This design comes from an exercise in tuning for small area on the open sky130 flow, not from production work.
Where RTL was checked, it was by simulation tests only, not by an equivalence proof against the original.
Some runs may be left out. An edit can pass the tests and still lose a function that they never use.
For run 4, only the layout was checked, not whether the RTL still works.

### flow/design.v
module P2SUM(input [15:0] r0, input [15:0] r1, input [15:0] r2, input [15:0] r3,
             input [3:0] c, output [15:0] y);
wire z1, z2;
assign z1 = r0[0] ^ c[0] ^ r1[0];
assign z2 = (r0[0] & c[0]) | (r0[0] & r1[0]) | (c[0] & r1[0]);
wire z3, z4;
assign z3 = c[1] ^ r2[0] ^ c[2];
assign z4 = (c[1] & r2[0]) | (c[1] & c[2]) | (r2[0] & c[2]);
wire z5, z6;
assign z5 = r0[1] ^ r1[1] ^ r2[1];
assign z6 = (r0[1] & r1[1]) | (r0[1] & r2[1]) | (r1[1] & r2[1]);
wire z7, z8;
assign z7 = r0[2] ^ r1[2];
assign z8 = r0[2] & r1[2];
wire z9, z10;
assign z9 = r0[3] ^ r1[3];
assign z10 = r0[3] & r1[3];
wire z11, z12;
assign z11 = r0[4] ^ r1[4];
assign z12 = r0[4] & r1[4];
wire z13, z14;
assign z13 = r0[5] ^ r1[5];
assign z14 = r0[5] & r1[5];
wire z15, z16;
assign z15 = r0[6] ^ r1[6];
assign z16 = r0[6] & r1[6];
wire z17, z18;
assign z17 = r0[7] ^ r1[7];
assign z18 = r0[7] & r1[7];
wire z19, z20;
assign z19 = r0[8] ^ r1[8];
assign z20 = r0[8] & r1[8];
wire z21, z22;
assign z21 = r0[9] ^ r1[9];
assign z22 = r0[9] & r1[9];
wire z23, z24;
assign z23 = r0[10] ^ r1[10];
assign z24 = r0[10] & r1[10];
wire z25, z26;
assign z25 = r0[11] ^ r1[11];
assign z26 = r0[11] & r1[11];
wire z27, z28;
assign z27 = r0[12] ^ r1[12];
assign z28 = r0[12] & r1[12];
wire z29, z30;
assign z29 = r0[13] ^ r1[13];
assign z30 = r0[13] & r1[13];
wire z31, z32;
assign z31 = r0[14] ^ r1[14];
assign z32 = r0[14] & r1[14];
wire z33, z34;
assign z33 = r0[15] ^ r1[15];
assign z34 = r0[15] & r1[15];
wire z35, z36;
assign z35 = r3[0] ^ c[3];
assign z36 = r3[0] & c[3];
wire z37, z38;
assign z37 = r3[1] ^ z2 ^ z4;
assign z38 = (r3[1] & z2) | (r3[1] & z4) | (z2 & z4);
wire z39, z40;
assign z39 = r2[2] ^ r3[2] ^ z6;
assign z40 = (r2[2] & r3[2]) | (r2[2] & z6) | (r3[2] & z6);
wire z41, z42;
assign z41 = r2[3] ^ r3[3] ^ z8;
assign z42 = (r2[3] & r3[3]) | (r2[3] & z8) | (r3[3] & z8);
wire z43, z44;
assign z43 = r2[4] ^ r3[4] ^ z10;
assign z44 = (r2[4] & r3[4]) | (r2[4] & z10) | (r3[4] & z10);
wire z45, z46;
assign z45 = r2[5] ^ r3[5] ^ z12;
assign z46 = (r2[5] & r3[5]) | (r2[5] & z12) | (r3[5] & z12);
wire z47, z48;
assign z47 = r2[6] ^ r3[6] ^ z14;
assign z48 = (r2[6] & r3[6]) | (r2[6] & z14) | (r3[6] & z14);
wire z49, z50;
assign z49 = r2[7] ^ r3[7] ^ z16;
assign z50 = (r2[7] & r3[7]) | (r2[7] & z16) | (r3[7] & z16);
wire z51, z52;
assign z51 = r2[8] ^ r3[8] ^ z18;
assign z52 = (r2[8] & r3[8]) | (r2[8] & z18) | (r3[8] & z18);
wire z53, z54;
assign z53 = r2[9] ^ r3[9] ^ z20;
assign z54 = (r2[9] & r3[9]) | (r2[9] & z20) | (r3[9] & z20);
wire z55, z56;
assign z55 = r2[10] ^ r3[10] ^ z22;
assign z56 = (r2[10] & r3[10]) | (r2[10] & z22) | (r3[10] & z22);
wire z57, z58;
assign z57 = r2[11] ^ r3[11] ^ z24;
assign z58 = (r2[11] & r3[11]) | (r2[11] & z24) | (r3[11] & z24);
wire z59, z60;
assign z59 = r2[12] ^ r3[12] ^ z26;
assign z60 = (r2[12] & r3[12]) | (r2[12] & z26) | (r3[12] & z26);
wire z61, z62;
assign z61 = r2[13] ^ r3[13] ^ z28;
assign z62 = (r2[13] & r3[13]) | (r2[13] & z28) | (r3[13] & z28);
wire z63, z64;
assign z63 = r2[14] ^ r3[14] ^ z30;
assign z64 = (r2[14] & r3[14]) | (r2[14] & z30) | (r3[14] & z30);
wire z65, z66;
assign z65 = r2[15] ^ r3[15] ^ z32;
assign z66 = (r2[15] & r3[15]) | (r2[15] & z32) | (r3[15] & z32);
wire z67, z68;
assign z67 = z1 ^ z3;
assign z68 = z1 & z3;
wire z69, z70;
assign z69 = z5 ^ z36 ^ z37;
assign z70 = (z5 & z36) | (z5 & z37) | (z36 & z37);
wire z71, z72;
assign z71 = z7 ^ z38 ^ z39;
assign z72 = (z7 & z38) | (z7 & z39) | (z38 & z39);
wire z73, z74;
assign z73 = z9 ^ z40 ^ z41;
assign z74 = (z9 & z40) | (z9 & z41) | (z40 & z41);
wire z75, z76;
assign z75 = z11 ^ z42 ^ z43;
assign z76 = (z11 & z42) | (z11 & z43) | (z42 & z43);
wire z77, z78;
assign z77 = z13 ^ z44 ^ z45;
assign z78 = (z13 & z44) | (z13 & z45) | (z44 & z45);
wire z79, z80;
assign z79 = z15 ^ z46 ^ z47;
assign z80 = (z15 & z46) | (z15 & z47) | (z46 & z47);
wire z81, z82;
assign z81 = z17 ^ z48 ^ z49;
assign z82 = (z17 & z48) | (z17 & z49) | (z48 & z49);
wire z83, z84;
assign z83 = z19 ^ z50 ^ z51;
assign z84 = (z19 & z50) | (z19 & z51) | (z50 & z51);
wire z85, z86;
assign z85 = z21 ^ z52 ^ z53;
assign z86 = (z21 & z52) | (z21 & z53) | (z52 & z53);
wire z87, z88;
assign z87 = z23 ^ z54 ^ z55;
assign z88 = (z23 & z54) | (z23 & z55) | (z54 & z55);
wire z89, z90;
assign z89 = z25 ^ z56 ^ z57;
assign z90 = (z25 & z56) | (z25 & z57) | (z56 & z57);
wire z91, z92;
assign z91 = z27 ^ z58 ^ z59;
assign z92 = (z27 & z58) | (z27 & z59) | (z58 & z59);
wire z93, z94;
assign z93 = z29 ^ z60 ^ z61;
assign z94 = (z29 & z60) | (z29 & z61) | (z60 & z61);
wire z95, z96;
assign z95 = z31 ^ z62 ^ z63;
assign z96 = (z31 & z62) | (z31 & z63) | (z62 & z63);
wire z97, z98;
assign z97 = z33 ^ z64 ^ z65;
assign z98 = (z33 & z64) | (z33 & z65) | (z64 & z65);
wire z99, z100;
assign z99 = z35 ^ z67;
assign z100 = z35 & z67;
wire z101, z102;
assign z101 = z68 ^ z69 ^ z100;
assign z102 = (z68 & z69) | (z68 & z100) | (z69 & z100);
wire z103, z104;
assign z103 = z70 ^ z71 ^ z102;
assign z104 = (z70 & z71) | (z70 & z102) | (z71 & z102);
wire z105, z106;
assign z105 = z72 ^ z73 ^ z104;
assign z106 = (z72 & z73) | (z72 & z104) | (z73 & z104);
wire z107, z108;
assign z107 = z74 ^ z75 ^ z106;
assign z108 = (z74 & z75) | (z74 & z106) | (z75 & z106);
wire z109, z110;
assign z109 = z76 ^ z77 ^ z108;
assign z110 = (z76 & z77) | (z76 & z108) | (z77 & z108);
wire z111, z112;
assign z111 = z78 ^ z79 ^ z110;
assign z112 = (z78 & z79) | (z78 & z110) | (z79 & z110);
wire z113, z114;
assign z113 = z80 ^ z81 ^ z112;
assign z114 = (z80 & z81) | (z80 & z112) | (z81 & z112);
wire z115, z116;
assign z115 = z82 ^ z83 ^ z114;
assign z116 = (z82 & z83) | (z82 & z114) | (z83 & z114);
wire z117, z118;
assign z117 = z84 ^ z85 ^ z116;
assign z118 = (z84 & z85) | (z84 & z116) | (z85 & z116);
wire z119, z120;
assign z119 = z86 ^ z87 ^ z118;
assign z120 = (z86 & z87) | (z86 & z118) | (z87 & z118);
wire z121, z122;
assign z121 = z88 ^ z89 ^ z120;
assign z122 = (z88 & z89) | (z88 & z120) | (z89 & z120);
wire z123, z124;
assign z123 = z90 ^ z91 ^ z122;
assign z124 = (z90 & z91) | (z90 & z122) | (z91 & z122);
wire z125, z126;
assign z125 = z92 ^ z93 ^ z124;
assign z126 = (z92 & z93) | (z92 & z124) | (z93 & z124);
wire z127, z128;
assign z127 = z94 ^ z95 ^ z126;
assign z128 = (z94 & z95) | (z94 & z126) | (z95 & z126);
wire z129, z130;
assign z129 = z96 ^ z97 ^ z128;
assign z130 = (z96 & z97) | (z96 & z128) | (z97 & z128);
assign y[0] = z99;
assign y[1] = z101;
assign y[2] = z103;
assign y[3] = z105;
assign y[4] = z107;
assign y[5] = z109;
assign y[6] = z111;
assign y[7] = z113;
assign y[8] = z115;
assign y[9] = z117;
assign y[10] = z119;
assign y[11] = z121;
assign y[12] = z123;
assign y[13] = z125;
assign y[14] = z127;
assign y[15] = z129;
endmodule
module RCA #(parameter W = 16) (
    input  [W-1:0] a,
    input  [W-1:0] b,
    input          ci,
    output [W-1:0] y
);
wire [W:0] c;
assign c[0] = ci;
genvar i;
generate
    for (i = 0; i < W; i = i + 1) begin : bit_
        assign y[i]   = a[i] ^ b[i] ^ c[i];
        assign c[i+1] = (a[i] & b[i]) | (a[i] & c[i]) | (b[i] & c[i]);
    end
endgenerate
endmodule
module DPA(input [15:0] p, input [15:0] q, input n1, input n2,
           output [15:0] d1, output [15:0] d2);
wire [15:0] p1 = p ^ {16{n1}}, q1 = q ^ {16{n1}};
wire [15:0] p2 = p ^ {16{n2}}, q2 = q ^ {16{n2}};
wire x1, x2;
assign x1 = p1[14] ^ p1[9];
assign x2 = p1[14] & p1[9];
wire x3, x4;
assign x3 = ~p1[15] ^ p1[10] ^ ~p1[7];
assign x4 = (~p1[15] & p1[10]) | (~p1[15] & ~p1[7]) | (p1[10] & ~p1[7]);
wire x5, x6;
assign x5 = p1[10] ^ p1[5];
assign x6 = p1[10] & p1[5];
wire x7, x8;
assign x7 = p1[11] ^ p1[6] ^ ~p1[3];
assign x8 = (p1[11] & p1[6]) | (p1[11] & ~p1[3]) | (p1[6] & ~p1[3]);
wire x9, x10;
assign x9 = ~p1[1] ^ ~q1[10];
assign x10 = ~p1[1] & ~q1[10];
wire x11, x12;
assign x11 = p1[12] ^ p1[7] ^ ~p1[4];
assign x12 = (p1[12] & p1[7]) | (p1[12] & ~p1[4]) | (p1[7] & ~p1[4]);
wire x13, x14;
assign x13 = ~p1[2] ^ ~q1[11];
assign x14 = ~p1[2] & ~q1[11];
wire x15, x16;
assign x15 = p1[13] ^ p1[8] ^ ~p1[5];
assign x16 = (p1[13] & p1[8]) | (p1[13] & ~p1[5]) | (p1[8] & ~p1[5]);
wire x17, x18;
assign x17 = ~p1[3] ^ ~q1[12] ^ q1[6];
assign x18 = (~p1[3] & ~q1[12]) | (~p1[3] & q1[6]) | (~q1[12] & q1[6]);
wire x19, x20;
assign x19 = ~q1[2] ^ q1[0];
assign x20 = ~q1[2] & q1[0];
wire x21, x22;
assign x21 = ~p1[6] ^ ~p1[4] ^ p1[0];
assign x22 = (~p1[6] & ~p1[4]) | (~p1[6] & p1[0]) | (~p1[4] & p1[0]);
wire x23, x24;
assign x23 = n1 ^ ~q1[13] ^ q1[7];
assign x24 = (n1 & ~q1[13]) | (n1 & q1[7]) | (~q1[13] & q1[7]);
wire x25, x26;
assign x25 = ~q1[3] ^ q1[1] ^ x1;
assign x26 = (~q1[3] & q1[1]) | (~q1[3] & x1) | (q1[1] & x1);
wire x27, x28;
assign x27 = ~p1[5] ^ p1[1] ^ ~q1[14];
assign x28 = (~p1[5] & p1[1]) | (~p1[5] & ~q1[14]) | (p1[1] & ~q1[14]);
wire x29, x30;
assign x29 = q1[8] ^ ~q1[4] ^ q1[2];
assign x30 = (q1[8] & ~q1[4]) | (q1[8] & q1[2]) | (~q1[4] & q1[2]);
wire x31, x32;
assign x31 = 1'b1 ^ x2 ^ x3;
assign x32 = (1'b1 & x2) | (1'b1 & x3) | (x2 & x3);
wire x33, x34;
assign x33 = p1[11] ^ ~p1[8] ^ ~p1[6];
assign x34 = (p1[11] & ~p1[8]) | (p1[11] & ~p1[6]) | (~p1[8] & ~p1[6]);
wire x35, x36;
assign x35 = p1[2] ^ q1[15] ^ q1[9];
assign x36 = (p1[2] & q1[15]) | (p1[2] & q1[9]) | (q1[15] & q1[9]);
wire x37, x38;
assign x37 = ~q1[5] ^ q1[3] ^ x4;
assign x38 = (~q1[5] & q1[3]) | (~q1[5] & x4) | (q1[3] & x4);
wire x39, x40;
assign x39 = p1[12] ^ ~p1[9] ^ ~p1[7];
assign x40 = (p1[12] & ~p1[9]) | (p1[12] & ~p1[7]) | (~p1[9] & ~p1[7]);
wire x41, x42;
assign x41 = p1[3] ^ q1[10] ^ ~q1[6];
assign x42 = (p1[3] & q1[10]) | (p1[3] & ~q1[6]) | (q1[10] & ~q1[6]);
wire x43, x44;
assign x43 = q1[4] ^ 1'b1;
assign x44 = q1[4] & 1'b1;
wire x45, x46;
assign x45 = p1[13] ^ ~p1[10] ^ ~p1[8];
assign x46 = (p1[13] & ~p1[10]) | (p1[13] & ~p1[8]) | (~p1[10] & ~p1[8]);
wire x47, x48;
assign x47 = p1[4] ^ q1[11] ^ ~q1[7];
assign x48 = (p1[4] & q1[11]) | (p1[4] & ~q1[7]) | (q1[11] & ~q1[7]);
wire x49, x50;
assign x49 = q1[5] ^ 1'b1;
assign x50 = q1[5] & 1'b1;
wire x51, x52;
assign x51 = p1[14] ^ ~p1[11] ^ ~p1[9];
assign x52 = (p1[14] & ~p1[11]) | (p1[14] & ~p1[9]) | (~p1[11] & ~p1[9]);
wire x53, x54;
assign x53 = p1[5] ^ q1[12] ^ ~q1[8];
assign x54 = (p1[5] & q1[12]) | (p1[5] & ~q1[8]) | (q1[12] & ~q1[8]);
wire x55, x56;
assign x55 = q1[6] ^ 1'b1;
assign x56 = q1[6] & 1'b1;
wire x57, x58;
assign x57 = ~p1[15] ^ ~p1[12] ^ ~p1[10];
assign x58 = (~p1[15] & ~p1[12]) | (~p1[15] & ~p1[10]) | (~p1[12] & ~p1[10]);
wire x59, x60;
assign x59 = p1[6] ^ q1[13] ^ ~q1[9];
assign x60 = (p1[6] & q1[13]) | (p1[6] & ~q1[9]) | (q1[13] & ~q1[9]);
wire x61, x62;
assign x61 = ~p1[13] ^ ~p1[11] ^ p1[7];
assign x62 = (~p1[13] & ~p1[11]) | (~p1[13] & p1[7]) | (~p1[11] & p1[7]);
wire x63, x64;
assign x63 = q1[14] ^ ~q1[10];
assign x64 = q1[14] & ~q1[10];
wire x65, x66;
assign x65 = ~p1[14] ^ ~p1[12] ^ p1[8];
assign x66 = (~p1[14] & ~p1[12]) | (~p1[14] & p1[8]) | (~p1[12] & p1[8]);
wire x67, x68;
assign x67 = p1[7] ^ p1[2];
assign x68 = p1[7] & p1[2];
wire x69, x70;
assign x69 = p1[8] ^ p1[3] ^ ~p1[0];
assign x70 = (p1[8] & p1[3]) | (p1[8] & ~p1[0]) | (p1[3] & ~p1[0]);
wire x71, x72;
assign x71 = ~n1 ^ ~q1[7];
assign x72 = ~n1 & ~q1[7];
wire x73, x74;
assign x73 = p1[9] ^ p1[4] ^ ~p1[1];
assign x74 = (p1[9] & p1[4]) | (p1[9] & ~p1[1]) | (p1[4] & ~p1[1]);
wire x75, x76;
assign x75 = ~q1[8] ^ q1[2];
assign x76 = ~q1[8] & q1[2];
wire x77, x78;
assign x77 = ~p1[2] ^ ~p1[0] ^ ~n1;
assign x78 = (~p1[2] & ~p1[0]) | (~p1[2] & ~n1) | (~p1[0] & ~n1);
wire x79, x80;
assign x79 = ~q1[9] ^ q1[3] ^ x5;
assign x80 = (~q1[9] & q1[3]) | (~q1[9] & x5) | (q1[3] & x5);
wire x81, x82;
assign x81 = q1[4] ^ ~q1[0] ^ ~n1;
assign x82 = (q1[4] & ~q1[0]) | (q1[4] & ~n1) | (~q1[0] & ~n1);
wire x83, x84;
assign x83 = x6 ^ x7 ^ x9;
assign x84 = (x6 & x7) | (x6 & x9) | (x7 & x9);
wire x85, x86;
assign x85 = q1[5] ^ ~q1[1] ^ x8;
assign x86 = (q1[5] & ~q1[1]) | (q1[5] & x8) | (~q1[1] & x8);
wire x87, x88;
assign x87 = x10 ^ x11 ^ x13;
assign x88 = (x10 & x11) | (x10 & x13) | (x11 & x13);
wire x89, x90;
assign x89 = n1 ^ x12 ^ x14;
assign x90 = (n1 & x12) | (n1 & x14) | (x12 & x14);
wire x91, x92;
assign x91 = x15 ^ x17 ^ x19;
assign x92 = (x15 & x17) | (x15 & x19) | (x17 & x19);
wire x93, x94;
assign x93 = x16 ^ x18 ^ x20;
assign x94 = (x16 & x18) | (x16 & x20) | (x18 & x20);
wire x95, x96;
assign x95 = x21 ^ x23 ^ x25;
assign x96 = (x21 & x23) | (x21 & x25) | (x23 & x25);
wire x97, x98;
assign x97 = x22 ^ x24 ^ x26;
assign x98 = (x22 & x24) | (x22 & x26) | (x24 & x26);
wire x99, x100;
assign x99 = x27 ^ x29 ^ x31;
assign x100 = (x27 & x29) | (x27 & x31) | (x29 & x31);
wire x101, x102;
assign x101 = x28 ^ x30 ^ x32;
assign x102 = (x28 & x30) | (x28 & x32) | (x30 & x32);
wire x103, x104;
assign x103 = x33 ^ x35 ^ x37;
assign x104 = (x33 & x35) | (x33 & x37) | (x35 & x37);
wire x105, x106;
assign x105 = x34 ^ x36 ^ x38;
assign x106 = (x34 & x36) | (x34 & x38) | (x36 & x38);
wire x107, x108;
assign x107 = x39 ^ x41 ^ x43;
assign x108 = (x39 & x41) | (x39 & x43) | (x41 & x43);
wire x109, x110;
assign x109 = x40 ^ x42 ^ x44;
assign x110 = (x40 & x42) | (x40 & x44) | (x42 & x44);
wire x111, x112;
assign x111 = x45 ^ x47 ^ x49;
assign x112 = (x45 & x47) | (x45 & x49) | (x47 & x49);
wire x113, x114;
assign x113 = x46 ^ x48 ^ x50;
assign x114 = (x46 & x48) | (x46 & x50) | (x48 & x50);
wire x115, x116;
assign x115 = x51 ^ x53 ^ x55;
assign x116 = (x51 & x53) | (x51 & x55) | (x53 & x55);
wire x117, x118;
assign x117 = q1[7] ^ x52 ^ x54;
assign x118 = (q1[7] & x52) | (q1[7] & x54) | (x52 & x54);
wire x119, x120;
assign x119 = x56 ^ x57 ^ x59;
assign x120 = (x56 & x57) | (x56 & x59) | (x57 & x59);
wire x121, x122;
assign x121 = q1[8] ^ 1'b1 ^ x58;
assign x122 = (q1[8] & 1'b1) | (q1[8] & x58) | (1'b1 & x58);
wire x123, x124;
assign x123 = x60 ^ x61 ^ x63;
assign x124 = (x60 & x61) | (x60 & x63) | (x61 & x63);
wire x125, x126;
assign x125 = ~q1[15] ^ ~q1[11] ^ q1[9];
assign x126 = (~q1[15] & ~q1[11]) | (~q1[15] & q1[9]) | (~q1[11] & q1[9]);
wire x127, x128;
assign x127 = x62 ^ x64 ^ x65;
assign x128 = (x62 & x64) | (x62 & x65) | (x64 & x65);
wire x129, x130;
assign x129 = p1[15] ^ ~p1[13] ^ p1[9];
assign x130 = (p1[15] & ~p1[13]) | (p1[15] & p1[9]) | (~p1[13] & p1[9]);
wire x131, x132;
assign x131 = ~q1[12] ^ q1[10] ^ x66;
assign x132 = (~q1[12] & q1[10]) | (~q1[12] & x66) | (q1[10] & x66);
wire x133, x134;
assign x133 = ~p1[14] ^ p1[10] ^ ~q1[13];
assign x134 = (~p1[14] & p1[10]) | (~p1[14] & ~q1[13]) | (p1[10] & ~q1[13]);
wire x135, x136;
assign x135 = q1[11] ^ 1'b1;
assign x136 = q1[11] & 1'b1;
wire x137, x138;
assign x137 = p1[15] ^ p1[11] ^ ~q1[14];
assign x138 = (p1[15] & p1[11]) | (p1[15] & ~q1[14]) | (p1[11] & ~q1[14]);
wire x139, x140;
assign x139 = p1[5] ^ p1[0];
assign x140 = p1[5] & p1[0];
wire x141, x142;
assign x141 = p1[6] ^ p1[1];
assign x142 = p1[6] & p1[1];
wire x143, x144;
assign x143 = ~q1[6] ^ q1[0] ^ n1;
assign x144 = (~q1[6] & q1[0]) | (~q1[6] & n1) | (q1[0] & n1);
wire x145, x146;
assign x145 = q1[1] ^ x68 ^ x69;
assign x146 = (q1[1] & x68) | (q1[1] & x69) | (x68 & x69);
wire x147, x148;
assign x147 = x70 ^ x72 ^ x73;
assign x148 = (x70 & x72) | (x70 & x73) | (x72 & x73);
wire x149, x150;
assign x149 = x74 ^ x76 ^ x77;
assign x150 = (x74 & x76) | (x74 & x77) | (x76 & x77);
wire x151, x152;
assign x151 = x78 ^ x80 ^ x81;
assign x152 = (x78 & x80) | (x78 & x81) | (x80 & x81);
wire x153, x154;
assign x153 = x82 ^ x84 ^ x85;
assign x154 = (x82 & x84) | (x82 & x85) | (x84 & x85);
wire x155, x156;
assign x155 = x86 ^ x88 ^ x89;
assign x156 = (x86 & x88) | (x86 & x89) | (x88 & x89);
wire x157, x158;
assign x157 = x90 ^ x92 ^ x93;
assign x158 = (x90 & x92) | (x90 & x93) | (x92 & x93);
wire x159, x160;
assign x159 = x94 ^ x96 ^ x97;
assign x160 = (x94 & x96) | (x94 & x97) | (x96 & x97);
wire x161, x162;
assign x161 = x98 ^ x100 ^ x101;
assign x162 = (x98 & x100) | (x98 & x101) | (x100 & x101);
wire x163, x164;
assign x163 = x102 ^ x104 ^ x105;
assign x164 = (x102 & x104) | (x102 & x105) | (x104 & x105);
wire x165, x166;
assign x165 = x106 ^ x108 ^ x109;
assign x166 = (x106 & x108) | (x106 & x109) | (x108 & x109);
wire x167, x168;
assign x167 = x110 ^ x112 ^ x113;
assign x168 = (x110 & x112) | (x110 & x113) | (x112 & x113);
wire x169, x170;
assign x169 = x114 ^ x116 ^ x117;
assign x170 = (x114 & x116) | (x114 & x117) | (x116 & x117);
wire x171, x172;
assign x171 = x118 ^ x120 ^ x121;
assign x172 = (x118 & x120) | (x118 & x121) | (x120 & x121);
wire x173, x174;
assign x173 = x122 ^ x124 ^ x125;
assign x174 = (x122 & x124) | (x122 & x125) | (x124 & x125);
wire x175, x176;
assign x175 = x126 ^ x128 ^ x129;
assign x176 = (x126 & x128) | (x126 & x129) | (x128 & x129);
wire x177, x178;
assign x177 = x130 ^ x132 ^ x133;
assign x178 = (x130 & x132) | (x130 & x133) | (x132 & x133);
wire x179, x180;
assign x179 = q1[12] ^ x134 ^ x136;
assign x180 = (q1[12] & x134) | (q1[12] & x136) | (x134 & x136);
wire x181, x182;
assign x181 = p1[12] ^ q1[15] ^ q1[13];
assign x182 = (p1[12] & q1[15]) | (p1[12] & q1[13]) | (q1[15] & q1[13]);
wire x183, x184;
assign x183 = p1[13] ^ q1[14];
assign x184 = p1[13] & q1[14];
wire x185, x186;
assign x185 = p1[1] ^ ~q1[0];
assign x186 = p1[1] & ~q1[0];
wire x187, x188;
assign x187 = p1[2] ^ ~q1[1];
assign x188 = p1[2] & ~q1[1];
wire x189, x190;
assign x189 = p1[3] ^ ~q1[2];
assign x190 = p1[3] & ~q1[2];
wire x191, x192;
assign x191 = p1[4] ^ ~q1[3];
assign x192 = p1[4] & ~q1[3];
wire x193, x194;
assign x193 = n1 ^ ~q1[4] ^ x139;
assign x194 = (n1 & ~q1[4]) | (n1 & x139) | (~q1[4] & x139);
wire x195, x196;
assign x195 = ~q1[5] ^ x140 ^ x141;
assign x196 = (~q1[5] & x140) | (~q1[5] & x141) | (x140 & x141);
wire x197, x198;
assign x197 = x67 ^ x142 ^ x143;
assign x198 = (x67 & x142) | (x67 & x143) | (x142 & x143);
wire x199, x200;
assign x199 = x71 ^ x144 ^ x145;
assign x200 = (x71 & x144) | (x71 & x145) | (x144 & x145);
wire x201, x202;
assign x201 = x75 ^ x146 ^ x147;
assign x202 = (x75 & x146) | (x75 & x147) | (x146 & x147);
wire x203, x204;
assign x203 = x79 ^ x148 ^ x149;
assign x204 = (x79 & x148) | (x79 & x149) | (x148 & x149);
wire x205, x206;
assign x205 = x83 ^ x150 ^ x151;
assign x206 = (x83 & x150) | (x83 & x151) | (x150 & x151);
wire x207, x208;
assign x207 = x87 ^ x152 ^ x153;
assign x208 = (x87 & x152) | (x87 & x153) | (x152 & x153);
wire x209, x210;
assign x209 = x91 ^ x154 ^ x155;
assign x210 = (x91 & x154) | (x91 & x155) | (x154 & x155);
wire x211, x212;
assign x211 = x95 ^ x156 ^ x157;
assign x212 = (x95 & x156) | (x95 & x157) | (x156 & x157);
wire x213, x214;
assign x213 = x99 ^ x158 ^ x159;
assign x214 = (x99 & x158) | (x99 & x159) | (x158 & x159);
wire x215, x216;
assign x215 = x103 ^ x160 ^ x161;
assign x216 = (x103 & x160) | (x103 & x161) | (x160 & x161);
wire x217, x218;
assign x217 = x107 ^ x162 ^ x163;
assign x218 = (x107 & x162) | (x107 & x163) | (x162 & x163);
wire x219, x220;
assign x219 = x111 ^ x164 ^ x165;
assign x220 = (x111 & x164) | (x111 & x165) | (x164 & x165);
wire x221, x222;
assign x221 = x115 ^ x166 ^ x167;
assign x222 = (x115 & x166) | (x115 & x167) | (x166 & x167);
wire x223, x224;
assign x223 = x119 ^ x168 ^ x169;
assign x224 = (x119 & x168) | (x119 & x169) | (x168 & x169);
wire x225, x226;
assign x225 = x123 ^ x170 ^ x171;
assign x226 = (x123 & x170) | (x123 & x171) | (x170 & x171);
wire x227, x228;
assign x227 = x127 ^ x172 ^ x173;
assign x228 = (x127 & x172) | (x127 & x173) | (x172 & x173);
wire x229, x230;
assign x229 = x131 ^ x174 ^ x175;
assign x230 = (x131 & x174) | (x131 & x175) | (x174 & x175);
wire x231, x232;
assign x231 = x135 ^ x176 ^ x177;
assign x232 = (x135 & x176) | (x135 & x177) | (x176 & x177);
wire x233, x234;
assign x233 = x137 ^ x178 ^ x179;
assign x234 = (x137 & x178) | (x137 & x179) | (x178 & x179);
wire x235, x236;
assign x235 = x138 ^ x180 ^ x181;
assign x236 = (x138 & x180) | (x138 & x181) | (x180 & x181);
wire x237, x238;
assign x237 = 1'b1 ^ x182 ^ x183;
assign x238 = (1'b1 & x182) | (1'b1 & x183) | (x182 & x183);
wire x239, x240;
assign x239 = p1[14] ^ ~q1[15] ^ x184;
assign x240 = (p1[14] & ~q1[15]) | (p1[14] & x184) | (~q1[15] & x184);
wire x241, x242;
assign x241 = p1[0] ^ n1;
assign x242 = p1[0] & n1;
wire x243, x244;
assign x243 = ~n1 ^ x185 ^ x242;
assign x244 = (~n1 & x185) | (~n1 & x242) | (x185 & x242);
wire x245, x246;
assign x245 = x186 ^ x187 ^ x244;
assign x246 = (x186 & x187) | (x186 & x244) | (x187 & x244);
wire x247, x248;
assign x247 = x188 ^ x189 ^ x246;
assign x248 = (x188 & x189) | (x188 & x246) | (x189 & x246);
wire x249, x250;
assign x249 = x190 ^ x191 ^ x248;
assign x250 = (x190 & x191) | (x190 & x248) | (x191 & x248);
wire x251, x252;
assign x251 = x192 ^ x193 ^ x250;
assign x252 = (x192 & x193) | (x192 & x250) | (x193 & x250);
wire x253, x254;
assign x253 = x194 ^ x195 ^ x252;
assign x254 = (x194 & x195) | (x194 & x252) | (x195 & x252);
wire x255, x256;
assign x255 = x196 ^ x197 ^ x254;
assign x256 = (x196 & x197) | (x196 & x254) | (x197 & x254);
wire x257, x258;
assign x257 = x198 ^ x199 ^ x256;
assign x258 = (x198 & x199) | (x198 & x256) | (x199 & x256);
wire x259, x260;
assign x259 = x200 ^ x201 ^ x258;
assign x260 = (x200 & x201) | (x200 & x258) | (x201 & x258);
wire x261, x262;
assign x261 = x202 ^ x203 ^ x260;
assign x262 = (x202 & x203) | (x202 & x260) | (x203 & x260);
wire x263, x264;
assign x263 = x204 ^ x205 ^ x262;
assign x264 = (x204 & x205) | (x204 & x262) | (x205 & x262);
wire x265, x266;
assign x265 = x206 ^ x207 ^ x264;
assign x266 = (x206 & x207) | (x206 & x264) | (x207 & x264);
wire x267, x268;
assign x267 = x208 ^ x209 ^ x266;
assign x268 = (x208 & x209) | (x208 & x266) | (x209 & x266);
wire x269, x270;
assign x269 = x210 ^ x211 ^ x268;
assign x270 = (x210 & x211) | (x210 & x268) | (x211 & x268);
wire x271, x272;
assign x271 = x212 ^ x213 ^ x270;
assign x272 = (x212 & x213) | (x212 & x270) | (x213 & x270);
wire x273, x274;
assign x273 = x214 ^ x215 ^ x272;
assign x274 = (x214 & x215) | (x214 & x272) | (x215 & x272);
wire x275, x276;
assign x275 = x216 ^ x217 ^ x274;
assign x276 = (x216 & x217) | (x216 & x274) | (x217 & x274);
wire x277, x278;
assign x277 = x218 ^ x219 ^ x276;
assign x278 = (x218 & x219) | (x218 & x276) | (x219 & x276);
wire x279, x280;
assign x279 = x220 ^ x221 ^ x278;
assign x280 = (x220 & x221) | (x220 & x278) | (x221 & x278);
wire x281, x282;
assign x281 = x222 ^ x223 ^ x280;
assign x282 = (x222 & x223) | (x222 & x280) | (x223 & x280);
wire x283, x284;
assign x283 = x224 ^ x225 ^ x282;
assign x284 = (x224 & x225) | (x224 & x282) | (x225 & x282);
wire x285, x286;
assign x285 = x226 ^ x227 ^ x284;
assign x286 = (x226 & x227) | (x226 & x284) | (x227 & x284);
wire x287, x288;
assign x287 = x228 ^ x229 ^ x286;
assign x288 = (x228 & x229) | (x228 & x286) | (x229 & x286);
wire x289, x290;
assign x289 = x230 ^ x231 ^ x288;
assign x290 = (x230 & x231) | (x230 & x288) | (x231 & x288);
wire x291, x292;
assign x291 = x232 ^ x233 ^ x290;
assign x292 = (x232 & x233) | (x232 & x290) | (x233 & x290);
wire x293, x294;
assign x293 = x234 ^ x235 ^ x292;
assign x294 = (x234 & x235) | (x234 & x292) | (x235 & x292);
wire x295, x296;
assign x295 = x236 ^ x237 ^ x294;
assign x296 = (x236 & x237) | (x236 & x294) | (x237 & x294);
wire x297, x298;
assign x297 = x238 ^ x239 ^ x296;
assign x298 = (x238 & x239) | (x238 & x296) | (x239 & x296);
wire x299, x300;
assign x299 = ~p1[15] ^ x240 ^ x298;
assign x300 = (~p1[15] & x240) | (~p1[15] & x298) | (x240 & x298);
assign d1[0] = x269;
assign d1[1] = x271;
assign d1[2] = x273;
assign d1[3] = x275;
assign d1[4] = x277;
assign d1[5] = x279;
assign d1[6] = x281;
assign d1[7] = x283;
assign d1[8] = x285;
assign d1[9] = x287;
assign d1[10] = x289;
assign d1[11] = x291;
assign d1[12] = x293;
assign d1[13] = x295;
assign d1[14] = x297;
assign d1[15] = x299;
wire y1, y2;
assign y1 = q2[14] ^ q2[9];
assign y2 = q2[14] & q2[9];
wire y3, y4;
assign y3 = ~q2[15] ^ q2[10] ^ ~q2[7];
assign y4 = (~q2[15] & q2[10]) | (~q2[15] & ~q2[7]) | (q2[10] & ~q2[7]);
wire y5, y6;
assign y5 = q2[10] ^ q2[5];
assign y6 = q2[10] & q2[5];
wire y7, y8;
assign y7 = q2[11] ^ q2[6] ^ ~q2[3];
assign y8 = (q2[11] & q2[6]) | (q2[11] & ~q2[3]) | (q2[6] & ~q2[3]);
wire y9, y10;
assign y9 = ~q2[1] ^ p2[10];
assign y10 = ~q2[1] & p2[10];
wire y11, y12;
assign y11 = q2[12] ^ q2[7] ^ ~q2[4];
assign y12 = (q2[12] & q2[7]) | (q2[12] & ~q2[4]) | (q2[7] & ~q2[4]);
wire y13, y14;
assign y13 = ~q2[2] ^ p2[11];
assign y14 = ~q2[2] & p2[11];
wire y15, y16;
assign y15 = q2[13] ^ q2[8] ^ ~q2[5];
assign y16 = (q2[13] & q2[8]) | (q2[13] & ~q2[5]) | (q2[8] & ~q2[5]);
wire y17, y18;
assign y17 = ~q2[3] ^ p2[12] ^ ~p2[6];
assign y18 = (~q2[3] & p2[12]) | (~q2[3] & ~p2[6]) | (p2[12] & ~p2[6]);
wire y19, y20;
assign y19 = p2[2] ^ ~p2[0];
assign y20 = p2[2] & ~p2[0];
wire y21, y22;
assign y21 = ~q2[6] ^ ~q2[4] ^ q2[0];
assign y22 = (~q2[6] & ~q2[4]) | (~q2[6] & q2[0]) | (~q2[4] & q2[0]);
wire y23, y24;
assign y23 = n2 ^ p2[13] ^ ~p2[7];
assign y24 = (n2 & p2[13]) | (n2 & ~p2[7]) | (p2[13] & ~p2[7]);
wire y25, y26;
assign y25 = p2[3] ^ ~p2[1] ^ y1;
assign y26 = (p2[3] & ~p2[1]) | (p2[3] & y1) | (~p2[1] & y1);
wire y27, y28;
assign y27 = ~q2[5] ^ q2[1] ^ p2[14];
assign y28 = (~q2[5] & q2[1]) | (~q2[5] & p2[14]) | (q2[1] & p2[14]);
wire y29, y30;
assign y29 = ~p2[8] ^ p2[4] ^ ~p2[2];
assign y30 = (~p2[8] & p2[4]) | (~p2[8] & ~p2[2]) | (p2[4] & ~p2[2]);
wire y31, y32;
assign y31 = 1'b1 ^ y2 ^ y3;
assign y32 = (1'b1 & y2) | (1'b1 & y3) | (y2 & y3);
wire y33, y34;
assign y33 = q2[11] ^ ~q2[8] ^ ~q2[6];
assign y34 = (q2[11] & ~q2[8]) | (q2[11] & ~q2[6]) | (~q2[8] & ~q2[6]);
wire y35, y36;
assign y35 = q2[2] ^ ~p2[15] ^ ~p2[9];
assign y36 = (q2[2] & ~p2[15]) | (q2[2] & ~p2[9]) | (~p2[15] & ~p2[9]);
wire y37, y38;
assign y37 = p2[5] ^ ~p2[3] ^ y4;
assign y38 = (p2[5] & ~p2[3]) | (p2[5] & y4) | (~p2[3] & y4);
wire y39, y40;
assign y39 = q2[12] ^ ~q2[9] ^ ~q2[7];
assign y40 = (q2[12] & ~q2[9]) | (q2[12] & ~q2[7]) | (~q2[9] & ~q2[7]);
wire y41, y42;
assign y41 = q2[3] ^ ~p2[10] ^ p2[6];
assign y42 = (q2[3] & ~p2[10]) | (q2[3] & p2[6]) | (~p2[10] & p2[6]);
wire y43, y44;
assign y43 = ~p2[4] ^ 1'b1;
assign y44 = ~p2[4] & 1'b1;
wire y45, y46;
assign y45 = q2[13] ^ ~q2[10] ^ ~q2[8];
assign y46 = (q2[13] & ~q2[10]) | (q2[13] & ~q2[8]) | (~q2[10] & ~q2[8]);
wire y47, y48;
assign y47 = q2[4] ^ ~p2[11] ^ p2[7];
assign y48 = (q2[4] & ~p2[11]) | (q2[4] & p2[7]) | (~p2[11] & p2[7]);
wire y49, y50;
assign y49 = ~p2[5] ^ 1'b1;
assign y50 = ~p2[5] & 1'b1;
wire y51, y52;
assign y51 = q2[14] ^ ~q2[11] ^ ~q2[9];
assign y52 = (q2[14] & ~q2[11]) | (q2[14] & ~q2[9]) | (~q2[11] & ~q2[9]);
wire y53, y54;
assign y53 = q2[5] ^ ~p2[12] ^ p2[8];
assign y54 = (q2[5] & ~p2[12]) | (q2[5] & p2[8]) | (~p2[12] & p2[8]);
wire y55, y56;
assign y55 = ~p2[6] ^ 1'b1;
assign y56 = ~p2[6] & 1'b1;
wire y57, y58;
assign y57 = ~q2[15] ^ ~q2[12] ^ ~q2[10];
assign y58 = (~q2[15] & ~q2[12]) | (~q2[15] & ~q2[10]) | (~q2[12] & ~q2[10]);
wire y59, y60;
assign y59 = q2[6] ^ ~p2[13] ^ p2[9];
assign y60 = (q2[6] & ~p2[13]) | (q2[6] & p2[9]) | (~p2[13] & p2[9]);
wire y61, y62;
assign y61 = ~q2[13] ^ ~q2[11] ^ q2[7];
assign y62 = (~q2[13] & ~q2[11]) | (~q2[13] & q2[7]) | (~q2[11] & q2[7]);
wire y63, y64;
assign y63 = ~p2[14] ^ p2[10];
assign y64 = ~p2[14] & p2[10];
wire y65, y66;
assign y65 = ~q2[14] ^ ~q2[12] ^ q2[8];
assign y66 = (~q2[14] & ~q2[12]) | (~q2[14] & q2[8]) | (~q2[12] & q2[8]);
wire y67, y68;
assign y67 = q2[7] ^ q2[2];
assign y68 = q2[7] & q2[2];
wire y69, y70;
assign y69 = q2[8] ^ q2[3] ^ ~q2[0];
assign y70 = (q2[8] & q2[3]) | (q2[8] & ~q2[0]) | (q2[3] & ~q2[0]);
wire y71, y72;
assign y71 = ~n2 ^ p2[7];
assign y72 = ~n2 & p2[7];
wire y73, y74;
assign y73 = q2[9] ^ q2[4] ^ ~q2[1];
assign y74 = (q2[9] & q2[4]) | (q2[9] & ~q2[1]) | (q2[4] & ~q2[1]);
wire y75, y76;
assign y75 = p2[8] ^ ~p2[2];
assign y76 = p2[8] & ~p2[2];
wire y77, y78;
assign y77 = ~q2[2] ^ ~q2[0] ^ ~n2;
assign y78 = (~q2[2] & ~q2[0]) | (~q2[2] & ~n2) | (~q2[0] & ~n2);
wire y79, y80;
assign y79 = p2[9] ^ ~p2[3] ^ y5;
assign y80 = (p2[9] & ~p2[3]) | (p2[9] & y5) | (~p2[3] & y5);
wire y81, y82;
assign y81 = ~p2[4] ^ p2[0] ^ n2;
assign y82 = (~p2[4] & p2[0]) | (~p2[4] & n2) | (p2[0] & n2);
wire y83, y84;
assign y83 = y6 ^ y7 ^ y9;
assign y84 = (y6 & y7) | (y6 & y9) | (y7 & y9);
wire y85, y86;
assign y85 = ~p2[5] ^ p2[1] ^ y8;
assign y86 = (~p2[5] & p2[1]) | (~p2[5] & y8) | (p2[1] & y8);
wire y87, y88;
assign y87 = y10 ^ y11 ^ y13;
assign y88 = (y10 & y11) | (y10 & y13) | (y11 & y13);
wire y89, y90;
assign y89 = ~n2 ^ y12 ^ y14;
assign y90 = (~n2 & y12) | (~n2 & y14) | (y12 & y14);
wire y91, y92;
assign y91 = y15 ^ y17 ^ y19;
assign y92 = (y15 & y17) | (y15 & y19) | (y17 & y19);
wire y93, y94;
assign y93 = y16 ^ y18 ^ y20;
assign y94 = (y16 & y18) | (y16 & y20) | (y18 & y20);
wire y95, y96;
assign y95 = y21 ^ y23 ^ y25;
assign y96 = (y21 & y23) | (y21 & y25) | (y23 & y25);
wire y97, y98;
assign y97 = y22 ^ y24 ^ y26;
assign y98 = (y22 & y24) | (y22 & y26) | (y24 & y26);
wire y99, y100;
assign y99 = y27 ^ y29 ^ y31;
assign y100 = (y27 & y29) | (y27 & y31) | (y29 & y31);
wire y101, y102;
assign y101 = y28 ^ y30 ^ y32;
assign y102 = (y28 & y30) | (y28 & y32) | (y30 & y32);
wire y103, y104;
assign y103 = y33 ^ y35 ^ y37;
assign y104 = (y33 & y35) | (y33 & y37) | (y35 & y37);
wire y105, y106;
assign y105 = y34 ^ y36 ^ y38;
assign y106 = (y34 & y36) | (y34 & y38) | (y36 & y38);
wire y107, y108;
assign y107 = y39 ^ y41 ^ y43;
assign y108 = (y39 & y41) | (y39 & y43) | (y41 & y43);
wire y109, y110;
assign y109 = y40 ^ y42 ^ y44;
assign y110 = (y40 & y42) | (y40 & y44) | (y42 & y44);
wire y111, y112;
assign y111 = y45 ^ y47 ^ y49;
assign y112 = (y45 & y47) | (y45 & y49) | (y47 & y49);
wire y113, y114;
assign y113 = y46 ^ y48 ^ y50;
assign y114 = (y46 & y48) | (y46 & y50) | (y48 & y50);
wire y115, y116;
assign y115 = y51 ^ y53 ^ y55;
assign y116 = (y51 & y53) | (y51 & y55) | (y53 & y55);
wire y117, y118;
assign y117 = ~p2[7] ^ y52 ^ y54;
assign y118 = (~p2[7] & y52) | (~p2[7] & y54) | (y52 & y54);
wire y119, y120;
assign y119 = y56 ^ y57 ^ y59;
assign y120 = (y56 & y57) | (y56 & y59) | (y57 & y59);
wire y121, y122;
assign y121 = ~p2[8] ^ 1'b1 ^ y58;
assign y122 = (~p2[8] & 1'b1) | (~p2[8] & y58) | (1'b1 & y58);
wire y123, y124;
assign y123 = y60 ^ y61 ^ y63;
assign y124 = (y60 & y61) | (y60 & y63) | (y61 & y63);
wire y125, y126;
assign y125 = p2[15] ^ p2[11] ^ ~p2[9];
assign y126 = (p2[15] & p2[11]) | (p2[15] & ~p2[9]) | (p2[11] & ~p2[9]);
wire y127, y128;
assign y127 = y62 ^ y64 ^ y65;
assign y128 = (y62 & y64) | (y62 & y65) | (y64 & y65);
wire y129, y130;
assign y129 = q2[15] ^ ~q2[13] ^ q2[9];
assign y130 = (q2[15] & ~q2[13]) | (q2[15] & q2[9]) | (~q2[13] & q2[9]);
wire y131, y132;
assign y131 = p2[12] ^ ~p2[10] ^ y66;
assign y132 = (p2[12] & ~p2[10]) | (p2[12] & y66) | (~p2[10] & y66);
wire y133, y134;
assign y133 = ~q2[14] ^ q2[10] ^ p2[13];
assign y134 = (~q2[14] & q2[10]) | (~q2[14] & p2[13]) | (q2[10] & p2[13]);
wire y135, y136;
assign y135 = ~p2[11] ^ 1'b1;
assign y136 = ~p2[11] & 1'b1;
wire y137, y138;
assign y137 = q2[15] ^ q2[11] ^ p2[14];
assign y138 = (q2[15] & q2[11]) | (q2[15] & p2[14]) | (q2[11] & p2[14]);
wire y139, y140;
assign y139 = q2[5] ^ q2[0];
assign y140 = q2[5] & q2[0];
wire y141, y142;
assign y141 = q2[6] ^ q2[1];
assign y142 = q2[6] & q2[1];
wire y143, y144;
assign y143 = p2[6] ^ ~p2[0] ^ ~n2;
assign y144 = (p2[6] & ~p2[0]) | (p2[6] & ~n2) | (~p2[0] & ~n2);
wire y145, y146;
assign y145 = ~p2[1] ^ y68 ^ y69;
assign y146 = (~p2[1] & y68) | (~p2[1] & y69) | (y68 & y69);
wire y147, y148;
assign y147 = y70 ^ y72 ^ y73;
assign y148 = (y70 & y72) | (y70 & y73) | (y72 & y73);
wire y149, y150;
assign y149 = y74 ^ y76 ^ y77;
assign y150 = (y74 & y76) | (y74 & y77) | (y76 & y77);
wire y151, y152;
assign y151 = y78 ^ y80 ^ y81;
assign y152 = (y78 & y80) | (y78 & y81) | (y80 & y81);
wire y153, y154;
assign y153 = y82 ^ y84 ^ y85;
assign y154 = (y82 & y84) | (y82 & y85) | (y84 & y85);
wire y155, y156;
assign y155 = y86 ^ y88 ^ y89;
assign y156 = (y86 & y88) | (y86 & y89) | (y88 & y89);
wire y157, y158;
assign y157 = y90 ^ y92 ^ y93;
assign y158 = (y90 & y92) | (y90 & y93) | (y92 & y93);
wire y159, y160;
assign y159 = y94 ^ y96 ^ y97;
assign y160 = (y94 & y96) | (y94 & y97) | (y96 & y97);
wire y161, y162;
assign y161 = y98 ^ y100 ^ y101;
assign y162 = (y98 & y100) | (y98 & y101) | (y100 & y101);
wire y163, y164;
assign y163 = y102 ^ y104 ^ y105;
assign y164 = (y102 & y104) | (y102 & y105) | (y104 & y105);
wire y165, y166;
assign y165 = y106 ^ y108 ^ y109;
assign y166 = (y106 & y108) | (y106 & y109) | (y108 & y109);
wire y167, y168;
assign y167 = y110 ^ y112 ^ y113;
assign y168 = (y110 & y112) | (y110 & y113) | (y112 & y113);
wire y169, y170;
assign y169 = y114 ^ y116 ^ y117;
assign y170 = (y114 & y116) | (y114 & y117) | (y116 & y117);
wire y171, y172;
assign y171 = y118 ^ y120 ^ y121;
assign y172 = (y118 & y120) | (y118 & y121) | (y120 & y121);
wire y173, y174;
assign y173 = y122 ^ y124 ^ y125;
assign y174 = (y122 & y124) | (y122 & y125) | (y124 & y125);
wire y175, y176;
assign y175 = y126 ^ y128 ^ y129;
assign y176 = (y126 & y128) | (y126 & y129) | (y128 & y129);
wire y177, y178;
assign y177 = y130 ^ y132 ^ y133;
assign y178 = (y130 & y132) | (y130 & y133) | (y132 & y133);
wire y179, y180;
assign y179 = ~p2[12] ^ y134 ^ y136;
assign y180 = (~p2[12] & y134) | (~p2[12] & y136) | (y134 & y136);
wire y181, y182;
assign y181 = q2[12] ^ ~p2[15] ^ ~p2[13];
assign y182 = (q2[12] & ~p2[15]) | (q2[12] & ~p2[13]) | (~p2[15] & ~p2[13]);
wire y183, y184;
assign y183 = q2[13] ^ ~p2[14];
assign y184 = q2[13] & ~p2[14];
wire y185, y186;
assign y185 = q2[1] ^ p2[0];
assign y186 = q2[1] & p2[0];
wire y187, y188;
assign y187 = q2[2] ^ p2[1];
assign y188 = q2[2] & p2[1];
wire y189, y190;
assign y189 = q2[3] ^ p2[2];
assign y190 = q2[3] & p2[2];
wire y191, y192;
assign y191 = q2[4] ^ p2[3];
assign y192 = q2[4] & p2[3];
wire y193, y194;
assign y193 = n2 ^ p2[4] ^ y139;
assign y194 = (n2 & p2[4]) | (n2 & y139) | (p2[4] & y139);
wire y195, y196;
assign y195 = p2[5] ^ y140 ^ y141;
assign y196 = (p2[5] & y140) | (p2[5] & y141) | (y140 & y141);
wire y197, y198;
assign y197 = y67 ^ y142 ^ y143;
assign y198 = (y67 & y142) | (y67 & y143) | (y142 & y143);
wire y199, y200;
assign y199 = y71 ^ y144 ^ y145;
assign y200 = (y71 & y144) | (y71 & y145) | (y144 & y145);
wire y201, y202;
assign y201 = y75 ^ y146 ^ y147;
assign y202 = (y75 & y146) | (y75 & y147) | (y146 & y147);
wire y203, y204;
assign y203 = y79 ^ y148 ^ y149;
assign y204 = (y79 & y148) | (y79 & y149) | (y148 & y149);
wire y205, y206;
assign y205 = y83 ^ y150 ^ y151;
assign y206 = (y83 & y150) | (y83 & y151) | (y150 & y151);
wire y207, y208;
assign y207 = y87 ^ y152 ^ y153;
assign y208 = (y87 & y152) | (y87 & y153) | (y152 & y153);
wire y209, y210;
assign y209 = y91 ^ y154 ^ y155;
assign y210 = (y91 & y154) | (y91 & y155) | (y154 & y155);
wire y211, y212;
assign y211 = y95 ^ y156 ^ y157;
assign y212 = (y95 & y156) | (y95 & y157) | (y156 & y157);
wire y213, y214;
assign y213 = y99 ^ y158 ^ y159;
assign y214 = (y99 & y158) | (y99 & y159) | (y158 & y159);
wire y215, y216;
assign y215 = y103 ^ y160 ^ y161;
assign y216 = (y103 & y160) | (y103 & y161) | (y160 & y161);
wire y217, y218;
assign y217 = y107 ^ y162 ^ y163;
assign y218 = (y107 & y162) | (y107 & y163) | (y162 & y163);
wire y219, y220;
assign y219 = y111 ^ y164 ^ y165;
assign y220 = (y111 & y164) | (y111 & y165) | (y164 & y165);
wire y221, y222;
assign y221 = y115 ^ y166 ^ y167;
assign y222 = (y115 & y166) | (y115 & y167) | (y166 & y167);
wire y223, y224;
assign y223 = y119 ^ y168 ^ y169;
assign y224 = (y119 & y168) | (y119 & y169) | (y168 & y169);
wire y225, y226;
assign y225 = y123 ^ y170 ^ y171;
assign y226 = (y123 & y170) | (y123 & y171) | (y170 & y171);
wire y227, y228;
assign y227 = y127 ^ y172 ^ y173;
assign y228 = (y127 & y172) | (y127 & y173) | (y172 & y173);
wire y229, y230;
assign y229 = y131 ^ y174 ^ y175;
assign y230 = (y131 & y174) | (y131 & y175) | (y174 & y175);
wire y231, y232;
assign y231 = y135 ^ y176 ^ y177;
assign y232 = (y135 & y176) | (y135 & y177) | (y176 & y177);
wire y233, y234;
assign y233 = y137 ^ y178 ^ y179;
assign y234 = (y137 & y178) | (y137 & y179) | (y178 & y179);
wire y235, y236;
assign y235 = y138 ^ y180 ^ y181;
assign y236 = (y138 & y180) | (y138 & y181) | (y180 & y181);
wire y237, y238;
assign y237 = 1'b1 ^ y182 ^ y183;
assign y238 = (1'b1 & y182) | (1'b1 & y183) | (y182 & y183);
wire y239, y240;
assign y239 = q2[14] ^ p2[15] ^ y184;
assign y240 = (q2[14] & p2[15]) | (q2[14] & y184) | (p2[15] & y184);
wire y241, y242;
assign y241 = q2[0] ^ n2;
assign y242 = q2[0] & n2;
wire y243, y244;
assign y243 = n2 ^ y185 ^ y242;
assign y244 = (n2 & y185) | (n2 & y242) | (y185 & y242);
wire y245, y246;
assign y245 = y186 ^ y187 ^ y244;
assign y246 = (y186 & y187) | (y186 & y244) | (y187 & y244);
wire y247, y248;
assign y247 = y188 ^ y189 ^ y246;
assign y248 = (y188 & y189) | (y188 & y246) | (y189 & y246);
wire y249, y250;
assign y249 = y190 ^ y191 ^ y248;
assign y250 = (y190 & y191) | (y190 & y248) | (y191 & y248);
wire y251, y252;
assign y251 = y192 ^ y193 ^ y250;
assign y252 = (y192 & y193) | (y192 & y250) | (y193 & y250);
wire y253, y254;
assign y253 = y194 ^ y195 ^ y252;
assign y254 = (y194 & y195) | (y194 & y252) | (y195 & y252);
wire y255, y256;
assign y255 = y196 ^ y197 ^ y254;
assign y256 = (y196 & y197) | (y196 & y254) | (y197 & y254);
wire y257, y258;
assign y257 = y198 ^ y199 ^ y256;
assign y258 = (y198 & y199) | (y198 & y256) | (y199 & y256);
wire y259, y260;
assign y259 = y200 ^ y201 ^ y258;
assign y260 = (y200 & y201) | (y200 & y258) | (y201 & y258);
wire y261, y262;
assign y261 = y202 ^ y203 ^ y260;
assign y262 = (y202 & y203) | (y202 & y260) | (y203 & y260);
wire y263, y264;
assign y263 = y204 ^ y205 ^ y262;
assign y264 = (y204 & y205) | (y204 & y262) | (y205 & y262);
wire y265, y266;
assign y265 = y206 ^ y207 ^ y264;
assign y266 = (y206 & y207) | (y206 & y264) | (y207 & y264);
wire y267, y268;
assign y267 = y208 ^ y209 ^ y266;
assign y268 = (y208 & y209) | (y208 & y266) | (y209 & y266);
wire y269, y270;
assign y269 = y210 ^ y211 ^ y268;
assign y270 = (y210 & y211) | (y210 & y268) | (y211 & y268);
wire y271, y272;
assign y271 = y212 ^ y213 ^ y270;
assign y272 = (y212 & y213) | (y212 & y270) | (y213 & y270);
wire y273, y274;
assign y273 = y214 ^ y215 ^ y272;
assign y274 = (y214 & y215) | (y214 & y272) | (y215 & y272);
wire y275, y276;
assign y275 = y216 ^ y217 ^ y274;
assign y276 = (y216 & y217) | (y216 & y274) | (y217 & y274);
wire y277, y278;
assign y277 = y218 ^ y219 ^ y276;
assign y278 = (y218 & y219) | (y218 & y276) | (y219 & y276);
wire y279, y280;
assign y279 = y220 ^ y221 ^ y278;
assign y280 = (y220 & y221) | (y220 & y278) | (y221 & y278);
wire y281, y282;
assign y281 = y222 ^ y223 ^ y280;
assign y282 = (y222 & y223) | (y222 & y280) | (y223 & y280);
wire y283, y284;
assign y283 = y224 ^ y225 ^ y282;
assign y284 = (y224 & y225) | (y224 & y282) | (y225 & y282);
wire y285, y286;
assign y285 = y226 ^ y227 ^ y284;
assign y286 = (y226 & y227) | (y226 & y284) | (y227 & y284);
wire y287, y288;
assign y287 = y228 ^ y229 ^ y286;
assign y288 = (y228 & y229) | (y228 & y286) | (y229 & y286);
wire y289, y290;
assign y289 = y230 ^ y231 ^ y288;
assign y290 = (y230 & y231) | (y230 & y288) | (y231 & y288);
wire y291, y292;
assign y291 = y232 ^ y233 ^ y290;
assign y292 = (y232 & y233) | (y232 & y290) | (y233 & y290);
wire y293, y294;
assign y293 = y234 ^ y235 ^ y292;
assign y294 = (y234 & y235) | (y234 & y292) | (y235 & y292);
wire y295, y296;
assign y295 = y236 ^ y237 ^ y294;
assign y296 = (y236 & y237) | (y236 & y294) | (y237 & y294);
wire y297, y298;
assign y297 = y238 ^ y239 ^ y296;
assign y298 = (y238 & y239) | (y238 & y296) | (y239 & y296);
wire y299, y300;
assign y299 = ~q2[15] ^ y240 ^ y298;
assign y300 = (~q2[15] & y240) | (~q2[15] & y298) | (y240 & y298);
assign d2[0] = y269;
assign d2[1] = y271;
assign d2[2] = y273;
assign d2[3] = y275;
assign d2[4] = y277;
assign d2[5] = y279;
assign d2[6] = y281;
assign d2[7] = y283;
assign d2[8] = y285;
assign d2[9] = y287;
assign d2[10] = y289;
assign d2[11] = y291;
assign d2[12] = y293;
assign d2[13] = y295;
assign d2[14] = y297;
assign d2[15] = y299;
endmodule
module HMUL(input [16:0] w, input t, output [15:0] y);
wire h1, h2;
assign h1 = w[13] ^ w[7];
assign h2 = w[13] & w[7];
wire h3, h4;
assign h3 = w[14] ^ w[8];
assign h4 = w[14] & w[8];
wire h5, h6;
assign h5 = w[15] ^ w[9];
assign h6 = w[15] & w[9];
wire h7, h8;
assign h7 = ~w[16] ^ w[10] ^ w[8];
assign h8 = (~w[16] & w[10]) | (~w[16] & w[8]) | (w[10] & w[8]);
wire h9, h10;
assign h9 = w[11] ^ w[9];
assign h10 = w[11] & w[9];
wire h11, h12;
assign h11 = w[12] ^ w[10];
assign h12 = w[12] & w[10];
wire h13, h14;
assign h13 = w[13] ^ w[11];
assign h14 = w[13] & w[11];
wire h15, h16;
assign h15 = w[14] ^ w[12];
assign h16 = w[14] & w[12];
wire h17, h18;
assign h17 = w[15] ^ w[13];
assign h18 = w[15] & w[13];
wire h19, h20;
assign h19 = w[10] ^ w[4];
assign h20 = w[10] & w[4];
wire h21, h22;
assign h21 = w[11] ^ w[5] ^ w[3];
assign h22 = (w[11] & w[5]) | (w[11] & w[3]) | (w[5] & w[3]);
wire h23, h24;
assign h23 = w[1] ^ w[0];
assign h24 = w[1] & w[0];
wire h25, h26;
assign h25 = w[12] ^ w[6] ^ w[4];
assign h26 = (w[12] & w[6]) | (w[12] & w[4]) | (w[6] & w[4]);
wire h27, h28;
assign h27 = w[2] ^ w[1];
assign h28 = w[2] & w[1];
wire h29, h30;
assign h29 = w[5] ^ w[3] ^ w[2];
assign h30 = (w[5] & w[3]) | (w[5] & w[2]) | (w[3] & w[2]);
wire h31, h32;
assign h31 = w[0] ^ t ^ h1;
assign h32 = (w[0] & t) | (w[0] & h1) | (t & h1);
wire h33, h34;
assign h33 = w[6] ^ w[4] ^ w[3];
assign h34 = (w[6] & w[4]) | (w[6] & w[3]) | (w[4] & w[3]);
wire h35, h36;
assign h35 = w[1] ^ h2 ^ h3;
assign h36 = (w[1] & h2) | (w[1] & h3) | (h2 & h3);
wire h37, h38;
assign h37 = w[7] ^ w[5] ^ w[4];
assign h38 = (w[7] & w[5]) | (w[7] & w[4]) | (w[5] & w[4]);
wire h39, h40;
assign h39 = w[2] ^ h4 ^ h5;
assign h40 = (w[2] & h4) | (w[2] & h5) | (h4 & h5);
wire h41, h42;
assign h41 = w[6] ^ w[5] ^ w[3];
assign h42 = (w[6] & w[5]) | (w[6] & w[3]) | (w[5] & w[3]);
wire h43, h44;
assign h43 = 1'b1 ^ h6 ^ h7;
assign h44 = (1'b1 & h6) | (1'b1 & h7) | (h6 & h7);
wire h45, h46;
assign h45 = w[7] ^ w[6] ^ w[4];
assign h46 = (w[7] & w[6]) | (w[7] & w[4]) | (w[6] & w[4]);
wire h47, h48;
assign h47 = 1'b1 ^ h8 ^ h9;
assign h48 = (1'b1 & h8) | (1'b1 & h9) | (h8 & h9);
wire h49, h50;
assign h49 = w[8] ^ w[7] ^ w[5];
assign h50 = (w[8] & w[7]) | (w[8] & w[5]) | (w[7] & w[5]);
wire h51, h52;
assign h51 = 1'b1 ^ h10 ^ h11;
assign h52 = (1'b1 & h10) | (1'b1 & h11) | (h10 & h11);
wire h53, h54;
assign h53 = w[9] ^ w[8] ^ w[6];
assign h54 = (w[9] & w[8]) | (w[9] & w[6]) | (w[8] & w[6]);
wire h55, h56;
assign h55 = 1'b1 ^ h12 ^ h13;
assign h56 = (1'b1 & h12) | (1'b1 & h13) | (h12 & h13);
wire h57, h58;
assign h57 = w[10] ^ w[9] ^ w[7];
assign h58 = (w[10] & w[9]) | (w[10] & w[7]) | (w[9] & w[7]);
wire h59, h60;
assign h59 = 1'b1 ^ h14 ^ h15;
assign h60 = (1'b1 & h14) | (1'b1 & h15) | (h14 & h15);
wire h61, h62;
assign h61 = w[11] ^ w[10] ^ w[8];
assign h62 = (w[11] & w[10]) | (w[11] & w[8]) | (w[10] & w[8]);
wire h63, h64;
assign h63 = 1'b1 ^ h16 ^ h17;
assign h64 = (1'b1 & h16) | (1'b1 & h17) | (h16 & h17);
wire h65, h66;
assign h65 = ~w[16] ^ w[14] ^ w[12];
assign h66 = (~w[16] & w[14]) | (~w[16] & w[12]) | (w[14] & w[12]);
wire h67, h68;
assign h67 = w[11] ^ w[9] ^ h18;
assign h68 = (w[11] & w[9]) | (w[11] & h18) | (w[9] & h18);
wire h69, h70;
assign h69 = w[15] ^ w[13] ^ w[12];
assign h70 = (w[15] & w[13]) | (w[15] & w[12]) | (w[13] & w[12]);
wire h71, h72;
assign h71 = w[10] ^ 1'b1;
assign h72 = w[10] & 1'b1;
wire h73, h74;
assign h73 = ~w[16] ^ w[14] ^ w[13];
assign h74 = (~w[16] & w[14]) | (~w[16] & w[13]) | (w[14] & w[13]);
wire h75, h76;
assign h75 = w[15] ^ w[14];
assign h76 = w[15] & w[14];
wire h77, h78;
assign h77 = w[8] ^ w[2];
assign h78 = w[8] & w[2];
wire h79, h80;
assign h79 = w[9] ^ w[3];
assign h80 = w[9] & w[3];
wire h81, h82;
assign h81 = w[2] ^ w[0] ^ t;
assign h82 = (w[2] & w[0]) | (w[2] & t) | (w[0] & t);
wire h83, h84;
assign h83 = t ^ h20 ^ h21;
assign h84 = (t & h20) | (t & h21) | (h20 & h21);
wire h85, h86;
assign h85 = h22 ^ h24 ^ h25;
assign h86 = (h22 & h24) | (h22 & h25) | (h24 & h25);
wire h87, h88;
assign h87 = h26 ^ h28 ^ h29;
assign h88 = (h26 & h28) | (h26 & h29) | (h28 & h29);
wire h89, h90;
assign h89 = h30 ^ h32 ^ h33;
assign h90 = (h30 & h32) | (h30 & h33) | (h32 & h33);
wire h91, h92;
assign h91 = h34 ^ h36 ^ h37;
assign h92 = (h34 & h36) | (h34 & h37) | (h36 & h37);
wire h93, h94;
assign h93 = h38 ^ h40 ^ h41;
assign h94 = (h38 & h40) | (h38 & h41) | (h40 & h41);
wire h95, h96;
assign h95 = h42 ^ h44 ^ h45;
assign h96 = (h42 & h44) | (h42 & h45) | (h44 & h45);
wire h97, h98;
assign h97 = h46 ^ h48 ^ h49;
assign h98 = (h46 & h48) | (h46 & h49) | (h48 & h49);
wire h99, h100;
assign h99 = h50 ^ h52 ^ h53;
assign h100 = (h50 & h52) | (h50 & h53) | (h52 & h53);
wire h101, h102;
assign h101 = h54 ^ h56 ^ h57;
assign h102 = (h54 & h56) | (h54 & h57) | (h56 & h57);
wire h103, h104;
assign h103 = h58 ^ h60 ^ h61;
assign h104 = (h58 & h60) | (h58 & h61) | (h60 & h61);
wire h105, h106;
assign h105 = h62 ^ h64 ^ h65;
assign h106 = (h62 & h64) | (h62 & h65) | (h64 & h65);
wire h107, h108;
assign h107 = h66 ^ h68 ^ h69;
assign h108 = (h66 & h68) | (h66 & h69) | (h68 & h69);
wire h109, h110;
assign h109 = w[11] ^ h70 ^ h72;
assign h110 = (w[11] & h70) | (w[11] & h72) | (h70 & h72);
wire h111, h112;
assign h111 = w[12] ^ 1'b1 ^ h74;
assign h112 = (w[12] & 1'b1) | (w[12] & h74) | (1'b1 & h74);
wire h113, h114;
assign h113 = ~w[16] ^ w[15] ^ w[13];
assign h114 = (~w[16] & w[15]) | (~w[16] & w[13]) | (w[15] & w[13]);
wire h115, h116;
assign h115 = w[6] ^ w[0];
assign h116 = w[6] & w[0];
wire h117, h118;
assign h117 = w[7] ^ w[1];
assign h118 = w[7] & w[1];
wire h119, h120;
assign h119 = w[0] ^ t ^ h77;
assign h120 = (w[0] & t) | (w[0] & h77) | (t & h77);
wire h121, h122;
assign h121 = w[1] ^ h78 ^ h79;
assign h122 = (w[1] & h78) | (w[1] & h79) | (h78 & h79);
wire h123, h124;
assign h123 = h19 ^ h80 ^ h81;
assign h124 = (h19 & h80) | (h19 & h81) | (h80 & h81);
wire h125, h126;
assign h125 = h23 ^ h82 ^ h83;
assign h126 = (h23 & h82) | (h23 & h83) | (h82 & h83);
wire h127, h128;
assign h127 = h27 ^ h84 ^ h85;
assign h128 = (h27 & h84) | (h27 & h85) | (h84 & h85);
wire h129, h130;
assign h129 = h31 ^ h86 ^ h87;
assign h130 = (h31 & h86) | (h31 & h87) | (h86 & h87);
wire h131, h132;
assign h131 = h35 ^ h88 ^ h89;
assign h132 = (h35 & h88) | (h35 & h89) | (h88 & h89);
wire h133, h134;
assign h133 = h39 ^ h90 ^ h91;
assign h134 = (h39 & h90) | (h39 & h91) | (h90 & h91);
wire h135, h136;
assign h135 = h43 ^ h92 ^ h93;
assign h136 = (h43 & h92) | (h43 & h93) | (h92 & h93);
wire h137, h138;
assign h137 = h47 ^ h94 ^ h95;
assign h138 = (h47 & h94) | (h47 & h95) | (h94 & h95);
wire h139, h140;
assign h139 = h51 ^ h96 ^ h97;
assign h140 = (h51 & h96) | (h51 & h97) | (h96 & h97);
wire h141, h142;
assign h141 = h55 ^ h98 ^ h99;
assign h142 = (h55 & h98) | (h55 & h99) | (h98 & h99);
wire h143, h144;
assign h143 = h59 ^ h100 ^ h101;
assign h144 = (h59 & h100) | (h59 & h101) | (h100 & h101);
wire h145, h146;
assign h145 = h63 ^ h102 ^ h103;
assign h146 = (h63 & h102) | (h63 & h103) | (h102 & h103);
wire h147, h148;
assign h147 = h67 ^ h104 ^ h105;
assign h148 = (h67 & h104) | (h67 & h105) | (h104 & h105);
wire h149, h150;
assign h149 = h71 ^ h106 ^ h107;
assign h150 = (h71 & h106) | (h71 & h107) | (h106 & h107);
wire h151, h152;
assign h151 = h73 ^ h108 ^ h109;
assign h152 = (h73 & h108) | (h73 & h109) | (h108 & h109);
wire h153, h154;
assign h153 = h75 ^ h110 ^ h111;
assign h154 = (h75 & h110) | (h75 & h111) | (h110 & h111);
wire h155, h156;
assign h155 = h76 ^ h112 ^ h113;
assign h156 = (h76 & h112) | (h76 & h113) | (h112 & h113);
wire h157, h158;
assign h157 = ~w[16] ^ w[14] ^ h114;
assign h158 = (~w[16] & w[14]) | (~w[16] & h114) | (w[14] & h114);
wire h159, h160;
assign h159 = w[15] ^ 1'b1;
assign h160 = w[15] & 1'b1;
wire h161, h162;
assign h161 = w[0] ^ t;
assign h162 = w[0] & t;
wire h163, h164;
assign h163 = w[1] ^ h162;
assign h164 = w[1] & h162;
wire h165, h166;
assign h165 = w[2] ^ h164;
assign h166 = w[2] & h164;
wire h167, h168;
assign h167 = w[3] ^ h166;
assign h168 = w[3] & h166;
wire h169, h170;
assign h169 = w[4] ^ h168;
assign h170 = w[4] & h168;
wire h171, h172;
assign h171 = w[5] ^ h170;
assign h172 = w[5] & h170;
wire h173, h174;
assign h173 = t ^ h115 ^ h172;
assign h174 = (t & h115) | (t & h172) | (h115 & h172);
wire h175, h176;
assign h175 = h116 ^ h117 ^ h174;
assign h176 = (h116 & h117) | (h116 & h174) | (h117 & h174);
wire h177, h178;
assign h177 = h118 ^ h119 ^ h176;
assign h178 = (h118 & h119) | (h118 & h176) | (h119 & h176);
wire h179, h180;
assign h179 = h120 ^ h121 ^ h178;
assign h180 = (h120 & h121) | (h120 & h178) | (h121 & h178);
wire h181, h182;
assign h181 = h122 ^ h123 ^ h180;
assign h182 = (h122 & h123) | (h122 & h180) | (h123 & h180);
wire h183, h184;
assign h183 = h124 ^ h125 ^ h182;
assign h184 = (h124 & h125) | (h124 & h182) | (h125 & h182);
wire h185, h186;
assign h185 = h126 ^ h127 ^ h184;
assign h186 = (h126 & h127) | (h126 & h184) | (h127 & h184);
wire h187, h188;
assign h187 = h128 ^ h129 ^ h186;
assign h188 = (h128 & h129) | (h128 & h186) | (h129 & h186);
wire h189, h190;
assign h189 = h130 ^ h131 ^ h188;
assign h190 = (h130 & h131) | (h130 & h188) | (h131 & h188);
wire h191, h192;
assign h191 = h132 ^ h133 ^ h190;
assign h192 = (h132 & h133) | (h132 & h190) | (h133 & h190);
wire h193, h194;
assign h193 = h134 ^ h135 ^ h192;
assign h194 = (h134 & h135) | (h134 & h192) | (h135 & h192);
wire h195, h196;
assign h195 = h136 ^ h137 ^ h194;
assign h196 = (h136 & h137) | (h136 & h194) | (h137 & h194);
wire h197, h198;
assign h197 = h138 ^ h139 ^ h196;
assign h198 = (h138 & h139) | (h138 & h196) | (h139 & h196);
wire h199, h200;
assign h199 = h140 ^ h141 ^ h198;
assign h200 = (h140 & h141) | (h140 & h198) | (h141 & h198);
wire h201, h202;
assign h201 = h142 ^ h143 ^ h200;
assign h202 = (h142 & h143) | (h142 & h200) | (h143 & h200);
wire h203, h204;
assign h203 = h144 ^ h145 ^ h202;
assign h204 = (h144 & h145) | (h144 & h202) | (h145 & h202);
wire h205, h206;
assign h205 = h146 ^ h147 ^ h204;
assign h206 = (h146 & h147) | (h146 & h204) | (h147 & h204);
wire h207, h208;
assign h207 = h148 ^ h149 ^ h206;
assign h208 = (h148 & h149) | (h148 & h206) | (h149 & h206);
wire h209, h210;
assign h209 = h150 ^ h151 ^ h208;
assign h210 = (h150 & h151) | (h150 & h208) | (h151 & h208);
wire h211, h212;
assign h211 = h152 ^ h153 ^ h210;
assign h212 = (h152 & h153) | (h152 & h210) | (h153 & h210);
wire h213, h214;
assign h213 = h154 ^ h155 ^ h212;
assign h214 = (h154 & h155) | (h154 & h212) | (h155 & h212);
wire h215, h216;
assign h215 = h156 ^ h157 ^ h214;
assign h216 = (h156 & h157) | (h156 & h214) | (h157 & h214);
wire h217, h218;
assign h217 = h158 ^ h159 ^ h216;
assign h218 = (h158 & h159) | (h158 & h216) | (h159 & h216);
wire h219, h220;
assign h219 = ~w[16] ^ h160 ^ h218;
assign h220 = (~w[16] & h160) | (~w[16] & h218) | (h160 & h218);
assign y[0] = h189;
assign y[1] = h191;
assign y[2] = h193;
assign y[3] = h195;
assign y[4] = h197;
assign y[5] = h199;
assign y[6] = h201;
assign y[7] = h203;
assign y[8] = h205;
assign y[9] = h207;
assign y[10] = h209;
assign y[11] = h211;
assign y[12] = h213;
assign y[13] = h215;
assign y[14] = h217;
assign y[15] = h219;
endmodule
module FFT16_SEQUENTIAL(A, Y, CLK, START, DONE, RESET);
input  [31:0] A;
output [31:0] Y;
input         CLK;
input         START;
output        DONE;
input         RESET;
reg [5:0] STATE;
reg       LAST_START;
always @(posedge CLK) begin
    if (RESET) begin
        LAST_START <= 1'b0;
        STATE      <= 6'd0;
    end else begin
        LAST_START <= START;
        case (STATE)
            6'd0:    STATE <= (~LAST_START & START) ? 6'd1 : 6'd0;
            6'd33:   STATE <= 6'd0;
            default: STATE <= STATE + 6'd1;
        endcase
    end
end
assign DONE = (STATE == 6'd18);
reg  [31:0] T [0:3][0:3];
wire [3:0] k    = STATE[3:0];
wire       act  = (STATE[5:4] == 2'b00);
wire       init = act & (STATE[3:2] == 2'b00);
wire [1:0] n    = k[3:2];
wire [15:0] xr  = A[31:16] & {16{act}};
wire [15:0] xi  = A[15:0]  & {16{act}};
wire [31:0] tap [0:3];
genvar b;
generate
    for (b = 0; b < 4; b = b + 1) begin : ph1
        wire [1:0] br = k[1:0] - 2'd2 - b;
        wire [1:0] e  = n * br + ((k[1:0] == 2'd2 && br == 2'd2) ? 2'd1 : 2'd0);
        wire       nr = e[1] & act;
        wire       ni = (e[0] ^ e[1]) & act;
        wire [15:0] ar = e[0] ? xi : xr;
        wire [15:0] ai = e[0] ? xr : xi;
        wire [31:0] acc = init ? 32'd0 : T[0][b];
        wire [15:0] yr, yi;
        RCA #(16) ur (.a(acc[31:16]), .b(ar ^ {16{nr}}), .ci(nr), .y(yr));
        RCA #(16) ui (.a(acc[15:0]),  .b(ai ^ {16{ni}}), .ci(ni), .y(yi));
        assign tap[b] = {yr, yi};
    end
endgenerate
wire        a_p   = (STATE == 6'd15) | (STATE == 6'd17);
wire        a_q   = (STATE == 6'd14) | (STATE == 6'd16);
wire        a_sw  = a_q;
wire        a_n1  = (STATE == 6'd17);
wire        a_n2  = a_n1 ^ a_sw;
wire [31:0] a_in  = a_p ? T[2][0] : T[1][1];
wire [15:0] a_pp  = a_sw ? a_in[15:0]  : a_in[31:16];
wire [15:0] a_qq  = a_sw ? a_in[31:16] : a_in[15:0];
wire [15:0] a_d1, a_d2;
DPA u_dpa (.p(a_pp), .q(a_qq), .n1(a_n1), .n2(a_n2), .d1(a_d1), .d2(a_d2));
wire        h_r   = (STATE == 6'd15) | (STATE == 6'd16);
wire        h_s   = (STATE == 6'd19) | (STATE == 6'd20);
wire        h_t   = (STATE == 6'd16) | (STATE == 6'd20);
wire [31:0] h_in  = h_s ? T[2][3] : T[1][0];
wire [15:0] h_cr  = h_in[31:16];
wire [15:0] h_ci  = h_in[15:0];
wire [16:0] h_w1, h_w2;
wire [15:0] h_y1, h_y2;
wire [15:0] h_crx = h_cr ^ {16{h_t}};
wire [15:0] h_cix = h_ci ^ {16{h_t}};
RCA #(17) uw1 (.a({h_ci[15], h_ci}), .b({h_crx[15], h_crx}), .ci(h_t), .y(h_w1));
RCA #(17) uw2 (.a({h_cix[15], h_cix}), .b({~h_cr[15], ~h_cr}), .ci(1'b1), .y(h_w2));
HMUL u_h1 (.w(h_w1), .t(1'b0), .y(h_y1));
HMUL u_h2 (.w(h_w2), .t(h_t),  .y(h_y2));
integer i, j;
always @(posedge CLK) begin
    for (i = 0; i < 4; i = i + 1)
        for (j = 0; j < 4; j = j + 1)
            T[(i + 1) % 4][(j + 1) % 4] <= T[i][j];
    for (j = 0; j < 4; j = j + 1)
        T[1][(j + 1) % 4] <= tap[j];
    if (a_q) T[2][2] <= {a_d1, a_d2};
    if (a_p) T[3][1] <= {a_d1, a_d2};
    if (h_r) T[2][1] <= {h_y1, h_y2};
    if (h_s) T[3][0] <= {h_y1, h_y2};
end
wire [3:0]  kk = STATE[3:0] - 4'd2;
wire [1:0]  q  = kk[3:2];
wire [15:0] rr [0:3];
wire [15:0] ri [0:3];
wire [3:0]  cr, ci;
generate
    for (b = 0; b < 4; b = b + 1) begin : ph2
        wire [1:0] g = kk[1:0] + 2'd2 - b;
        wire [1:0] e = g * q;
        wire [31:0] s = T[b][0];
        assign cr[b] = e[1];
        assign ci[b] = e[0] ^ e[1];
        assign rr[b] = (e[0] ? s[15:0]  : s[31:16]) ^ {16{cr[b]}};
        assign ri[b] = (e[0] ? s[31:16] : s[15:0])  ^ {16{ci[b]}};
    end
endgenerate
wire [15:0] yr, yi;
P2SUM u_sr (.r0(rr[0]), .r1(rr[1]), .r2(rr[2]), .r3(rr[3]), .c(cr), .y(yr));
P2SUM u_si (.r0(ri[0]), .r1(ri[1]), .r2(ri[2]), .r3(ri[3]), .c(ci), .y(yi));
assign Y = {yr, yi};
endmodule
### flow/run.sh
#!/bin/bash
# synth_recipe.tcl (not shown) runs the flow's synth.tcl, then flattens the netlist and writes it again
# the make line also repeats each setting of config.mk as NAME=value (left out here)
make -C /OpenROAD-flow-scripts/flow DESIGN_CONFIG=/design/flow/config.mk WORK_HOME=/design/flow/orfs CLKGATE_MAP_FILE= SYNTH_SCRIPT=/design/flow/synth_recipe.tcl finish
### flow/config.mk
export PLATFORM = sky130hd
export DESIGN_NAME = FFT16_SEQUENTIAL
export DESIGN_NICKNAME = FFT16_SEQUENTIAL
export VERILOG_FILES = /design/flow/design.v
export SDC_FILE = /design/flow/constraint.sdc
export NUM_CORES = 4
export LEC_CHECK = 0
export CAP_MARGIN = 20
export CORE_MARGIN = 2
export CORE_UTILIZATION = 40
export SLEW_MARGIN = 20
### flow/constraint.sdc
create_clock -name core_clock -period 14.0 [get_ports {CLK}]
set_input_delay 2.8000 -clock core_clock [delete_from_list [all_inputs] [get_ports {CLK}]]
set_output_delay 2.8000 -clock core_clock [all_outputs]
set_load 0.01 [all_outputs]
Fig. 1: run 1, sequential cells grouped by signal name
Scale bar: 100 um. Other sequential cells in the stronger gray, the rest of the logic in the fainter gray.
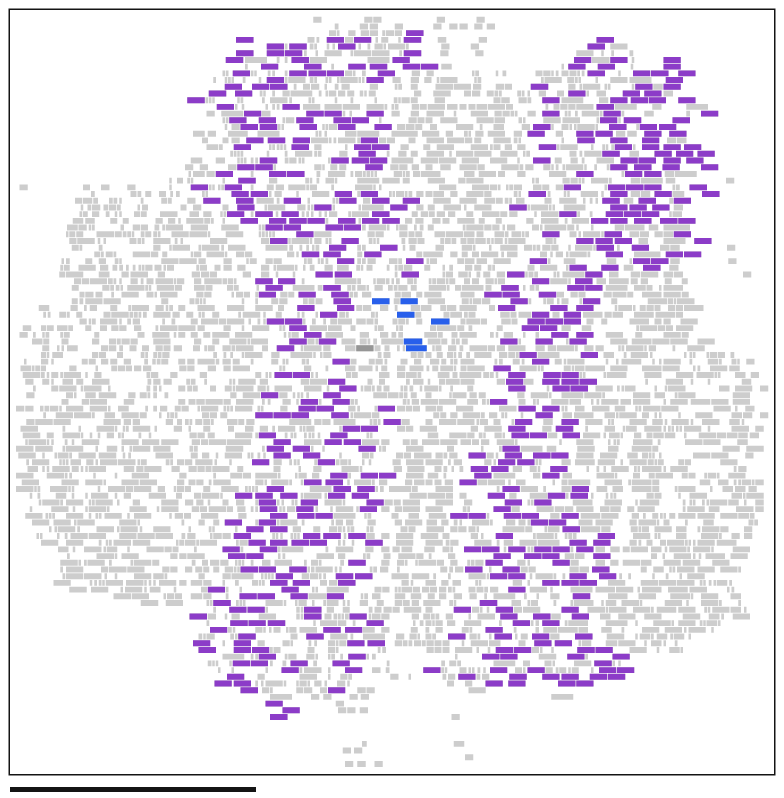
[blue] STATE | placed flops: 6 | where: center
[purple] T | placed flops: 512
core utilization of the finished layout: 0.450
Seq/total area: 0.248
Storage cell area: 10,400 sq um

Fig. 2: run 1, gate-type map
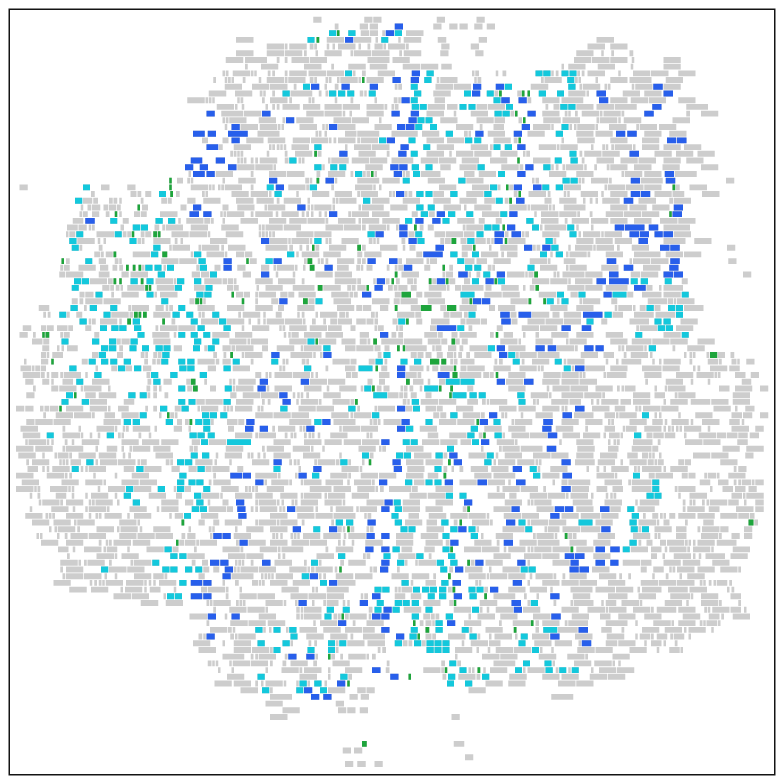
[blue] mux cells | cells: 286 | most used: mux2i_1
[cyan] xor and xnor cells | cells: 486 | most used: xnor2_1
[green] nor cells | cells: 136 | most used: nor2_1

==> summary.txt, run 1 <==
================================================================================
Run status                                              timing/DRC/antenna clean
Largest net degree at the start of global routing                             84
Family with the most delay on the worst path                         adder cells
Share of cell area taken by muxes after synthesis                         0.0802
CP max FO                                                                      3
Endpoint with the worst hold slack                                       T[8][8]
Num rows                                                                     112
Antenna viol nets, final                                                       0
Number of synthesis warnings                                                   3
Total number of cells along the worst setup path                              44
IO buf count                                                                  67
DRC violations left                                                            0
Top post-synthesis cells by count                                   fa_1 (546), nand2_1 (522), dfxtp_1 (519)
First-pass DRT Iterations                                                      5
Root Driver                                                            clkbuf_16
Largest clock skew in the final design                                 0.0220 ns
Die area                                                            96,100 sq um
Simple-gate portion of the synthesized area                               0.0746
Biggest area consumer among synthesized cells                               fa_1
Synth Cell Area                                                     37,400 sq um
Dominant cells by area after synthesis                              fa_1 (29%), dfxtp_1 (28%), xnor2_1 (8.1%)
Reg clk slew, reported paths                                             0.06 ns
Maximum number of buffers from clock root to sink                              3
Share of async-settable or async-resettable flops after synthesis              0
DRC marker count from the first detailed-route iteration                   1,361
Fraction of final layout cells sized beyond drive strength 1               0.107
Number of top-level pins                                                      68
Area share of fa/ha/maj cells after synthesis                              0.340
Clock Sink Count                                                             519
Achievable frequency                                                  0.0737 GHz
Initial Utilization                                                        0.402
CP bufs+invs                                                                   6
Part of the cycle the worst path needs                                     0.969
Count of placed standard cells including taps                              4,872
Top cell type's share of synthesized area                                  0.292
Via count normalized by instance count                                      4.74
Commonest non-fill, non-tap cell in the layout                           nand2_1
Launch instance of the worst register-to-register path                  STATE[0]
Sequential share of the synthesized area                                   0.278
Syn nets                                                                   4,329
Insertion delay of the later-clocked pin in the worst-skew pair          0.59 ns
Max-slew violations                                                            0
Most instantiated flip-flop cell in the synthesis netlist                dfxtp_1
Number of different library cells in the post-synthesis netlist               66
Global-route wire length before repair                                    156 mm
Die Y                                                                     310 um
Num CTS Buffers                                                               51
Max-cap violation count                                                        0
Smallest hold slack                                                     0.306 ns
Final setup vio count                                                          0
Total detailed-routing wirelength                                         101 mm
Startpoint type of the worst setup path                                 register
Critical Path Sink Type                                                 register
Max stage delay cell, worst path                                            fa_1
Overall die width                                                         310 um
Number of instances in the synthesized netlist                             3,629
Gr ovfl total                                                                  0
Vias after detailed routing                                               23,600
Min Tclk post-route                                                     13.57 ns
Area of all placed cells without fillers                            41,900 sq um
Number of antenna violations at the first check in global routing              5
Worst min-delay path category                                       register to register
Highest-count cells in the layout ignoring fill and taps            nand2_1 (518), dfxtp_1 (516), fa_1 (510)
Headroom to the max-slew limit                                             0.339
Critical Path End                                                      T[12][14]
Global placement routability congestion                                    0.941
Path depth of the worst reg2reg path                                          44
Critical register-to-register path endpoint                            T[12][14]
Startpoint of the most critical hold path                                T[7][8]
CTS Hold Buffers Added                                                         0
Sum of net half-perimeters after detailed placement                      81.8 mm
Post-CTS sizing                                                               19
Post-Synthesis Mean Instance Area                                     10.3 sq um
Setup bufs post-CTS                                                            4
Worst-margin pin slew                                                   0.963 ns
Net count reported at finish                                               4,387
CTS tree                                                                     yes
Area fraction in compound gates after synthesis                           0.0407
GRT Resource Usage Total                                                   0.217
Non-Filler Instances                                                       4,981
Core region area                                                    93,000 sq um
Yosys reg bits                                                               519
Largest family of logic cells by synthesized area                    adder cells
CP dominant cell by count                                                   fa_2
Worst path arrival time                                                 14.03 ns
Critical path required time                                             14.46 ns
Final count of hold timing violations                                          0
Cell with the most instances after synthesis                                fa_1
Largest stage delay, worst path                                          0.52 ns
Launch point of the critical path                                       STATE[0]
CTS HTree Levels                                                               2
Xor and xnor fraction of the mapped netlist area                           0.114
Count of flip-flops with a built-in enable after synthesis                     0
Post-detailed-placement cell area                                   39,900 sq um
Crit Path Category                                                  register to register
Hold path cells                                                                0
Area Growth Syn to Fin                                                     11.9%
Number of global-route vias before repair                                 24,900
================================================================================
Fig. 3: run 1, routing congestion map
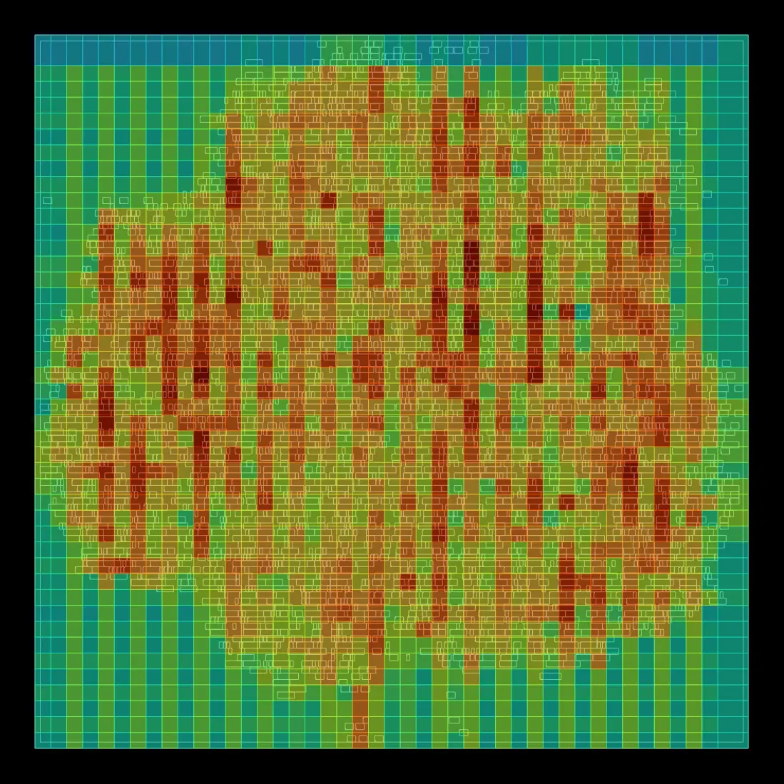
fraction of met1 tracks used by global routing: 0.296
busiest layer in global routing: met2
drt wl/cell: 20.4 um
routing usage on met2: 0.358

-- run 1: state kept, by name (all words and copies together), names as in the netlist --
signal,count
T,512
STATE,6
LAST_START,1
-- run 1: per-layer routing --
metal  routed length [um]  track usage  vias to the layer above
met3                 4180       0.0272                      140
li1                     -            -                    11300
met4                 3650       0.0730                        6
met5                   39            0                        -
met1                45800        0.296                    11700
met2                47800        0.358                      473
-- run 1: final cells by class --
type / instances / area, sq um
fill: 8874 / 51200
multi-input combinational: 2430 / 24700
sequential: 519 / 10400
inverter: 491 / 1850
timing repair buffer: 194 / 1690
tap: 1254 / 1570
clock buffer: 74 / 1460
clock inverter: 17 / 185
antenna: 2 / 5.00
-- run 1: stage by stage --
stage | setup slack [ns] | util | TNS [ns]
final | 0.432 | 0.450 | 0
after global routing | -0.00765 | 0.450 | -0.00765
after CTS | 0.00484 | 0.448 | 0
after detailed placement | -0.302 | 0.429 | -1.92
after global placement | -0.0335 | 0.429 | -0.156
after floorplan | 0.00274 | - | 0
Fig. 4: run 1, clock network drawn from the DEF
Scale bar: 100 um.
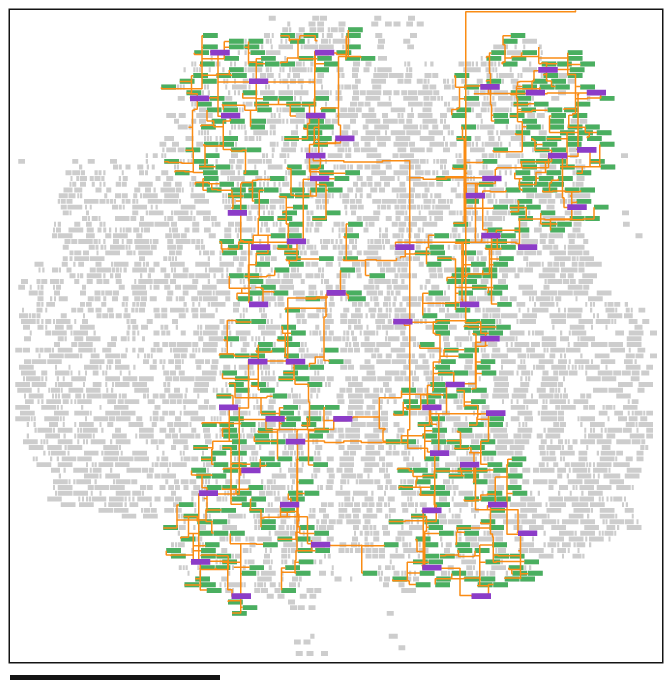

==> inputs of run 2 (changes only) <==
--- a/flow/config.mk
+++ b/flow/config.mk
@@ -9,3 +9,4 @@
 export CORE_MARGIN = 2
 export CORE_UTILIZATION = 40
+export CTS_BUF_LIST = sky130_fd_sc_hd__clkbuf_4 sky130_fd_sc_hd__clkbuf_8
 export SLEW_MARGIN = 20
Fig. 5: run 2, clock network drawn from the DEF
Scale bar: 100 um.
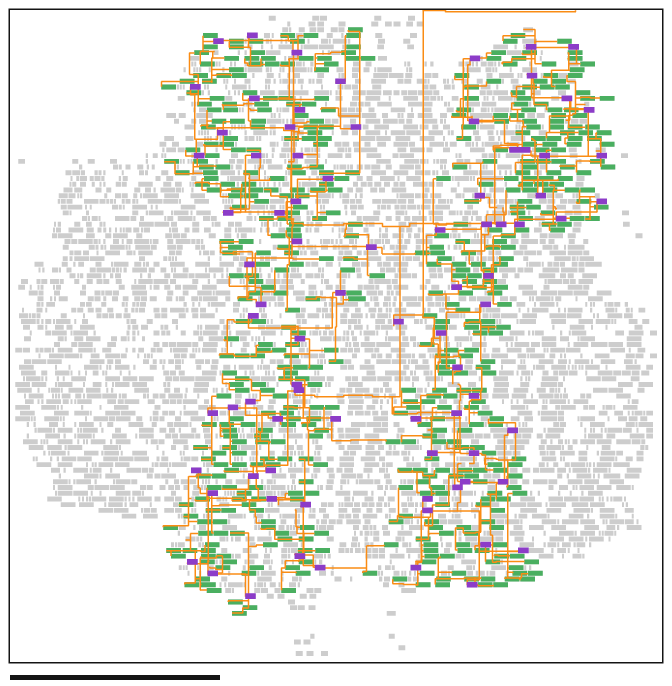
[orange] clock wires | length: 6,830 um
[green] flip-flops | count: 519
[purple] clock-net drivers | count: 82
routed clock nets: 83

==> summary.txt, run 2 <==
================================================================================
Die Y                                                                     310 um
Run status                                              timing/DRC/antenna clean
Number of different library cells in the post-synthesis netlist               66
GRT Resource Usage Total                                                   0.218
Smallest hold slack                                                     0.300 ns
Syn nets                                                                   4,329
Part of the cycle the worst path needs                                     0.971
Antenna viol nets, final                                                       0
Highest-count cells in the layout ignoring fill and taps            nand2_1 (518), dfxtp_1 (516), fa_1 (511)
Initial Utilization                                                        0.402
Top post-synthesis cells by count                                   fa_1 (546), nand2_1 (522), dfxtp_1 (519)
CP max FO                                                                      6
Final setup vio count                                                          0
Share of async-settable or async-resettable flops after synthesis              0
Net count reported at finish                                               4,416
Top cell type's share of synthesized area                                  0.292
Gr ovfl total                                                                  0
Length of routed wiring on met1                                          45.5 mm
DRC violations left                                                            0
Critical Path Sink Type                                                 register
Share of cell area taken by muxes after synthesis                         0.0802
Largest family of logic cells by synthesized area                    adder cells
Uppermost metal layer occupied by signal nets                               met5
Area share of fa/ha/maj cells after synthesis                              0.340
Non-clk bufs                                                                 192
Worst min-delay path category                                       register to register
Via count normalized by instance count                                      4.72
Core region area                                                    93,000 sq um
Largest stage delay, worst path                                          0.52 ns
Min Tclk post-route                                                     13.60 ns
Count of placed standard cells including taps                              4,872
Max-cap violation count                                                        0
Die area                                                            96,100 sq um
Maximum number of buffers from clock root to sink                              3
Layout non-clock buf frac                                                 0.0394
Sequential share of the synthesized area                                   0.278
Synth Cell Area                                                     37,400 sq um
Multi-input combinational cell count                                       2,430
Non-Filler Instances                                                       5,032
Core utilization of the finished layout                                    0.452
Met3 track demand over resource                                           0.0308
Reg clk slew, reported paths                                             0.07 ns
Dominant cells by area after synthesis                              fa_1 (29%), dfxtp_1 (28%), xnor2_1 (8.1%)
Total detailed-routing wirelength                                         102 mm
Number of global-route vias before repair                                 25,200
Cell with the most instances after synthesis                                fa_1
Startpoint type of the worst setup path                                 register
Final-layout fill cell count                                               8,862
Xor and xnor fraction of the mapped netlist area                           0.114
Area fraction in compound gates after synthesis                           0.0407
Insertion delay of the later-clocked pin in the worst-skew pair          0.69 ns
Vias after detailed routing                                               23,800
Number of antenna violations at the first check in global routing              8
Drt wl/cell                                                              20.2 um
Headroom to the max-slew limit                                             0.332
IO buf count                                                                  67
Number of instances in the synthesized netlist                             3,629
Busiest layer in global routing                                             met2
Crit Path Category                                                  register to register
Worst path arrival time                                                 14.15 ns
Fraction of final layout cells sized beyond drive strength 1               0.122
Most instantiated flip-flop cell in the synthesis netlist                dfxtp_1
CTS tree                                                                     yes
Worst slack at placement                                               -0.302 ns
CTS HTree Levels                                                               3
Largest cell class                                                  multi-input gates
CP dominant cell by count                                                   fa_1
Simple-gate portion of the synthesized area                               0.0746
DRC marker count from the first detailed-route iteration                   1,320
Diode count                                                                    2
Largest clock skew in the final design                                 0.0387 ns
Top flop regs                                                       T: 512 flops, STATE: 6 flops, LAST_START: 1 flops
Global-route wire length before repair                                    156 mm
DR WL met2                                                               48.4 mm
Worst-margin pin slew                                                    1.00 ns
Number of synthesis warnings                                                   3
Overall die width                                                         310 um
First-pass DRT Iterations                                                      5
Count of flip-flops with a built-in enable after synthesis                     0
Num rows                                                                     112
Global placement routability congestion                                    0.941
Well Taps                                                                  1,254
Seq/total area                                                             0.247
Routing usage on met2                                                      0.360
Max FFs per register                                                         512
Number of top-level pins                                                      68
CTS Hold Buffers Added                                                         0
Met3 Routed Length                                                       4.57 mm
Most flop-heavy register                                                       T
Multi-input gate share of the layout cell area                             0.588
Biggest area consumer among synthesized cells                               fa_1
# clk buffers                                                                126
Storage cell area                                                   10,400 sq um
================================================================================
Fig. 6: run 2, sequential cells grouped by signal name
Scale bar: 100 um. Other sequential cells in the stronger gray, the rest of the logic in the fainter gray.
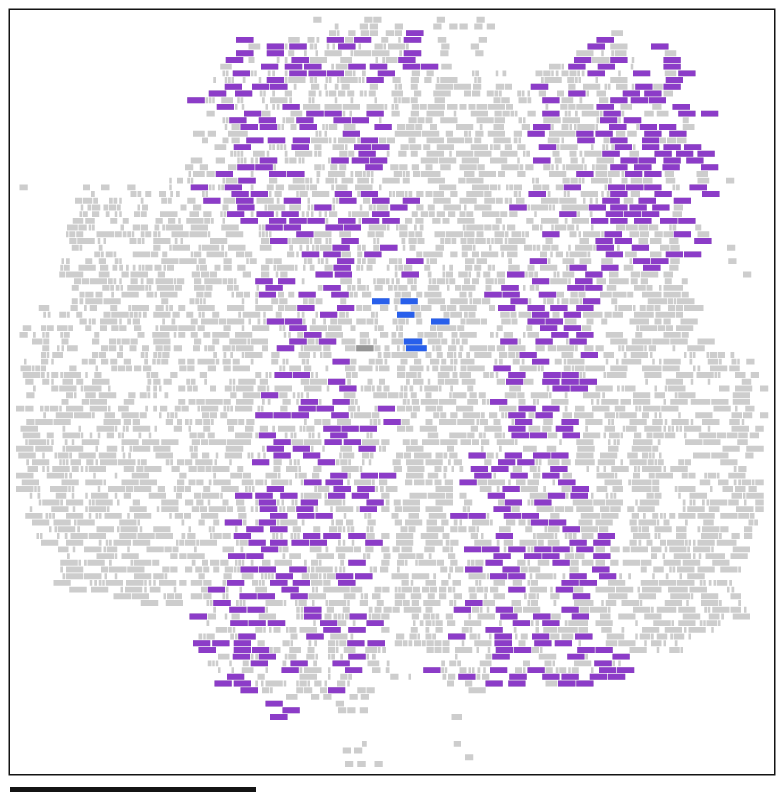
[purple] T | placed flops: 512
[blue] STATE | placed flops: 6 | where: center
not colored: 1

## run 2: cell counts after synthesis
No cell type changed its count.
## run 2: worst reg2reg max path, delay by kind of cell (launching register included)
kind | cells | cell delay (ns)
adder cells (fa/ha/maj) | 33 | 11.56
AND/OR/NAND/NOR | 2 | 0.53
multiplexers | 2 | 0.52
buffers and inverters | 6 | 0.46
flip-flops | 1 | 0.33
XOR/XNOR | 1 | 0.09
## run 2: final timing paths
kind | slack [ns] | startpoint | endpoint | cells past startpoint
worst max register to register | 0.40 | STATE[4] | T[12][14] | 44
worst max-delay path | 0.40 | STATE[4] | T[12][14] | 44
worst min-delay path | 0.30 | T[7][17] | T[8][17] | 0
worst min register to register | 0.30 | T[7][17] | T[8][17] | 0
## run 2: timing repair
item	CTS	global route
pin swaps	6	7
endpoints found under the hold margin	0	0
buffers inserted	4	10
gates resized for setup	25	32
setup endpoints to repair	10	14
gates cloned	0	0
Fig. 7: run 2, M1 wires
Supply wires on this layer in gray.
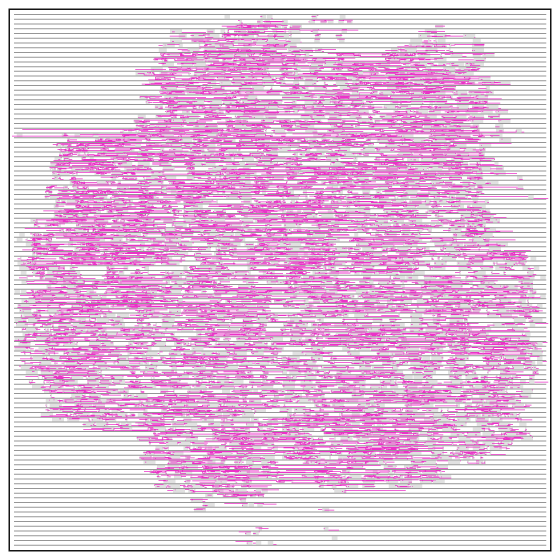

==> inputs of run 3 (changes only) <==
--- a/flow/config.mk
+++ b/flow/config.mk
@@ -8,5 +8,6 @@
 export CAP_MARGIN = 20
 export CORE_MARGIN = 2
-export CORE_UTILIZATION = 40
-export CTS_BUF_LIST = sky130_fd_sc_hd__clkbuf_4 sky130_fd_sc_hd__clkbuf_8
+export CORE_UTILIZATION = 60
+export CTS_BUF_LIST = sky130_fd_sc_hd__clkbuf_2 sky130_fd_sc_hd__clkbuf_4
+export CTS_CLUSTER_SIZE = 20
 export SLEW_MARGIN = 20
Fig. 8: run 3, M1 wires
Supply wires on this layer in gray.
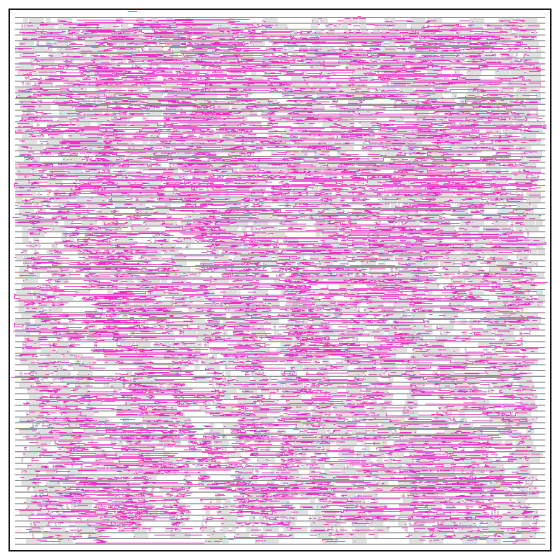
longest straight run: 104 um
main direction: horizontal
vias after detailed routing: 25,500
fraction of met1 tracks used by global routing: 0.426
total detailed-routing wirelength: 108 mm

Fig. 9: run 3, clock network drawn from the DEF
Scale bar: 100 um.
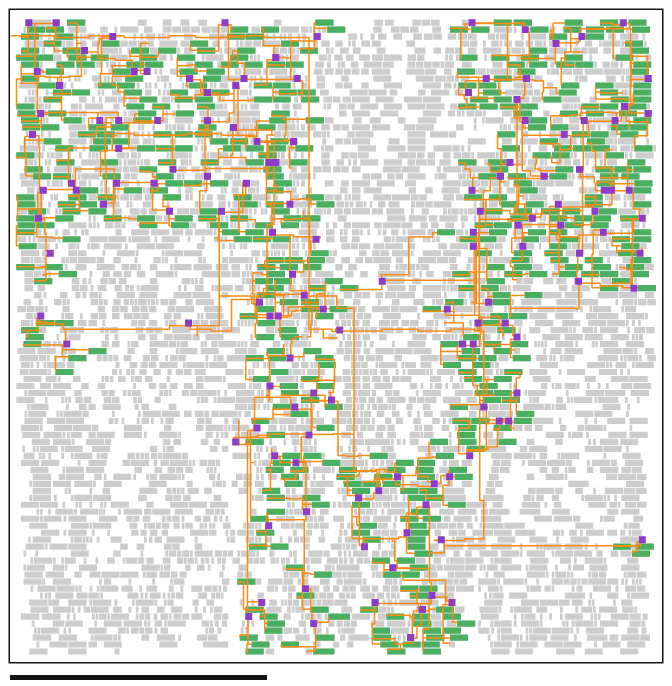
[purple] clock-net drivers | count: 138
[green] flip-flops | count: 519
[orange] clock wires | length: 7,330 um
routed clock nets: 139

==> summary.txt, run 3 <==
================================================================================
Run status                                              timing/DRC/antenna clean
CTS HTree Levels                                                               4
Number of global-route vias before repair                                 27,300
Via count normalized by instance count                                      5.40
Final worst setup slack                                                 0.287 ns
Post-detailed-placement cell area                                   39,400 sq um
Reg clk slew, reported paths                                             0.06 ns
Max-cap violation count                                                        0
Global-route wire length before repair                                    163 mm
Worst min-delay path category                                       register to register
Achievable frequency                                                  0.0729 GHz
Area of all placed cells without fillers                            41,500 sq um
Global placement routability congestion                                    0.967
Startpoint type of the worst setup path                                 register
Uppermost metal layer occupied by signal nets                               met4
Setup TNS                                                                   0 ns
Crit Path Category                                                  register to register
Number of synthesis warnings                                                   3
Antenna viol nets, final                                                       0
Core region area                                                    61,700 sq um
Highest-count cells in the layout ignoring fill and taps            nand2_1 (518), fa_1 (517), dfxtp_1 (516)
Worst-margin pin slew                                                   0.991 ns
Count of placed standard cells including taps                              4,463
Storage cell area                                                   10,400 sq um
Largest clock skew in the final design                                 0.0893 ns
Max stage delay cell, worst path                                            fa_1
Family with the most delay on the worst path                         adder cells
Root Driver                                                             clkbuf_4
CP bufs+invs                                                                   6
Critical path required time                                             14.85 ns
Routing usage on met2                                                      0.585
Final setup vio count                                                          0
CP max FO                                                                      5
Part of the cycle the worst path needs                                     0.980
Number of different library cells in the post-synthesis netlist               66
Cell with the most instances after synthesis                                fa_1
Smallest hold slack                                                     0.264 ns
Commonest non-fill, non-tap cell in the layout                           nand2_1
Synth Cell Area                                                     37,400 sq um
Count of flip-flops with a built-in enable after synthesis                     0
Worst path arrival time                                                 14.56 ns
Headroom to the max-slew limit                                             0.321
Length of routed wiring on met1                                          42.1 mm
Final-layout fill cell count                                               4,892
Area Growth Syn to Fin                                                     10.9%
Syn nets                                                                   4,329
Multi-input gate area in the final layout                           24,700 sq um
First-pass DRT Iterations                                                      6
CTS tree                                                                     yes
Biggest area consumer among synthesized cells                               fa_1
Num rows                                                                      91
Met3 track demand over resource                                           0.0673
Sequential share of the synthesized area                                   0.278
Critical Path Sink Type                                                 register
Largest stage delay, worst path                                          0.56 ns
Core utilization of the finished layout                                    0.673
Die Y                                                                     254 um
DRC marker count from the first detailed-route iteration                   1,732
Initial Utilization                                                        0.607
GRT Resource Usage Total                                                   0.348
DR WL met2                                                               53.1 mm
Net count reported at finish                                               4,473
IO buf count                                                                  67
Busiest layer in global routing                                             met2
Final count of hold timing violations                                          0
Clock Sink Count                                                             519
Most flop-heavy register                                                       T
DRC violations left                                                            0
Sum of net half-perimeters after detailed placement                      86.3 mm
Max-slew violations                                                            0
Non-Filler Instances                                                       4,715
Dominant cells by area after synthesis                              fa_1 (29%), dfxtp_1 (28%), xnor2_1 (8.1%)
Number of instances in the synthesized netlist                             3,629
Drt wl/cell                                                              22.8 um
Min Tclk post-route                                                     13.71 ns
Share of async-settable or async-resettable flops after synthesis              0
Top post-synthesis cells by count                                   fa_1 (546), nand2_1 (522), dfxtp_1 (519)
Met3 Routed Length                                                       6.63 mm
Yosys reg bits                                                               519
Gr ovfl total                                                                  0
Post-Synthesis Mean Instance Area                                     10.3 sq um
Overall die width                                                         254 um
Num CTS Buffers                                                              138
CP dominant cell by count                                                   fa_1
CTS Hold Buffers Added                                                         0
Largest net degree at the start of global routing                             77
Number of antenna violations at the first check in global routing              2
Most instantiated flip-flop cell in the synthesis netlist                dfxtp_1
Insertion delay of the later-clocked pin in the worst-skew pair          1.00 ns
================================================================================
run 3: final cells by class:
| cell class | count | area share |
|---|---|---|
| multi-input combinational | 2430 | 0.596 |
| sequential | 519 | 0.250 |
| inverter | 491 | 0.0447 |
| timing repair buffer | 193 | 0.0398 |
| clock buffer | 191 | 0.0345 |
| tap | 837 | 0.0252 |
| clock inverter | 51 | 0.00910 |
| antenna | 3 | 0.000181 |
run 3: what timing repair did:
item	CTS	global route
gates resized for setup	26	31
gates cloned	0	1
pin swaps	7	11
buffers inserted	1	5
setup endpoints to repair	10	12
run 3: kinds of logic (layout without fill, tap and decap cells):
family	Yosys count	count (layout)	synth area share
AO/OA/AOI/OAI	264	264	0.0407
XOR/XNOR	486	486	0.114
adder cells (fa/ha/maj)	697	697	0.340
buffers and inverters	680	926	0.0726
flip-flops	519	519	0.278
multiplexers	286	286	0.0802
other	0	3	0
AND/OR/NAND/NOR	697	697	0.0746
run 3: worst paths after layout:
path,startpoint,to,slack [ns],cells after the start
setup / recovery,STATE[4],T[12][14],0.29,43
setup reg to reg,STATE[4],T[12][14],0.29,43
hold / removal,T[6][1],T[11][1],0.26,0
hold reg to reg,T[6][1],T[11][1],0.26,0
Fig. 10: run 3, sequential cells grouped by signal name
Scale bar: 100 um. Other sequential cells in the stronger gray, the rest of the logic in the fainter gray.
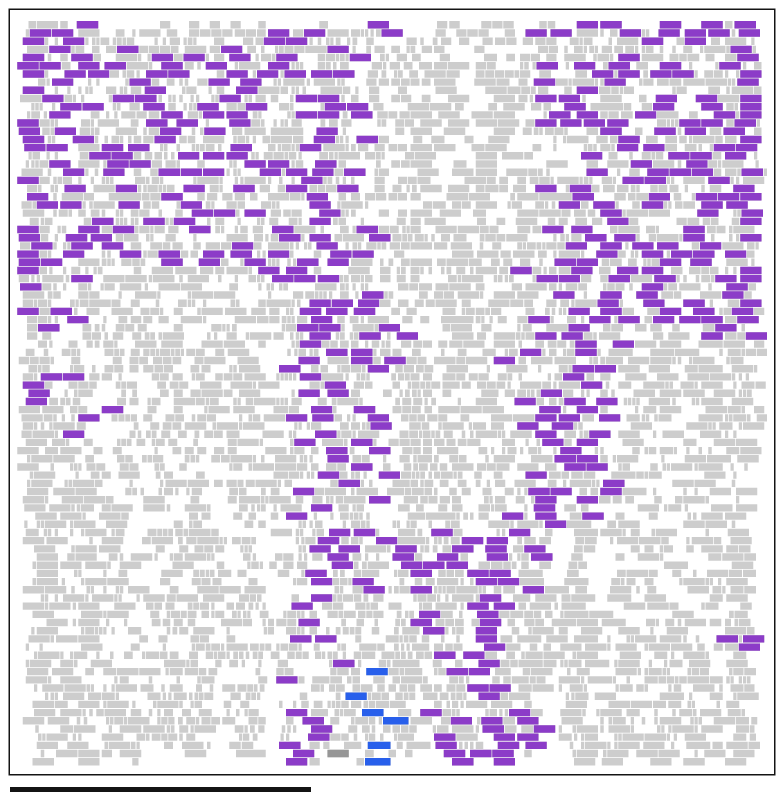

==> inputs of run 4 (changes only) <==
--- a/flow/design.v
+++ b/flow/design.v
@@ -1542,6 +1542,7 @@
 wire       init = act & (STATE[3:2] == 2'b00);
 wire [1:0] n    = k[3:2];
-wire [15:0] xr  = A[31:16] & {16{act}};
-wire [15:0] xi  = A[15:0]  & {16{act}};
+wire       g0   = n[0] & k[0];
+wire [15:0] xh  = (g0 ? A[15:0]  : A[31:16]) & {16{act}};
+wire [15:0] xl  = (g0 ? A[31:16] : A[15:0])  & {16{act}};
 wire [31:0] tap [0:3];
 genvar b;
@@ -1549,13 +1550,12 @@
     for (b = 0; b < 4; b = b + 1) begin : ph1
         wire [1:0] br = k[1:0] - 2'd2 - b;
-        wire [1:0] e  = n * br + ((k[1:0] == 2'd2 && br == 2'd2) ? 2'd1 : 2'd0);
-        wire       nr = e[1] & act;
-        wire       ni = (e[0] ^ e[1]) & act;
-        wire [15:0] ar = e[0] ? xi : xr;
-        wire [15:0] ai = e[0] ? xr : xi;
+        wire [1:0] e  = n * br;
+        wire       f  = (b % 2 == 1) ? n[0] : 1'b0;
+        wire       sr = (f ? (e[0] ^ e[1]) : e[1]) & act;
+        wire       si = (f ? e[1] : (e[0] ^ e[1])) & act;
         wire [31:0] acc = init ? 32'd0 : T[0][b];
         wire [15:0] yr, yi;
-        RCA #(16) ur (.a(acc[31:16]), .b(ar ^ {16{nr}}), .ci(nr), .y(yr));
-        RCA #(16) ui (.a(acc[15:0]),  .b(ai ^ {16{ni}}), .ci(ni), .y(yi));
+        RCA #(16) ur (.a(acc[31:16]), .b(xh ^ {16{sr}}), .ci(sr), .y(yr));
+        RCA #(16) ui (.a(acc[15:0]),  .b(xl ^ {16{si}}), .ci(si), .y(yi));
         assign tap[b] = {yr, yi};
     end
@@ -1563,10 +1563,9 @@
 wire        a_p   = (STATE == 6'd15) | (STATE == 6'd17);
 wire        a_q   = (STATE == 6'd14) | (STATE == 6'd16);
-wire        a_sw  = a_q;
 wire        a_n1  = (STATE == 6'd17);
-wire        a_n2  = a_n1 ^ a_sw;
+wire        a_n2  = a_n1 ^ a_q;
 wire [31:0] a_in  = a_p ? T[2][0] : T[1][1];
-wire [15:0] a_pp  = a_sw ? a_in[15:0]  : a_in[31:16];
-wire [15:0] a_qq  = a_sw ? a_in[31:16] : a_in[15:0];
+wire [15:0] a_pp  = a_in[31:16];
+wire [15:0] a_qq  = a_in[15:0];
 wire [15:0] a_d1, a_d2;
 DPA u_dpa (.p(a_pp), .q(a_qq), .n1(a_n1), .n2(a_n2), .d1(a_d1), .d2(a_d2));
@@ -1585,4 +1584,7 @@
 HMUL u_h1 (.w(h_w1), .t(1'b0), .y(h_y1));
 HMUL u_h2 (.w(h_w2), .t(h_t),  .y(h_y2));
+function [31:0] hswap(input [31:0] v);
+    hswap = {v[15:0], v[31:16]};
+endfunction
 integer i, j;
 always @(posedge CLK) begin
@@ -1590,13 +1592,24 @@
         for (j = 0; j < 4; j = j + 1)
             T[(i + 1) % 4][(j + 1) % 4] <= T[i][j];
-    for (j = 0; j < 4; j = j + 1)
-        T[1][(j + 1) % 4] <= tap[j];
-    if (a_q) T[2][2] <= {a_d1, a_d2};
-    if (a_p) T[3][1] <= {a_d1, a_d2};
-    if (h_r) T[2][1] <= {h_y1, h_y2};
-    if (h_s) T[3][0] <= {h_y1, h_y2};
+    T[1][1] <= hswap(tap[0]);
+    T[1][2] <= tap[1];
+    T[1][3] <= tap[2];
+    T[1][0] <= hswap(tap[3]);
+    T[2][2] <= a_q ? {a_d1, a_d2} : hswap(T[1][1]);
+    T[3][1] <= a_p ? {a_d1, a_d2} : T[2][0];
+    T[2][1] <= h_r ? {h_y1, h_y2} : T[1][0];
+    T[3][0] <= h_s ? {h_y1, h_y2} : hswap(T[2][3]);
 end
 wire [3:0]  kk = STATE[3:0] - 4'd2;
 wire [1:0]  q  = kk[3:2];
+reg  [1:0]  fr;
+always @(*) begin
+    case (kk)
+        4'd0:  fr = 2'b01;  4'd1:  fr = 2'b11;  4'd2:  fr = 2'b01;  4'd3:  fr = 2'b00;
+        4'd4:  fr = 2'b10;  4'd5:  fr = 2'b00;  4'd6:  fr = 2'b10;  4'd7:  fr = 2'b11;
+        4'd8:  fr = 2'b01;  4'd9:  fr = 2'b11;  4'd10: fr = 2'b01;  4'd11: fr = 2'b00;
+        4'd12: fr = 2'b10;  4'd13: fr = 2'b00;  4'd14: fr = 2'b10;  default: fr = 2'b11;
+    endcase
+end
 wire [15:0] rr [0:3];
 wire [15:0] ri [0:3];
@@ -1604,11 +1617,13 @@
 generate
     for (b = 0; b < 4; b = b + 1) begin : ph2
-        wire [1:0] g = kk[1:0] + 2'd2 - b;
-        wire [1:0] e = g * q;
+        wire [1:0] g  = kk[1:0] + 2'd2 - b;
+        wire [1:0] e  = g * q + ((kk[1:0] == 2'd2 && g == 2'd2) ? 2'd1 : 2'd0);
+        wire       f  = (b == 1) ? fr[0] : (b == 3) ? fr[1] : 1'b0;
+        wire       sw = e[0] ^ f;
         wire [31:0] s = T[b][0];
         assign cr[b] = e[1];
         assign ci[b] = e[0] ^ e[1];
-        assign rr[b] = (e[0] ? s[15:0]  : s[31:16]) ^ {16{cr[b]}};
-        assign ri[b] = (e[0] ? s[31:16] : s[15:0])  ^ {16{ci[b]}};
+        assign rr[b] = (sw ? s[15:0]  : s[31:16]) ^ {16{cr[b]}};
+        assign ri[b] = (sw ? s[31:16] : s[15:0])  ^ {16{ci[b]}};
     end
 endgenerate
--- a/flow/config.mk
+++ b/flow/config.mk
@@ -8,6 +8,6 @@
 export CAP_MARGIN = 20
 export CORE_MARGIN = 2
-export CORE_UTILIZATION = 60
-export CTS_BUF_LIST = sky130_fd_sc_hd__clkbuf_2 sky130_fd_sc_hd__clkbuf_4
-export CTS_CLUSTER_SIZE = 20
+export CORE_UTILIZATION = 40
+export CTS_CLUSTER_DIAMETER = 80
+export CTS_CLUSTER_SIZE = 30
 export SLEW_MARGIN = 20
Fig. 11: run 4, sequential cells grouped by signal name
Scale bar: 100 um. Other sequential cells in the stronger gray, the rest of the logic in the fainter gray.
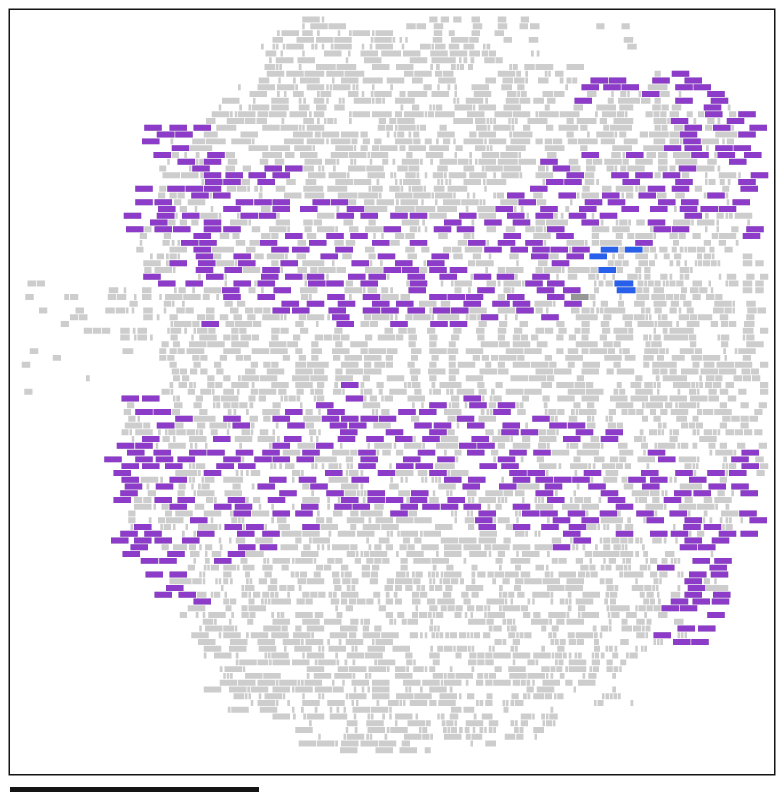
[blue] STATE | placed flops: 6
[purple] T | placed flops: 512

Fig. 12: run 4, M1 wires
Supply wires on this layer in gray.
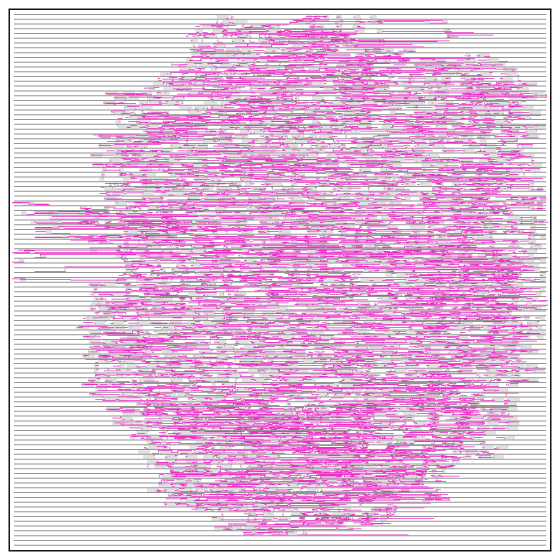
wire length on this layer: 45.4 mm
longest straight run: 83.7 um
main direction: horizontal
nets with wire on the layer: 3,776

==> summary.txt, run 4 <==
================================================================================
Number of global-route vias before repair                                 23,500
Setup TNS                                                                   0 ns
Setup bufs post-CTS                                                            7
Top cell type's share of synthesized area                                  0.297
Global placement routability congestion                                    0.924
Largest stage delay, worst path                                          0.57 ns
Final setup vio count                                                          0
Met3 Routed Length                                                       3.85 mm
DRC violations left                                                            0
Biggest area consumer among synthesized cells                               fa_1
Area of all placed cells without fillers                            40,100 sq um
Max FFs per register                                                         512
DR WL met2                                                               44.0 mm
Number of instances in the synthesized netlist                             3,353
Max-cap violation count                                                        0
Launch instance of the worst register-to-register path                  STATE[1]
Antenna viol nets, final                                                       0
Core region area                                                    91,400 sq um
CP max FO                                                                      6
Synth Cell Area                                                     36,800 sq um
Part of the cycle the worst path needs                                     0.974
Critical Path Sink Type                                                 register
Worst-margin pin slew                                                    1.06 ns
Fraction of met1 tracks used by global routing                             0.303
Max stage delay cell, worst path                                            fa_1
Area fraction in compound gates after synthesis                           0.0313
Root Driver                                                            clkbuf_16
Smallest hold slack                                                     0.319 ns
Endpoint with the worst hold slack                                       T[0][3]
Total detailed-routing wirelength                                        94.7 mm
Insertion delay of the later-clocked pin in the worst-skew pair          0.59 ns
Num CTS Buffers                                                               24
Commonest non-fill, non-tap cell in the layout                           dfxtp_1
Busiest layer in global routing                                             met2
Global-route wire length before repair                                    147 mm
Max-slew violations                                                            0
DRC marker count from the first detailed-route iteration                   1,370
Die area                                                            94,300 sq um
Most flop-heavy register                                                       T
Top post-synthesis cells by count                                   fa_1 (546), dfxtp_1 (519), inv_1 (463)
Yosys reg bits                                                               519
Length of routed wiring on met1                                          45.4 mm
Run status                                              timing/DRC/antenna clean
Diode count                                                                    0
Share of async-settable or async-resettable flops after synthesis              0
Vias after detailed routing                                               22,300
Highest-count cells in the layout ignoring fill and taps            dfxtp_1 (517), fa_1 (498), inv_1 (457)
Post-CTS sizing                                                               14
Worst min-delay path category                                       register to register
Largest family of logic cells by synthesized area                    adder cells
Startpoint of the most critical hold path                               T[15][3]
Min Tclk post-route                                                     13.64 ns
IO buf count                                                                  67
Drt wl/cell                                                              20.7 um
Met3 track demand over resource                                           0.0191
Number of different library cells in the post-synthesis netlist               75
Path depth of the worst reg2reg path                                          48
Cell with the most instances after synthesis                                fa_1
Sum of net half-perimeters after detailed placement                      79.1 mm
Net count reported at finish                                               4,084
Number of synthesis warnings                                                   3
Routing usage on met2                                                      0.337
Sequential share of the synthesized area                                   0.283
CTS HTree Levels                                                               1
================================================================================
## run 4: cell types whose count changed after synthesis, moves of 28 or more
cell | previous run | this run
a21oi_1 | 94 | 64
o21ai_0 | 94 | 45
nand2_1 | 522 | 358
clkbuf_1 | 105 | 71
xor2_1 | 140 | 112
mux2i_1 | 195 | 167
mux2_2 | 84 | 141
## run 4: worst max-delay path by stage
stage                  start   endpoint  slack [ns]
floorplan           STATE[0]   T[9][14]       0.002
global placement    STATE[1]   T[9][30]        0.09
detailed placement  STATE[1]   T[9][14]       -0.25
CTS                 STATE[1]   T[9][30]      -0.006
global route        STATE[1]   T[9][31]       -0.03
finish              STATE[1]  T[12][14]        0.36
## run 4: worst max-delay path: cells and delay by family (launching register included)
family / cells / cell delay (ns)
simple gates: 3 / 0.47
fa+ha+maj: 33 / 10.85
mux: 3 / 0.88
compound gates: 1 / 0.33
flops: 1 / 0.35
buf+inv: 8 / 0.67
## run 4: layout make-up
cell class	instances	area [sq um]	share of cell area
timing repair buffer	166	1450	0.0361
sequential	519	10400	0.259
tap	1186	1480	0.0370
multi-input combinational	2196	24200	0.604
clock inverter	10	141	0.00353
inverter	472	1770	0.0442
clock buffer	28	647	0.0161
Fig. 13: run 4, gate-type map
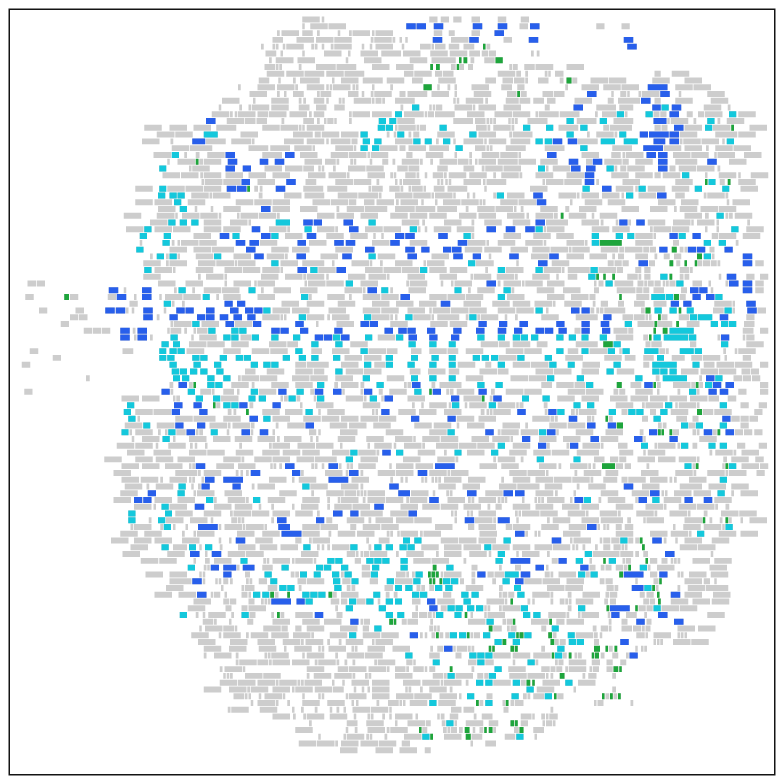

==> run 5: too many edits to list; what changed since run 4 <==
flow/design.v: 1634 -> 1541 lines; modules unchanged: 0
  FA3: new, 4 lines
  HA2: new, 4 lines
  FFT16_SEQUENTIAL: edited, 119 -> 1533 lines
  removed: P2SUM, RCA, DPA, HMUL
==> module HA2 as of run 5 <==
module HA2(input a, input b, output s, output co);
assign s = a ^ b;
assign co = a & b;
endmodule
==> module FA3 as of run 5 <==
module FA3(input a, input b, input c, output s, output co);
assign s = a ^ b ^ c;
assign co = (a & b) | (a & c) | (b & c);
endmodule
--- a/flow/config.mk
+++ b/flow/config.mk
@@ -12,2 +12,3 @@
 export CTS_CLUSTER_SIZE = 30
 export SLEW_MARGIN = 20
+export SYNTH_HIERARCHICAL = 1
Fig. 14: run 5, gate-type map
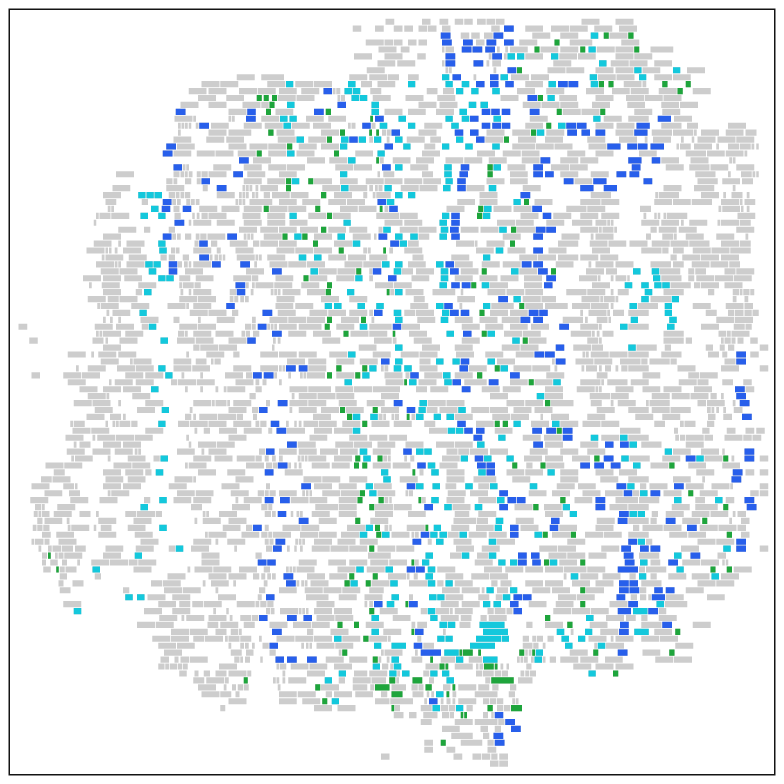
[green] nor cells | cells: 171 | most used: nor2b_1
[cyan] xor and xnor cells | cells: 335 | most used: xnor2_1
[blue] mux cells | cells: 292 | most used: mux2i_1

Fig. 15: run 5, sequential cells grouped by signal name
Scale bar: 100 um. Other sequential cells in the stronger gray, the rest of the logic in the fainter gray.
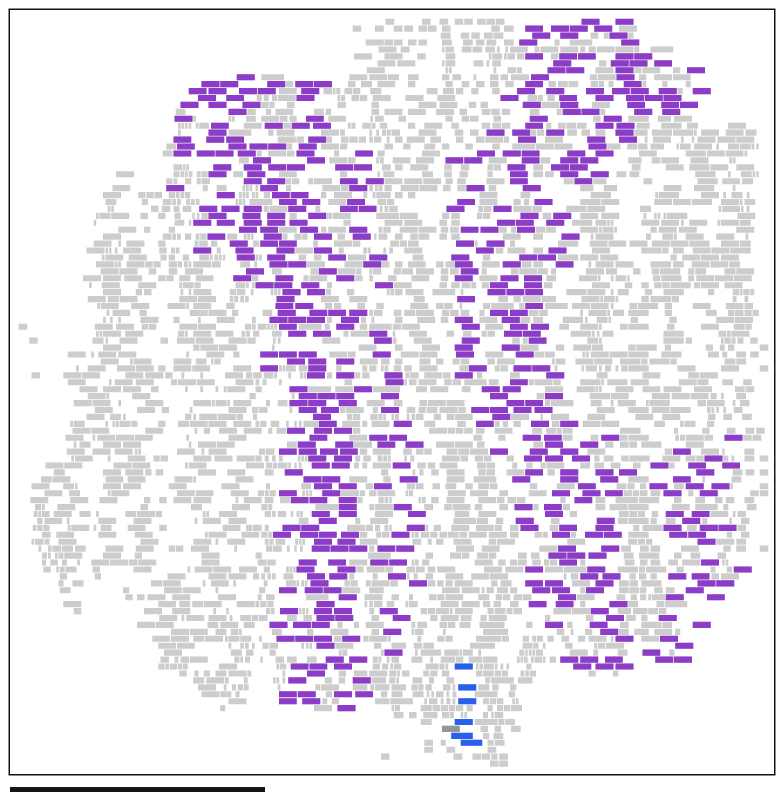
[purple] T | placed flops: 512
[blue] STATE | placed flops: 6 | where: south
not colored: 1

==> summary.txt, run 5 <==
================================================================================
Run status                                                          complete, but fails checks
Failing Checks                                                      negative setup slack
Busiest layer in global routing                                             met2
Most flop-heavy register                                                       T
Number of instances in the synthesized netlist                             2,775
Area share of fa/ha/maj cells after synthesis                              0.402
Hold path cells                                                                0
Top cell type's share of synthesized area                                  0.355
Area fraction in compound gates after synthesis                           0.0351
Global placement routability congestion                                    0.956
Uppermost metal layer occupied by signal nets                               met4
Sequential share of the synthesized area                                   0.297
Family with the most delay on the worst path                         adder cells
Crit Path Category                                                  register to register
Diode count                                                                    0
Storage cell area                                                   10,400 sq um
Gr ovfl total                                                                  0
Post-Synthesis Mean Instance Area                                     12.6 sq um
Headroom to the max-slew limit                                             0.280
Setup repair after global routing missed its margin                         true
Xor and xnor fraction of the mapped netlist area                          0.0865
Simple-gate portion of the synthesized area                               0.0520
Via count normalized by instance count                                      4.88
Top flop regs                                                       T: 512 flops, STATE: 6 flops, LAST_START: 1 flops
Most instantiated flip-flop cell in the synthesis netlist                dfxtp_1
Drt wl/cell                                                              22.3 um
Number of different library cells in the post-synthesis netlist               66
Worst path arrival time                                                 15.06 ns
Met3 Routed Length                                                       2.12 mm
Top post-synthesis cells by count                                   fa_1 (621), dfxtp_1 (519), nand2_1 (176)
Total detailed-routing wirelength                                        89.4 mm
Final count of hold timing violations                                          0
CTS HTree Levels                                                               1
Num rows                                                                     108
Net count reported at finish                                               3,625
Worst min-delay path category                                       register to register
Syn nets                                                                   3,557
Setup TNS                                                               -2.70 ns
Synth Cell Area                                                     35,000 sq um
Number of top-level pins                                                      68
Highest-count cells in the layout ignoring fill and taps            fa_1 (560), dfxtp_1 (517), nand2_1 (175)
DRC marker count from the first detailed-route iteration                   1,094
Non-Filler Instances                                                       4,010
Count of placed standard cells including taps                              3,963
DRC violations left                                                            0
Largest net degree at the start of global routing                             66
CP bufs+invs                                                                   3
Launch instance of the worst register-to-register path                  STATE[0]
Biggest area consumer among synthesized cells                               fa_1
Part of the cycle the worst path needs                                      1.04
Vias after detailed routing                                               19,600
Critical path required time                                             14.48 ns
Largest stage delay, worst path                                          0.56 ns
Achievable frequency                                                  0.0686 GHz
Area Growth Syn to Fin                                                     9.88%
Commonest non-fill, non-tap cell in the layout                              fa_1
Largest family of logic cells by synthesized area                    adder cells
Path depth of the worst reg2reg path                                          43
Antenna viol nets, final                                                       0
Insertion delay of the later-clocked pin in the worst-skew pair          0.58 ns
Initial Utilization                                                        0.403
Max FFs per register                                                         512
Worst-margin pin slew                                                    1.08 ns
Smallest hold slack                                                     0.317 ns
Number of global-route vias before repair                                 22,300
Root Driver                                                            clkbuf_16
Fraction of met1 tracks used by global routing                             0.282
Final worst setup slack                                                -0.585 ns
Cell with the most instances after synthesis                                fa_1
Critical Path Sink Type                                                 register
Routing usage on met2                                                      0.360
Max-slew violations                                                            0
Number of synthesis warnings                                                   8
Startpoint type of the worst setup path                                 register
Global-route wire length before repair                                    139 mm
Dominant cells by area after synthesis                              fa_1 (36%), dfxtp_1 (30%), mux2_2 (4.7%)
Post-CTS sizing                                                               12
Num CTS Buffers                                                               25
Startpoint of the most critical hold path                               T[15][6]
Min Tclk post-route                                                     14.58 ns
Count of flip-flops with a built-in enable after synthesis                     0
CP dominant cell by count                                                   fa_2
Length of routed wiring on met1                                          40.5 mm
Final-layout fill cell count                                               7,970
Die Y                                                                     300 um
Fraction of final layout cells sized beyond drive strength 1               0.137
Number of antenna violations at the first check in global routing              0
Met3 track demand over resource                                           0.0114
GRT Resource Usage Total                                                   0.206
Die area                                                            89,800 sq um
Max-cap violation count                                                        0
Overall die width                                                         300 um
DR WL met2                                                               44.7 mm
CTS Hold Buffers Added                                                         0
Core region area                                                    86,800 sq um
Setup bufs post-CTS                                                            6
Max stage delay cell, worst path                                            fa_2
Critical register-to-register path endpoint                            T[12][31]
First-pass DRT Iterations                                                      5
Endpoint with the worst hold slack                                       T[0][6]
Yosys reg bits                                                               519
Maximum number of buffers from clock root to sink                              3
IO buf count                                                                  67
Clock Sink Count                                                             519
Multi-input gate area in the final layout                           23,600 sq um
Sum of net half-perimeters after detailed placement                      75.3 mm
CTS tree                                                                     yes
Reg clk slew, reported paths                                             0.11 ns
Largest clock skew in the final design                                 0.0209 ns
Final setup vio count                                                          8
Share of async-settable or async-resettable flops after synthesis              0
Launch point of the critical path                                       STATE[0]
CP max FO                                                                      3
Share of cell area taken by muxes after synthesis                         0.0887
================================================================================
[run 5: stage by stage]
step           instance area (sq um)  setup slack [ns]   util
3_5_place_dp                   37500            -0.732  0.432
4_1_cts                        38400            -0.646  0.442
6_report                       38400            -0.585  0.443
5_1_grt                        38400            -0.906  0.443
2_1_floorplan                  35200            -0.572      -
3_3_place_gp                   37500            -0.571  0.432
[run 5: Yosys stat by module, one instance, submodules excluded]
module,cells,times used
HA2,1,93
FFT16_SEQUENTIAL,2061,1
FA3,1,621
[run 5: cell type report]
cell class	count	area share
Clock buffer	27	0.0165
Clock inverter	12	0.00472
Inverter	168	0.0167
Multi-Input combinational cell	1951	0.614
Sequential cell	519	0.270
Tap cell	1155	0.0376
Timing Repair Buffer	178	0.0396
[run 5: how the worst max path moves through the flow]
stage / end / cells after the start
floorplan: T[9][31] / 44
global placement: T[9][15] / 44
detailed placement: T[12][31] / 42
CTS: T[12][31] / 43
global route: T[12][31] / 43
finish: T[12][31] / 43
Fig. 16: run 5, clock network drawn from the DEF
Scale bar: 100 um.
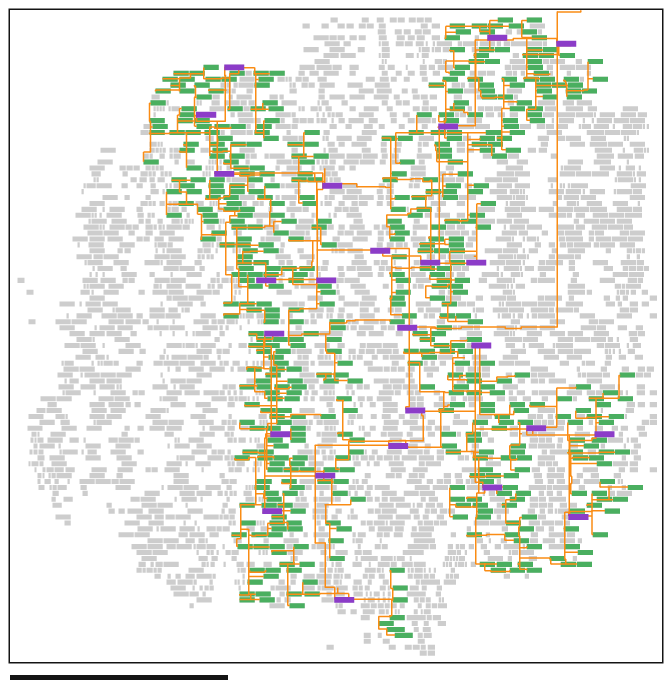

## Run 6: large edit since run 5, in outline
flow/design.v: 1541 -> 1519 lines; modules unchanged: 2
  FFT16_SEQUENTIAL: edited, 1533 -> 1511 lines
--- a/flow/config.mk
+++ b/flow/config.mk
@@ -6,9 +6,10 @@
 export NUM_CORES = 4
 export LEC_CHECK = 0
-export CAP_MARGIN = 20
+export CAP_MARGIN = 0
 export CORE_MARGIN = 2
 export CORE_UTILIZATION = 40
 export CTS_CLUSTER_DIAMETER = 80
 export CTS_CLUSTER_SIZE = 30
-export SLEW_MARGIN = 20
+export GPL_TIMING_DRIVEN = 0
+export SLEW_MARGIN = 0
 export SYNTH_HIERARCHICAL = 1
Fig. 17: run 6, clock network drawn from the DEF
Scale bar: 100 um.
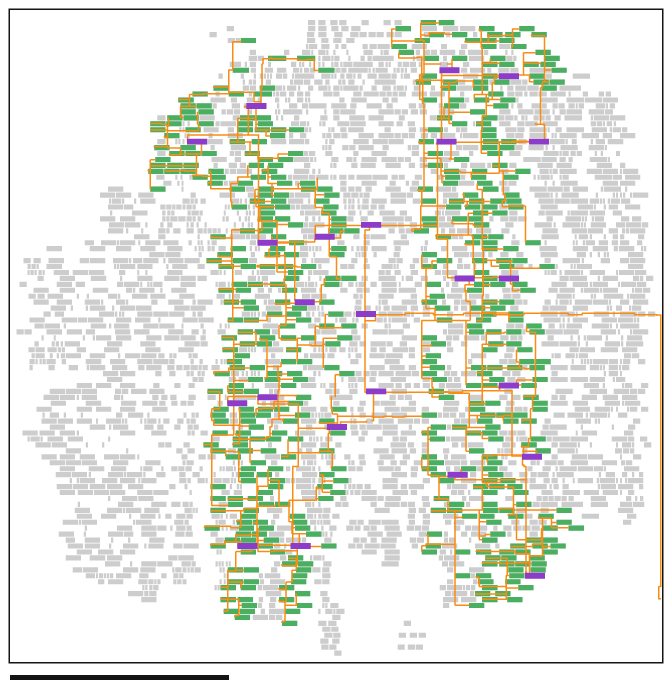
[purple] clock-net drivers | count: 23
[orange] clock wires | length: 5,280 um
[green] flip-flops | count: 519
routed clock nets: 24
largest clock skew in the final design: 0.0218 ns
insertion delay of the later-clocked pin in the worst-skew pair: 0.58 ns

==> summary.txt, run 6 <==
================================================================================
Run status                                                          complete, but fails checks
Failing Checks                                                      negative setup slack
Number of global-route vias before repair                                 23,300
Setup repair after global routing missed its margin                         true
Setup TNS                                                              -0.937 ns
Final setup vio count                                                          8
Via count normalized by instance count                                      4.96
DRC violations left                                                            0
Synth Cell Area                                                     34,600 sq um
Simple-gate portion of the synthesized area                               0.0559
CP bufs+invs                                                                  12
Fraction of final layout cells sized beyond drive strength 1               0.142
Part of the cycle the worst path needs                                      1.01
Critical Path End                                                      T[12][31]
Area of all placed cells without fillers                            38,600 sq um
Root Driver                                                            clkbuf_16
Uppermost metal layer occupied by signal nets                               met5
Launch point of the critical path                                       STATE[1]
Final-layout fill cell count                                               7,850
Number of synthesis warnings                                                   8
Met3 track demand over resource                                           0.0189
Fraction of met1 tracks used by global routing                             0.291
Number of antenna violations at the first check in global routing              2
Number of instances in the synthesized netlist                             2,828
Vias after detailed routing                                               20,500
Share of async-settable or async-resettable flops after synthesis              0
Area Growth Syn to Fin                                                     11.4%
Smallest hold slack                                                     0.326 ns
Area share of fa/ha/maj cells after synthesis                              0.394
Top flop regs                                                       T: 512 flops, STATE: 6 flops, LAST_START: 1 flops
Post-CTS sizing                                                              104
Most flop-heavy register                                                       T
Maximum number of buffers from clock root to sink                              3
Drt wl/cell                                                              24.7 um
Achievable frequency                                                  0.0708 GHz
Commonest non-fill, non-tap cell in the layout                              fa_1
CTS Hold Buffers Added                                                         0
Global placement routability congestion                                    0.971
Startpoint type of the worst setup path                                 register
Xor and xnor fraction of the mapped netlist area                          0.0868
Dominant cells by area after synthesis                              fa_1 (36%), dfxtp_1 (30%), xnor2_1 (5.4%)
Setup bufs post-CTS                                                           51
Max FFs per register                                                         512
DRC marker count from the first detailed-route iteration                   1,039
Net count reported at finish                                               3,723
Count of flip-flops with a built-in enable after synthesis                     0
Yosys reg bits                                                               519
Num CTS Buffers                                                               23
First-pass DRT Iterations                                                      7
Top cell type's share of synthesized area                                  0.356
Core region area                                                    85,400 sq um
Non-Filler Instances                                                       4,127
Critical register-to-register path endpoint                            T[12][31]
Met3 Routed Length                                                       3.34 mm
Routing usage on met2                                                      0.418
Initial Utilization                                                        0.405
Number of different library cells in the post-synthesis netlist               68
Final worst setup slack                                                -0.130 ns
Gr ovfl total                                                                  0
Max-cap violation count                                                        0
Num rows                                                                     107
Critical Path Sink Type                                                 register
Largest net degree at the start of global routing                             32
Reg clk slew, reported paths                                             0.11 ns
Busiest layer in global routing                                             met2
Max stage delay cell, worst path                                            fa_1
IO buf count                                                                  67
Worst-margin pin slew                                                    1.31 ns
Count of placed standard cells including taps                              4,039
Die Y                                                                     298 um
Sequential share of the synthesized area                                   0.300
Overall die width                                                         298 um
Length of routed wiring on met1                                          41.6 mm
================================================================================
Fig. 18: run 6, gate-type map
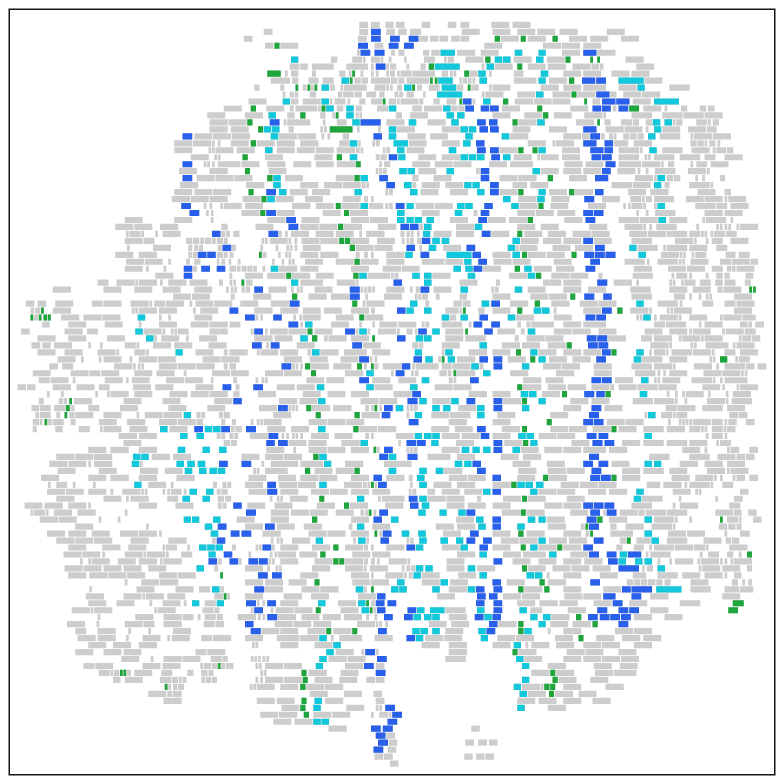
[cyan] xor and xnor cells | cells: 338 | most used: xnor2_1
[blue] mux cells | cells: 294 | most used: mux2i_1
[green] nor cells | cells: 183 | most used: nor2b_1

## run 6: cell count changes after synthesis, sizes merged, moves of 20 or more
cell / previous run / this run
nand2: 176 / 198
a211oi: 28 / 2
ha: 126 / 98
nor2: 33 / 53
xnor2: 174 / 215
xor2: 161 / 123
inv: 167 / 266
buf: 94 / 57
## run 6: worst min path at each step
| stage | from | to | slack (ns) | depth (start not counted) |
|---|---|---|---|---|
| after floorplan | T[15][0] | T[0][0] | 0.31 | 0 |
| after global placement | T[7][17] | T[8][17] | 0.31 | 0 |
| after detailed placement | T[6][20] | T[11][20] | 0.31 | 0 |
| after CTS | T[15][29] | T[0][29] | 0.33 | 0 |
| after global routing | T[15][29] | T[0][29] | 0.32 | 0 |
| final | T[7][7] | T[8][7] | 0.33 | 0 |
## run 6: cell type report
type | instances | area (sq um) | share of cell area
multi-input cells | 1939 | 23300 | 0.603
flip-flops and latches | 519 | 10400 | 0.270
well taps | 1144 | 1430 | 0.0371
repair buffers | 127 | 1150 | 0.0298
inverters | 267 | 1030 | 0.0268
clock buffers | 25 | 593 | 0.0154
plain buffers | 97 | 544 | 0.0141
clock inverters | 8 | 136 | 0.00354
diodes | 1 | 2.50 | 0.0000649
Fig. 19: run 6, routing congestion map
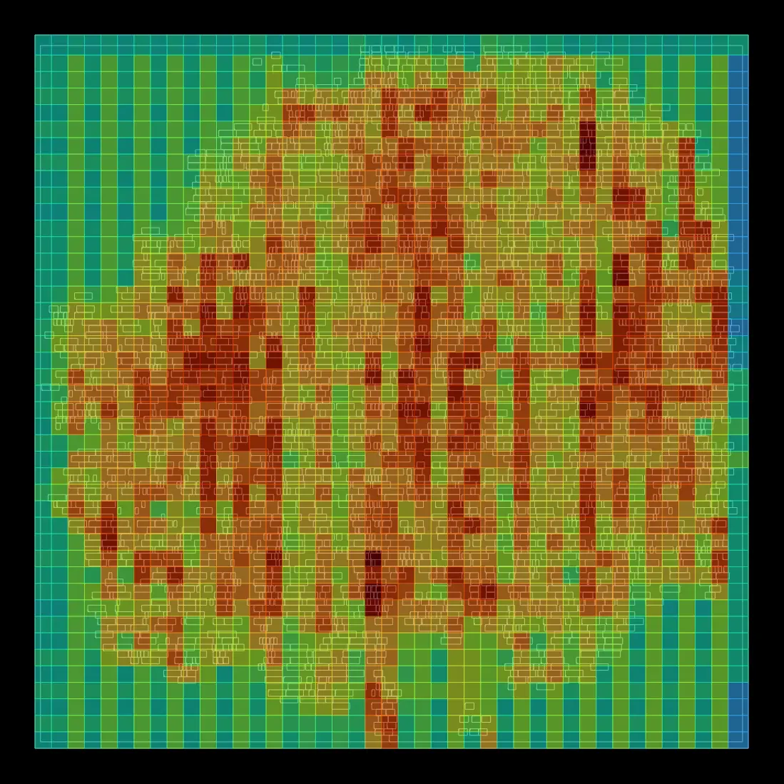

==> inputs of run 7 (changes only) <==
--- a/flow/config.mk
+++ b/flow/config.mk
@@ -11,5 +11,4 @@
 export CTS_CLUSTER_DIAMETER = 80
 export CTS_CLUSTER_SIZE = 30
-export GPL_TIMING_DRIVEN = 0
 export SLEW_MARGIN = 0
 export SYNTH_HIERARCHICAL = 1
Fig. 20: run 7, routing congestion map
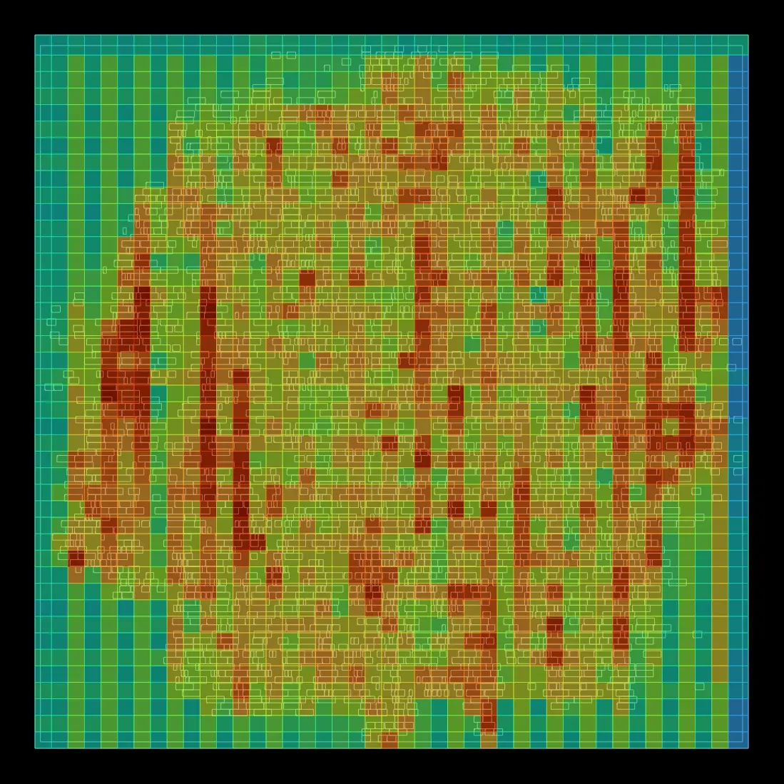
GRT Resource Usage Total: 0.209
fraction of met1 tracks used by global routing: 0.277
core utilization of the finished layout: 0.450

Fig. 21: run 7, clock network drawn from the DEF
Scale bar: 100 um.
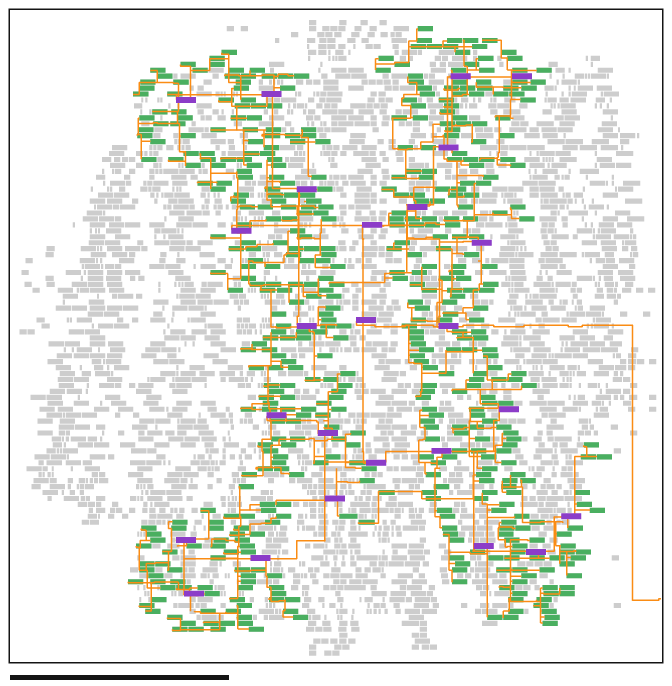
[purple] clock-net drivers | count: 25
[green] flip-flops | count: 519
[orange] clock wires | length: 5,250 um
routed clock nets: 26

==> summary.txt, run 7 <==
================================================================================
Critical path required time                                             14.47 ns
Root Driver                                                            clkbuf_16
Non-Filler Instances                                                       4,081
Final worst setup slack                                                 0.252 ns
Reg clk slew, reported paths                                             0.11 ns
Global-route wire length before repair                                    140 mm
Largest stage delay, worst path                                          0.55 ns
Share of async-settable or async-resettable flops after synthesis              0
DRC violations left                                                            0
Core region area                                                    85,400 sq um
Number of antenna violations at the first check in global routing              2
Setup bufs post-CTS                                                            9
Total detailed-routing wirelength                                        90.9 mm
CP max FO                                                                      6
Num rows                                                                     107
Post-detailed-placement cell area                                   37,200 sq um
Number of different library cells in the post-synthesis netlist               68
Number of non-clock inverters                                                267
Clock Sink Count                                                             519
Multi-input gate share of the layout cell area                             0.605
Max-slew violations                                                            0
Top flop regs                                                       T: 512 flops, STATE: 6 flops, LAST_START: 1 flops
CTS tree                                                                     yes
Storage cell area                                                   10,400 sq um
IO buf count                                                                  67
Worst slack at placement                                               -0.446 ns
Net count reported at finish                                               3,672
Startpoint type of the worst setup path                                 register
# clk buffers                                                                 27
Crit Path Category                                                  register to register
Insertion delay of the later-clocked pin in the worst-skew pair          0.58 ns
Area of all placed cells without fillers                            38,400 sq um
Die Y                                                                     298 um
Multi-input gate area in the final layout                           23,200 sq um
Part of the cycle the worst path needs                                     0.982
Achievable frequency                                                  0.0727 GHz
Worst path arrival time                                                 14.22 ns
Multi-input combinational cell count                                       1,939
Worst-margin pin slew                                                    1.08 ns
CP dominant cell by count                                                   fa_2
Global placement routability congestion                                    0.936
Post-Synthesis Mean Instance Area                                     12.2 sq um
Antenna viol nets, final                                                       0
Smallest hold slack                                                     0.321 ns
Diode count                                                                    1
Count of placed standard cells including taps                              4,023
Sequential share of the synthesized area                                   0.300
Yosys reg bits                                                               519
Maximum number of buffers from clock root to sink                              3
Top cell type's share of synthesized area                                  0.356
Number of instances in the synthesized netlist                             2,828
Die area                                                            88,900 sq um
Commonest non-fill, non-tap cell in the layout                              fa_1
Num CTS Buffers                                                               25
Count of flip-flops with a built-in enable after synthesis                     0
Layout non-clock buf frac                                                 0.0393
Largest family of logic cells by synthesized area                    adder cells
Non-clk bufs                                                                 171
Number of synthesis warnings                                                   8
Area share of fa/ha/maj cells after synthesis                              0.394
Area Growth Syn to Fin                                                     11.0%
Dominant cells by area after synthesis                              fa_1 (36%), dfxtp_1 (30%), xnor2_1 (5.4%)
Final setup vio count                                                          0
Synth Cell Area                                                     34,600 sq um
Number of top-level pins                                                      68
Run status                                              timing/DRC/antenna clean
Largest clock skew in the final design                                 0.0371 ns
Max-cap violation count                                                        0
Initial Utilization                                                        0.405
Headroom to the max-slew limit                                             0.275
CTS HTree Levels                                                               1
DRC marker count from the first detailed-route iteration                     994
Largest net degree at the start of global routing                             81
Largest cell class                                                  multi-input gates
Max FFs per register                                                         512
Drt wl/cell                                                              22.3 um
================================================================================
-- run 7: cell counts after synthesis --
Identical to the previous run, type by type.
-- run 7: worst paths after layout --
kind	slack, ns	depth (start not counted)	start	to
min reg2reg	0.32	0	T[13][19]	T[2][19]
min	0.32	0	T[13][19]	T[2][19]
max reg2reg	0.25	51	STATE[1]	T[9][14]
max	0.25	51	STATE[1]	T[9][14]
-- run 7: worst max-delay path, delay by kind of cell (launching register included) --
family                     cells  cell delay, ns
adders and majority gates     33           11.47
buffers and inverters         13            0.99
muxes                          3            0.59
DFF                            1            0.37
xor gates and xnor gates       1            0.14
and+or+nand+nor                1            0.07
-- run 7: per-module statistics from Yosys (local to each module, per instance) --
module / times used / cells inside / cell area (sq um)
FA3: 450 / 1 / 20.0
FFT16_SEQUENTIAL: 1 / 2346 / 25200
HA2: 32 / 1 / 12.5
-- run 7: layer usage --
layer / GRT usage / share of wire / wire length [um] / vias up
li1: - / - / - / 9029
met1: 0.277 / 0.44 / 39800 / 10400
met2: 0.374 / 0.51 / 46400 / 345
met3: 0.0160 / 0.029 / 2670 / 95
met4: 0.0452 / 0.022 / 2030 / 0
met5: 0 / 0 / 0 / -
==> inputs of run 8 (changes only) <==
--- a/flow/config.mk
+++ b/flow/config.mk
@@ -6,9 +6,9 @@
 export NUM_CORES = 4
 export LEC_CHECK = 0
-export CAP_MARGIN = 0
+export CAP_MARGIN = 20
 export CORE_MARGIN = 2
 export CORE_UTILIZATION = 40
 export CTS_CLUSTER_DIAMETER = 80
 export CTS_CLUSTER_SIZE = 30
-export SLEW_MARGIN = 0
+export SLEW_MARGIN = 20
 export SYNTH_HIERARCHICAL = 1
Fig. 22: run 8, M1 wires
Supply wires on this layer in gray.
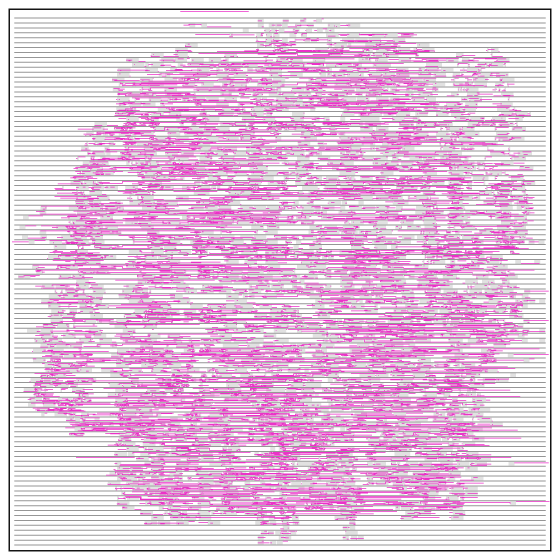
longest straight run: 119 um
wire length on this layer: 39.8 mm
nets with wire on the layer: 3,414

==> summary.txt, run 8 <==
================================================================================
Setup bufs post-CTS                                                            9
Die area                                                            88,900 sq um
Number of antenna violations at the first check in global routing              2
Largest clock skew in the final design                                 0.0371 ns
Yosys reg bits                                                               519
Global placement routability congestion                                    0.936
First-pass DRT Iterations                                                      5
CTS HTree Levels                                                               1
GRT Resource Usage Total                                                   0.209
Startpoint of the most critical hold path                              T[13][19]
Setup repair after global routing missed its margin                         true
Insertion delay of the later-clocked pin in the worst-skew pair          0.58 ns
CP bufs+invs                                                                  13
Number of non-clock inverters                                                267
Crit Path Category                                                  register to register
Most instantiated flip-flop cell in the synthesis netlist                dfxtp_1
Number of global-route vias before repair                                 22,500
Synth Cell Area                                                     34,600 sq um
Dominant cells by area after synthesis                              fa_1 (36%), dfxtp_1 (30%), xnor2_1 (5.4%)
CTS tree                                                                     yes
DR WL met2                                                               46.4 mm
Root Driver                                                            clkbuf_16
Well Taps                                                                  1,144
Overall die width                                                         298 um
Count of flip-flops with a built-in enable after synthesis                     0
Maximum number of buffers from clock root to sink                              3
Largest cell class                                                  multi-input gates
# clk buffers                                                                 27
Area Growth Syn to Fin                                                     11.0%
Share of async-settable or async-resettable flops after synthesis              0
Worst path arrival time                                                 14.22 ns
Final setup vio count                                                          0
DRC marker count from the first detailed-route iteration                     994
Critical Path Sink Type                                                 register
Multi-input gate area in the final layout                           23,200 sq um
Core region area                                                    85,400 sq um
Commonest non-fill, non-tap cell in the layout                              fa_1
Post-CTS sizing                                                               25
Hold path cells                                                                0
Num CTS Buffers                                                               25
Multi-input combinational cell count                                       1,939
Launch instance of the worst register-to-register path                  STATE[1]
Top cell type's share of synthesized area                                  0.356
Reg clk slew, reported paths                                             0.11 ns
Number of different library cells in the post-synthesis netlist               68
Number of synthesis warnings                                                   8
Gr ovfl total                                                                  0
Part of the cycle the worst path needs                                     0.982
Top flop regs                                                       T: 512 flops, STATE: 6 flops, LAST_START: 1 flops
Path depth of the worst reg2reg path                                          51
Launch point of the critical path                                       STATE[1]
Fraction of area in clock buffers and inverters                           0.0217
Via count normalized by instance count                                      4.86
Endpoint with the worst hold slack                                      T[2][19]
Worst-margin pin slew                                                    1.08 ns
Total detailed-routing wirelength                                        90.9 mm
Final-layout fill cell count                                               7,885
Max-cap violation count                                                        0
Cell with the most instances after synthesis                                fa_1
Min Tclk post-route                                                     13.75 ns
Met3 Routed Length                                                       2.67 mm
Worst min-delay path category                                       register to register
Achievable frequency                                                  0.0727 GHz
Sum of net half-perimeters after detailed placement                      76.6 mm
CP max FO                                                                      6
Uppermost metal layer occupied by signal nets                               met4
Non-clk bufs                                                                 171
Post-Synthesis Mean Instance Area                                     12.2 sq um
Highest-count cells in the layout ignoring fill and taps            fa_1 (557), dfxtp_1 (515), inv_1 (244)
Syn nets                                                                   3,577
FF+latch count                                                               519
Run status                                              timing/DRC/antenna clean
Layout non-clock buf frac                                                 0.0393
Most flop-heavy register                                                       T
Number of top-level pins                                                      68
Initial Utilization                                                        0.405
Storage cell area                                                   10,400 sq um
Critical Path End                                                       T[9][14]
Critical path required time                                             14.47 ns
Num rows                                                                     107
Top post-synthesis cells by count                                   fa_1 (616), dfxtp_1 (519), inv_1 (264)
Non-Filler Instances                                                       4,081
Net count reported at finish                                               3,672
Biggest area consumer among synthesized cells                               fa_1
Diode count                                                                    1
Count of placed standard cells including taps                              4,023
Max FFs per register                                                         512
CTS Hold Buffers Added                                                         0
Seq/total area                                                             0.271
Sequential share of the synthesized area                                   0.300
Antenna viol nets, final                                                       0
Vias after detailed routing                                               19,800
Total number of cells along the worst setup path                              51
================================================================================
Fig. 23: run 8, sequential cells grouped by signal name
Scale bar: 100 um. Other sequential cells in the stronger gray, the rest of the logic in the fainter gray.
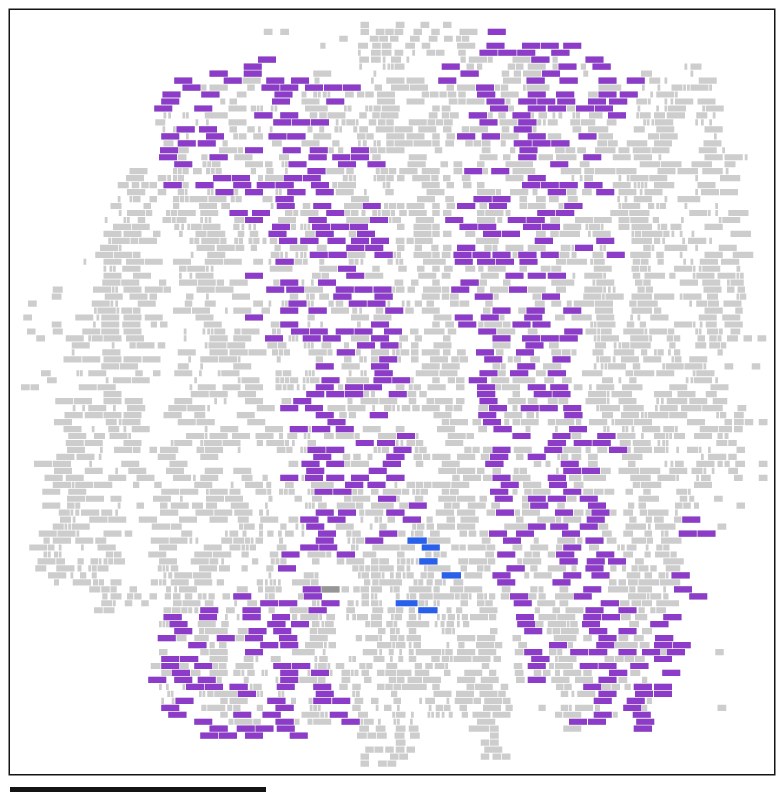
[purple] T | placed flops: 512
[blue] STATE | placed flops: 6 | where: south
not colored: 1

-- run 8: cell counts in the layout (fill, tap and decap cells not counted) --
No cell type changed its count.
-- run 8: per-layer routing --
layer,track usage,up-vias
met2,0.374,345
li1,-,9029
met3,0.0160,95
met5,0,-
met4,0.0452,0
met1,0.277,10400
-- run 8: metrics by stage --
step | setup WS [ns] | cell area (sq um) | util | hold WS [ns]
floorplan | 0.00866 | 34900 | - | 0.310
finish | 0.252 | 38400 | 0.450 | 0.321
detailed placement | -0.446 | 37200 | 0.436 | 0.312
CTS | -0.139 | 38200 | 0.448 | 0.326
global route | -0.153 | 38400 | 0.450 | 0.331
global placement | -0.180 | 37200 | 0.436 | 0.310
-- run 8: kinds of logic (layout without fill, tap and decap cells) --
logic type	Yosys count	count (layout)	share of synthesized area
AO/OA/AOI/OAI	179	179	0.0312
XOR/XNOR	338	338	0.0868
adder cells (fa/ha/maj)	721	721	0.394
buffers and inverters	370	478	0.0421
flip-flops	519	519	0.300
multiplexers	294	294	0.0901
other	0	1	0
AND/OR/NAND/NOR	407	407	0.0559
Fig. 24: run 8, gate-type map
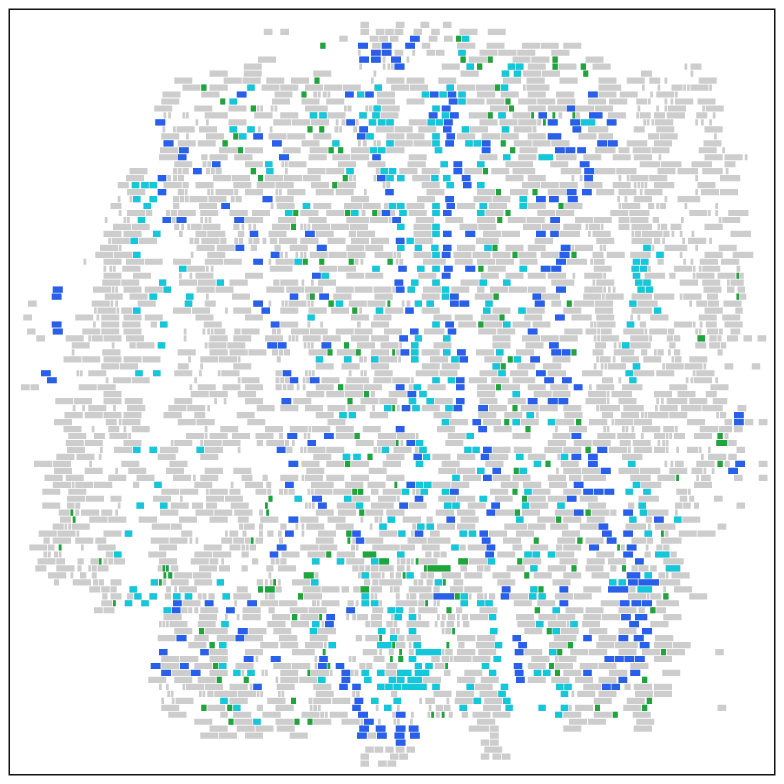

==> inputs of run 9 (changes only) <==
--- a/flow/config.mk
+++ b/flow/config.mk
@@ -10,5 +10,5 @@
 export CORE_UTILIZATION = 40
 export CTS_CLUSTER_DIAMETER = 80
-export CTS_CLUSTER_SIZE = 30
+export CTS_CLUSTER_SIZE = 34
 export SLEW_MARGIN = 20
 export SYNTH_HIERARCHICAL = 1
Fig. 25: run 9, gate-type map
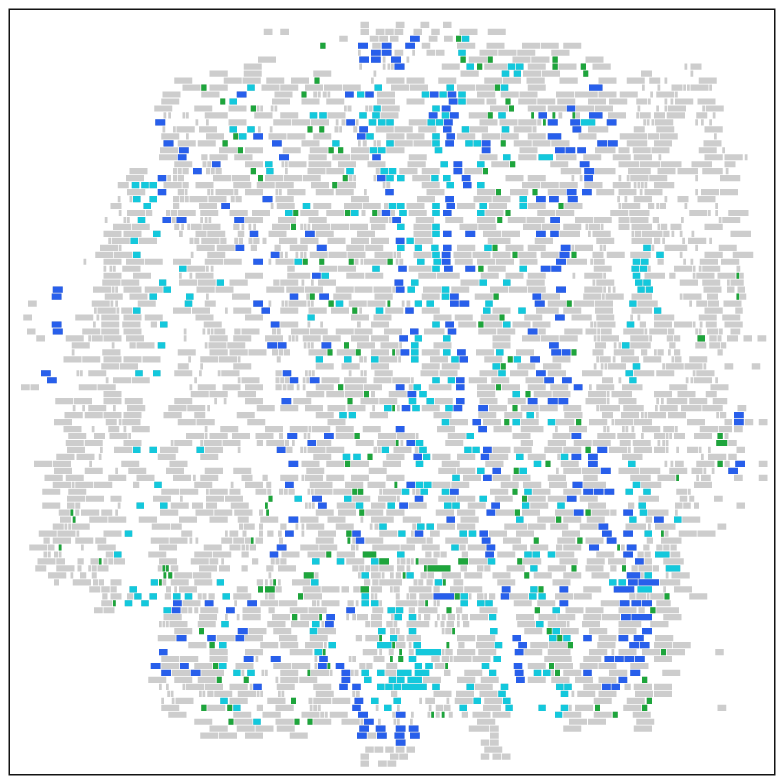
[green] nor cells | cells: 183 | most used: nor2b_1
[cyan] xor and xnor cells | cells: 338 | most used: xnor2_1
[blue] mux cells | cells: 294 | most used: mux2i_1

Fig. 26: run 9, routing congestion map
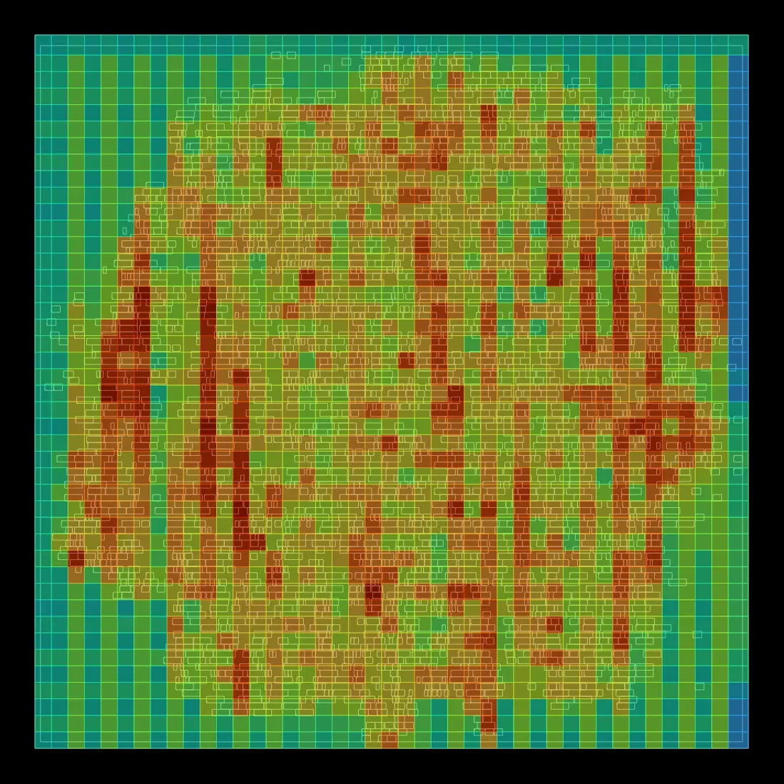
core utilization of the finished layout: 0.450
routing usage on met2: 0.375
fraction of met1 tracks used by global routing: 0.278
drt wl/cell: 22.3 um
met3 track demand over resource: 0.0152

==> summary.txt, run 9 <==
================================================================================
First-pass DRT Iterations                                                      5
Endpoint with the worst hold slack                                      T[3][16]
Launch point of the critical path                                       STATE[4]
Syn nets                                                                   3,577
Final count of hold timing violations                                          0
Setup repair after global routing missed its margin                         true
Number of top-level pins                                                      68
Critical Path Sink Type                                                 register
CP dominant cell by count                                                   fa_2
Cell with the most instances after synthesis                                fa_1
Top cell type's share of synthesized area                                  0.356
Final-layout fill cell count                                               7,873
Number of synthesis warnings                                                   8
Layout non-clock buf frac                                                 0.0400
Maximum number of buffers from clock root to sink                              3
Sequential share of the synthesized area                                   0.300
Well Taps                                                                  1,144
Family with the most delay on the worst path                         adder cells
Hold path cells                                                                0
Global-route wire length before repair                                    140 mm
Non-clk bufs                                                                 175
Root Driver                                                            clkbuf_16
Worst slack at placement                                               -0.446 ns
Commonest non-fill, non-tap cell in the layout                              fa_1
Final setup vio count                                                          0
Startpoint type of the worst setup path                                 register
Initial Utilization                                                        0.405
Max stage delay cell, worst path                                            fa_2
# clk buffers                                                                 27
Headroom to the max-slew limit                                             0.294
Critical register-to-register path endpoint                             T[9][14]
Critical path required time                                             14.49 ns
Most instantiated flip-flop cell in the synthesis netlist                dfxtp_1
CTS Hold Buffers Added                                                         0
Total number of cells along the worst setup path                              50
Net count reported at finish                                               3,675
Insertion delay of the later-clocked pin in the worst-skew pair          0.59 ns
Path depth of the worst reg2reg path                                          50
Max-slew violations                                                            0
Part of the cycle the worst path needs                                     0.991
Top flop regs                                                       T: 512 flops, STATE: 6 flops, LAST_START: 1 flops
Top post-synthesis cells by count                                   fa_1 (616), dfxtp_1 (519), inv_1 (264)
Vias after detailed routing                                               19,900
CP max FO                                                                      6
Die Y                                                                     298 um
Run status                                              timing/DRC/antenna clean
CP bufs+invs                                                                  11
Area of all placed cells without fillers                            38,500 sq um
Number of non-clock inverters                                                267
Final worst setup slack                                                 0.132 ns
Min Tclk post-route                                                     13.87 ns
Fraction of area in clock buffers and inverters                           0.0223
Biggest area consumer among synthesized cells                               fa_1
GRT Resource Usage Total                                                   0.209
Overall die width                                                         298 um
Max-cap violation count                                                        0
Worst path arrival time                                                 14.36 ns
Largest stage delay, worst path                                          0.57 ns
Count of placed standard cells including taps                              4,023
Global placement routability congestion                                    0.936
Worst min-delay path category                                       register to register
Largest cell class                                                  multi-input gates
Multi-input combinational cell count                                       1,939
Diode count                                                                    2
Clock Sink Count                                                             519
DRC marker count from the first detailed-route iteration                     942
Post-Synthesis Mean Instance Area                                     12.2 sq um
Total detailed-routing wirelength                                        91.1 mm
Max FFs per register                                                         512
Core region area                                                    85,400 sq um
Setup TNS                                                                   0 ns
Most flop-heavy register                                                       T
Share of async-settable or async-resettable flops after synthesis              0
Seq/total area                                                             0.270
Non-Filler Instances                                                       4,085
Yosys reg bits                                                               519
Gr ovfl total                                                                  0
Synth Cell Area                                                     34,600 sq um
Largest clock skew in the final design                                 0.0380 ns
Reg clk slew, reported paths                                             0.12 ns
CTS HTree Levels                                                               1
Worst-margin pin slew                                                    1.06 ns
Number of global-route vias before repair                                 22,500
Die area                                                            88,900 sq um
Crit Path Category                                                  register to register
Area Growth Syn to Fin                                                     11.1%
Number of different library cells in the post-synthesis netlist               68
Dominant cells by area after synthesis                              fa_1 (36%), dfxtp_1 (30%), xnor2_1 (5.4%)
Multi-input gate area in the final layout                           23,200 sq um
Sum of net half-perimeters after detailed placement                      76.6 mm
IO buf count                                                                  67
Fraction of final layout cells sized beyond drive strength 1               0.143
Startpoint of the most critical hold path                              T[14][16]
Launch instance of the worst register-to-register path                  STATE[4]
CTS tree                                                                     yes
Number of instances in the synthesized netlist                             2,828
Achievable frequency                                                  0.0721 GHz
Via count normalized by instance count                                      4.86
Number of antenna violations at the first check in global routing              2
Count of flip-flops with a built-in enable after synthesis                     0
Largest net degree at the start of global routing                             81
Antenna viol nets, final                                                       0
Smallest hold slack                                                     0.317 ns
Post-detailed-placement cell area                                   37,200 sq um
Num rows                                                                     107
Highest-count cells in the layout ignoring fill and taps            fa_1 (558), dfxtp_1 (515), inv_1 (249)
DRC violations left                                                            0
Num CTS Buffers                                                               24
Storage cell area                                                   10,400 sq um
Critical Path End                                                       T[9][14]
FF+latch count                                                               519
Multi-input gate share of the layout cell area                             0.604
================================================================================
-- run 9: logic make-up (layout without fill, tap and decap cells) --
kind of cell / count (synthesis) / count (layout) / synth area share
compound gates: 179 / 179 / 0.0312
xor+xnor: 338 / 338 / 0.0868
fa+ha+maj: 721 / 721 / 0.394
buf+inv: 370 / 481 / 0.0421
flops: 519 / 519 / 0.300
mux: 294 / 294 / 0.0901
other cells: 0 / 2 / 0
simple gates: 407 / 407 / 0.0559
-- run 9: metal layers --
layer	up-vias	routed length, um	track usage
li1	9042	-	-
met1	10400	40200	0.278
met2	336	46800	0.375
met3	88	2400	0.0152
met4	0	1770	0.0426
met5	-	0	0
-- run 9: per-module statistics from Yosys (local to each module, per instance) --
| module | cells inside | times used |
|---|---|---|
| FA3 | 1 | 450 |
| HA2 | 1 | 32 |
| FFT16_SEQUENTIAL | 2346 | 1 |
-- run 9: what timing repair did --
| action | in CTS | in global routing |
|---|---|---|
| setup buffers | 11 | 11 |
| gates resized for setup | 22 | 36 |
| pin swaps | 54 | 63 |
| endpoints found under the setup margin | 10 | 14 |
Fig. 27: run 9, M1 wires
Supply wires on this layer in gray.
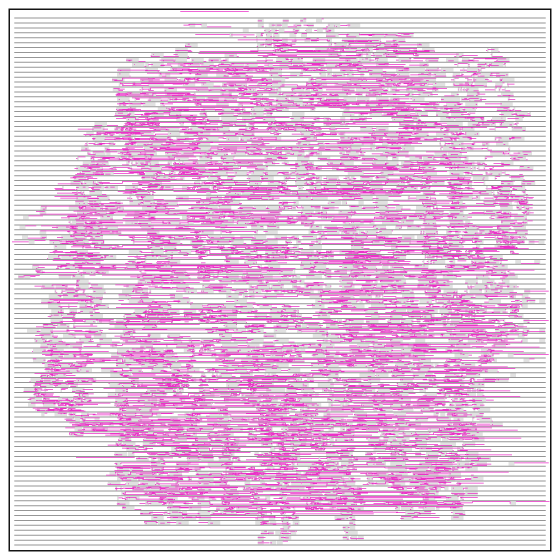

==> run 10: too many edits to list; what changed since run 9 <==
flow/design.v: 1519 -> 1355 lines; modules unchanged: 2
  FFT16_SEQUENTIAL: edited, 1511 -> 1347 lines
--- a/flow/config.mk
+++ b/flow/config.mk
@@ -10,5 +10,6 @@
 export CORE_UTILIZATION = 40
 export CTS_CLUSTER_DIAMETER = 80
-export CTS_CLUSTER_SIZE = 34
+export CTS_CLUSTER_SIZE = 30
+export SETUP_SLACK_MARGIN = 0.4
 export SLEW_MARGIN = 20
 export SYNTH_HIERARCHICAL = 1
Fig. 28: run 10, M1 wires
Supply wires on this layer in gray.
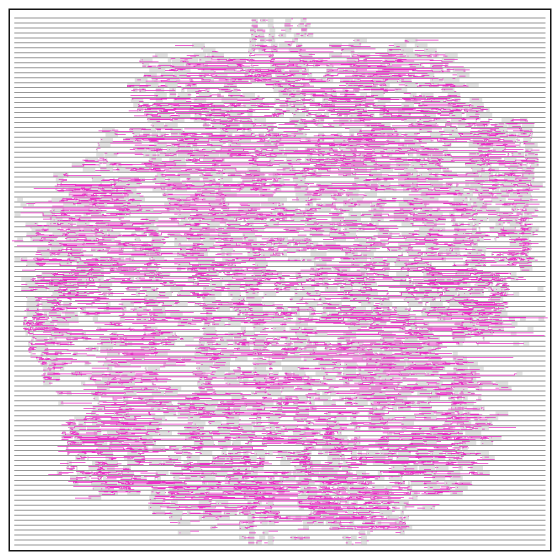
longest straight run: 111 um
wire length on this layer: 39.2 mm
share of all routed wire: 45%
nets with wire on the layer: 3,164

Fig. 29: run 10, routing congestion map
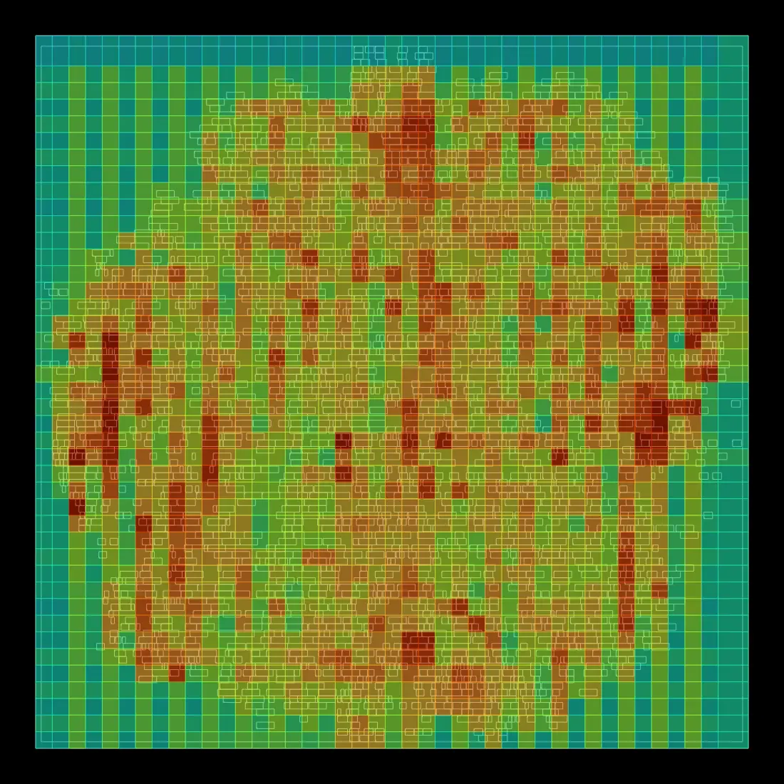
drt wl/cell: 22.6 um
fraction of met1 tracks used by global routing: 0.285
met3 track demand over resource: 0.0159

==> summary.txt, run 10 <==
================================================================================
Max stage delay cell, worst path                                            fa_2
Headroom to the max-slew limit                                             0.353
Syn nets                                                                   3,332
Area of all placed cells without fillers                            37,700 sq um
Sum of net half-perimeters after detailed placement                      72.6 mm
Total detailed-routing wirelength                                        86.2 mm
Final-layout fill cell count                                               7,656
Launch point of the critical path                                       STATE[0]
Global placement routability congestion                                    0.924
Routing usage on met2                                                      0.352
Non-Filler Instances                                                       3,821
Die Y                                                                     295 um
DR WL met2                                                               42.8 mm
Number of different library cells in the post-synthesis netlist               58
Biggest area consumer among synthesized cells                               fa_1
Post-detailed-placement cell area                                   36,500 sq um
Setup TNS                                                                   0 ns
Run status                                              timing/DRC/antenna clean
Smallest hold slack                                                     0.314 ns
Startpoint of the most critical hold path                               T[10][8]
Startpoint type of the worst setup path                                 register
Synth Cell Area                                                     34,000 sq um
Met3 Routed Length                                                       2.02 mm
Core utilization of the finished layout                                    0.450
Launch instance of the worst register-to-register path                  STATE[0]
Num rows                                                                     106
Largest clock skew in the final design                                 0.0288 ns
First-pass DRT Iterations                                                      5
Busiest layer in global routing                                             met2
Number of top-level pins                                                      68
Antenna viol nets, final                                                       0
Sequential share of the synthesized area                                   0.306
Part of the cycle the worst path needs                                     0.972
Final count of hold timing violations                                          0
Multi-input gate area in the final layout                           23,000 sq um
Reg clk slew, reported paths                                             0.11 ns
Clock Sink Count                                                             519
Global-route wire length before repair                                    133 mm
Achievable frequency                                                  0.0735 GHz
CTS tree                                                                     yes
Via count normalized by instance count                                      4.82
Insertion delay of the later-clocked pin in the worst-skew pair          0.59 ns
Number of instances in the synthesized netlist                             2,586
Core region area                                                    83,800 sq um
Count of flip-flops with a built-in enable after synthesis                     0
Share of async-settable or async-resettable flops after synthesis              0
Gr ovfl total                                                                  0
Highest-count cells in the layout ignoring fill and taps            fa_1 (553), dfxtp_1 (516), xnor2_1 (260)
Fraction of final layout cells sized beyond drive strength 1               0.159
Top post-synthesis cells by count                                   fa_1 (617), dfxtp_1 (519), xnor2_1 (267)
Uppermost metal layer occupied by signal nets                               met4
Num CTS Buffers                                                               25
Number of synthesis warnings                                                   8
Post-Synthesis Mean Instance Area                                     13.1 sq um
CTS Hold Buffers Added                                                         0
Worst slack at placement                                               -0.119 ns
GRT Resource Usage Total                                                   0.206
Maximum number of buffers from clock root to sink                              3
CP dominant cell by count                                                   fa_2
Cell with the most instances after synthesis                                fa_1
Commonest non-fill, non-tap cell in the layout                              fa_1
Most flop-heavy register                                                       T
Overall die width                                                         295 um
Yosys reg bits                                                               519
Worst min-delay path category                                       register to register
Family with the most delay on the worst path                         adder cells
Vias after detailed routing                                               18,400
IO buf count                                                                  67
Most instantiated flip-flop cell in the synthesis netlist                dfxtp_1
Net count reported at finish                                               3,421
Final setup vio count                                                          0
Count of placed standard cells including taps                              3,763
Top flop regs                                                       T: 512 flops, STATE: 6 flops, LAST_START: 1 flops
Dominant cells by area after synthesis                              fa_1 (36%), dfxtp_1 (31%), xnor2_1 (6.9%)
Max FFs per register                                                         512
Min Tclk post-route                                                     13.61 ns
================================================================================
==> run 10: worst paths after layout <==
kind | endpoint | slack [ns] | depth (start not counted)
worst max-delay path | T[9][15] | 0.39 | 46
worst min-delay path | T[15][8] | 0.31 | 0
worst max register to register | T[9][15] | 0.39 | 46
worst min register to register | T[15][8] | 0.31 | 0
==> run 10: layout make-up <==
type,instances,area share
Tap cell,1134,0.0376
Inverter,168,0.0170
Multi-Input combinational cell,1804,0.609
Clock inverter,10,0.00458
Antenna cell,1,0.0000664
Sequential cell,519,0.276
Timing Repair Buffer,157,0.0379
Clock buffer,28,0.0174
==> run 10: cell families after synthesis <==
kind of cell,synth area share
flops,0.306
buf+inv,0.0316
compound gates,0.0189
xor+xnor,0.0975
mux,0.103
fa+ha+maj,0.399
simple gates,0.0445
==> run 10: repair_timing <==
action	4_1_cts	5_1_grt
pin swaps	10	7
gates resized for setup	26	23
setup endpoints to repair	11	8
cloned	0	1
buffers inserted	12	6
Fig. 30: run 10, sequential cells grouped by signal name
Scale bar: 100 um. Other sequential cells in the stronger gray, the rest of the logic in the fainter gray.
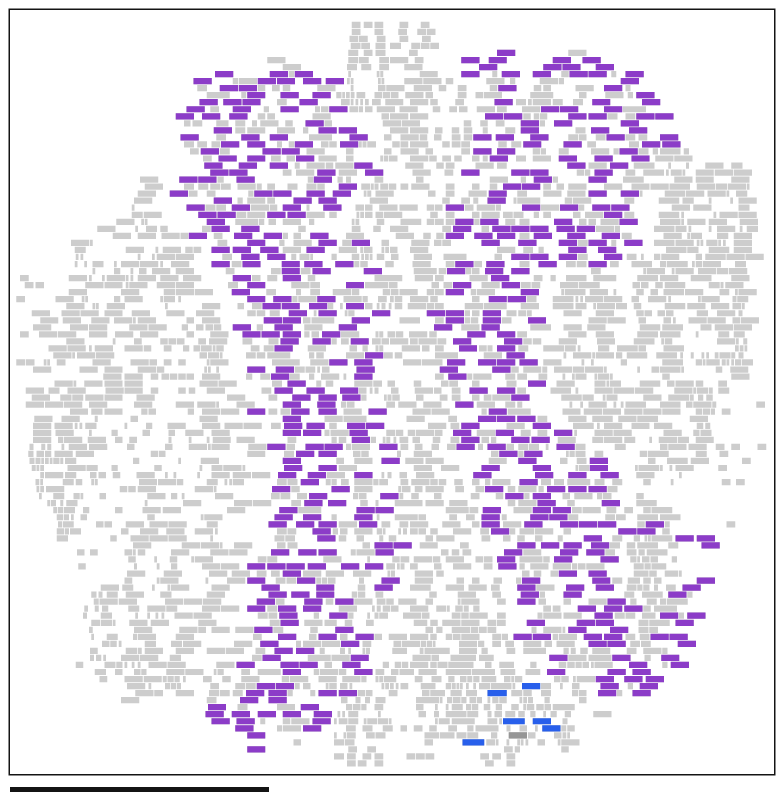

==> inputs of run 11 (changes only) <==
--- a/flow/config.mk
+++ b/flow/config.mk
@@ -11,5 +11,5 @@
 export CTS_CLUSTER_DIAMETER = 80
 export CTS_CLUSTER_SIZE = 30
-export SETUP_SLACK_MARGIN = 0.4
+export SETUP_SLACK_MARGIN = 0.1
 export SLEW_MARGIN = 20
 export SYNTH_HIERARCHICAL = 1
Fig. 31: run 11, sequential cells grouped by signal name
Scale bar: 100 um. Other sequential cells in the stronger gray, the rest of the logic in the fainter gray.
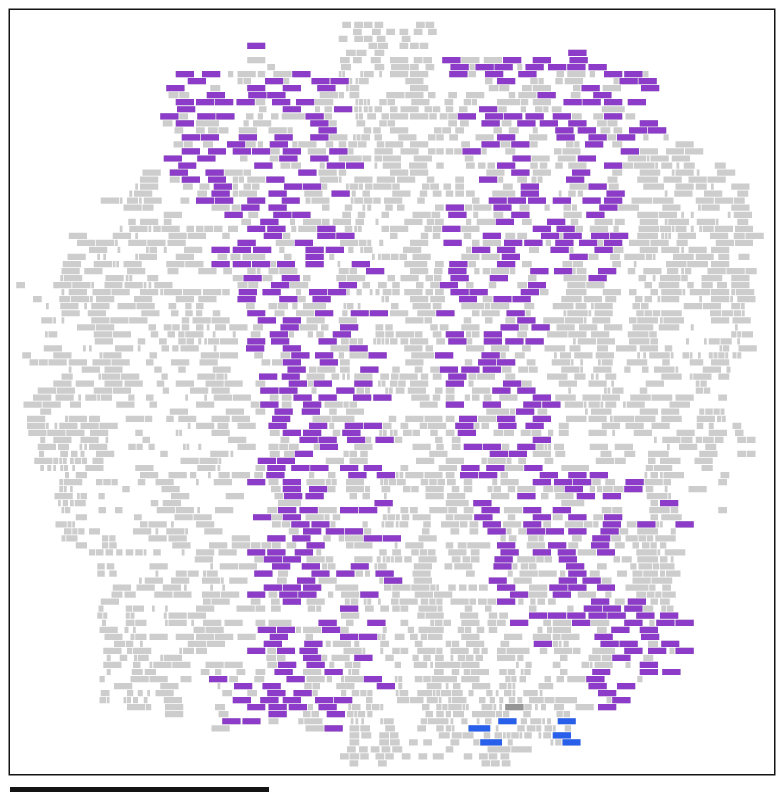
[purple] T | placed flops: 512
[blue] STATE | placed flops: 6
not colored: 1
Storage cell area: 10,400 sq um
Seq/total area: 0.278
core utilization of the finished layout: 0.446

Fig. 32: run 11, clock network drawn from the DEF
Scale bar: 100 um.
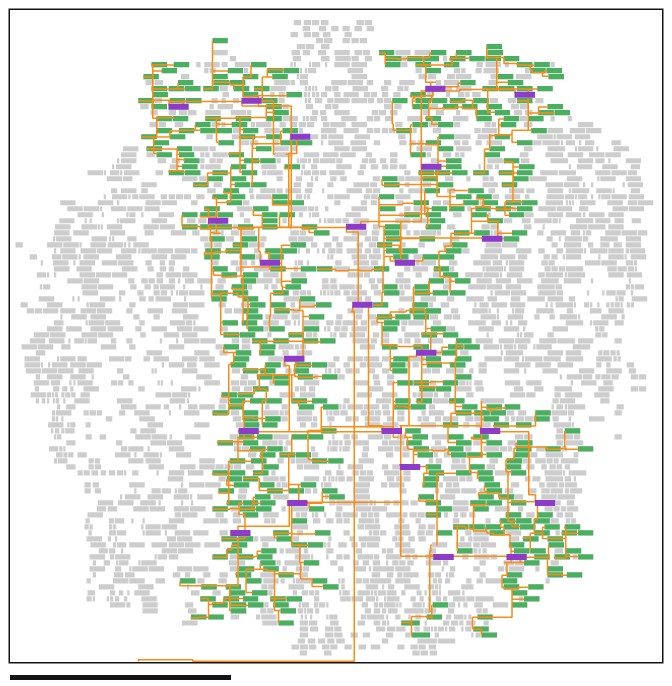
[purple] clock-net drivers | count: 23
[orange] clock wires | length: 5,160 um
[green] flip-flops | count: 519
routed clock nets: 24

==> summary.txt, run 11 <==
================================================================================
Run status                                              timing/DRC/antenna clean
Largest clock skew in the final design                                 0.0176 ns
Commonest non-fill, non-tap cell in the layout                              fa_1
Area share of fa/ha/maj cells after synthesis                              0.399
Multi-input combinational cell count                                       1,805
Area fraction in compound gates after synthesis                           0.0189
Largest cell class                                                  multi-input gates
Syn nets                                                                   3,332
Launch instance of the worst register-to-register path                  STATE[1]
Initial Utilization                                                        0.405
Post-detailed-placement cell area                                   36,400 sq um
Highest-count cells in the layout ignoring fill and taps            fa_1 (557), dfxtp_1 (517), xnor2_1 (263)
Smallest hold slack                                                     0.328 ns
Root Driver                                                            clkbuf_16
Worst-margin pin slew                                                    1.08 ns
Cell with the most instances after synthesis                                fa_1
Crit Path Category                                                  register to register
Top flop regs                                                       T: 512 flops, STATE: 6 flops, LAST_START: 1 flops
DRC violations left                                                            0
Non-clk bufs                                                                 145
Synth Cell Area                                                     34,000 sq um
Worst min-delay path category                                       register to register
Top post-synthesis cells by count                                   fa_1 (617), dfxtp_1 (519), xnor2_1 (267)
CTS tree                                                                     yes
First-pass DRT Iterations                                                      5
Total detailed-routing wirelength                                        85.6 mm
Startpoint of the most critical hold path                              T[10][11]
Simple-gate portion of the synthesized area                               0.0445
Number of instances in the synthesized netlist                             2,586
Die Y                                                                     295 um
CP max FO                                                                      5
Maximum number of buffers from clock root to sink                              3
Net count reported at finish                                               3,408
Biggest area consumer among synthesized cells                               fa_1
Number of antenna violations at the first check in global routing              0
Sequential share of the synthesized area                                   0.306
FF+latch count                                                               519
Headroom to the max-slew limit                                             0.276
Max-slew violations                                                            0
Count of flip-flops with a built-in enable after synthesis                     0
Number of global-route vias before repair                                 21,100
Share of cell area taken by muxes after synthesis                          0.103
Number of synthesis warnings                                                   8
Worst path arrival time                                                 14.26 ns
Hold path cells                                                                0
Area Growth Syn to Fin                                                     10.1%
Number of different library cells in the post-synthesis netlist               58
CP dominant cell by count                                                   fa_2
Fraction of final layout cells sized beyond drive strength 1               0.152
Max stage delay cell, worst path                                            fa_1
Via count normalized by instance count                                      4.81
Min Tclk post-route                                                     13.79 ns
Setup repair after global routing missed its margin                         true
CTS HTree Levels                                                               1
Dominant cells by area after synthesis                              fa_1 (36%), dfxtp_1 (31%), xnor2_1 (6.9%)
Multi-input gate area in the final layout                           22,900 sq um
Critical Path Sink Type                                                 register
Most flop-heavy register                                                       T
Critical Path End                                                      T[12][15]
Final setup vio count                                                          0
Launch point of the critical path                                       STATE[1]
GRT Resource Usage Total                                                   0.204
Global-route wire length before repair                                    132 mm
Final count of hold timing violations                                          0
Xor and xnor fraction of the mapped netlist area                          0.0975
Num CTS Buffers                                                               23
IO buf count                                                                  67
Well Taps                                                                  1,134
Number of top-level pins                                                      68
CTS Hold Buffers Added                                                         0
================================================================================
-- run 11: cell count changes in the layout (fill, tap and decap cells not counted), sizes merged, moves of 2 or more --
cell    before  now
buf         89   78
clkbuf      29   24
clkinv       6    2
inv        171  173
-- run 11: stage by stage --
stage	std cells	setup slack (ns)	setup TNS (ns)
6_report	3804	0.206	0
5_1_grt	3804	-0.196	-0.583
4_1_cts	3796	0.0967	0
3_5_place_dp	3758	-0.175	-0.429
3_3_place_gp	3758	0.0670	0
2_1_floorplan	2586	0.101	0
-- run 11: per-layer routing --
layer,up-vias,routed length [um],track usage
li1,8296,-,-
met1,9576,38000,0.275
met2,291,41500,0.344
met3,124,2550,0.0201
met4,0,3590,0.0752
met5,-,0,0
-- run 11: worst max-delay path, delay by kind of cell (launching register included) --
kind	cells	cell delay [ns]
AND/OR/NAND/NOR	1	0.24
adder cells (fa/ha/maj)	34	11.51
buffers and inverters	10	0.84
flip-flops	1	0.37
multiplexers	3	0.61
XOR/XNOR	1	0.14
-- run 11: timing repair --
action,CTS,global route
buffers inserted,4,8
pin swaps,12,19
endpoints found under the setup margin,6,6
resized for setup,18,25
gates cloned,1,0
Fig. 33: run 11, routing congestion map
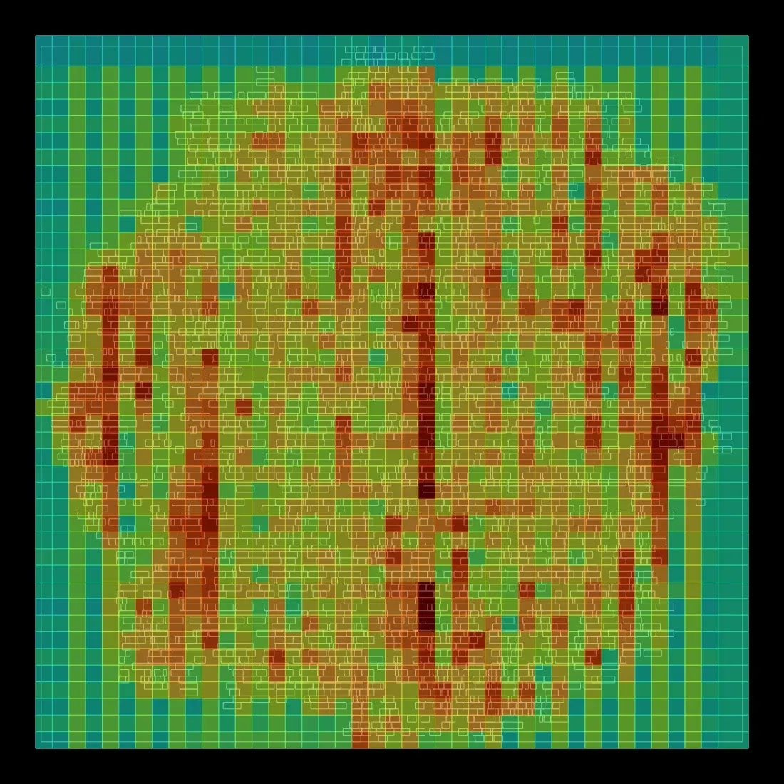

==> inputs of run 12 (changes only) <==
--- a/flow/config.mk
+++ b/flow/config.mk
@@ -11,5 +11,4 @@
 export CTS_CLUSTER_DIAMETER = 80
 export CTS_CLUSTER_SIZE = 30
-export SETUP_SLACK_MARGIN = 0.1
 export SLEW_MARGIN = 20
 export SYNTH_HIERARCHICAL = 1
Fig. 34: run 12, routing congestion map
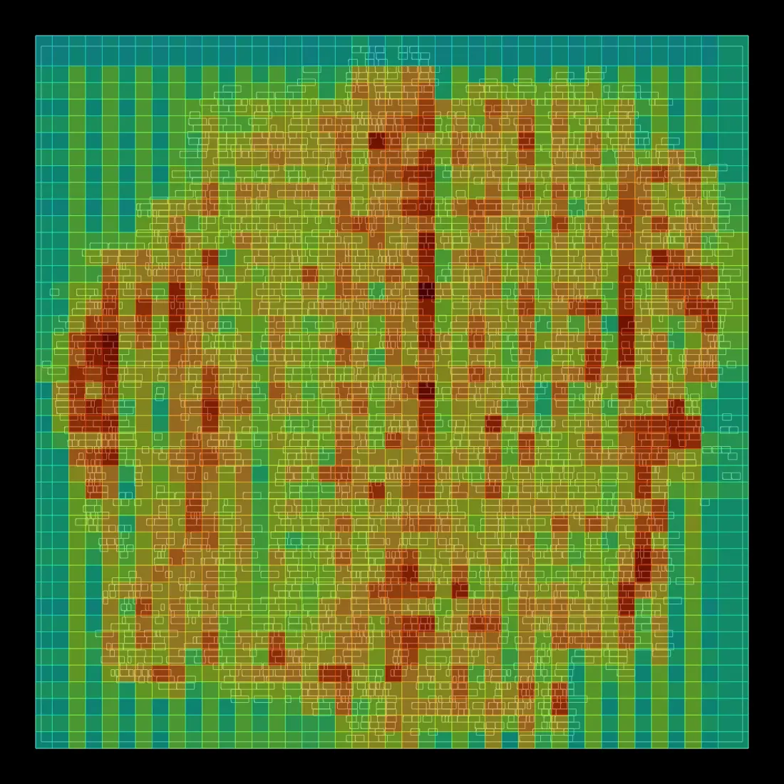
core utilization of the finished layout: 0.449
met3 track demand over resource: 0.0216
GRT Resource Usage Total: 0.205
drt wl/cell: 22.4 um
fraction of met1 tracks used by global routing: 0.276

==> summary.txt, run 12 <==
================================================================================
DRC marker count from the first detailed-route iteration                     777
Top cell type's share of synthesized area                                  0.364
Multi-input combinational cell count                                       1,804
Reg clk slew, reported paths                                             0.11 ns
Root Driver                                                            clkbuf_16
Post-Synthesis Mean Instance Area                                     13.1 sq um
Number of antenna violations at the first check in global routing              1
Max-cap violation count                                                        0
Launch instance of the worst register-to-register path                  STATE[1]
Dominant cells by area after synthesis                              fa_1 (36%), dfxtp_1 (31%), xnor2_1 (6.9%)
Headroom to the max-slew limit                                             0.387
Max FFs per register                                                         512
Startpoint type of the worst setup path                                 register
Fraction of final layout cells sized beyond drive strength 1               0.160
Number of non-clock inverters                                                168
Num CTS Buffers                                                               24
IO buf count                                                                  67
Largest family of logic cells by synthesized area                    adder cells
Setup TNS                                                                   0 ns
Most instantiated flip-flop cell in the synthesis netlist                dfxtp_1
CTS Hold Buffers Added                                                         0
Critical path required time                                             14.46 ns
First-pass DRT Iterations                                                      5
Syn nets                                                                   3,332
Post-detailed-placement cell area                                   36,500 sq um
Via count normalized by instance count                                      4.81
Critical Path Sink Type                                                 register
Number of synthesis warnings                                                   8
Storage cell area                                                   10,400 sq um
DRC violations left                                                            0
Family with the most delay on the worst path                         adder cells
Number of top-level pins                                                      68
Critical Path End                                                      T[12][15]
Number of global-route vias before repair                                 20,900
Smallest hold slack                                                     0.316 ns
Final count of hold timing violations                                          0
Top flop regs                                                       T: 512 flops, STATE: 6 flops, LAST_START: 1 flops
Final worst setup slack                                                 0.130 ns
Top post-synthesis cells by count                                   fa_1 (617), dfxtp_1 (519), xnor2_1 (267)
Gr ovfl total                                                                  0
Multi-input gate area in the final layout                           22,900 sq um
Maximum number of buffers from clock root to sink                              3
Count of flip-flops with a built-in enable after synthesis                     0
Highest-count cells in the layout ignoring fill and taps            fa_1 (557), dfxtp_1 (516), xnor2_1 (263)
Global-route wire length before repair                                    132 mm
Count of placed standard cells including taps                              3,770
Non-clk bufs                                                                 167
Part of the cycle the worst path needs                                     0.991
Vias after detailed routing                                               18,400
Worst min-delay path category                                       register to register
Final setup vio count                                                          0
Insertion delay of the later-clocked pin in the worst-skew pair          0.58 ns
Core region area                                                    83,800 sq um
Largest clock skew in the final design                                 0.0245 ns
Largest stage delay, worst path                                          0.53 ns
Setup repair after global routing missed its margin                         true
# clk buffers                                                                 26
CP dominant cell by count                                                   fa_2
Net count reported at finish                                               3,430
Fraction of area in clock buffers and inverters                           0.0215
Sequential share of the synthesized area                                   0.306
Achievable frequency                                                  0.0721 GHz
Worst-margin pin slew                                                   0.912 ns
Num rows                                                                     106
CTS tree                                                                     yes
Non-Filler Instances                                                       3,829
Total detailed-routing wirelength                                        85.9 mm
Max-slew violations                                                            0
Number of instances in the synthesized netlist                             2,586
Path depth of the worst reg2reg path                                          46
Layout non-clock buf frac                                                 0.0389
Critical register-to-register path endpoint                            T[12][15]
Run status                                              timing/DRC/antenna clean
FF+latch count                                                               519
Min Tclk post-route                                                     13.87 ns
Crit Path Category                                                  register to register
Diode count                                                                    1
CP max FO                                                                      5
Area fraction in compound gates after synthesis                           0.0189
Xor and xnor fraction of the mapped netlist area                          0.0975
Number of different library cells in the post-synthesis netlist               58
Multi-input gate share of the layout cell area                             0.609
Sum of net half-perimeters after detailed placement                      72.5 mm
Global placement routability congestion                                    0.889
Cell with the most instances after synthesis                                fa_1
Share of cell area taken by muxes after synthesis                          0.103
Largest net degree at the start of global routing                             66
Antenna viol nets, final                                                       0
Launch point of the critical path                                       STATE[1]
Area share of fa/ha/maj cells after synthesis                              0.399
Max stage delay cell, worst path                                            fa_1
Area of all placed cells without fillers                            37,600 sq um
CP bufs+invs                                                                   8
Biggest area consumer among synthesized cells                               fa_1
Share of async-settable or async-resettable flops after synthesis              0
Most flop-heavy register                                                       T
Yosys reg bits                                                               519
Clock Sink Count                                                             519
Largest cell class                                                  multi-input gates
Die area                                                            87,300 sq um
Synth Cell Area                                                     34,000 sq um
Overall die width                                                         295 um
Worst path arrival time                                                 14.33 ns
Die Y                                                                     295 um
Final-layout fill cell count                                               7,665
Worst slack at placement                                               -0.227 ns
Simple-gate portion of the synthesized area                               0.0445
Well Taps                                                                  1,134
Seq/total area                                                             0.276
Area Growth Syn to Fin                                                     10.8%
Total number of cells along the worst setup path                              46
Commonest non-fill, non-tap cell in the layout                              fa_1
CTS HTree Levels                                                               1
Initial Utilization                                                        0.405
================================================================================
Fig. 35: run 12, M1 wires
Supply wires on this layer in gray.
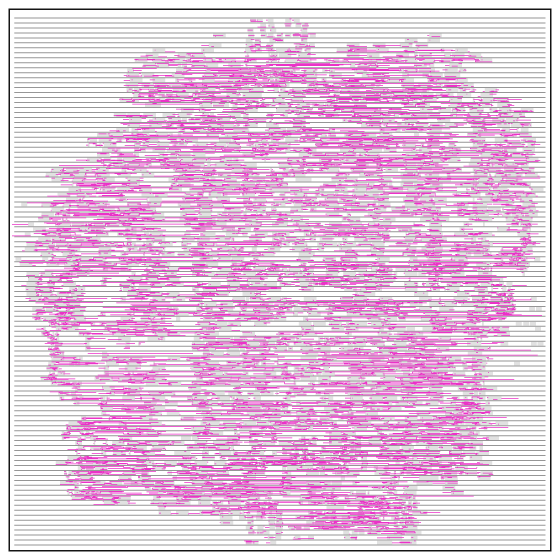
nets with wire on the layer: 3,162
wire length on this layer: 38.2 mm

-- run 12: per-layer routing --
layer	part of all wire	vias to the layer above	wire (um)	global-route usage
met4	0.027	0	2280	0.0529
li1	-	8361	-	-
met3	0.032	86	2710	0.0216
met2	0.50	256	42700	0.352
met1	0.44	9719	38200	0.276
met5	0	-	0	0
-- run 12: cell families (layout without fill, tap and decap cells) --
family                   count (synthesis)  count (layout)
adder cells (fa/ha/maj)                714             714
flip-flops                             519             519
XOR/XNOR                               372             372
multiplexers                           326             326
AND/OR/NAND/NOR                        285             285
buffers and inverters                  263             371
AO/OA/AOI/OAI                          107             107
other                                    0               1
-- run 12: how the worst min path moves through the flow --
stage	start	cells past startpoint	to	slack [ns]
floorplan	T[15][0]	0	T[0][0]	0.31
CTS	T[7][29]	0	T[8][29]	0.32
global route	T[7][29]	0	T[8][29]	0.32
detailed placement	T[15][19]	0	T[0][19]	0.31
finish	T[7][29]	0	T[8][29]	0.32
global placement	T[14][18]	0	T[3][18]	0.31
-- run 12: timing repair --
action / in CTS / in global routing
endpoints found under the setup margin: 5 / 6
pin swaps: 11 / 21
resized for setup: 14 / 44
buffers inserted: 4 / 18
Fig. 36: run 12, clock network drawn from the DEF
Scale bar: 100 um.
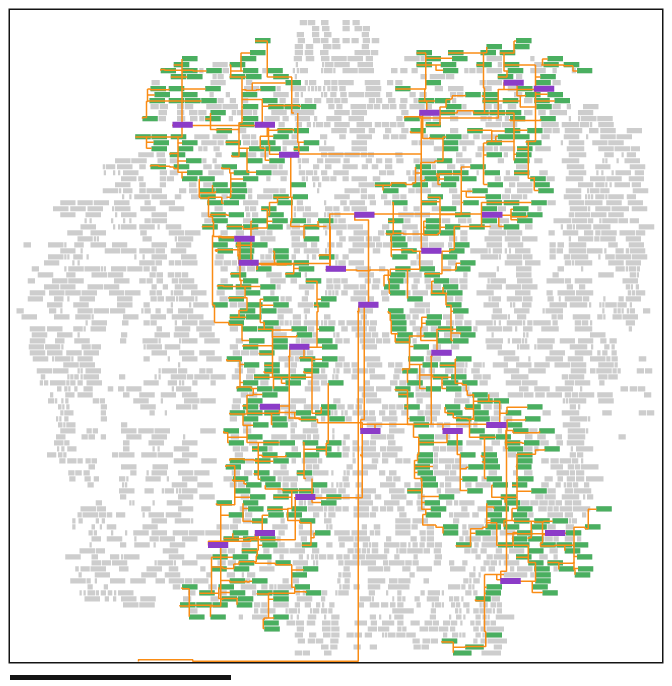

==> inputs of run 13 (changes only) <==
--- a/flow/config.mk
+++ b/flow/config.mk
@@ -11,4 +11,6 @@
 export CTS_CLUSTER_DIAMETER = 80
 export CTS_CLUSTER_SIZE = 30
+export PLACE_DENSITY = 0.7
+export SETUP_SLACK_MARGIN = 0.2
 export SLEW_MARGIN = 20
 export SYNTH_HIERARCHICAL = 1
Fig. 37: run 13, clock network drawn from the DEF
Scale bar: 100 um.
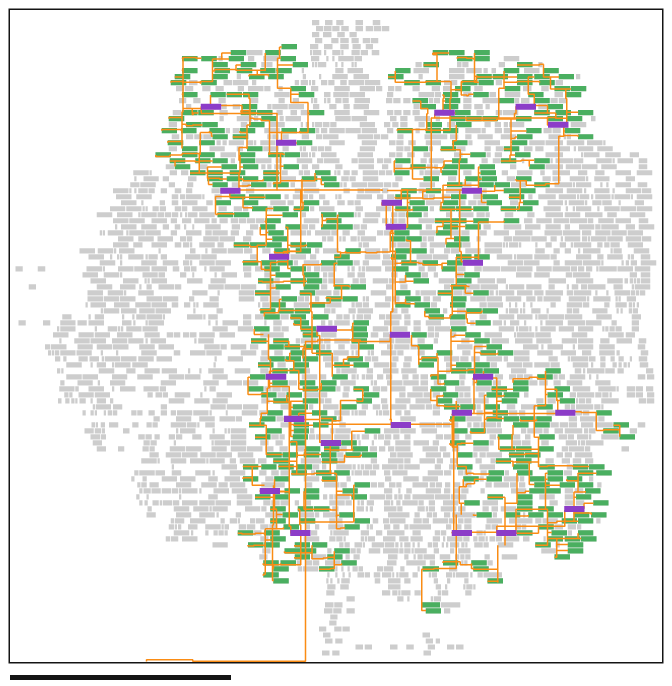
[green] flip-flops | count: 519
[orange] clock wires | length: 5,220 um
[purple] clock-net drivers | count: 25
routed clock nets: 26

Fig. 38: run 13, M1 wires
Supply wires on this layer in gray.
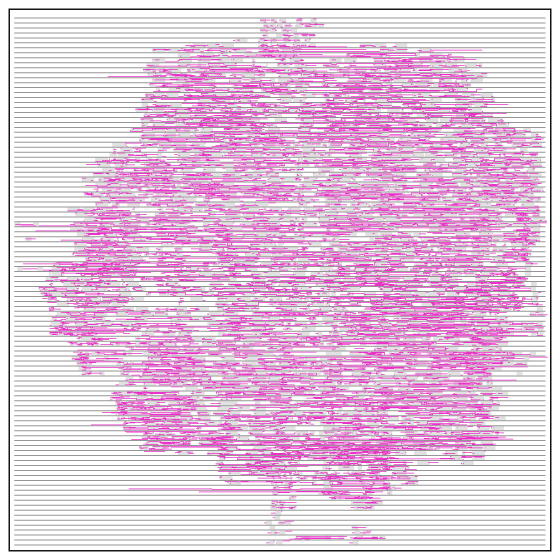
wire length on this layer: 37.2 mm
nets with wire on the layer: 3,155
longest straight run: 72.2 um
fraction of met1 tracks used by global routing: 0.271
total detailed-routing wirelength: 81.2 mm
vias after detailed routing: 18,300

==> summary.txt, run 13 <==
================================================================================
Die area                                                            87,300 sq um
Setup TNS                                                                   0 ns
Dominant cells by area after synthesis                              fa_1 (36%), dfxtp_1 (31%), xnor2_1 (6.9%)
Storage cell area                                                   10,400 sq um
Max-slew violations                                                            0
Top flop regs                                                       T: 512 flops, STATE: 6 flops, LAST_START: 1 flops
Drt wl/cell                                                              21.3 um
Area Growth Syn to Fin                                                     10.5%
Final count of hold timing violations                                          0
Largest cell class                                                  multi-input gates
Clock Sink Count                                                             519
Share of async-settable or async-resettable flops after synthesis              0
Sequential share of the synthesized area                                   0.306
Core utilization of the finished layout                                    0.448
Final setup vio count                                                          0
Post-Synthesis Mean Instance Area                                     13.1 sq um
First-pass DRT Iterations                                                      5
Largest clock skew in the final design                                 0.0318 ns
CP bufs+invs                                                                   8
Layout non-clock buf frac                                                 0.0364
Count of flip-flops with a built-in enable after synthesis                     0
FF+latch count                                                               519
Total number of cells along the worst setup path                              47
Crit Path Category                                                  register to register
Headroom to the max-slew limit                                             0.320
Multi-input combinational cell count                                       1,805
Critical Path End                                                      T[12][15]
Count of placed standard cells including taps                              3,758
CTS Hold Buffers Added                                                         0
Top cell type's share of synthesized area                                  0.364
Critical register-to-register path endpoint                            T[12][15]
Number of different library cells in the post-synthesis netlist               58
Min Tclk post-route                                                     13.59 ns
Die Y                                                                     295 um
DR WL met2                                                               38.7 mm
Max-cap violation count                                                        0
Highest-count cells in the layout ignoring fill and taps            fa_1 (560), dfxtp_1 (517), xnor2_1 (263)
Maximum number of buffers from clock root to sink                              3
Busiest layer in global routing                                             met2
Largest stage delay, worst path                                          0.56 ns
Initial Utilization                                                        0.405
Well Taps                                                                  1,134
Syn nets                                                                   3,332
Routing usage on met2                                                      0.320
Net count reported at finish                                               3,416
Launch instance of the worst register-to-register path                  STATE[0]
Worst path arrival time                                                 14.07 ns
Yosys reg bits                                                               519
Synth Cell Area                                                     34,000 sq um
Number of instances in the synthesized netlist                             2,586
Num rows                                                                     106
Number of global-route vias before repair                                 20,600
Global-route wire length before repair                                    126 mm
CP dominant cell by count                                                   fa_2
Final-layout fill cell count                                               7,685
Overall die width                                                         295 um
# clk buffers                                                                 26
DRC marker count from the first detailed-route iteration                     957
Met3 track demand over resource                                           0.0190
Non-clk bufs                                                                 151
Via count normalized by instance count                                      4.79
Path depth of the worst reg2reg path                                          47
CTS tree                                                                     yes
Gr ovfl total                                                                  0
Commonest non-fill, non-tap cell in the layout                              fa_1
Critical path required time                                             14.48 ns
Non-Filler Instances                                                       3,811
Uppermost metal layer occupied by signal nets                               met5
DRC violations left                                                            0
Root Driver                                                            clkbuf_16
Most instantiated flip-flop cell in the synthesis netlist                dfxtp_1
Largest net degree at the start of global routing                             66
Worst min-delay path category                                       register to register
Number of synthesis warnings                                                   8
Setup repair after global routing missed its margin                         true
Fraction of area in clock buffers and inverters                           0.0213
Multi-input gate area in the final layout                           22,900 sq um
Worst-margin pin slew                                                    1.02 ns
Insertion delay of the later-clocked pin in the worst-skew pair          0.59 ns
Reg clk slew, reported paths                                             0.11 ns
Num CTS Buffers                                                               25
Antenna viol nets, final                                                       0
CP max FO                                                                      4
Number of non-clock inverters                                                168
Diode count                                                                    0
Number of top-level pins                                                      68
Final worst setup slack                                                 0.410 ns
Cell with the most instances after synthesis                                fa_1
Family with the most delay on the worst path                         adder cells
Run status                                              timing/DRC/antenna clean
Post-detailed-placement cell area                                   36,400 sq um
Fraction of final layout cells sized beyond drive strength 1               0.151
Area of all placed cells without fillers                            37,500 sq um
Startpoint type of the worst setup path                                 register
Multi-input gate share of the layout cell area                             0.611
Core region area                                                    83,800 sq um
Critical Path Sink Type                                                 register
CTS HTree Levels                                                               1
IO buf count                                                                  67
Max FFs per register                                                         512
GRT Resource Usage Total                                                   0.193
Sum of net half-perimeters after detailed placement                      67.4 mm
Smallest hold slack                                                     0.298 ns
Met3 Routed Length                                                       2.81 mm
Biggest area consumer among synthesized cells                               fa_1
Most flop-heavy register                                                       T
Number of antenna violations at the first check in global routing              3
Top post-synthesis cells by count                                   fa_1 (617), dfxtp_1 (519), xnor2_1 (267)
Worst slack at placement                                              0.00735 ns
Max stage delay cell, worst path                                            fa_2
Global placement routability congestion                                    0.921
Seq/total area                                                             0.277
Launch point of the critical path                                       STATE[0]
Achievable frequency                                                  0.0736 GHz
Part of the cycle the worst path needs                                     0.971
Length of routed wiring on met1                                          37.2 mm
================================================================================
-- run 13: cells by family (layout without fill, tap and decap cells) --
family | count (synthesis) | in the layout | synth area share
buffers and inverters | 263 | 353 | 0.0316
xor gates and xnor gates | 372 | 373 | 0.0975
muxes | 326 | 326 | 0.103
DFF | 519 | 519 | 0.306
adders and majority gates | 714 | 714 | 0.399
and+or+nand+nor | 285 | 285 | 0.0445
AOI/OAI and AO/OA | 107 | 107 | 0.0189
-- run 13: how the worst min path moves through the flow --
stage / start / to / slack [ns] / depth (start not counted)
5_1_grt: T[13][2] / T[2][2] / 0.30 / 0
3_3_place_gp: T[6][3] / T[11][3] / 0.31 / 0
2_1_floorplan: T[15][0] / T[0][0] / 0.31 / 0
6_report: T[15][6] / T[0][6] / 0.30 / 0
3_5_place_dp: T[15][0] / T[0][0] / 0.31 / 0
4_1_cts: T[15][6] / T[0][6] / 0.30 / 0
-- run 13: timing repair --
item / in CTS / in global routing
pin swaps: 4 / 13
hold endpoints to repair: 0 / 0
resized for setup: 8 / 26
cloned: 1 / 0
endpoints found under the setup margin: 6 / 8
setup buffers: 6 / 12
Fig. 39: run 13, routing congestion map
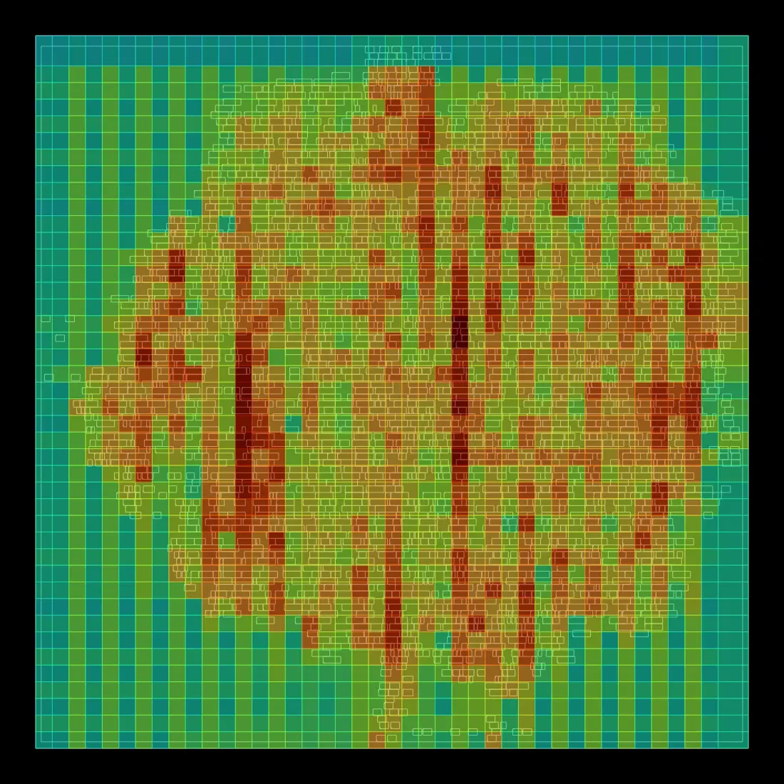

==> inputs of run 14 (changes only) <==
--- a/flow/config.mk
+++ b/flow/config.mk
@@ -9,7 +9,7 @@
 export CORE_MARGIN = 2
 export CORE_UTILIZATION = 40
+export CTS_BUF_LIST = sky130_fd_sc_hd__clkbuf_8 sky130_fd_sc_hd__clkbuf_16
 export CTS_CLUSTER_DIAMETER = 80
 export CTS_CLUSTER_SIZE = 30
-export PLACE_DENSITY = 0.7
 export SETUP_SLACK_MARGIN = 0.2
 export SLEW_MARGIN = 20
Fig. 40: run 14, routing congestion map
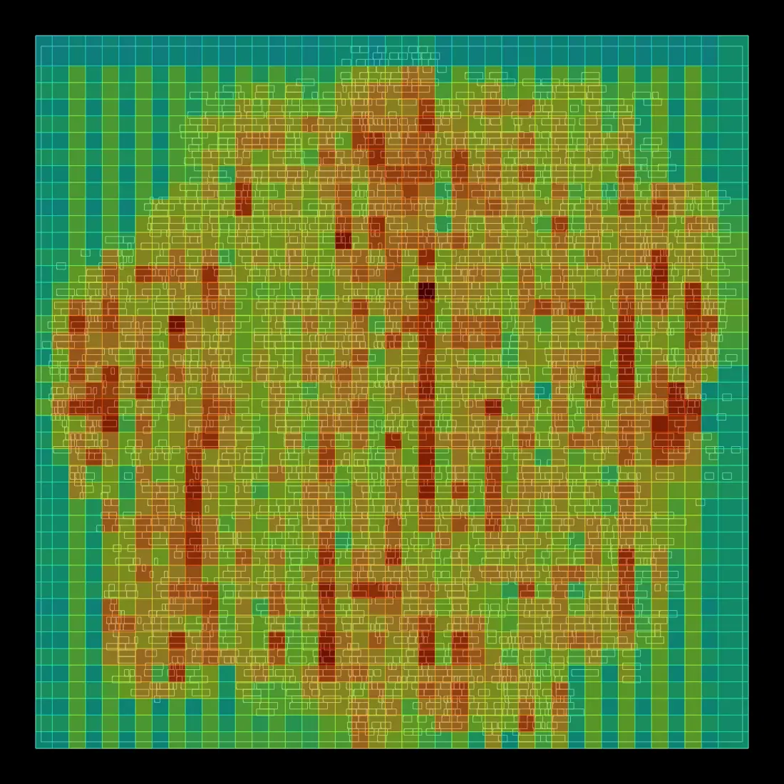
core utilization of the finished layout: 0.447
fraction of met1 tracks used by global routing: 0.282
drt wl/cell: 22.5 um

Fig. 41: run 14, M1 wires
Supply wires on this layer in gray.
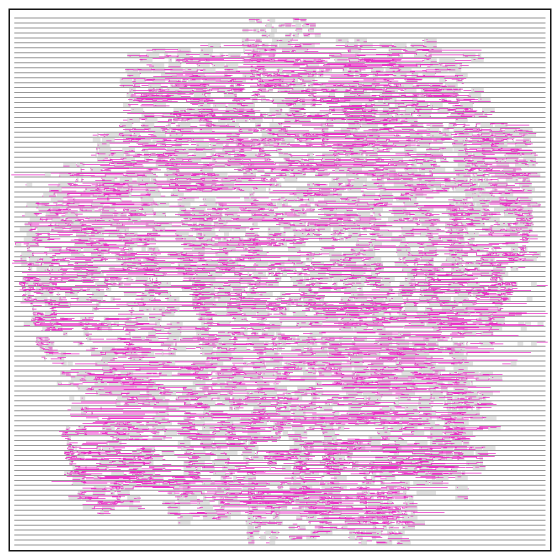
longest straight run: 81.0 um
main direction: horizontal
nets with wire on the layer: 3,176
wire length on this layer: 38.8 mm

==> summary.txt, run 14 <==
================================================================================
Antenna viol nets, final                                                       0
Top cell type's share of synthesized area                                  0.364
Dominant cells by area after synthesis                              fa_1 (36%), dfxtp_1 (31%), xnor2_1 (6.9%)
DRC violations left                                                            0
Endpoint with the worst hold slack                                       T[0][6]
Final count of hold timing violations                                          0
Maximum number of buffers from clock root to sink                              3
Total detailed-routing wirelength                                        85.8 mm
Largest clock skew in the final design                                 0.0321 ns
Busiest layer in global routing                                             met2
Family with the most delay on the worst path                         adder cells
Count of flip-flops with a built-in enable after synthesis                     0
Die Y                                                                     295 um
Fraction of final layout cells sized beyond drive strength 1               0.153
Root Driver                                                            clkbuf_16
Most instantiated flip-flop cell in the synthesis netlist                dfxtp_1
Syn nets                                                                   3,332
Length of routed wiring on met1                                          38.8 mm
Setup bufs post-CTS                                                            6
Net count reported at finish                                               3,416
Reg clk slew, reported paths                                             0.11 ns
Number of global-route vias before repair                                 21,100
Number of instances in the synthesized netlist                             2,586
Global-route wire length before repair                                    133 mm
Non-Filler Instances                                                       3,811
CTS HTree Levels                                                               1
Crit Path Category                                                  register to register
Biggest area consumer among synthesized cells                               fa_1
Headroom to the max-slew limit                                             0.291
Smallest hold slack                                                     0.299 ns
Cell with the most instances after synthesis                                fa_1
Worst path arrival time                                                 14.06 ns
Run status                                              timing/DRC/antenna clean
Final worst setup slack                                                 0.402 ns
Via count normalized by instance count                                      4.82
Achievable frequency                                                  0.0735 GHz
Global placement routability congestion                                    0.894
Worst slack at placement                                               -0.121 ns
Initial Utilization                                                        0.405
Diode count                                                                    0
Sequential share of the synthesized area                                   0.306
Uppermost metal layer occupied by signal nets                               met4
Met3 Routed Length                                                       1.99 mm
Worst min-delay path category                                       register to register
Num CTS Buffers                                                               23
Number of top-level pins                                                      68
Total number of cells along the worst setup path                              49
Critical register-to-register path endpoint                             T[9][15]
Largest stage delay, worst path                                          0.51 ns
Post-CTS sizing                                                               12
Vias after detailed routing                                               18,400
Top flop regs                                                       T: 512 flops, STATE: 6 flops, LAST_START: 1 flops
Sum of net half-perimeters after detailed placement                      72.5 mm
Part of the cycle the worst path needs                                     0.971
Critical Path Sink Type                                                 register
Largest net degree at the start of global routing                             66
Yosys reg bits                                                               519
Max stage delay cell, worst path                                            fa_1
Insertion delay of the later-clocked pin in the worst-skew pair          0.57 ns
Commonest non-fill, non-tap cell in the layout                              fa_1
First-pass DRT Iterations                                                      5
Launch instance of the worst register-to-register path                  STATE[0]
Critical path required time                                             14.46 ns
Area Growth Syn to Fin                                                     10.3%
Post-Synthesis Mean Instance Area                                     13.1 sq um
Synth Cell Area                                                     34,000 sq um
Top post-synthesis cells by count                                   fa_1 (617), dfxtp_1 (519), xnor2_1 (267)
CP bufs+invs                                                                  10
DRC marker count from the first detailed-route iteration                     886
Number of different library cells in the post-synthesis netlist               58
CTS Hold Buffers Added                                                         0
Share of async-settable or async-resettable flops after synthesis              0
Worst-margin pin slew                                                    1.06 ns
Hold path cells                                                                0
Met3 track demand over resource                                           0.0150
CTS tree                                                                     yes
DR WL met2                                                               43.3 mm
Number of synthesis warnings                                                   8
Highest-count cells in the layout ignoring fill and taps            fa_1 (558), dfxtp_1 (516), xnor2_1 (260)
Startpoint type of the worst setup path                                 register
Path depth of the worst reg2reg path                                          49
Core region area                                                    83,800 sq um
Num rows                                                                     106
Count of placed standard cells including taps                              3,764
Gr ovfl total                                                                  0
Post-detailed-placement cell area                                   36,500 sq um
IO buf count                                                                  67
Routing usage on met2                                                      0.357
Setup repair after global routing missed its margin                         true
Clock Sink Count                                                             519
Setup TNS                                                                   0 ns
Number of antenna violations at the first check in global routing              0
Die area                                                            87,300 sq um
Max-cap violation count                                                        0
Overall die width                                                         295 um
CP dominant cell by count                                                   fa_2
Final-layout fill cell count                                               7,621
GRT Resource Usage Total                                                   0.205
Max FFs per register                                                         512
Startpoint of the most critical hold path                               T[15][6]
Most flop-heavy register                                                       T
Area of all placed cells without fillers                            37,500 sq um
Min Tclk post-route                                                     13.60 ns
Max-slew violations                                                            0
CP max FO                                                                      4
Final setup vio count                                                          0
================================================================================
## run 14: final cells by class
type | instances | area, sq um | area share
multi-input cells | 1804 | 22900 | 0.612
repair buffers | 154 | 1370 | 0.0365
well taps | 1134 | 1420 | 0.0379
clock inverters | 8 | 123 | 0.00327
clock buffers | 24 | 589 | 0.0157
inverters | 168 | 636 | 0.0170
flip-flops and latches | 519 | 10400 | 0.278
## run 14: kinds of logic (layout without fill, tap and decap cells)
kind of cell               count (synthesis)  after routing  synth area share
and+or+nand+nor                          285            285            0.0445
muxes                                    326            326             0.103
buffers and inverters                    263            354            0.0316
xor gates and xnor gates                 372            372            0.0975
DFF                                      519            519             0.306
AOI/OAI and AO/OA                        107            107            0.0189
adders and majority gates                714            714             0.399
## run 14: worst max path at each step
stage	end	start	slack (ns)
floorplan	T[12][15]	STATE[0]	0.22
global placement	T[9][15]	STATE[0]	0.11
detailed placement	T[9][15]	STATE[0]	-0.12
CTS	T[9][15]	STATE[0]	0.19
global route	T[9][15]	STATE[0]	0.02
finish	T[9][15]	STATE[0]	0.40
Fig. 42: run 14, gate-type map
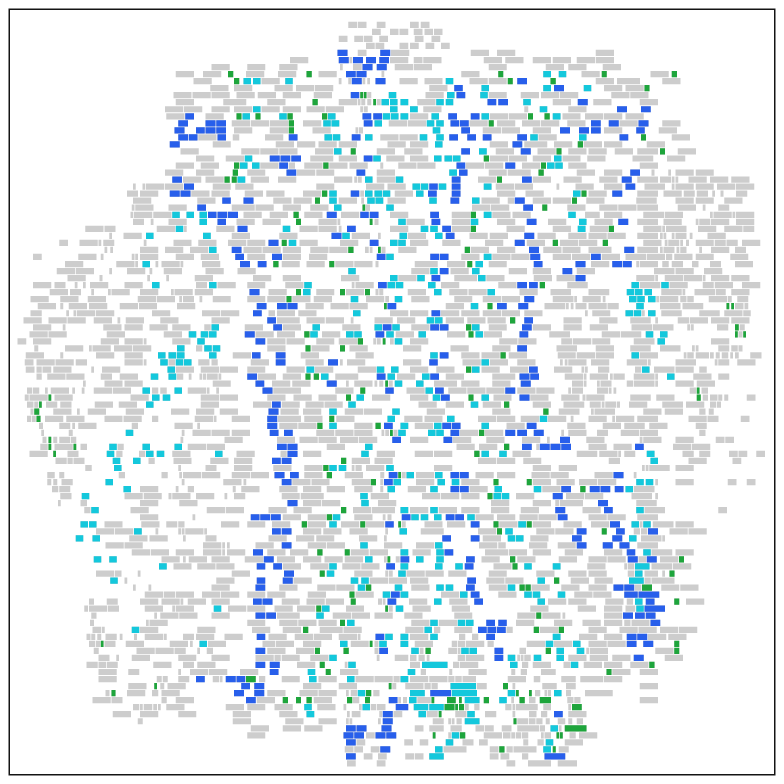

==> inputs of run 15 (changes only) <==
--- a/flow/config.mk
+++ b/flow/config.mk
@@ -8,6 +8,5 @@
 export CAP_MARGIN = 20
 export CORE_MARGIN = 2
-export CORE_UTILIZATION = 40
-export CTS_BUF_LIST = sky130_fd_sc_hd__clkbuf_8 sky130_fd_sc_hd__clkbuf_16
+export CORE_UTILIZATION = 30
 export CTS_CLUSTER_DIAMETER = 80
 export CTS_CLUSTER_SIZE = 30
Fig. 43: run 15, gate-type map
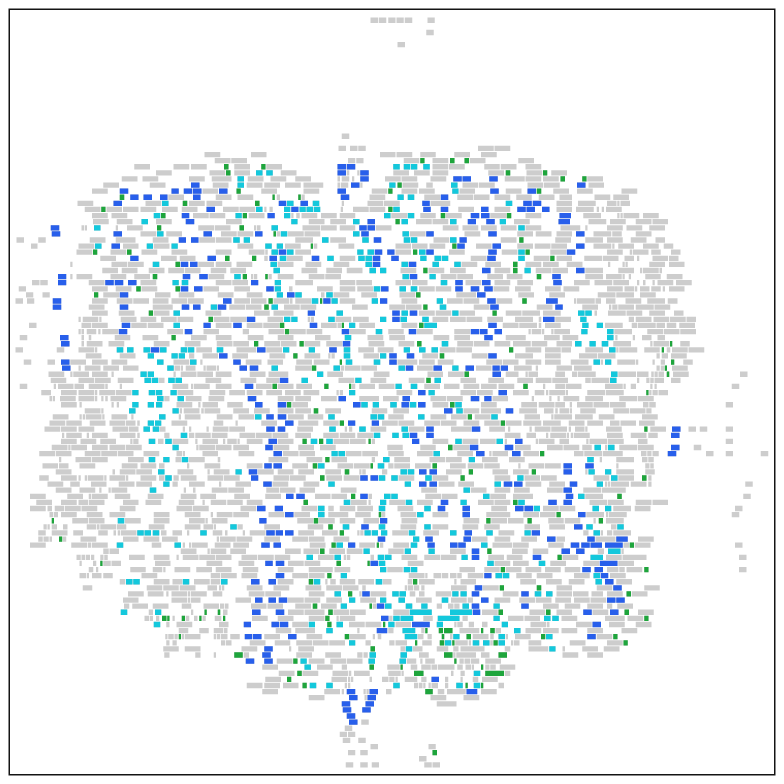
[green] nor cells | cells: 189 | most used: nor2b_1
[cyan] xor and xnor cells | cells: 373 | most used: xnor2_1
[blue] mux cells | cells: 326 | most used: mux2_2

Fig. 44: run 15, sequential cells grouped by signal name
Scale bar: 100 um. Other sequential cells in the stronger gray, the rest of the logic in the fainter gray.
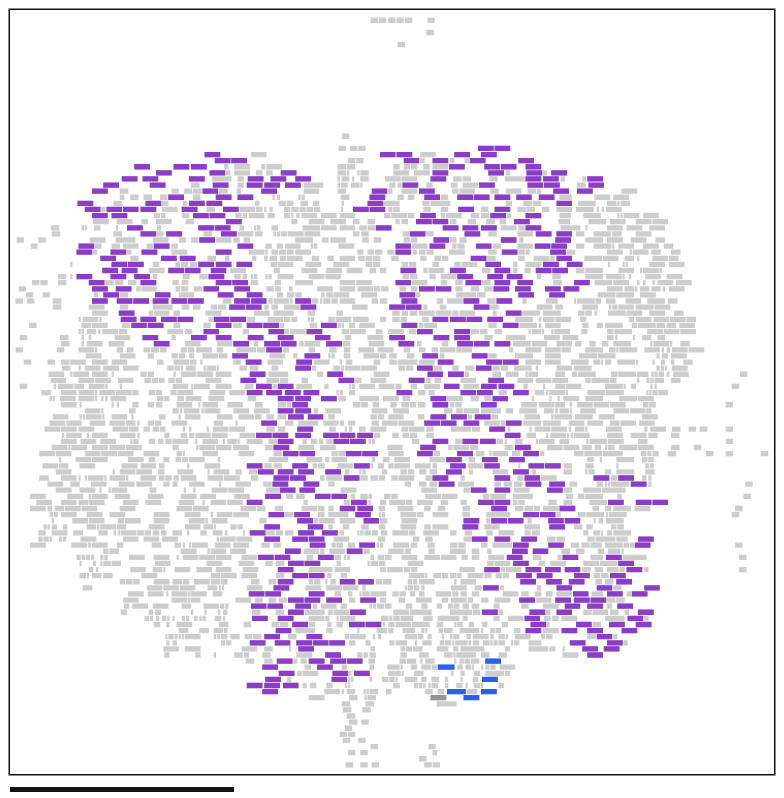
[blue] STATE | placed flops: 6 | where: south
[purple] T | placed flops: 512

==> summary.txt, run 15 <==
================================================================================
Final count of hold timing violations                                          0
Reg clk slew, reported paths                                             0.11 ns
Yosys reg bits                                                               519
DRC marker count from the first detailed-route iteration                   1,001
CP max FO                                                                      6
Worst path arrival time                                                 14.18 ns
Min Tclk post-route                                                     13.67 ns
Busiest layer in global routing                                             met2
Biggest area consumer among synthesized cells                               fa_1
Antenna viol nets, final                                                       0
Highest-count cells in the layout ignoring fill and taps            fa_1 (552), dfxtp_1 (517), xnor2_1 (263)
Final-layout fill cell count                                              11,000
Smallest hold slack                                                     0.309 ns
Setup TNS                                                                   0 ns
Length of routed wiring on met1                                          41.3 mm
Insertion delay of the later-clocked pin in the worst-skew pair          0.63 ns
Total detailed-routing wirelength                                        86.4 mm
Number of synthesis warnings                                                   8
Routing usage on met2                                                      0.242
Endpoint with the worst hold slack                                     T[11][19]
Largest clock skew in the final design                                 0.0467 ns
Setup repair after global routing missed its margin                         true
Critical Path Sink Type                                                 register
Dominant cells by area after synthesis                              fa_1 (36%), dfxtp_1 (31%), xnor2_1 (6.9%)
Final worst setup slack                                                 0.333 ns
Met3 track demand over resource                                           0.0199
Global placement routability congestion                                    0.885
Uppermost metal layer occupied by signal nets                               met4
Via count normalized by instance count                                      4.37
Synth Cell Area                                                     34,000 sq um
Net count reported at finish                                               3,410
First-pass DRT Iterations                                                      5
Worst-margin pin slew                                                    1.08 ns
Core utilization of the finished layout                                    0.340
Most instantiated flip-flop cell in the synthesis netlist                dfxtp_1
CTS tree                                                                     yes
CP bufs+invs                                                                   7
Post-detailed-placement cell area                                   36,900 sq um
Num rows                                                                     123
Share of async-settable or async-resettable flops after synthesis              0
Die area                                                            116,000 sq um
Top cell type's share of synthesized area                                  0.364
Number of different library cells in the post-synthesis netlist               58
Max-slew violations                                                            0
Num CTS Buffers                                                               28
CTS Hold Buffers Added                                                         0
Number of global-route vias before repair                                 20,300
Drt wl/cell                                                              20.7 um
Part of the cycle the worst path needs                                     0.976
Top flop regs                                                       T: 512 flops, STATE: 6 flops, LAST_START: 1 flops
Root Driver                                                            clkbuf_16
Sum of net half-perimeters after detailed placement                      71.8 mm
Die Y                                                                     341 um
CTS HTree Levels                                                               1
DR WL met2                                                               39.4 mm
Storage cell area                                                   10,400 sq um
Headroom to the max-slew limit                                             0.280
Number of top-level pins                                                      68
Vias after detailed routing                                               18,300
Worst min-delay path category                                       register to register
Critical path required time                                             14.52 ns
Met3 Routed Length                                                       3.82 mm
GRT Resource Usage Total                                                   0.152
Max FFs per register                                                         512
IO buf count                                                                  67
Count of flip-flops with a built-in enable after synthesis                     0
Fraction of met1 tracks used by global routing                             0.221
Launch instance of the worst register-to-register path                  STATE[0]
Cell with the most instances after synthesis                                fa_1
Syn nets                                                                   3,332
Area of all placed cells without fillers                            38,200 sq um
Crit Path Category                                                  register to register
Family with the most delay on the worst path                         adder cells
Run status                                              timing/DRC/antenna clean
Worst slack at placement                                               0.0222 ns
Count of placed standard cells including taps                              4,120
Overall die width                                                         341 um
Startpoint type of the worst setup path                                 register
Largest net degree at the start of global routing                             66
Hold path cells                                                                0
DRC violations left                                                            0
Max-cap violation count                                                        0
Multi-input gate area in the final layout                           22,900 sq um
Initial Utilization                                                        0.302
Startpoint of the most critical hold path                               T[6][19]
Largest stage delay, worst path                                          0.61 ns
Number of antenna violations at the first check in global routing              3
Most flop-heavy register                                                       T
Critical register-to-register path endpoint                             T[9][31]
Commonest non-fill, non-tap cell in the layout                              fa_1
Top post-synthesis cells by count                                   fa_1 (617), dfxtp_1 (519), xnor2_1 (267)
Path depth of the worst reg2reg path                                          46
Clock Sink Count                                                             519
Gr ovfl total                                                                  0
Maximum number of buffers from clock root to sink                              3
Area Growth Syn to Fin                                                     12.4%
Number of instances in the synthesized netlist                             2,586
Final setup vio count                                                          0
Core region area                                                    112,000 sq um
Fraction of final layout cells sized beyond drive strength 1               0.155
Achievable frequency                                                  0.0732 GHz
Max stage delay cell, worst path                                            fa_2
Diode count                                                                    0
Sequential share of the synthesized area                                   0.306
Non-Filler Instances                                                       4,180
CP dominant cell by count                                                   fa_2
Global-route wire length before repair                                    132 mm
Post-Synthesis Mean Instance Area                                     13.1 sq um
================================================================================
-- run 15: layout make-up --
type / instances / area share
inverter: 168 / 0.0166
multi-input combinational: 1805 / 0.601
clock inverter: 16 / 0.00829
timing repair buffer: 142 / 0.0346
clock buffer: 30 / 0.0185
tap: 1500 / 0.0491
sequential: 519 / 0.272
-- run 15: cells by family (layout without fill, tap and decap cells) --
group,count (synthesis),count (layout),synth area share
compound gates,107,107,0.0189
xor+xnor,372,373,0.0975
fa+ha+maj,714,714,0.399
buf+inv,263,356,0.0316
flops,519,519,0.306
mux,326,326,0.103
simple gates,285,285,0.0445
-- run 15: what timing repair did --
item	in CTS	in global routing
endpoints found under the setup margin	7	7
resized for setup	16	35
pin swaps	4	39
buffers inserted	7	6
gates cloned	1	0
-- run 15: worst max path at each step --
stage / from / to / slack [ns] / cells after the start
5_1_grt: STATE[0] / T[12][31] / -0.06 / 46
2_1_floorplan: STATE[0] / T[12][15] / 0.22 / 51
4_1_cts: STATE[2] / Y[31] / 0.21 / 26
3_5_place_dp: STATE[0] / T[9][31] / 0.02 / 44
6_report: STATE[0] / T[9][31] / 0.33 / 46
3_3_place_gp: STATE[0] / T[9][31] / 0.11 / 44
Fig. 45: run 15, routing congestion map
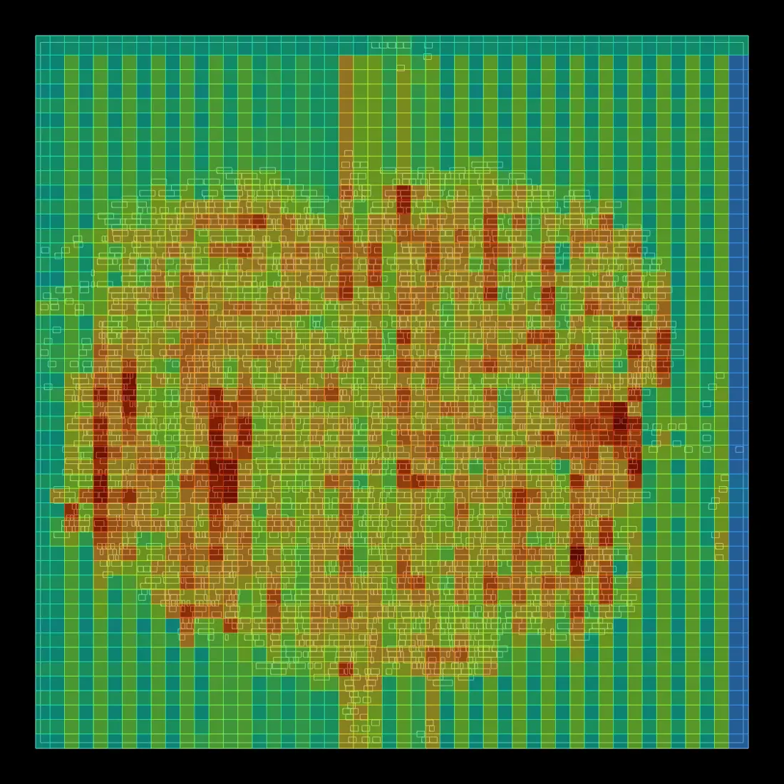

==> inputs of run 16 (changes only) <==
--- a/flow/config.mk
+++ b/flow/config.mk
@@ -8,5 +8,5 @@
 export CAP_MARGIN = 20
 export CORE_MARGIN = 2
-export CORE_UTILIZATION = 30
+export CORE_UTILIZATION = 50
 export CTS_CLUSTER_DIAMETER = 80
 export CTS_CLUSTER_SIZE = 30
Fig. 46: run 16, routing congestion map
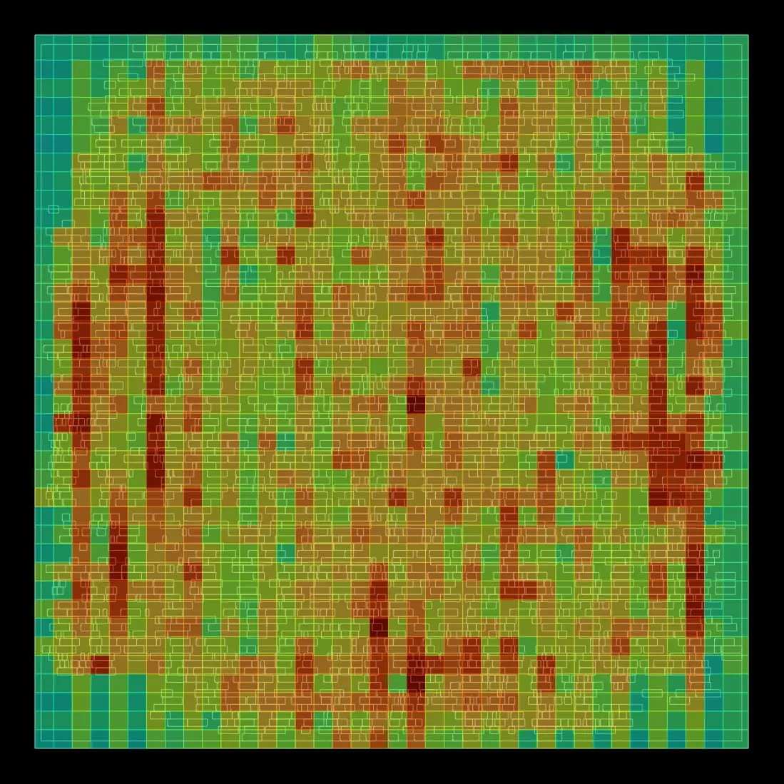
GRT Resource Usage Total: 0.251
fraction of met1 tracks used by global routing: 0.350
drt wl/cell: 23.9 um
met3 track demand over resource: 0.0242

==> summary.txt, run 16 <==
================================================================================
Run status                                              timing/DRC/antenna clean
Worst min-delay path category                                       register to register
CP max FO                                                                     14
Commonest non-fill, non-tap cell in the layout                              fa_1
Smallest hold slack                                                     0.315 ns
Root Driver                                                            clkbuf_16
Part of the cycle the worst path needs                                     0.982
Clock Sink Count                                                             519
Headroom to the max-slew limit                                             0.250
Num CTS Buffers                                                               27
Diode count                                                                    0
Setup bufs post-CTS                                                            5
Initial Utilization                                                        0.506
Largest clock skew in the final design                                 0.0327 ns
Total number of cells along the worst setup path                              28
Dominant cells by area after synthesis                              fa_1 (36%), dfxtp_1 (31%), xnor2_1 (6.9%)
Family with the most delay on the worst path                         adder cells
Max-slew violations                                                            0
Max FFs per register                                                         512
Max-cap violation count                                                        0
Fraction of final layout cells sized beyond drive strength 1               0.153
Share of async-settable or async-resettable flops after synthesis              0
Antenna viol nets, final                                                       0
Largest net degree at the start of global routing                             66
CP bufs+invs                                                                   4
Endpoint with the worst hold slack                                      T[3][22]
Post-detailed-placement cell area                                   36,000 sq um
Highest-count cells in the layout ignoring fill and taps            fa_1 (556), dfxtp_1 (517), xnor2_1 (258)
CTS tree                                                                     yes
Sum of net half-perimeters after detailed placement                      70.6 mm
Startpoint of the most critical hold path                              T[14][22]
Die area                                                            70,000 sq um
Final count of hold timing violations                                          0
Cell with the most instances after synthesis                                fa_1
Crit Path Category                                                  register to primary output
Synth Cell Area                                                     34,000 sq um
Die Y                                                                     265 um
Min Tclk post-route                                                     13.75 ns
Sequential share of the synthesized area                                   0.306
First-pass DRT Iterations                                                      5
CP dominant cell by count                                                   fa_1
CTS HTree Levels                                                               1
IO buf count                                                                  67
Final setup vio count                                                          0
Total detailed-routing wirelength                                        84.8 mm
Top cell type's share of synthesized area                                  0.364
Count of flip-flops with a built-in enable after synthesis                     0
Overall die width                                                         265 um
DRC violations left                                                            0
Number of different library cells in the post-synthesis netlist               58
Area Growth Syn to Fin                                                     9.86%
Most instantiated flip-flop cell in the synthesis netlist                dfxtp_1
Count of placed standard cells including taps                              3,485
Max stage delay cell, worst path                                    clkdlybuf4s50_1
Core region area                                                    67,200 sq um
Launch instance of the worst register-to-register path                  STATE[0]
DRC marker count from the first detailed-route iteration                     850
Startpoint type of the worst setup path                                 register
Critical Path Sink Type                                             primary output
Setup TNS                                                                   0 ns
Post-CTS sizing                                                                8
Setup repair after global routing missed its margin                         true
Yosys reg bits                                                               519
Critical path required time                                             11.20 ns
Maximum number of buffers from clock root to sink                              3
Post-Synthesis Mean Instance Area                                     13.1 sq um
Critical Path End                                                          Y[31]
Launch point of the critical path                                       STATE[2]
Net count reported at finish                                               3,403
Non-Filler Instances                                                       3,545
Most flop-heavy register                                                       T
Worst-margin pin slew                                                    1.12 ns
Number of synthesis warnings                                                   8
Path depth of the worst reg2reg path                                          48
Hold path cells                                                                0
Largest stage delay, worst path                                          0.54 ns
Number of instances in the synthesized netlist                             2,586
Biggest area consumer among synthesized cells                               fa_1
Area of all placed cells without fillers                            37,300 sq um
Worst slack at placement                                               0.0404 ns
CTS Hold Buffers Added                                                         0
Number of antenna violations at the first check in global routing              0
Top flop regs                                                       T: 512 flops, STATE: 6 flops, LAST_START: 1 flops
Num rows                                                                      95
Via count normalized by instance count                                      5.18
Global placement routability congestion                                    0.912
Gr ovfl total                                                                  0
Critical register-to-register path endpoint                            T[12][15]
Vias after detailed routing                                               18,400
Insertion delay of the later-clocked pin in the worst-skew pair          0.61 ns
Number of global-route vias before repair                                 20,700
Number of top-level pins                                                      68
Reg clk slew, reported paths                                             0.11 ns
Syn nets                                                                   3,332
Top post-synthesis cells by count                                   fa_1 (617), dfxtp_1 (519), xnor2_1 (267)
Achievable frequency                                                  0.0727 GHz
Global-route wire length before repair                                    130 mm
Worst path arrival time                                                 10.95 ns
Final worst setup slack                                                 0.250 ns
================================================================================
Fig. 47: run 16, sequential cells grouped by signal name
Scale bar: 100 um. Other sequential cells in the stronger gray, the rest of the logic in the fainter gray.
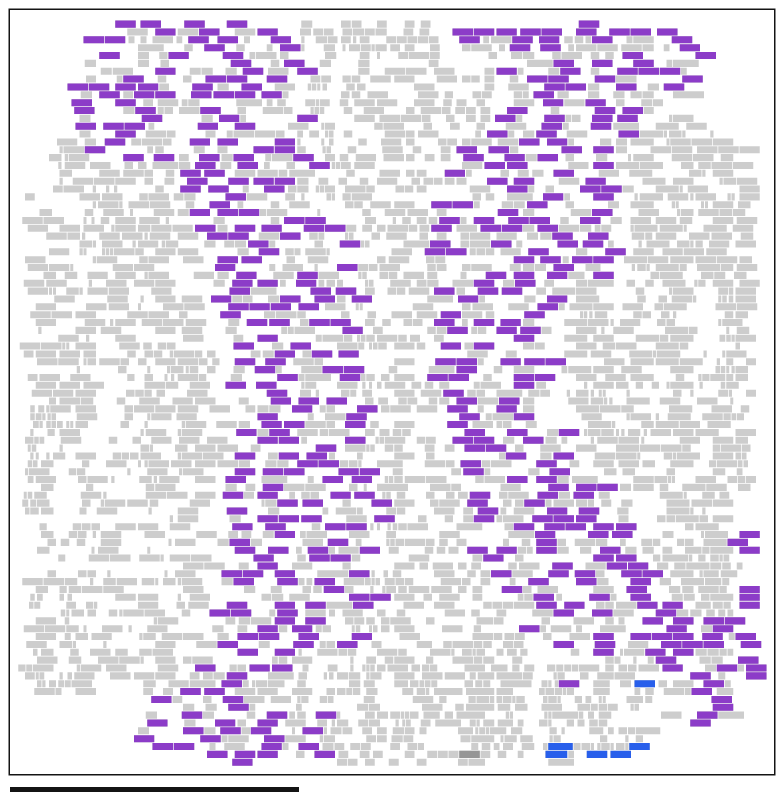
[purple] T | placed flops: 512
[blue] STATE | placed flops: 6 | where: south-east
Seq/total area: 0.279
core utilization of the finished layout: 0.556
Storage cell area: 10,400 sq um

[run 16: layout make-up]
| cell class | count | area [sq um] |
|---|---|---|
| well taps | 873 | 1090 |
| inverters | 168 | 633 |
| multi-input cells | 1804 | 23000 |
| clock buffers | 28 | 679 |
| repair buffers | 137 | 1290 |
| fillers | 5468 | 29800 |
| flip-flops and latches | 519 | 10400 |
| clock inverters | 16 | 274 |
[run 16: kinds of logic (layout without fill, tap and decap cells)]
kind of cell | after synthesis | after routing | share of synthesized area
and+or+nand+nor | 285 | 285 | 0.0445
AOI/OAI and AO/OA | 107 | 107 | 0.0189
buffers and inverters | 263 | 349 | 0.0316
xor gates and xnor gates | 372 | 372 | 0.0975
muxes | 326 | 326 | 0.103
adders and majority gates | 714 | 714 | 0.399
DFF | 519 | 519 | 0.306
[run 16: Yosys stat by module (local to each module, per instance)]
module            cells inside  flip-flops and latches  cell area [sq um]  copies in the design
FA3                          1                       0               20.0                   587
HA2                          1                       0               12.5                    59
FFT16_SEQUENTIAL          1940                     519              21500                     1
[run 16: layer usage]
metal | global-route usage | share of wire
met2 | 0.416 | 0.48
met1 | 0.350 | 0.45
met3 | 0.0242 | 0.031
met4 | 0.0831 | 0.037
met5 | 0 | 0
Fig. 48: run 16, clock network drawn from the DEF
Scale bar: 100 um.
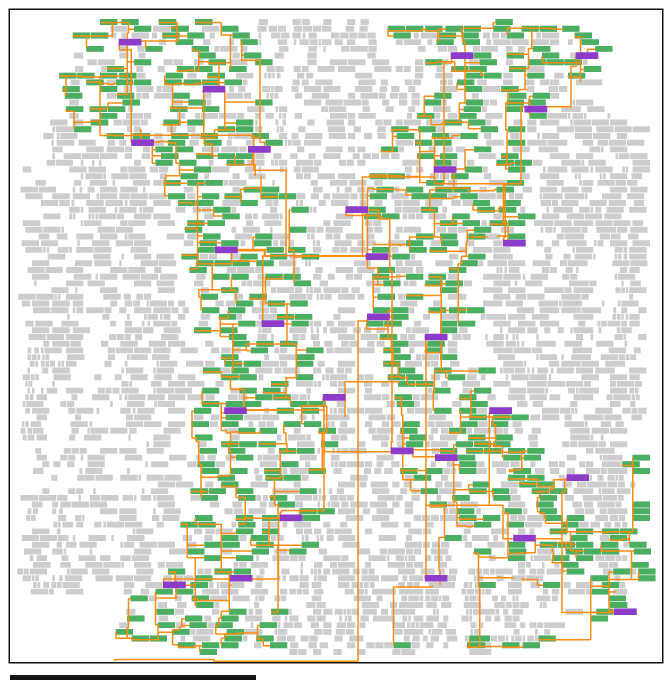

==> inputs of run 17 (changes only) <==
--- a/flow/config.mk
+++ b/flow/config.mk
@@ -8,5 +8,5 @@
 export CAP_MARGIN = 20
 export CORE_MARGIN = 2
-export CORE_UTILIZATION = 50
+export CORE_UTILIZATION = 40
 export CTS_CLUSTER_DIAMETER = 80
 export CTS_CLUSTER_SIZE = 30
Fig. 49: run 17, clock network drawn from the DEF
Scale bar: 100 um.
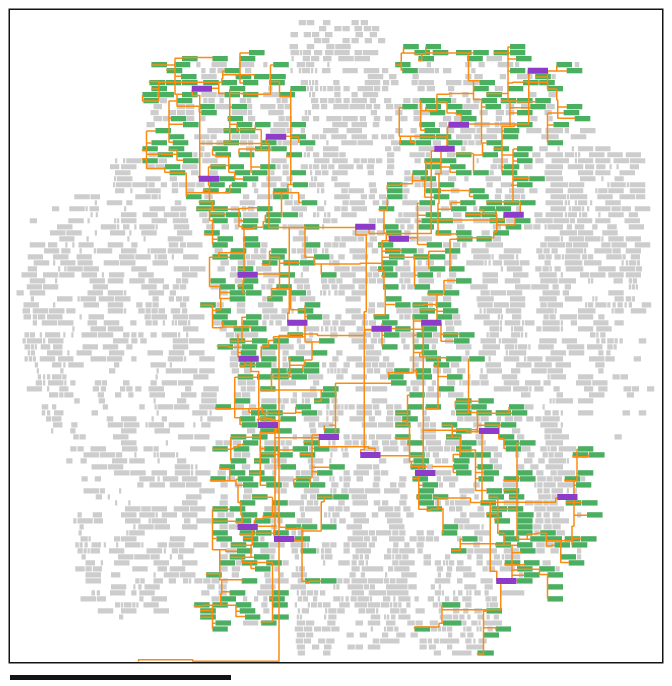
[purple] clock-net drivers | count: 23
[green] flip-flops | count: 519
[orange] clock wires | length: 5,150 um
routed clock nets: 24
largest clock skew in the final design: 0.0321 ns
insertion delay of the later-clocked pin in the worst-skew pair: 0.57 ns

Fig. 50: run 17, sequential cells grouped by signal name
Scale bar: 100 um. Other sequential cells in the stronger gray, the rest of the logic in the fainter gray.
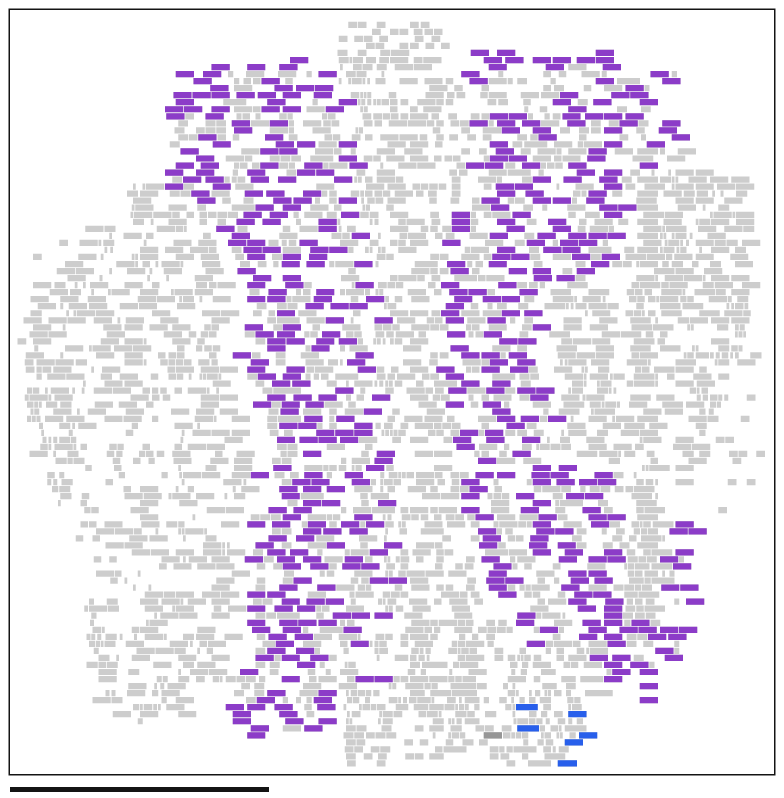
[blue] STATE | placed flops: 6 | where: south-east
[purple] T | placed flops: 512
Seq/total area: 0.278
core utilization of the finished layout: 0.447
Storage cell area: 10,400 sq um

==> summary.txt, run 17 <==
================================================================================
Number of instances in the synthesized netlist                             2,586
Dominant cells by area after synthesis                              fa_1 (36%), dfxtp_1 (31%), xnor2_1 (6.9%)
Hold path cells                                                                0
Critical register-to-register path endpoint                             T[9][15]
Number of synthesis warnings                                                   8
Area Growth Syn to Fin                                                     10.3%
Top flop regs                                                       T: 512 flops, STATE: 6 flops, LAST_START: 1 flops
Number of different library cells in the post-synthesis netlist               58
Gr ovfl total                                                                  0
Max FFs per register                                                         512
Critical Path End                                                       T[9][15]
Antenna viol nets, final                                                       0
Area of all placed cells without fillers                            37,500 sq um
Total number of cells along the worst setup path                              49
Simple-gate portion of the synthesized area                               0.0445
Largest stage delay, worst path                                          0.51 ns
DRC marker count from the first detailed-route iteration                     886
Final-layout fill cell count                                               7,621
Worst min-delay path category                                       register to register
Root Driver                                                            clkbuf_16
Num rows                                                                     106
Net count reported at finish                                               3,416
Yosys reg bits                                                               519
Number of antenna violations at the first check in global routing              0
Share of async-settable or async-resettable flops after synthesis              0
Xor and xnor fraction of the mapped netlist area                          0.0975
First-pass DRT Iterations                                                      5
Min Tclk post-route                                                     13.60 ns
Most flop-heavy register                                                       T
Count of flip-flops with a built-in enable after synthesis                     0
Worst-margin pin slew                                                    1.06 ns
Global-route wire length before repair                                    133 mm
Clock Sink Count                                                             519
Highest-count cells in the layout ignoring fill and taps            fa_1 (558), dfxtp_1 (516), xnor2_1 (260)
CTS tree                                                                     yes
CP dominant cell by count                                                   fa_2
Achievable frequency                                                  0.0735 GHz
Setup repair after global routing missed its margin                         true
CP bufs+invs                                                                  10
Sum of net half-perimeters after detailed placement                      72.5 mm
Post-detailed-placement cell area                                   36,500 sq um
Biggest area consumer among synthesized cells                               fa_1
Largest family of logic cells by synthesized area                    adder cells
Part of the cycle the worst path needs                                     0.971
Commonest non-fill, non-tap cell in the layout                              fa_1
Diode count                                                                    0
Share of cell area taken by muxes after synthesis                          0.103
Path depth of the worst reg2reg path                                          49
Crit Path Category                                                  register to register
Drt wl/cell                                                              22.5 um
Final count of hold timing violations                                          0
Area fraction in compound gates after synthesis                           0.0189
Number of global-route vias before repair                                 21,100
Synth Cell Area                                                     34,000 sq um
IO buf count                                                                  67
Final worst setup slack                                                 0.402 ns
Startpoint type of the worst setup path                                 register
Critical Path Sink Type                                                 register
Worst slack at placement                                               -0.121 ns
Run status                                              timing/DRC/antenna clean
Post-CTS sizing                                                               12
Die area                                                            87,300 sq um
================================================================================
==> run 17: layout make-up <==
cell class                      count  area, sq um  area share
Clock inverter                      8          123     0.00327
Timing Repair Buffer              154         1370      0.0365
Sequential cell                   519        10400       0.278
Tap cell                         1134         1420      0.0379
Multi-Input combinational cell   1804        22900       0.612
Inverter                          168          636      0.0170
Clock buffer                       24          589      0.0157
==> run 17: layer usage <==
layer | wire, um | vias to the layer above | GRT usage
met5 | 0 | - | 0
met2 | 43300 | 227 | 0.357
met4 | 1720 | 0 | 0.0435
li1 | - | 8315 | -
met1 | 38800 | 9766 | 0.282
met3 | 1990 | 72 | 0.0150
==> run 17: stage by stage <==
stage / std cells
after detailed placement: 3764
after floorplan: 2586
final: 3811
after global routing: 3811
after global placement: 3764
after CTS: 3802
==> run 17: cells by family (layout without fill, tap and decap cells) <==
kind of cell,after synthesis,after routing
adders and majority gates,714,714
DFF,519,519
xor gates and xnor gates,372,372
muxes,326,326
and+or+nand+nor,285,285
buffers and inverters,263,354
AOI/OAI and AO/OA,107,107

## Gallery

M1 wires.
Supply wires on this layer in gray.
shot_01.png
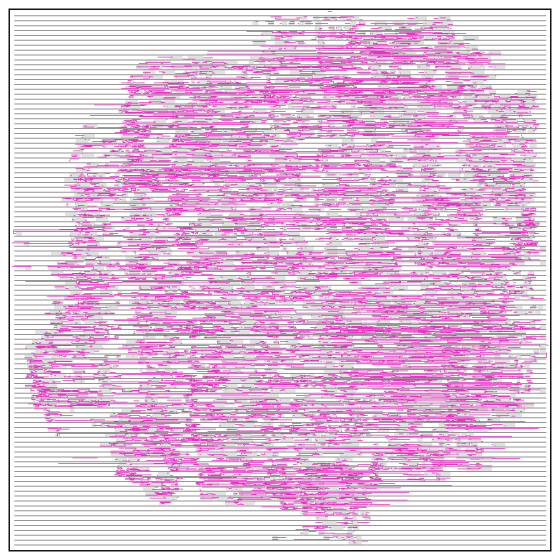
shot_02.png
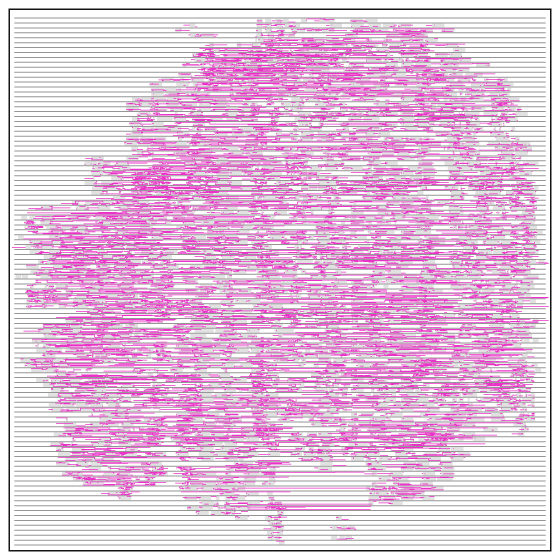
shot_03.png
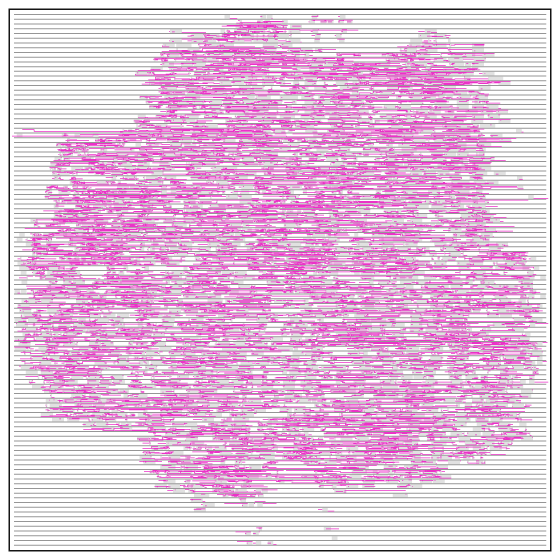
shot_04.png
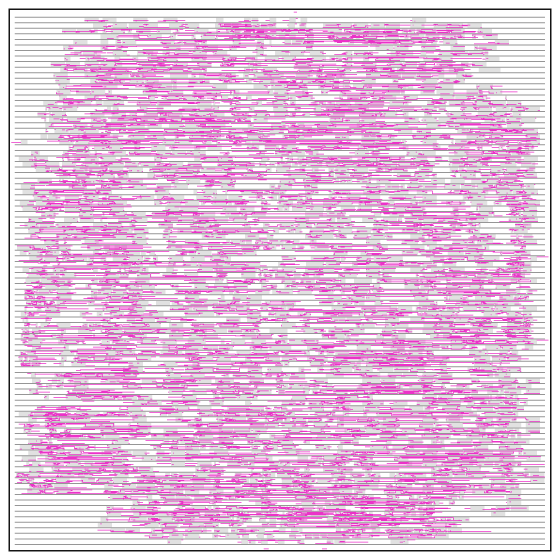
shot_05.png
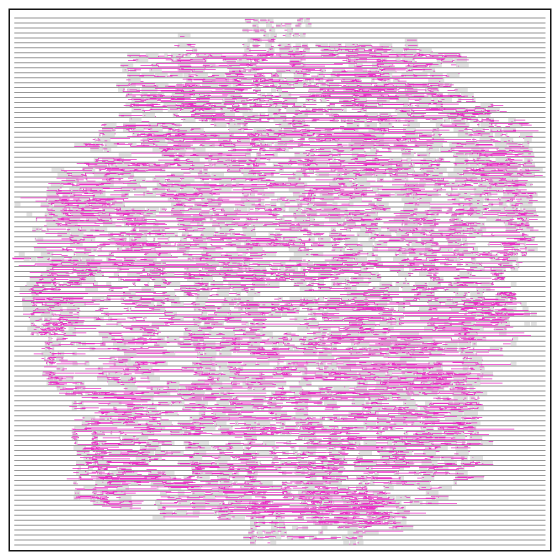
shot_06.png
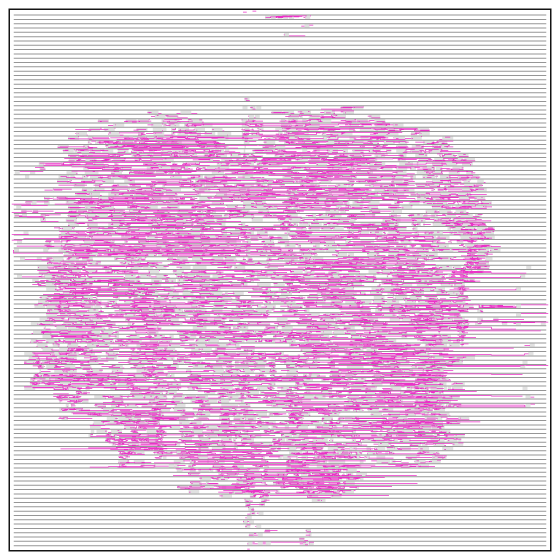
shot_02.png -> run 6
shot_03.png -> run 1
shot_01.png -> run 5
shot_05.png -> run 11
shot_04.png -> run 16
shot_06.png -> run 15


==> screenshots <==
Routing congestion map.
picture 1
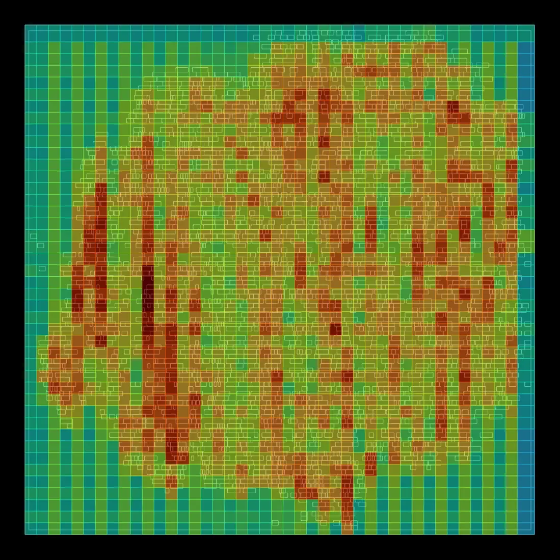
picture 2
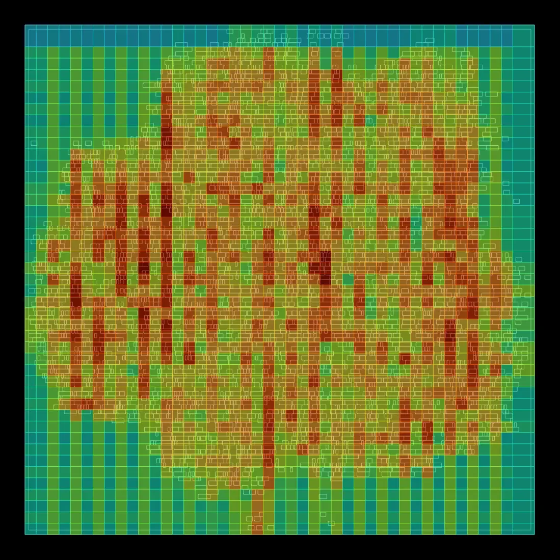
picture 3
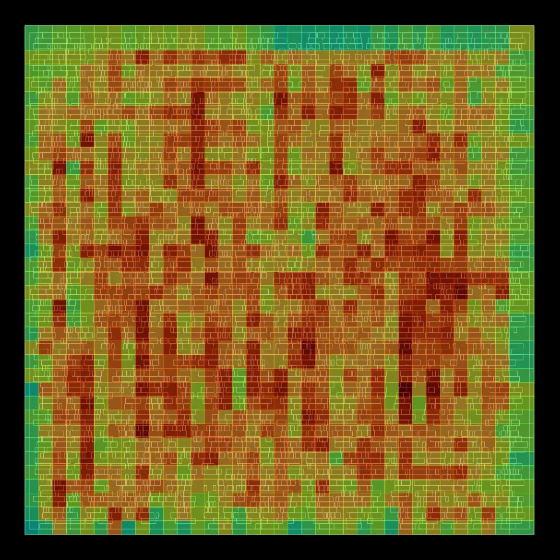
picture 4
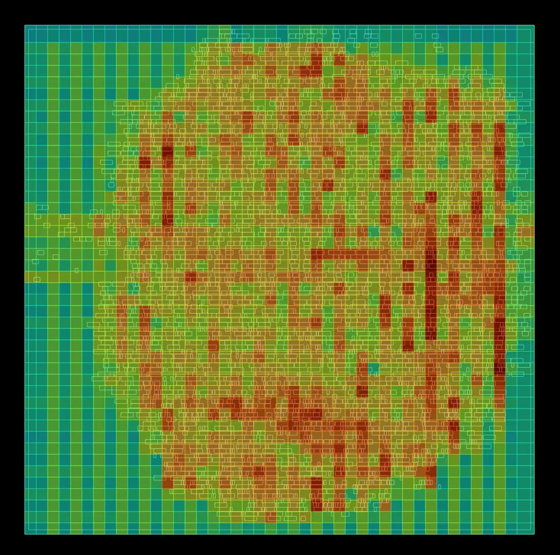
- picture 1 = run 5
- picture 3 = run 3
- picture 4 = run 4
- picture 2 = run 2

-- afterwards: timing with drivers on the ports --
In the flow no input, the clock included, has a driving cell. The finished layouts below were timed again as built, in two steps.
Step 1 assumes that a clkbuf_16 drives the clock port and a buf_2 every other input.
Step 2 also shifts input and output timing later by t, the mid clock arrival at the registers, as if the neighbouring blocks saw the same clock.
a / b / c = ideal ports / drivers / drivers and shift; a / b = the first two.
run	t, ns	setup slack, ns	clock arrival spread, ns	worst data-port slew with drivers (ns)
run 1	0.641	0.432 / 0.390 / 0.432	0.023 / 0.023	0.16
run 2	0.727	0.402 / 0.402 / 0.402	0.044 / 0.044	0.17
run 3	1.025	0.287 / 0.265 / 0.287	0.091 / 0.092	0.16
run 4	0.641	0.363 / 0.362 / 0.363	0.035 / 0.035	0.06
run 5	0.635	-0.585 / -0.585 / -0.585	0.022 / 0.022	0.04
run 6	0.631	-0.130 / -0.130 / -0.130	0.023 / 0.023	0.05
run 7	0.631	0.252 / 0.252 / 0.252	0.037 / 0.037	0.04
run 8	0.631	0.252 / 0.252 / 0.252	0.037 / 0.037	0.04
run 9	0.635	0.132 / 0.132 / 0.132	0.038 / 0.039	0.04
run 10	0.637	0.393 / 0.393 / 0.393	0.029 / 0.030	0.04
run 11	0.626	0.206 / 0.186 / 0.206	0.020 / 0.020	0.05
run 12	0.625	0.130 / 0.130 / 0.130	0.025 / 0.025	0.04
run 13	0.632	0.410 / 0.410 / 0.410	0.033 / 0.034	0.04
run 14	0.618	0.402 / 0.402 / 0.402	0.032 / 0.032	0.04
run 15	0.670	0.333 / 0.270 / 0.333	0.051 / 0.051	0.07
run 16	0.651	0.250 / 0.191 / 0.324	0.035 / 0.035	0.07
run 17	0.618	0.402 / 0.402 / 0.402	0.032 / 0.032	0.04
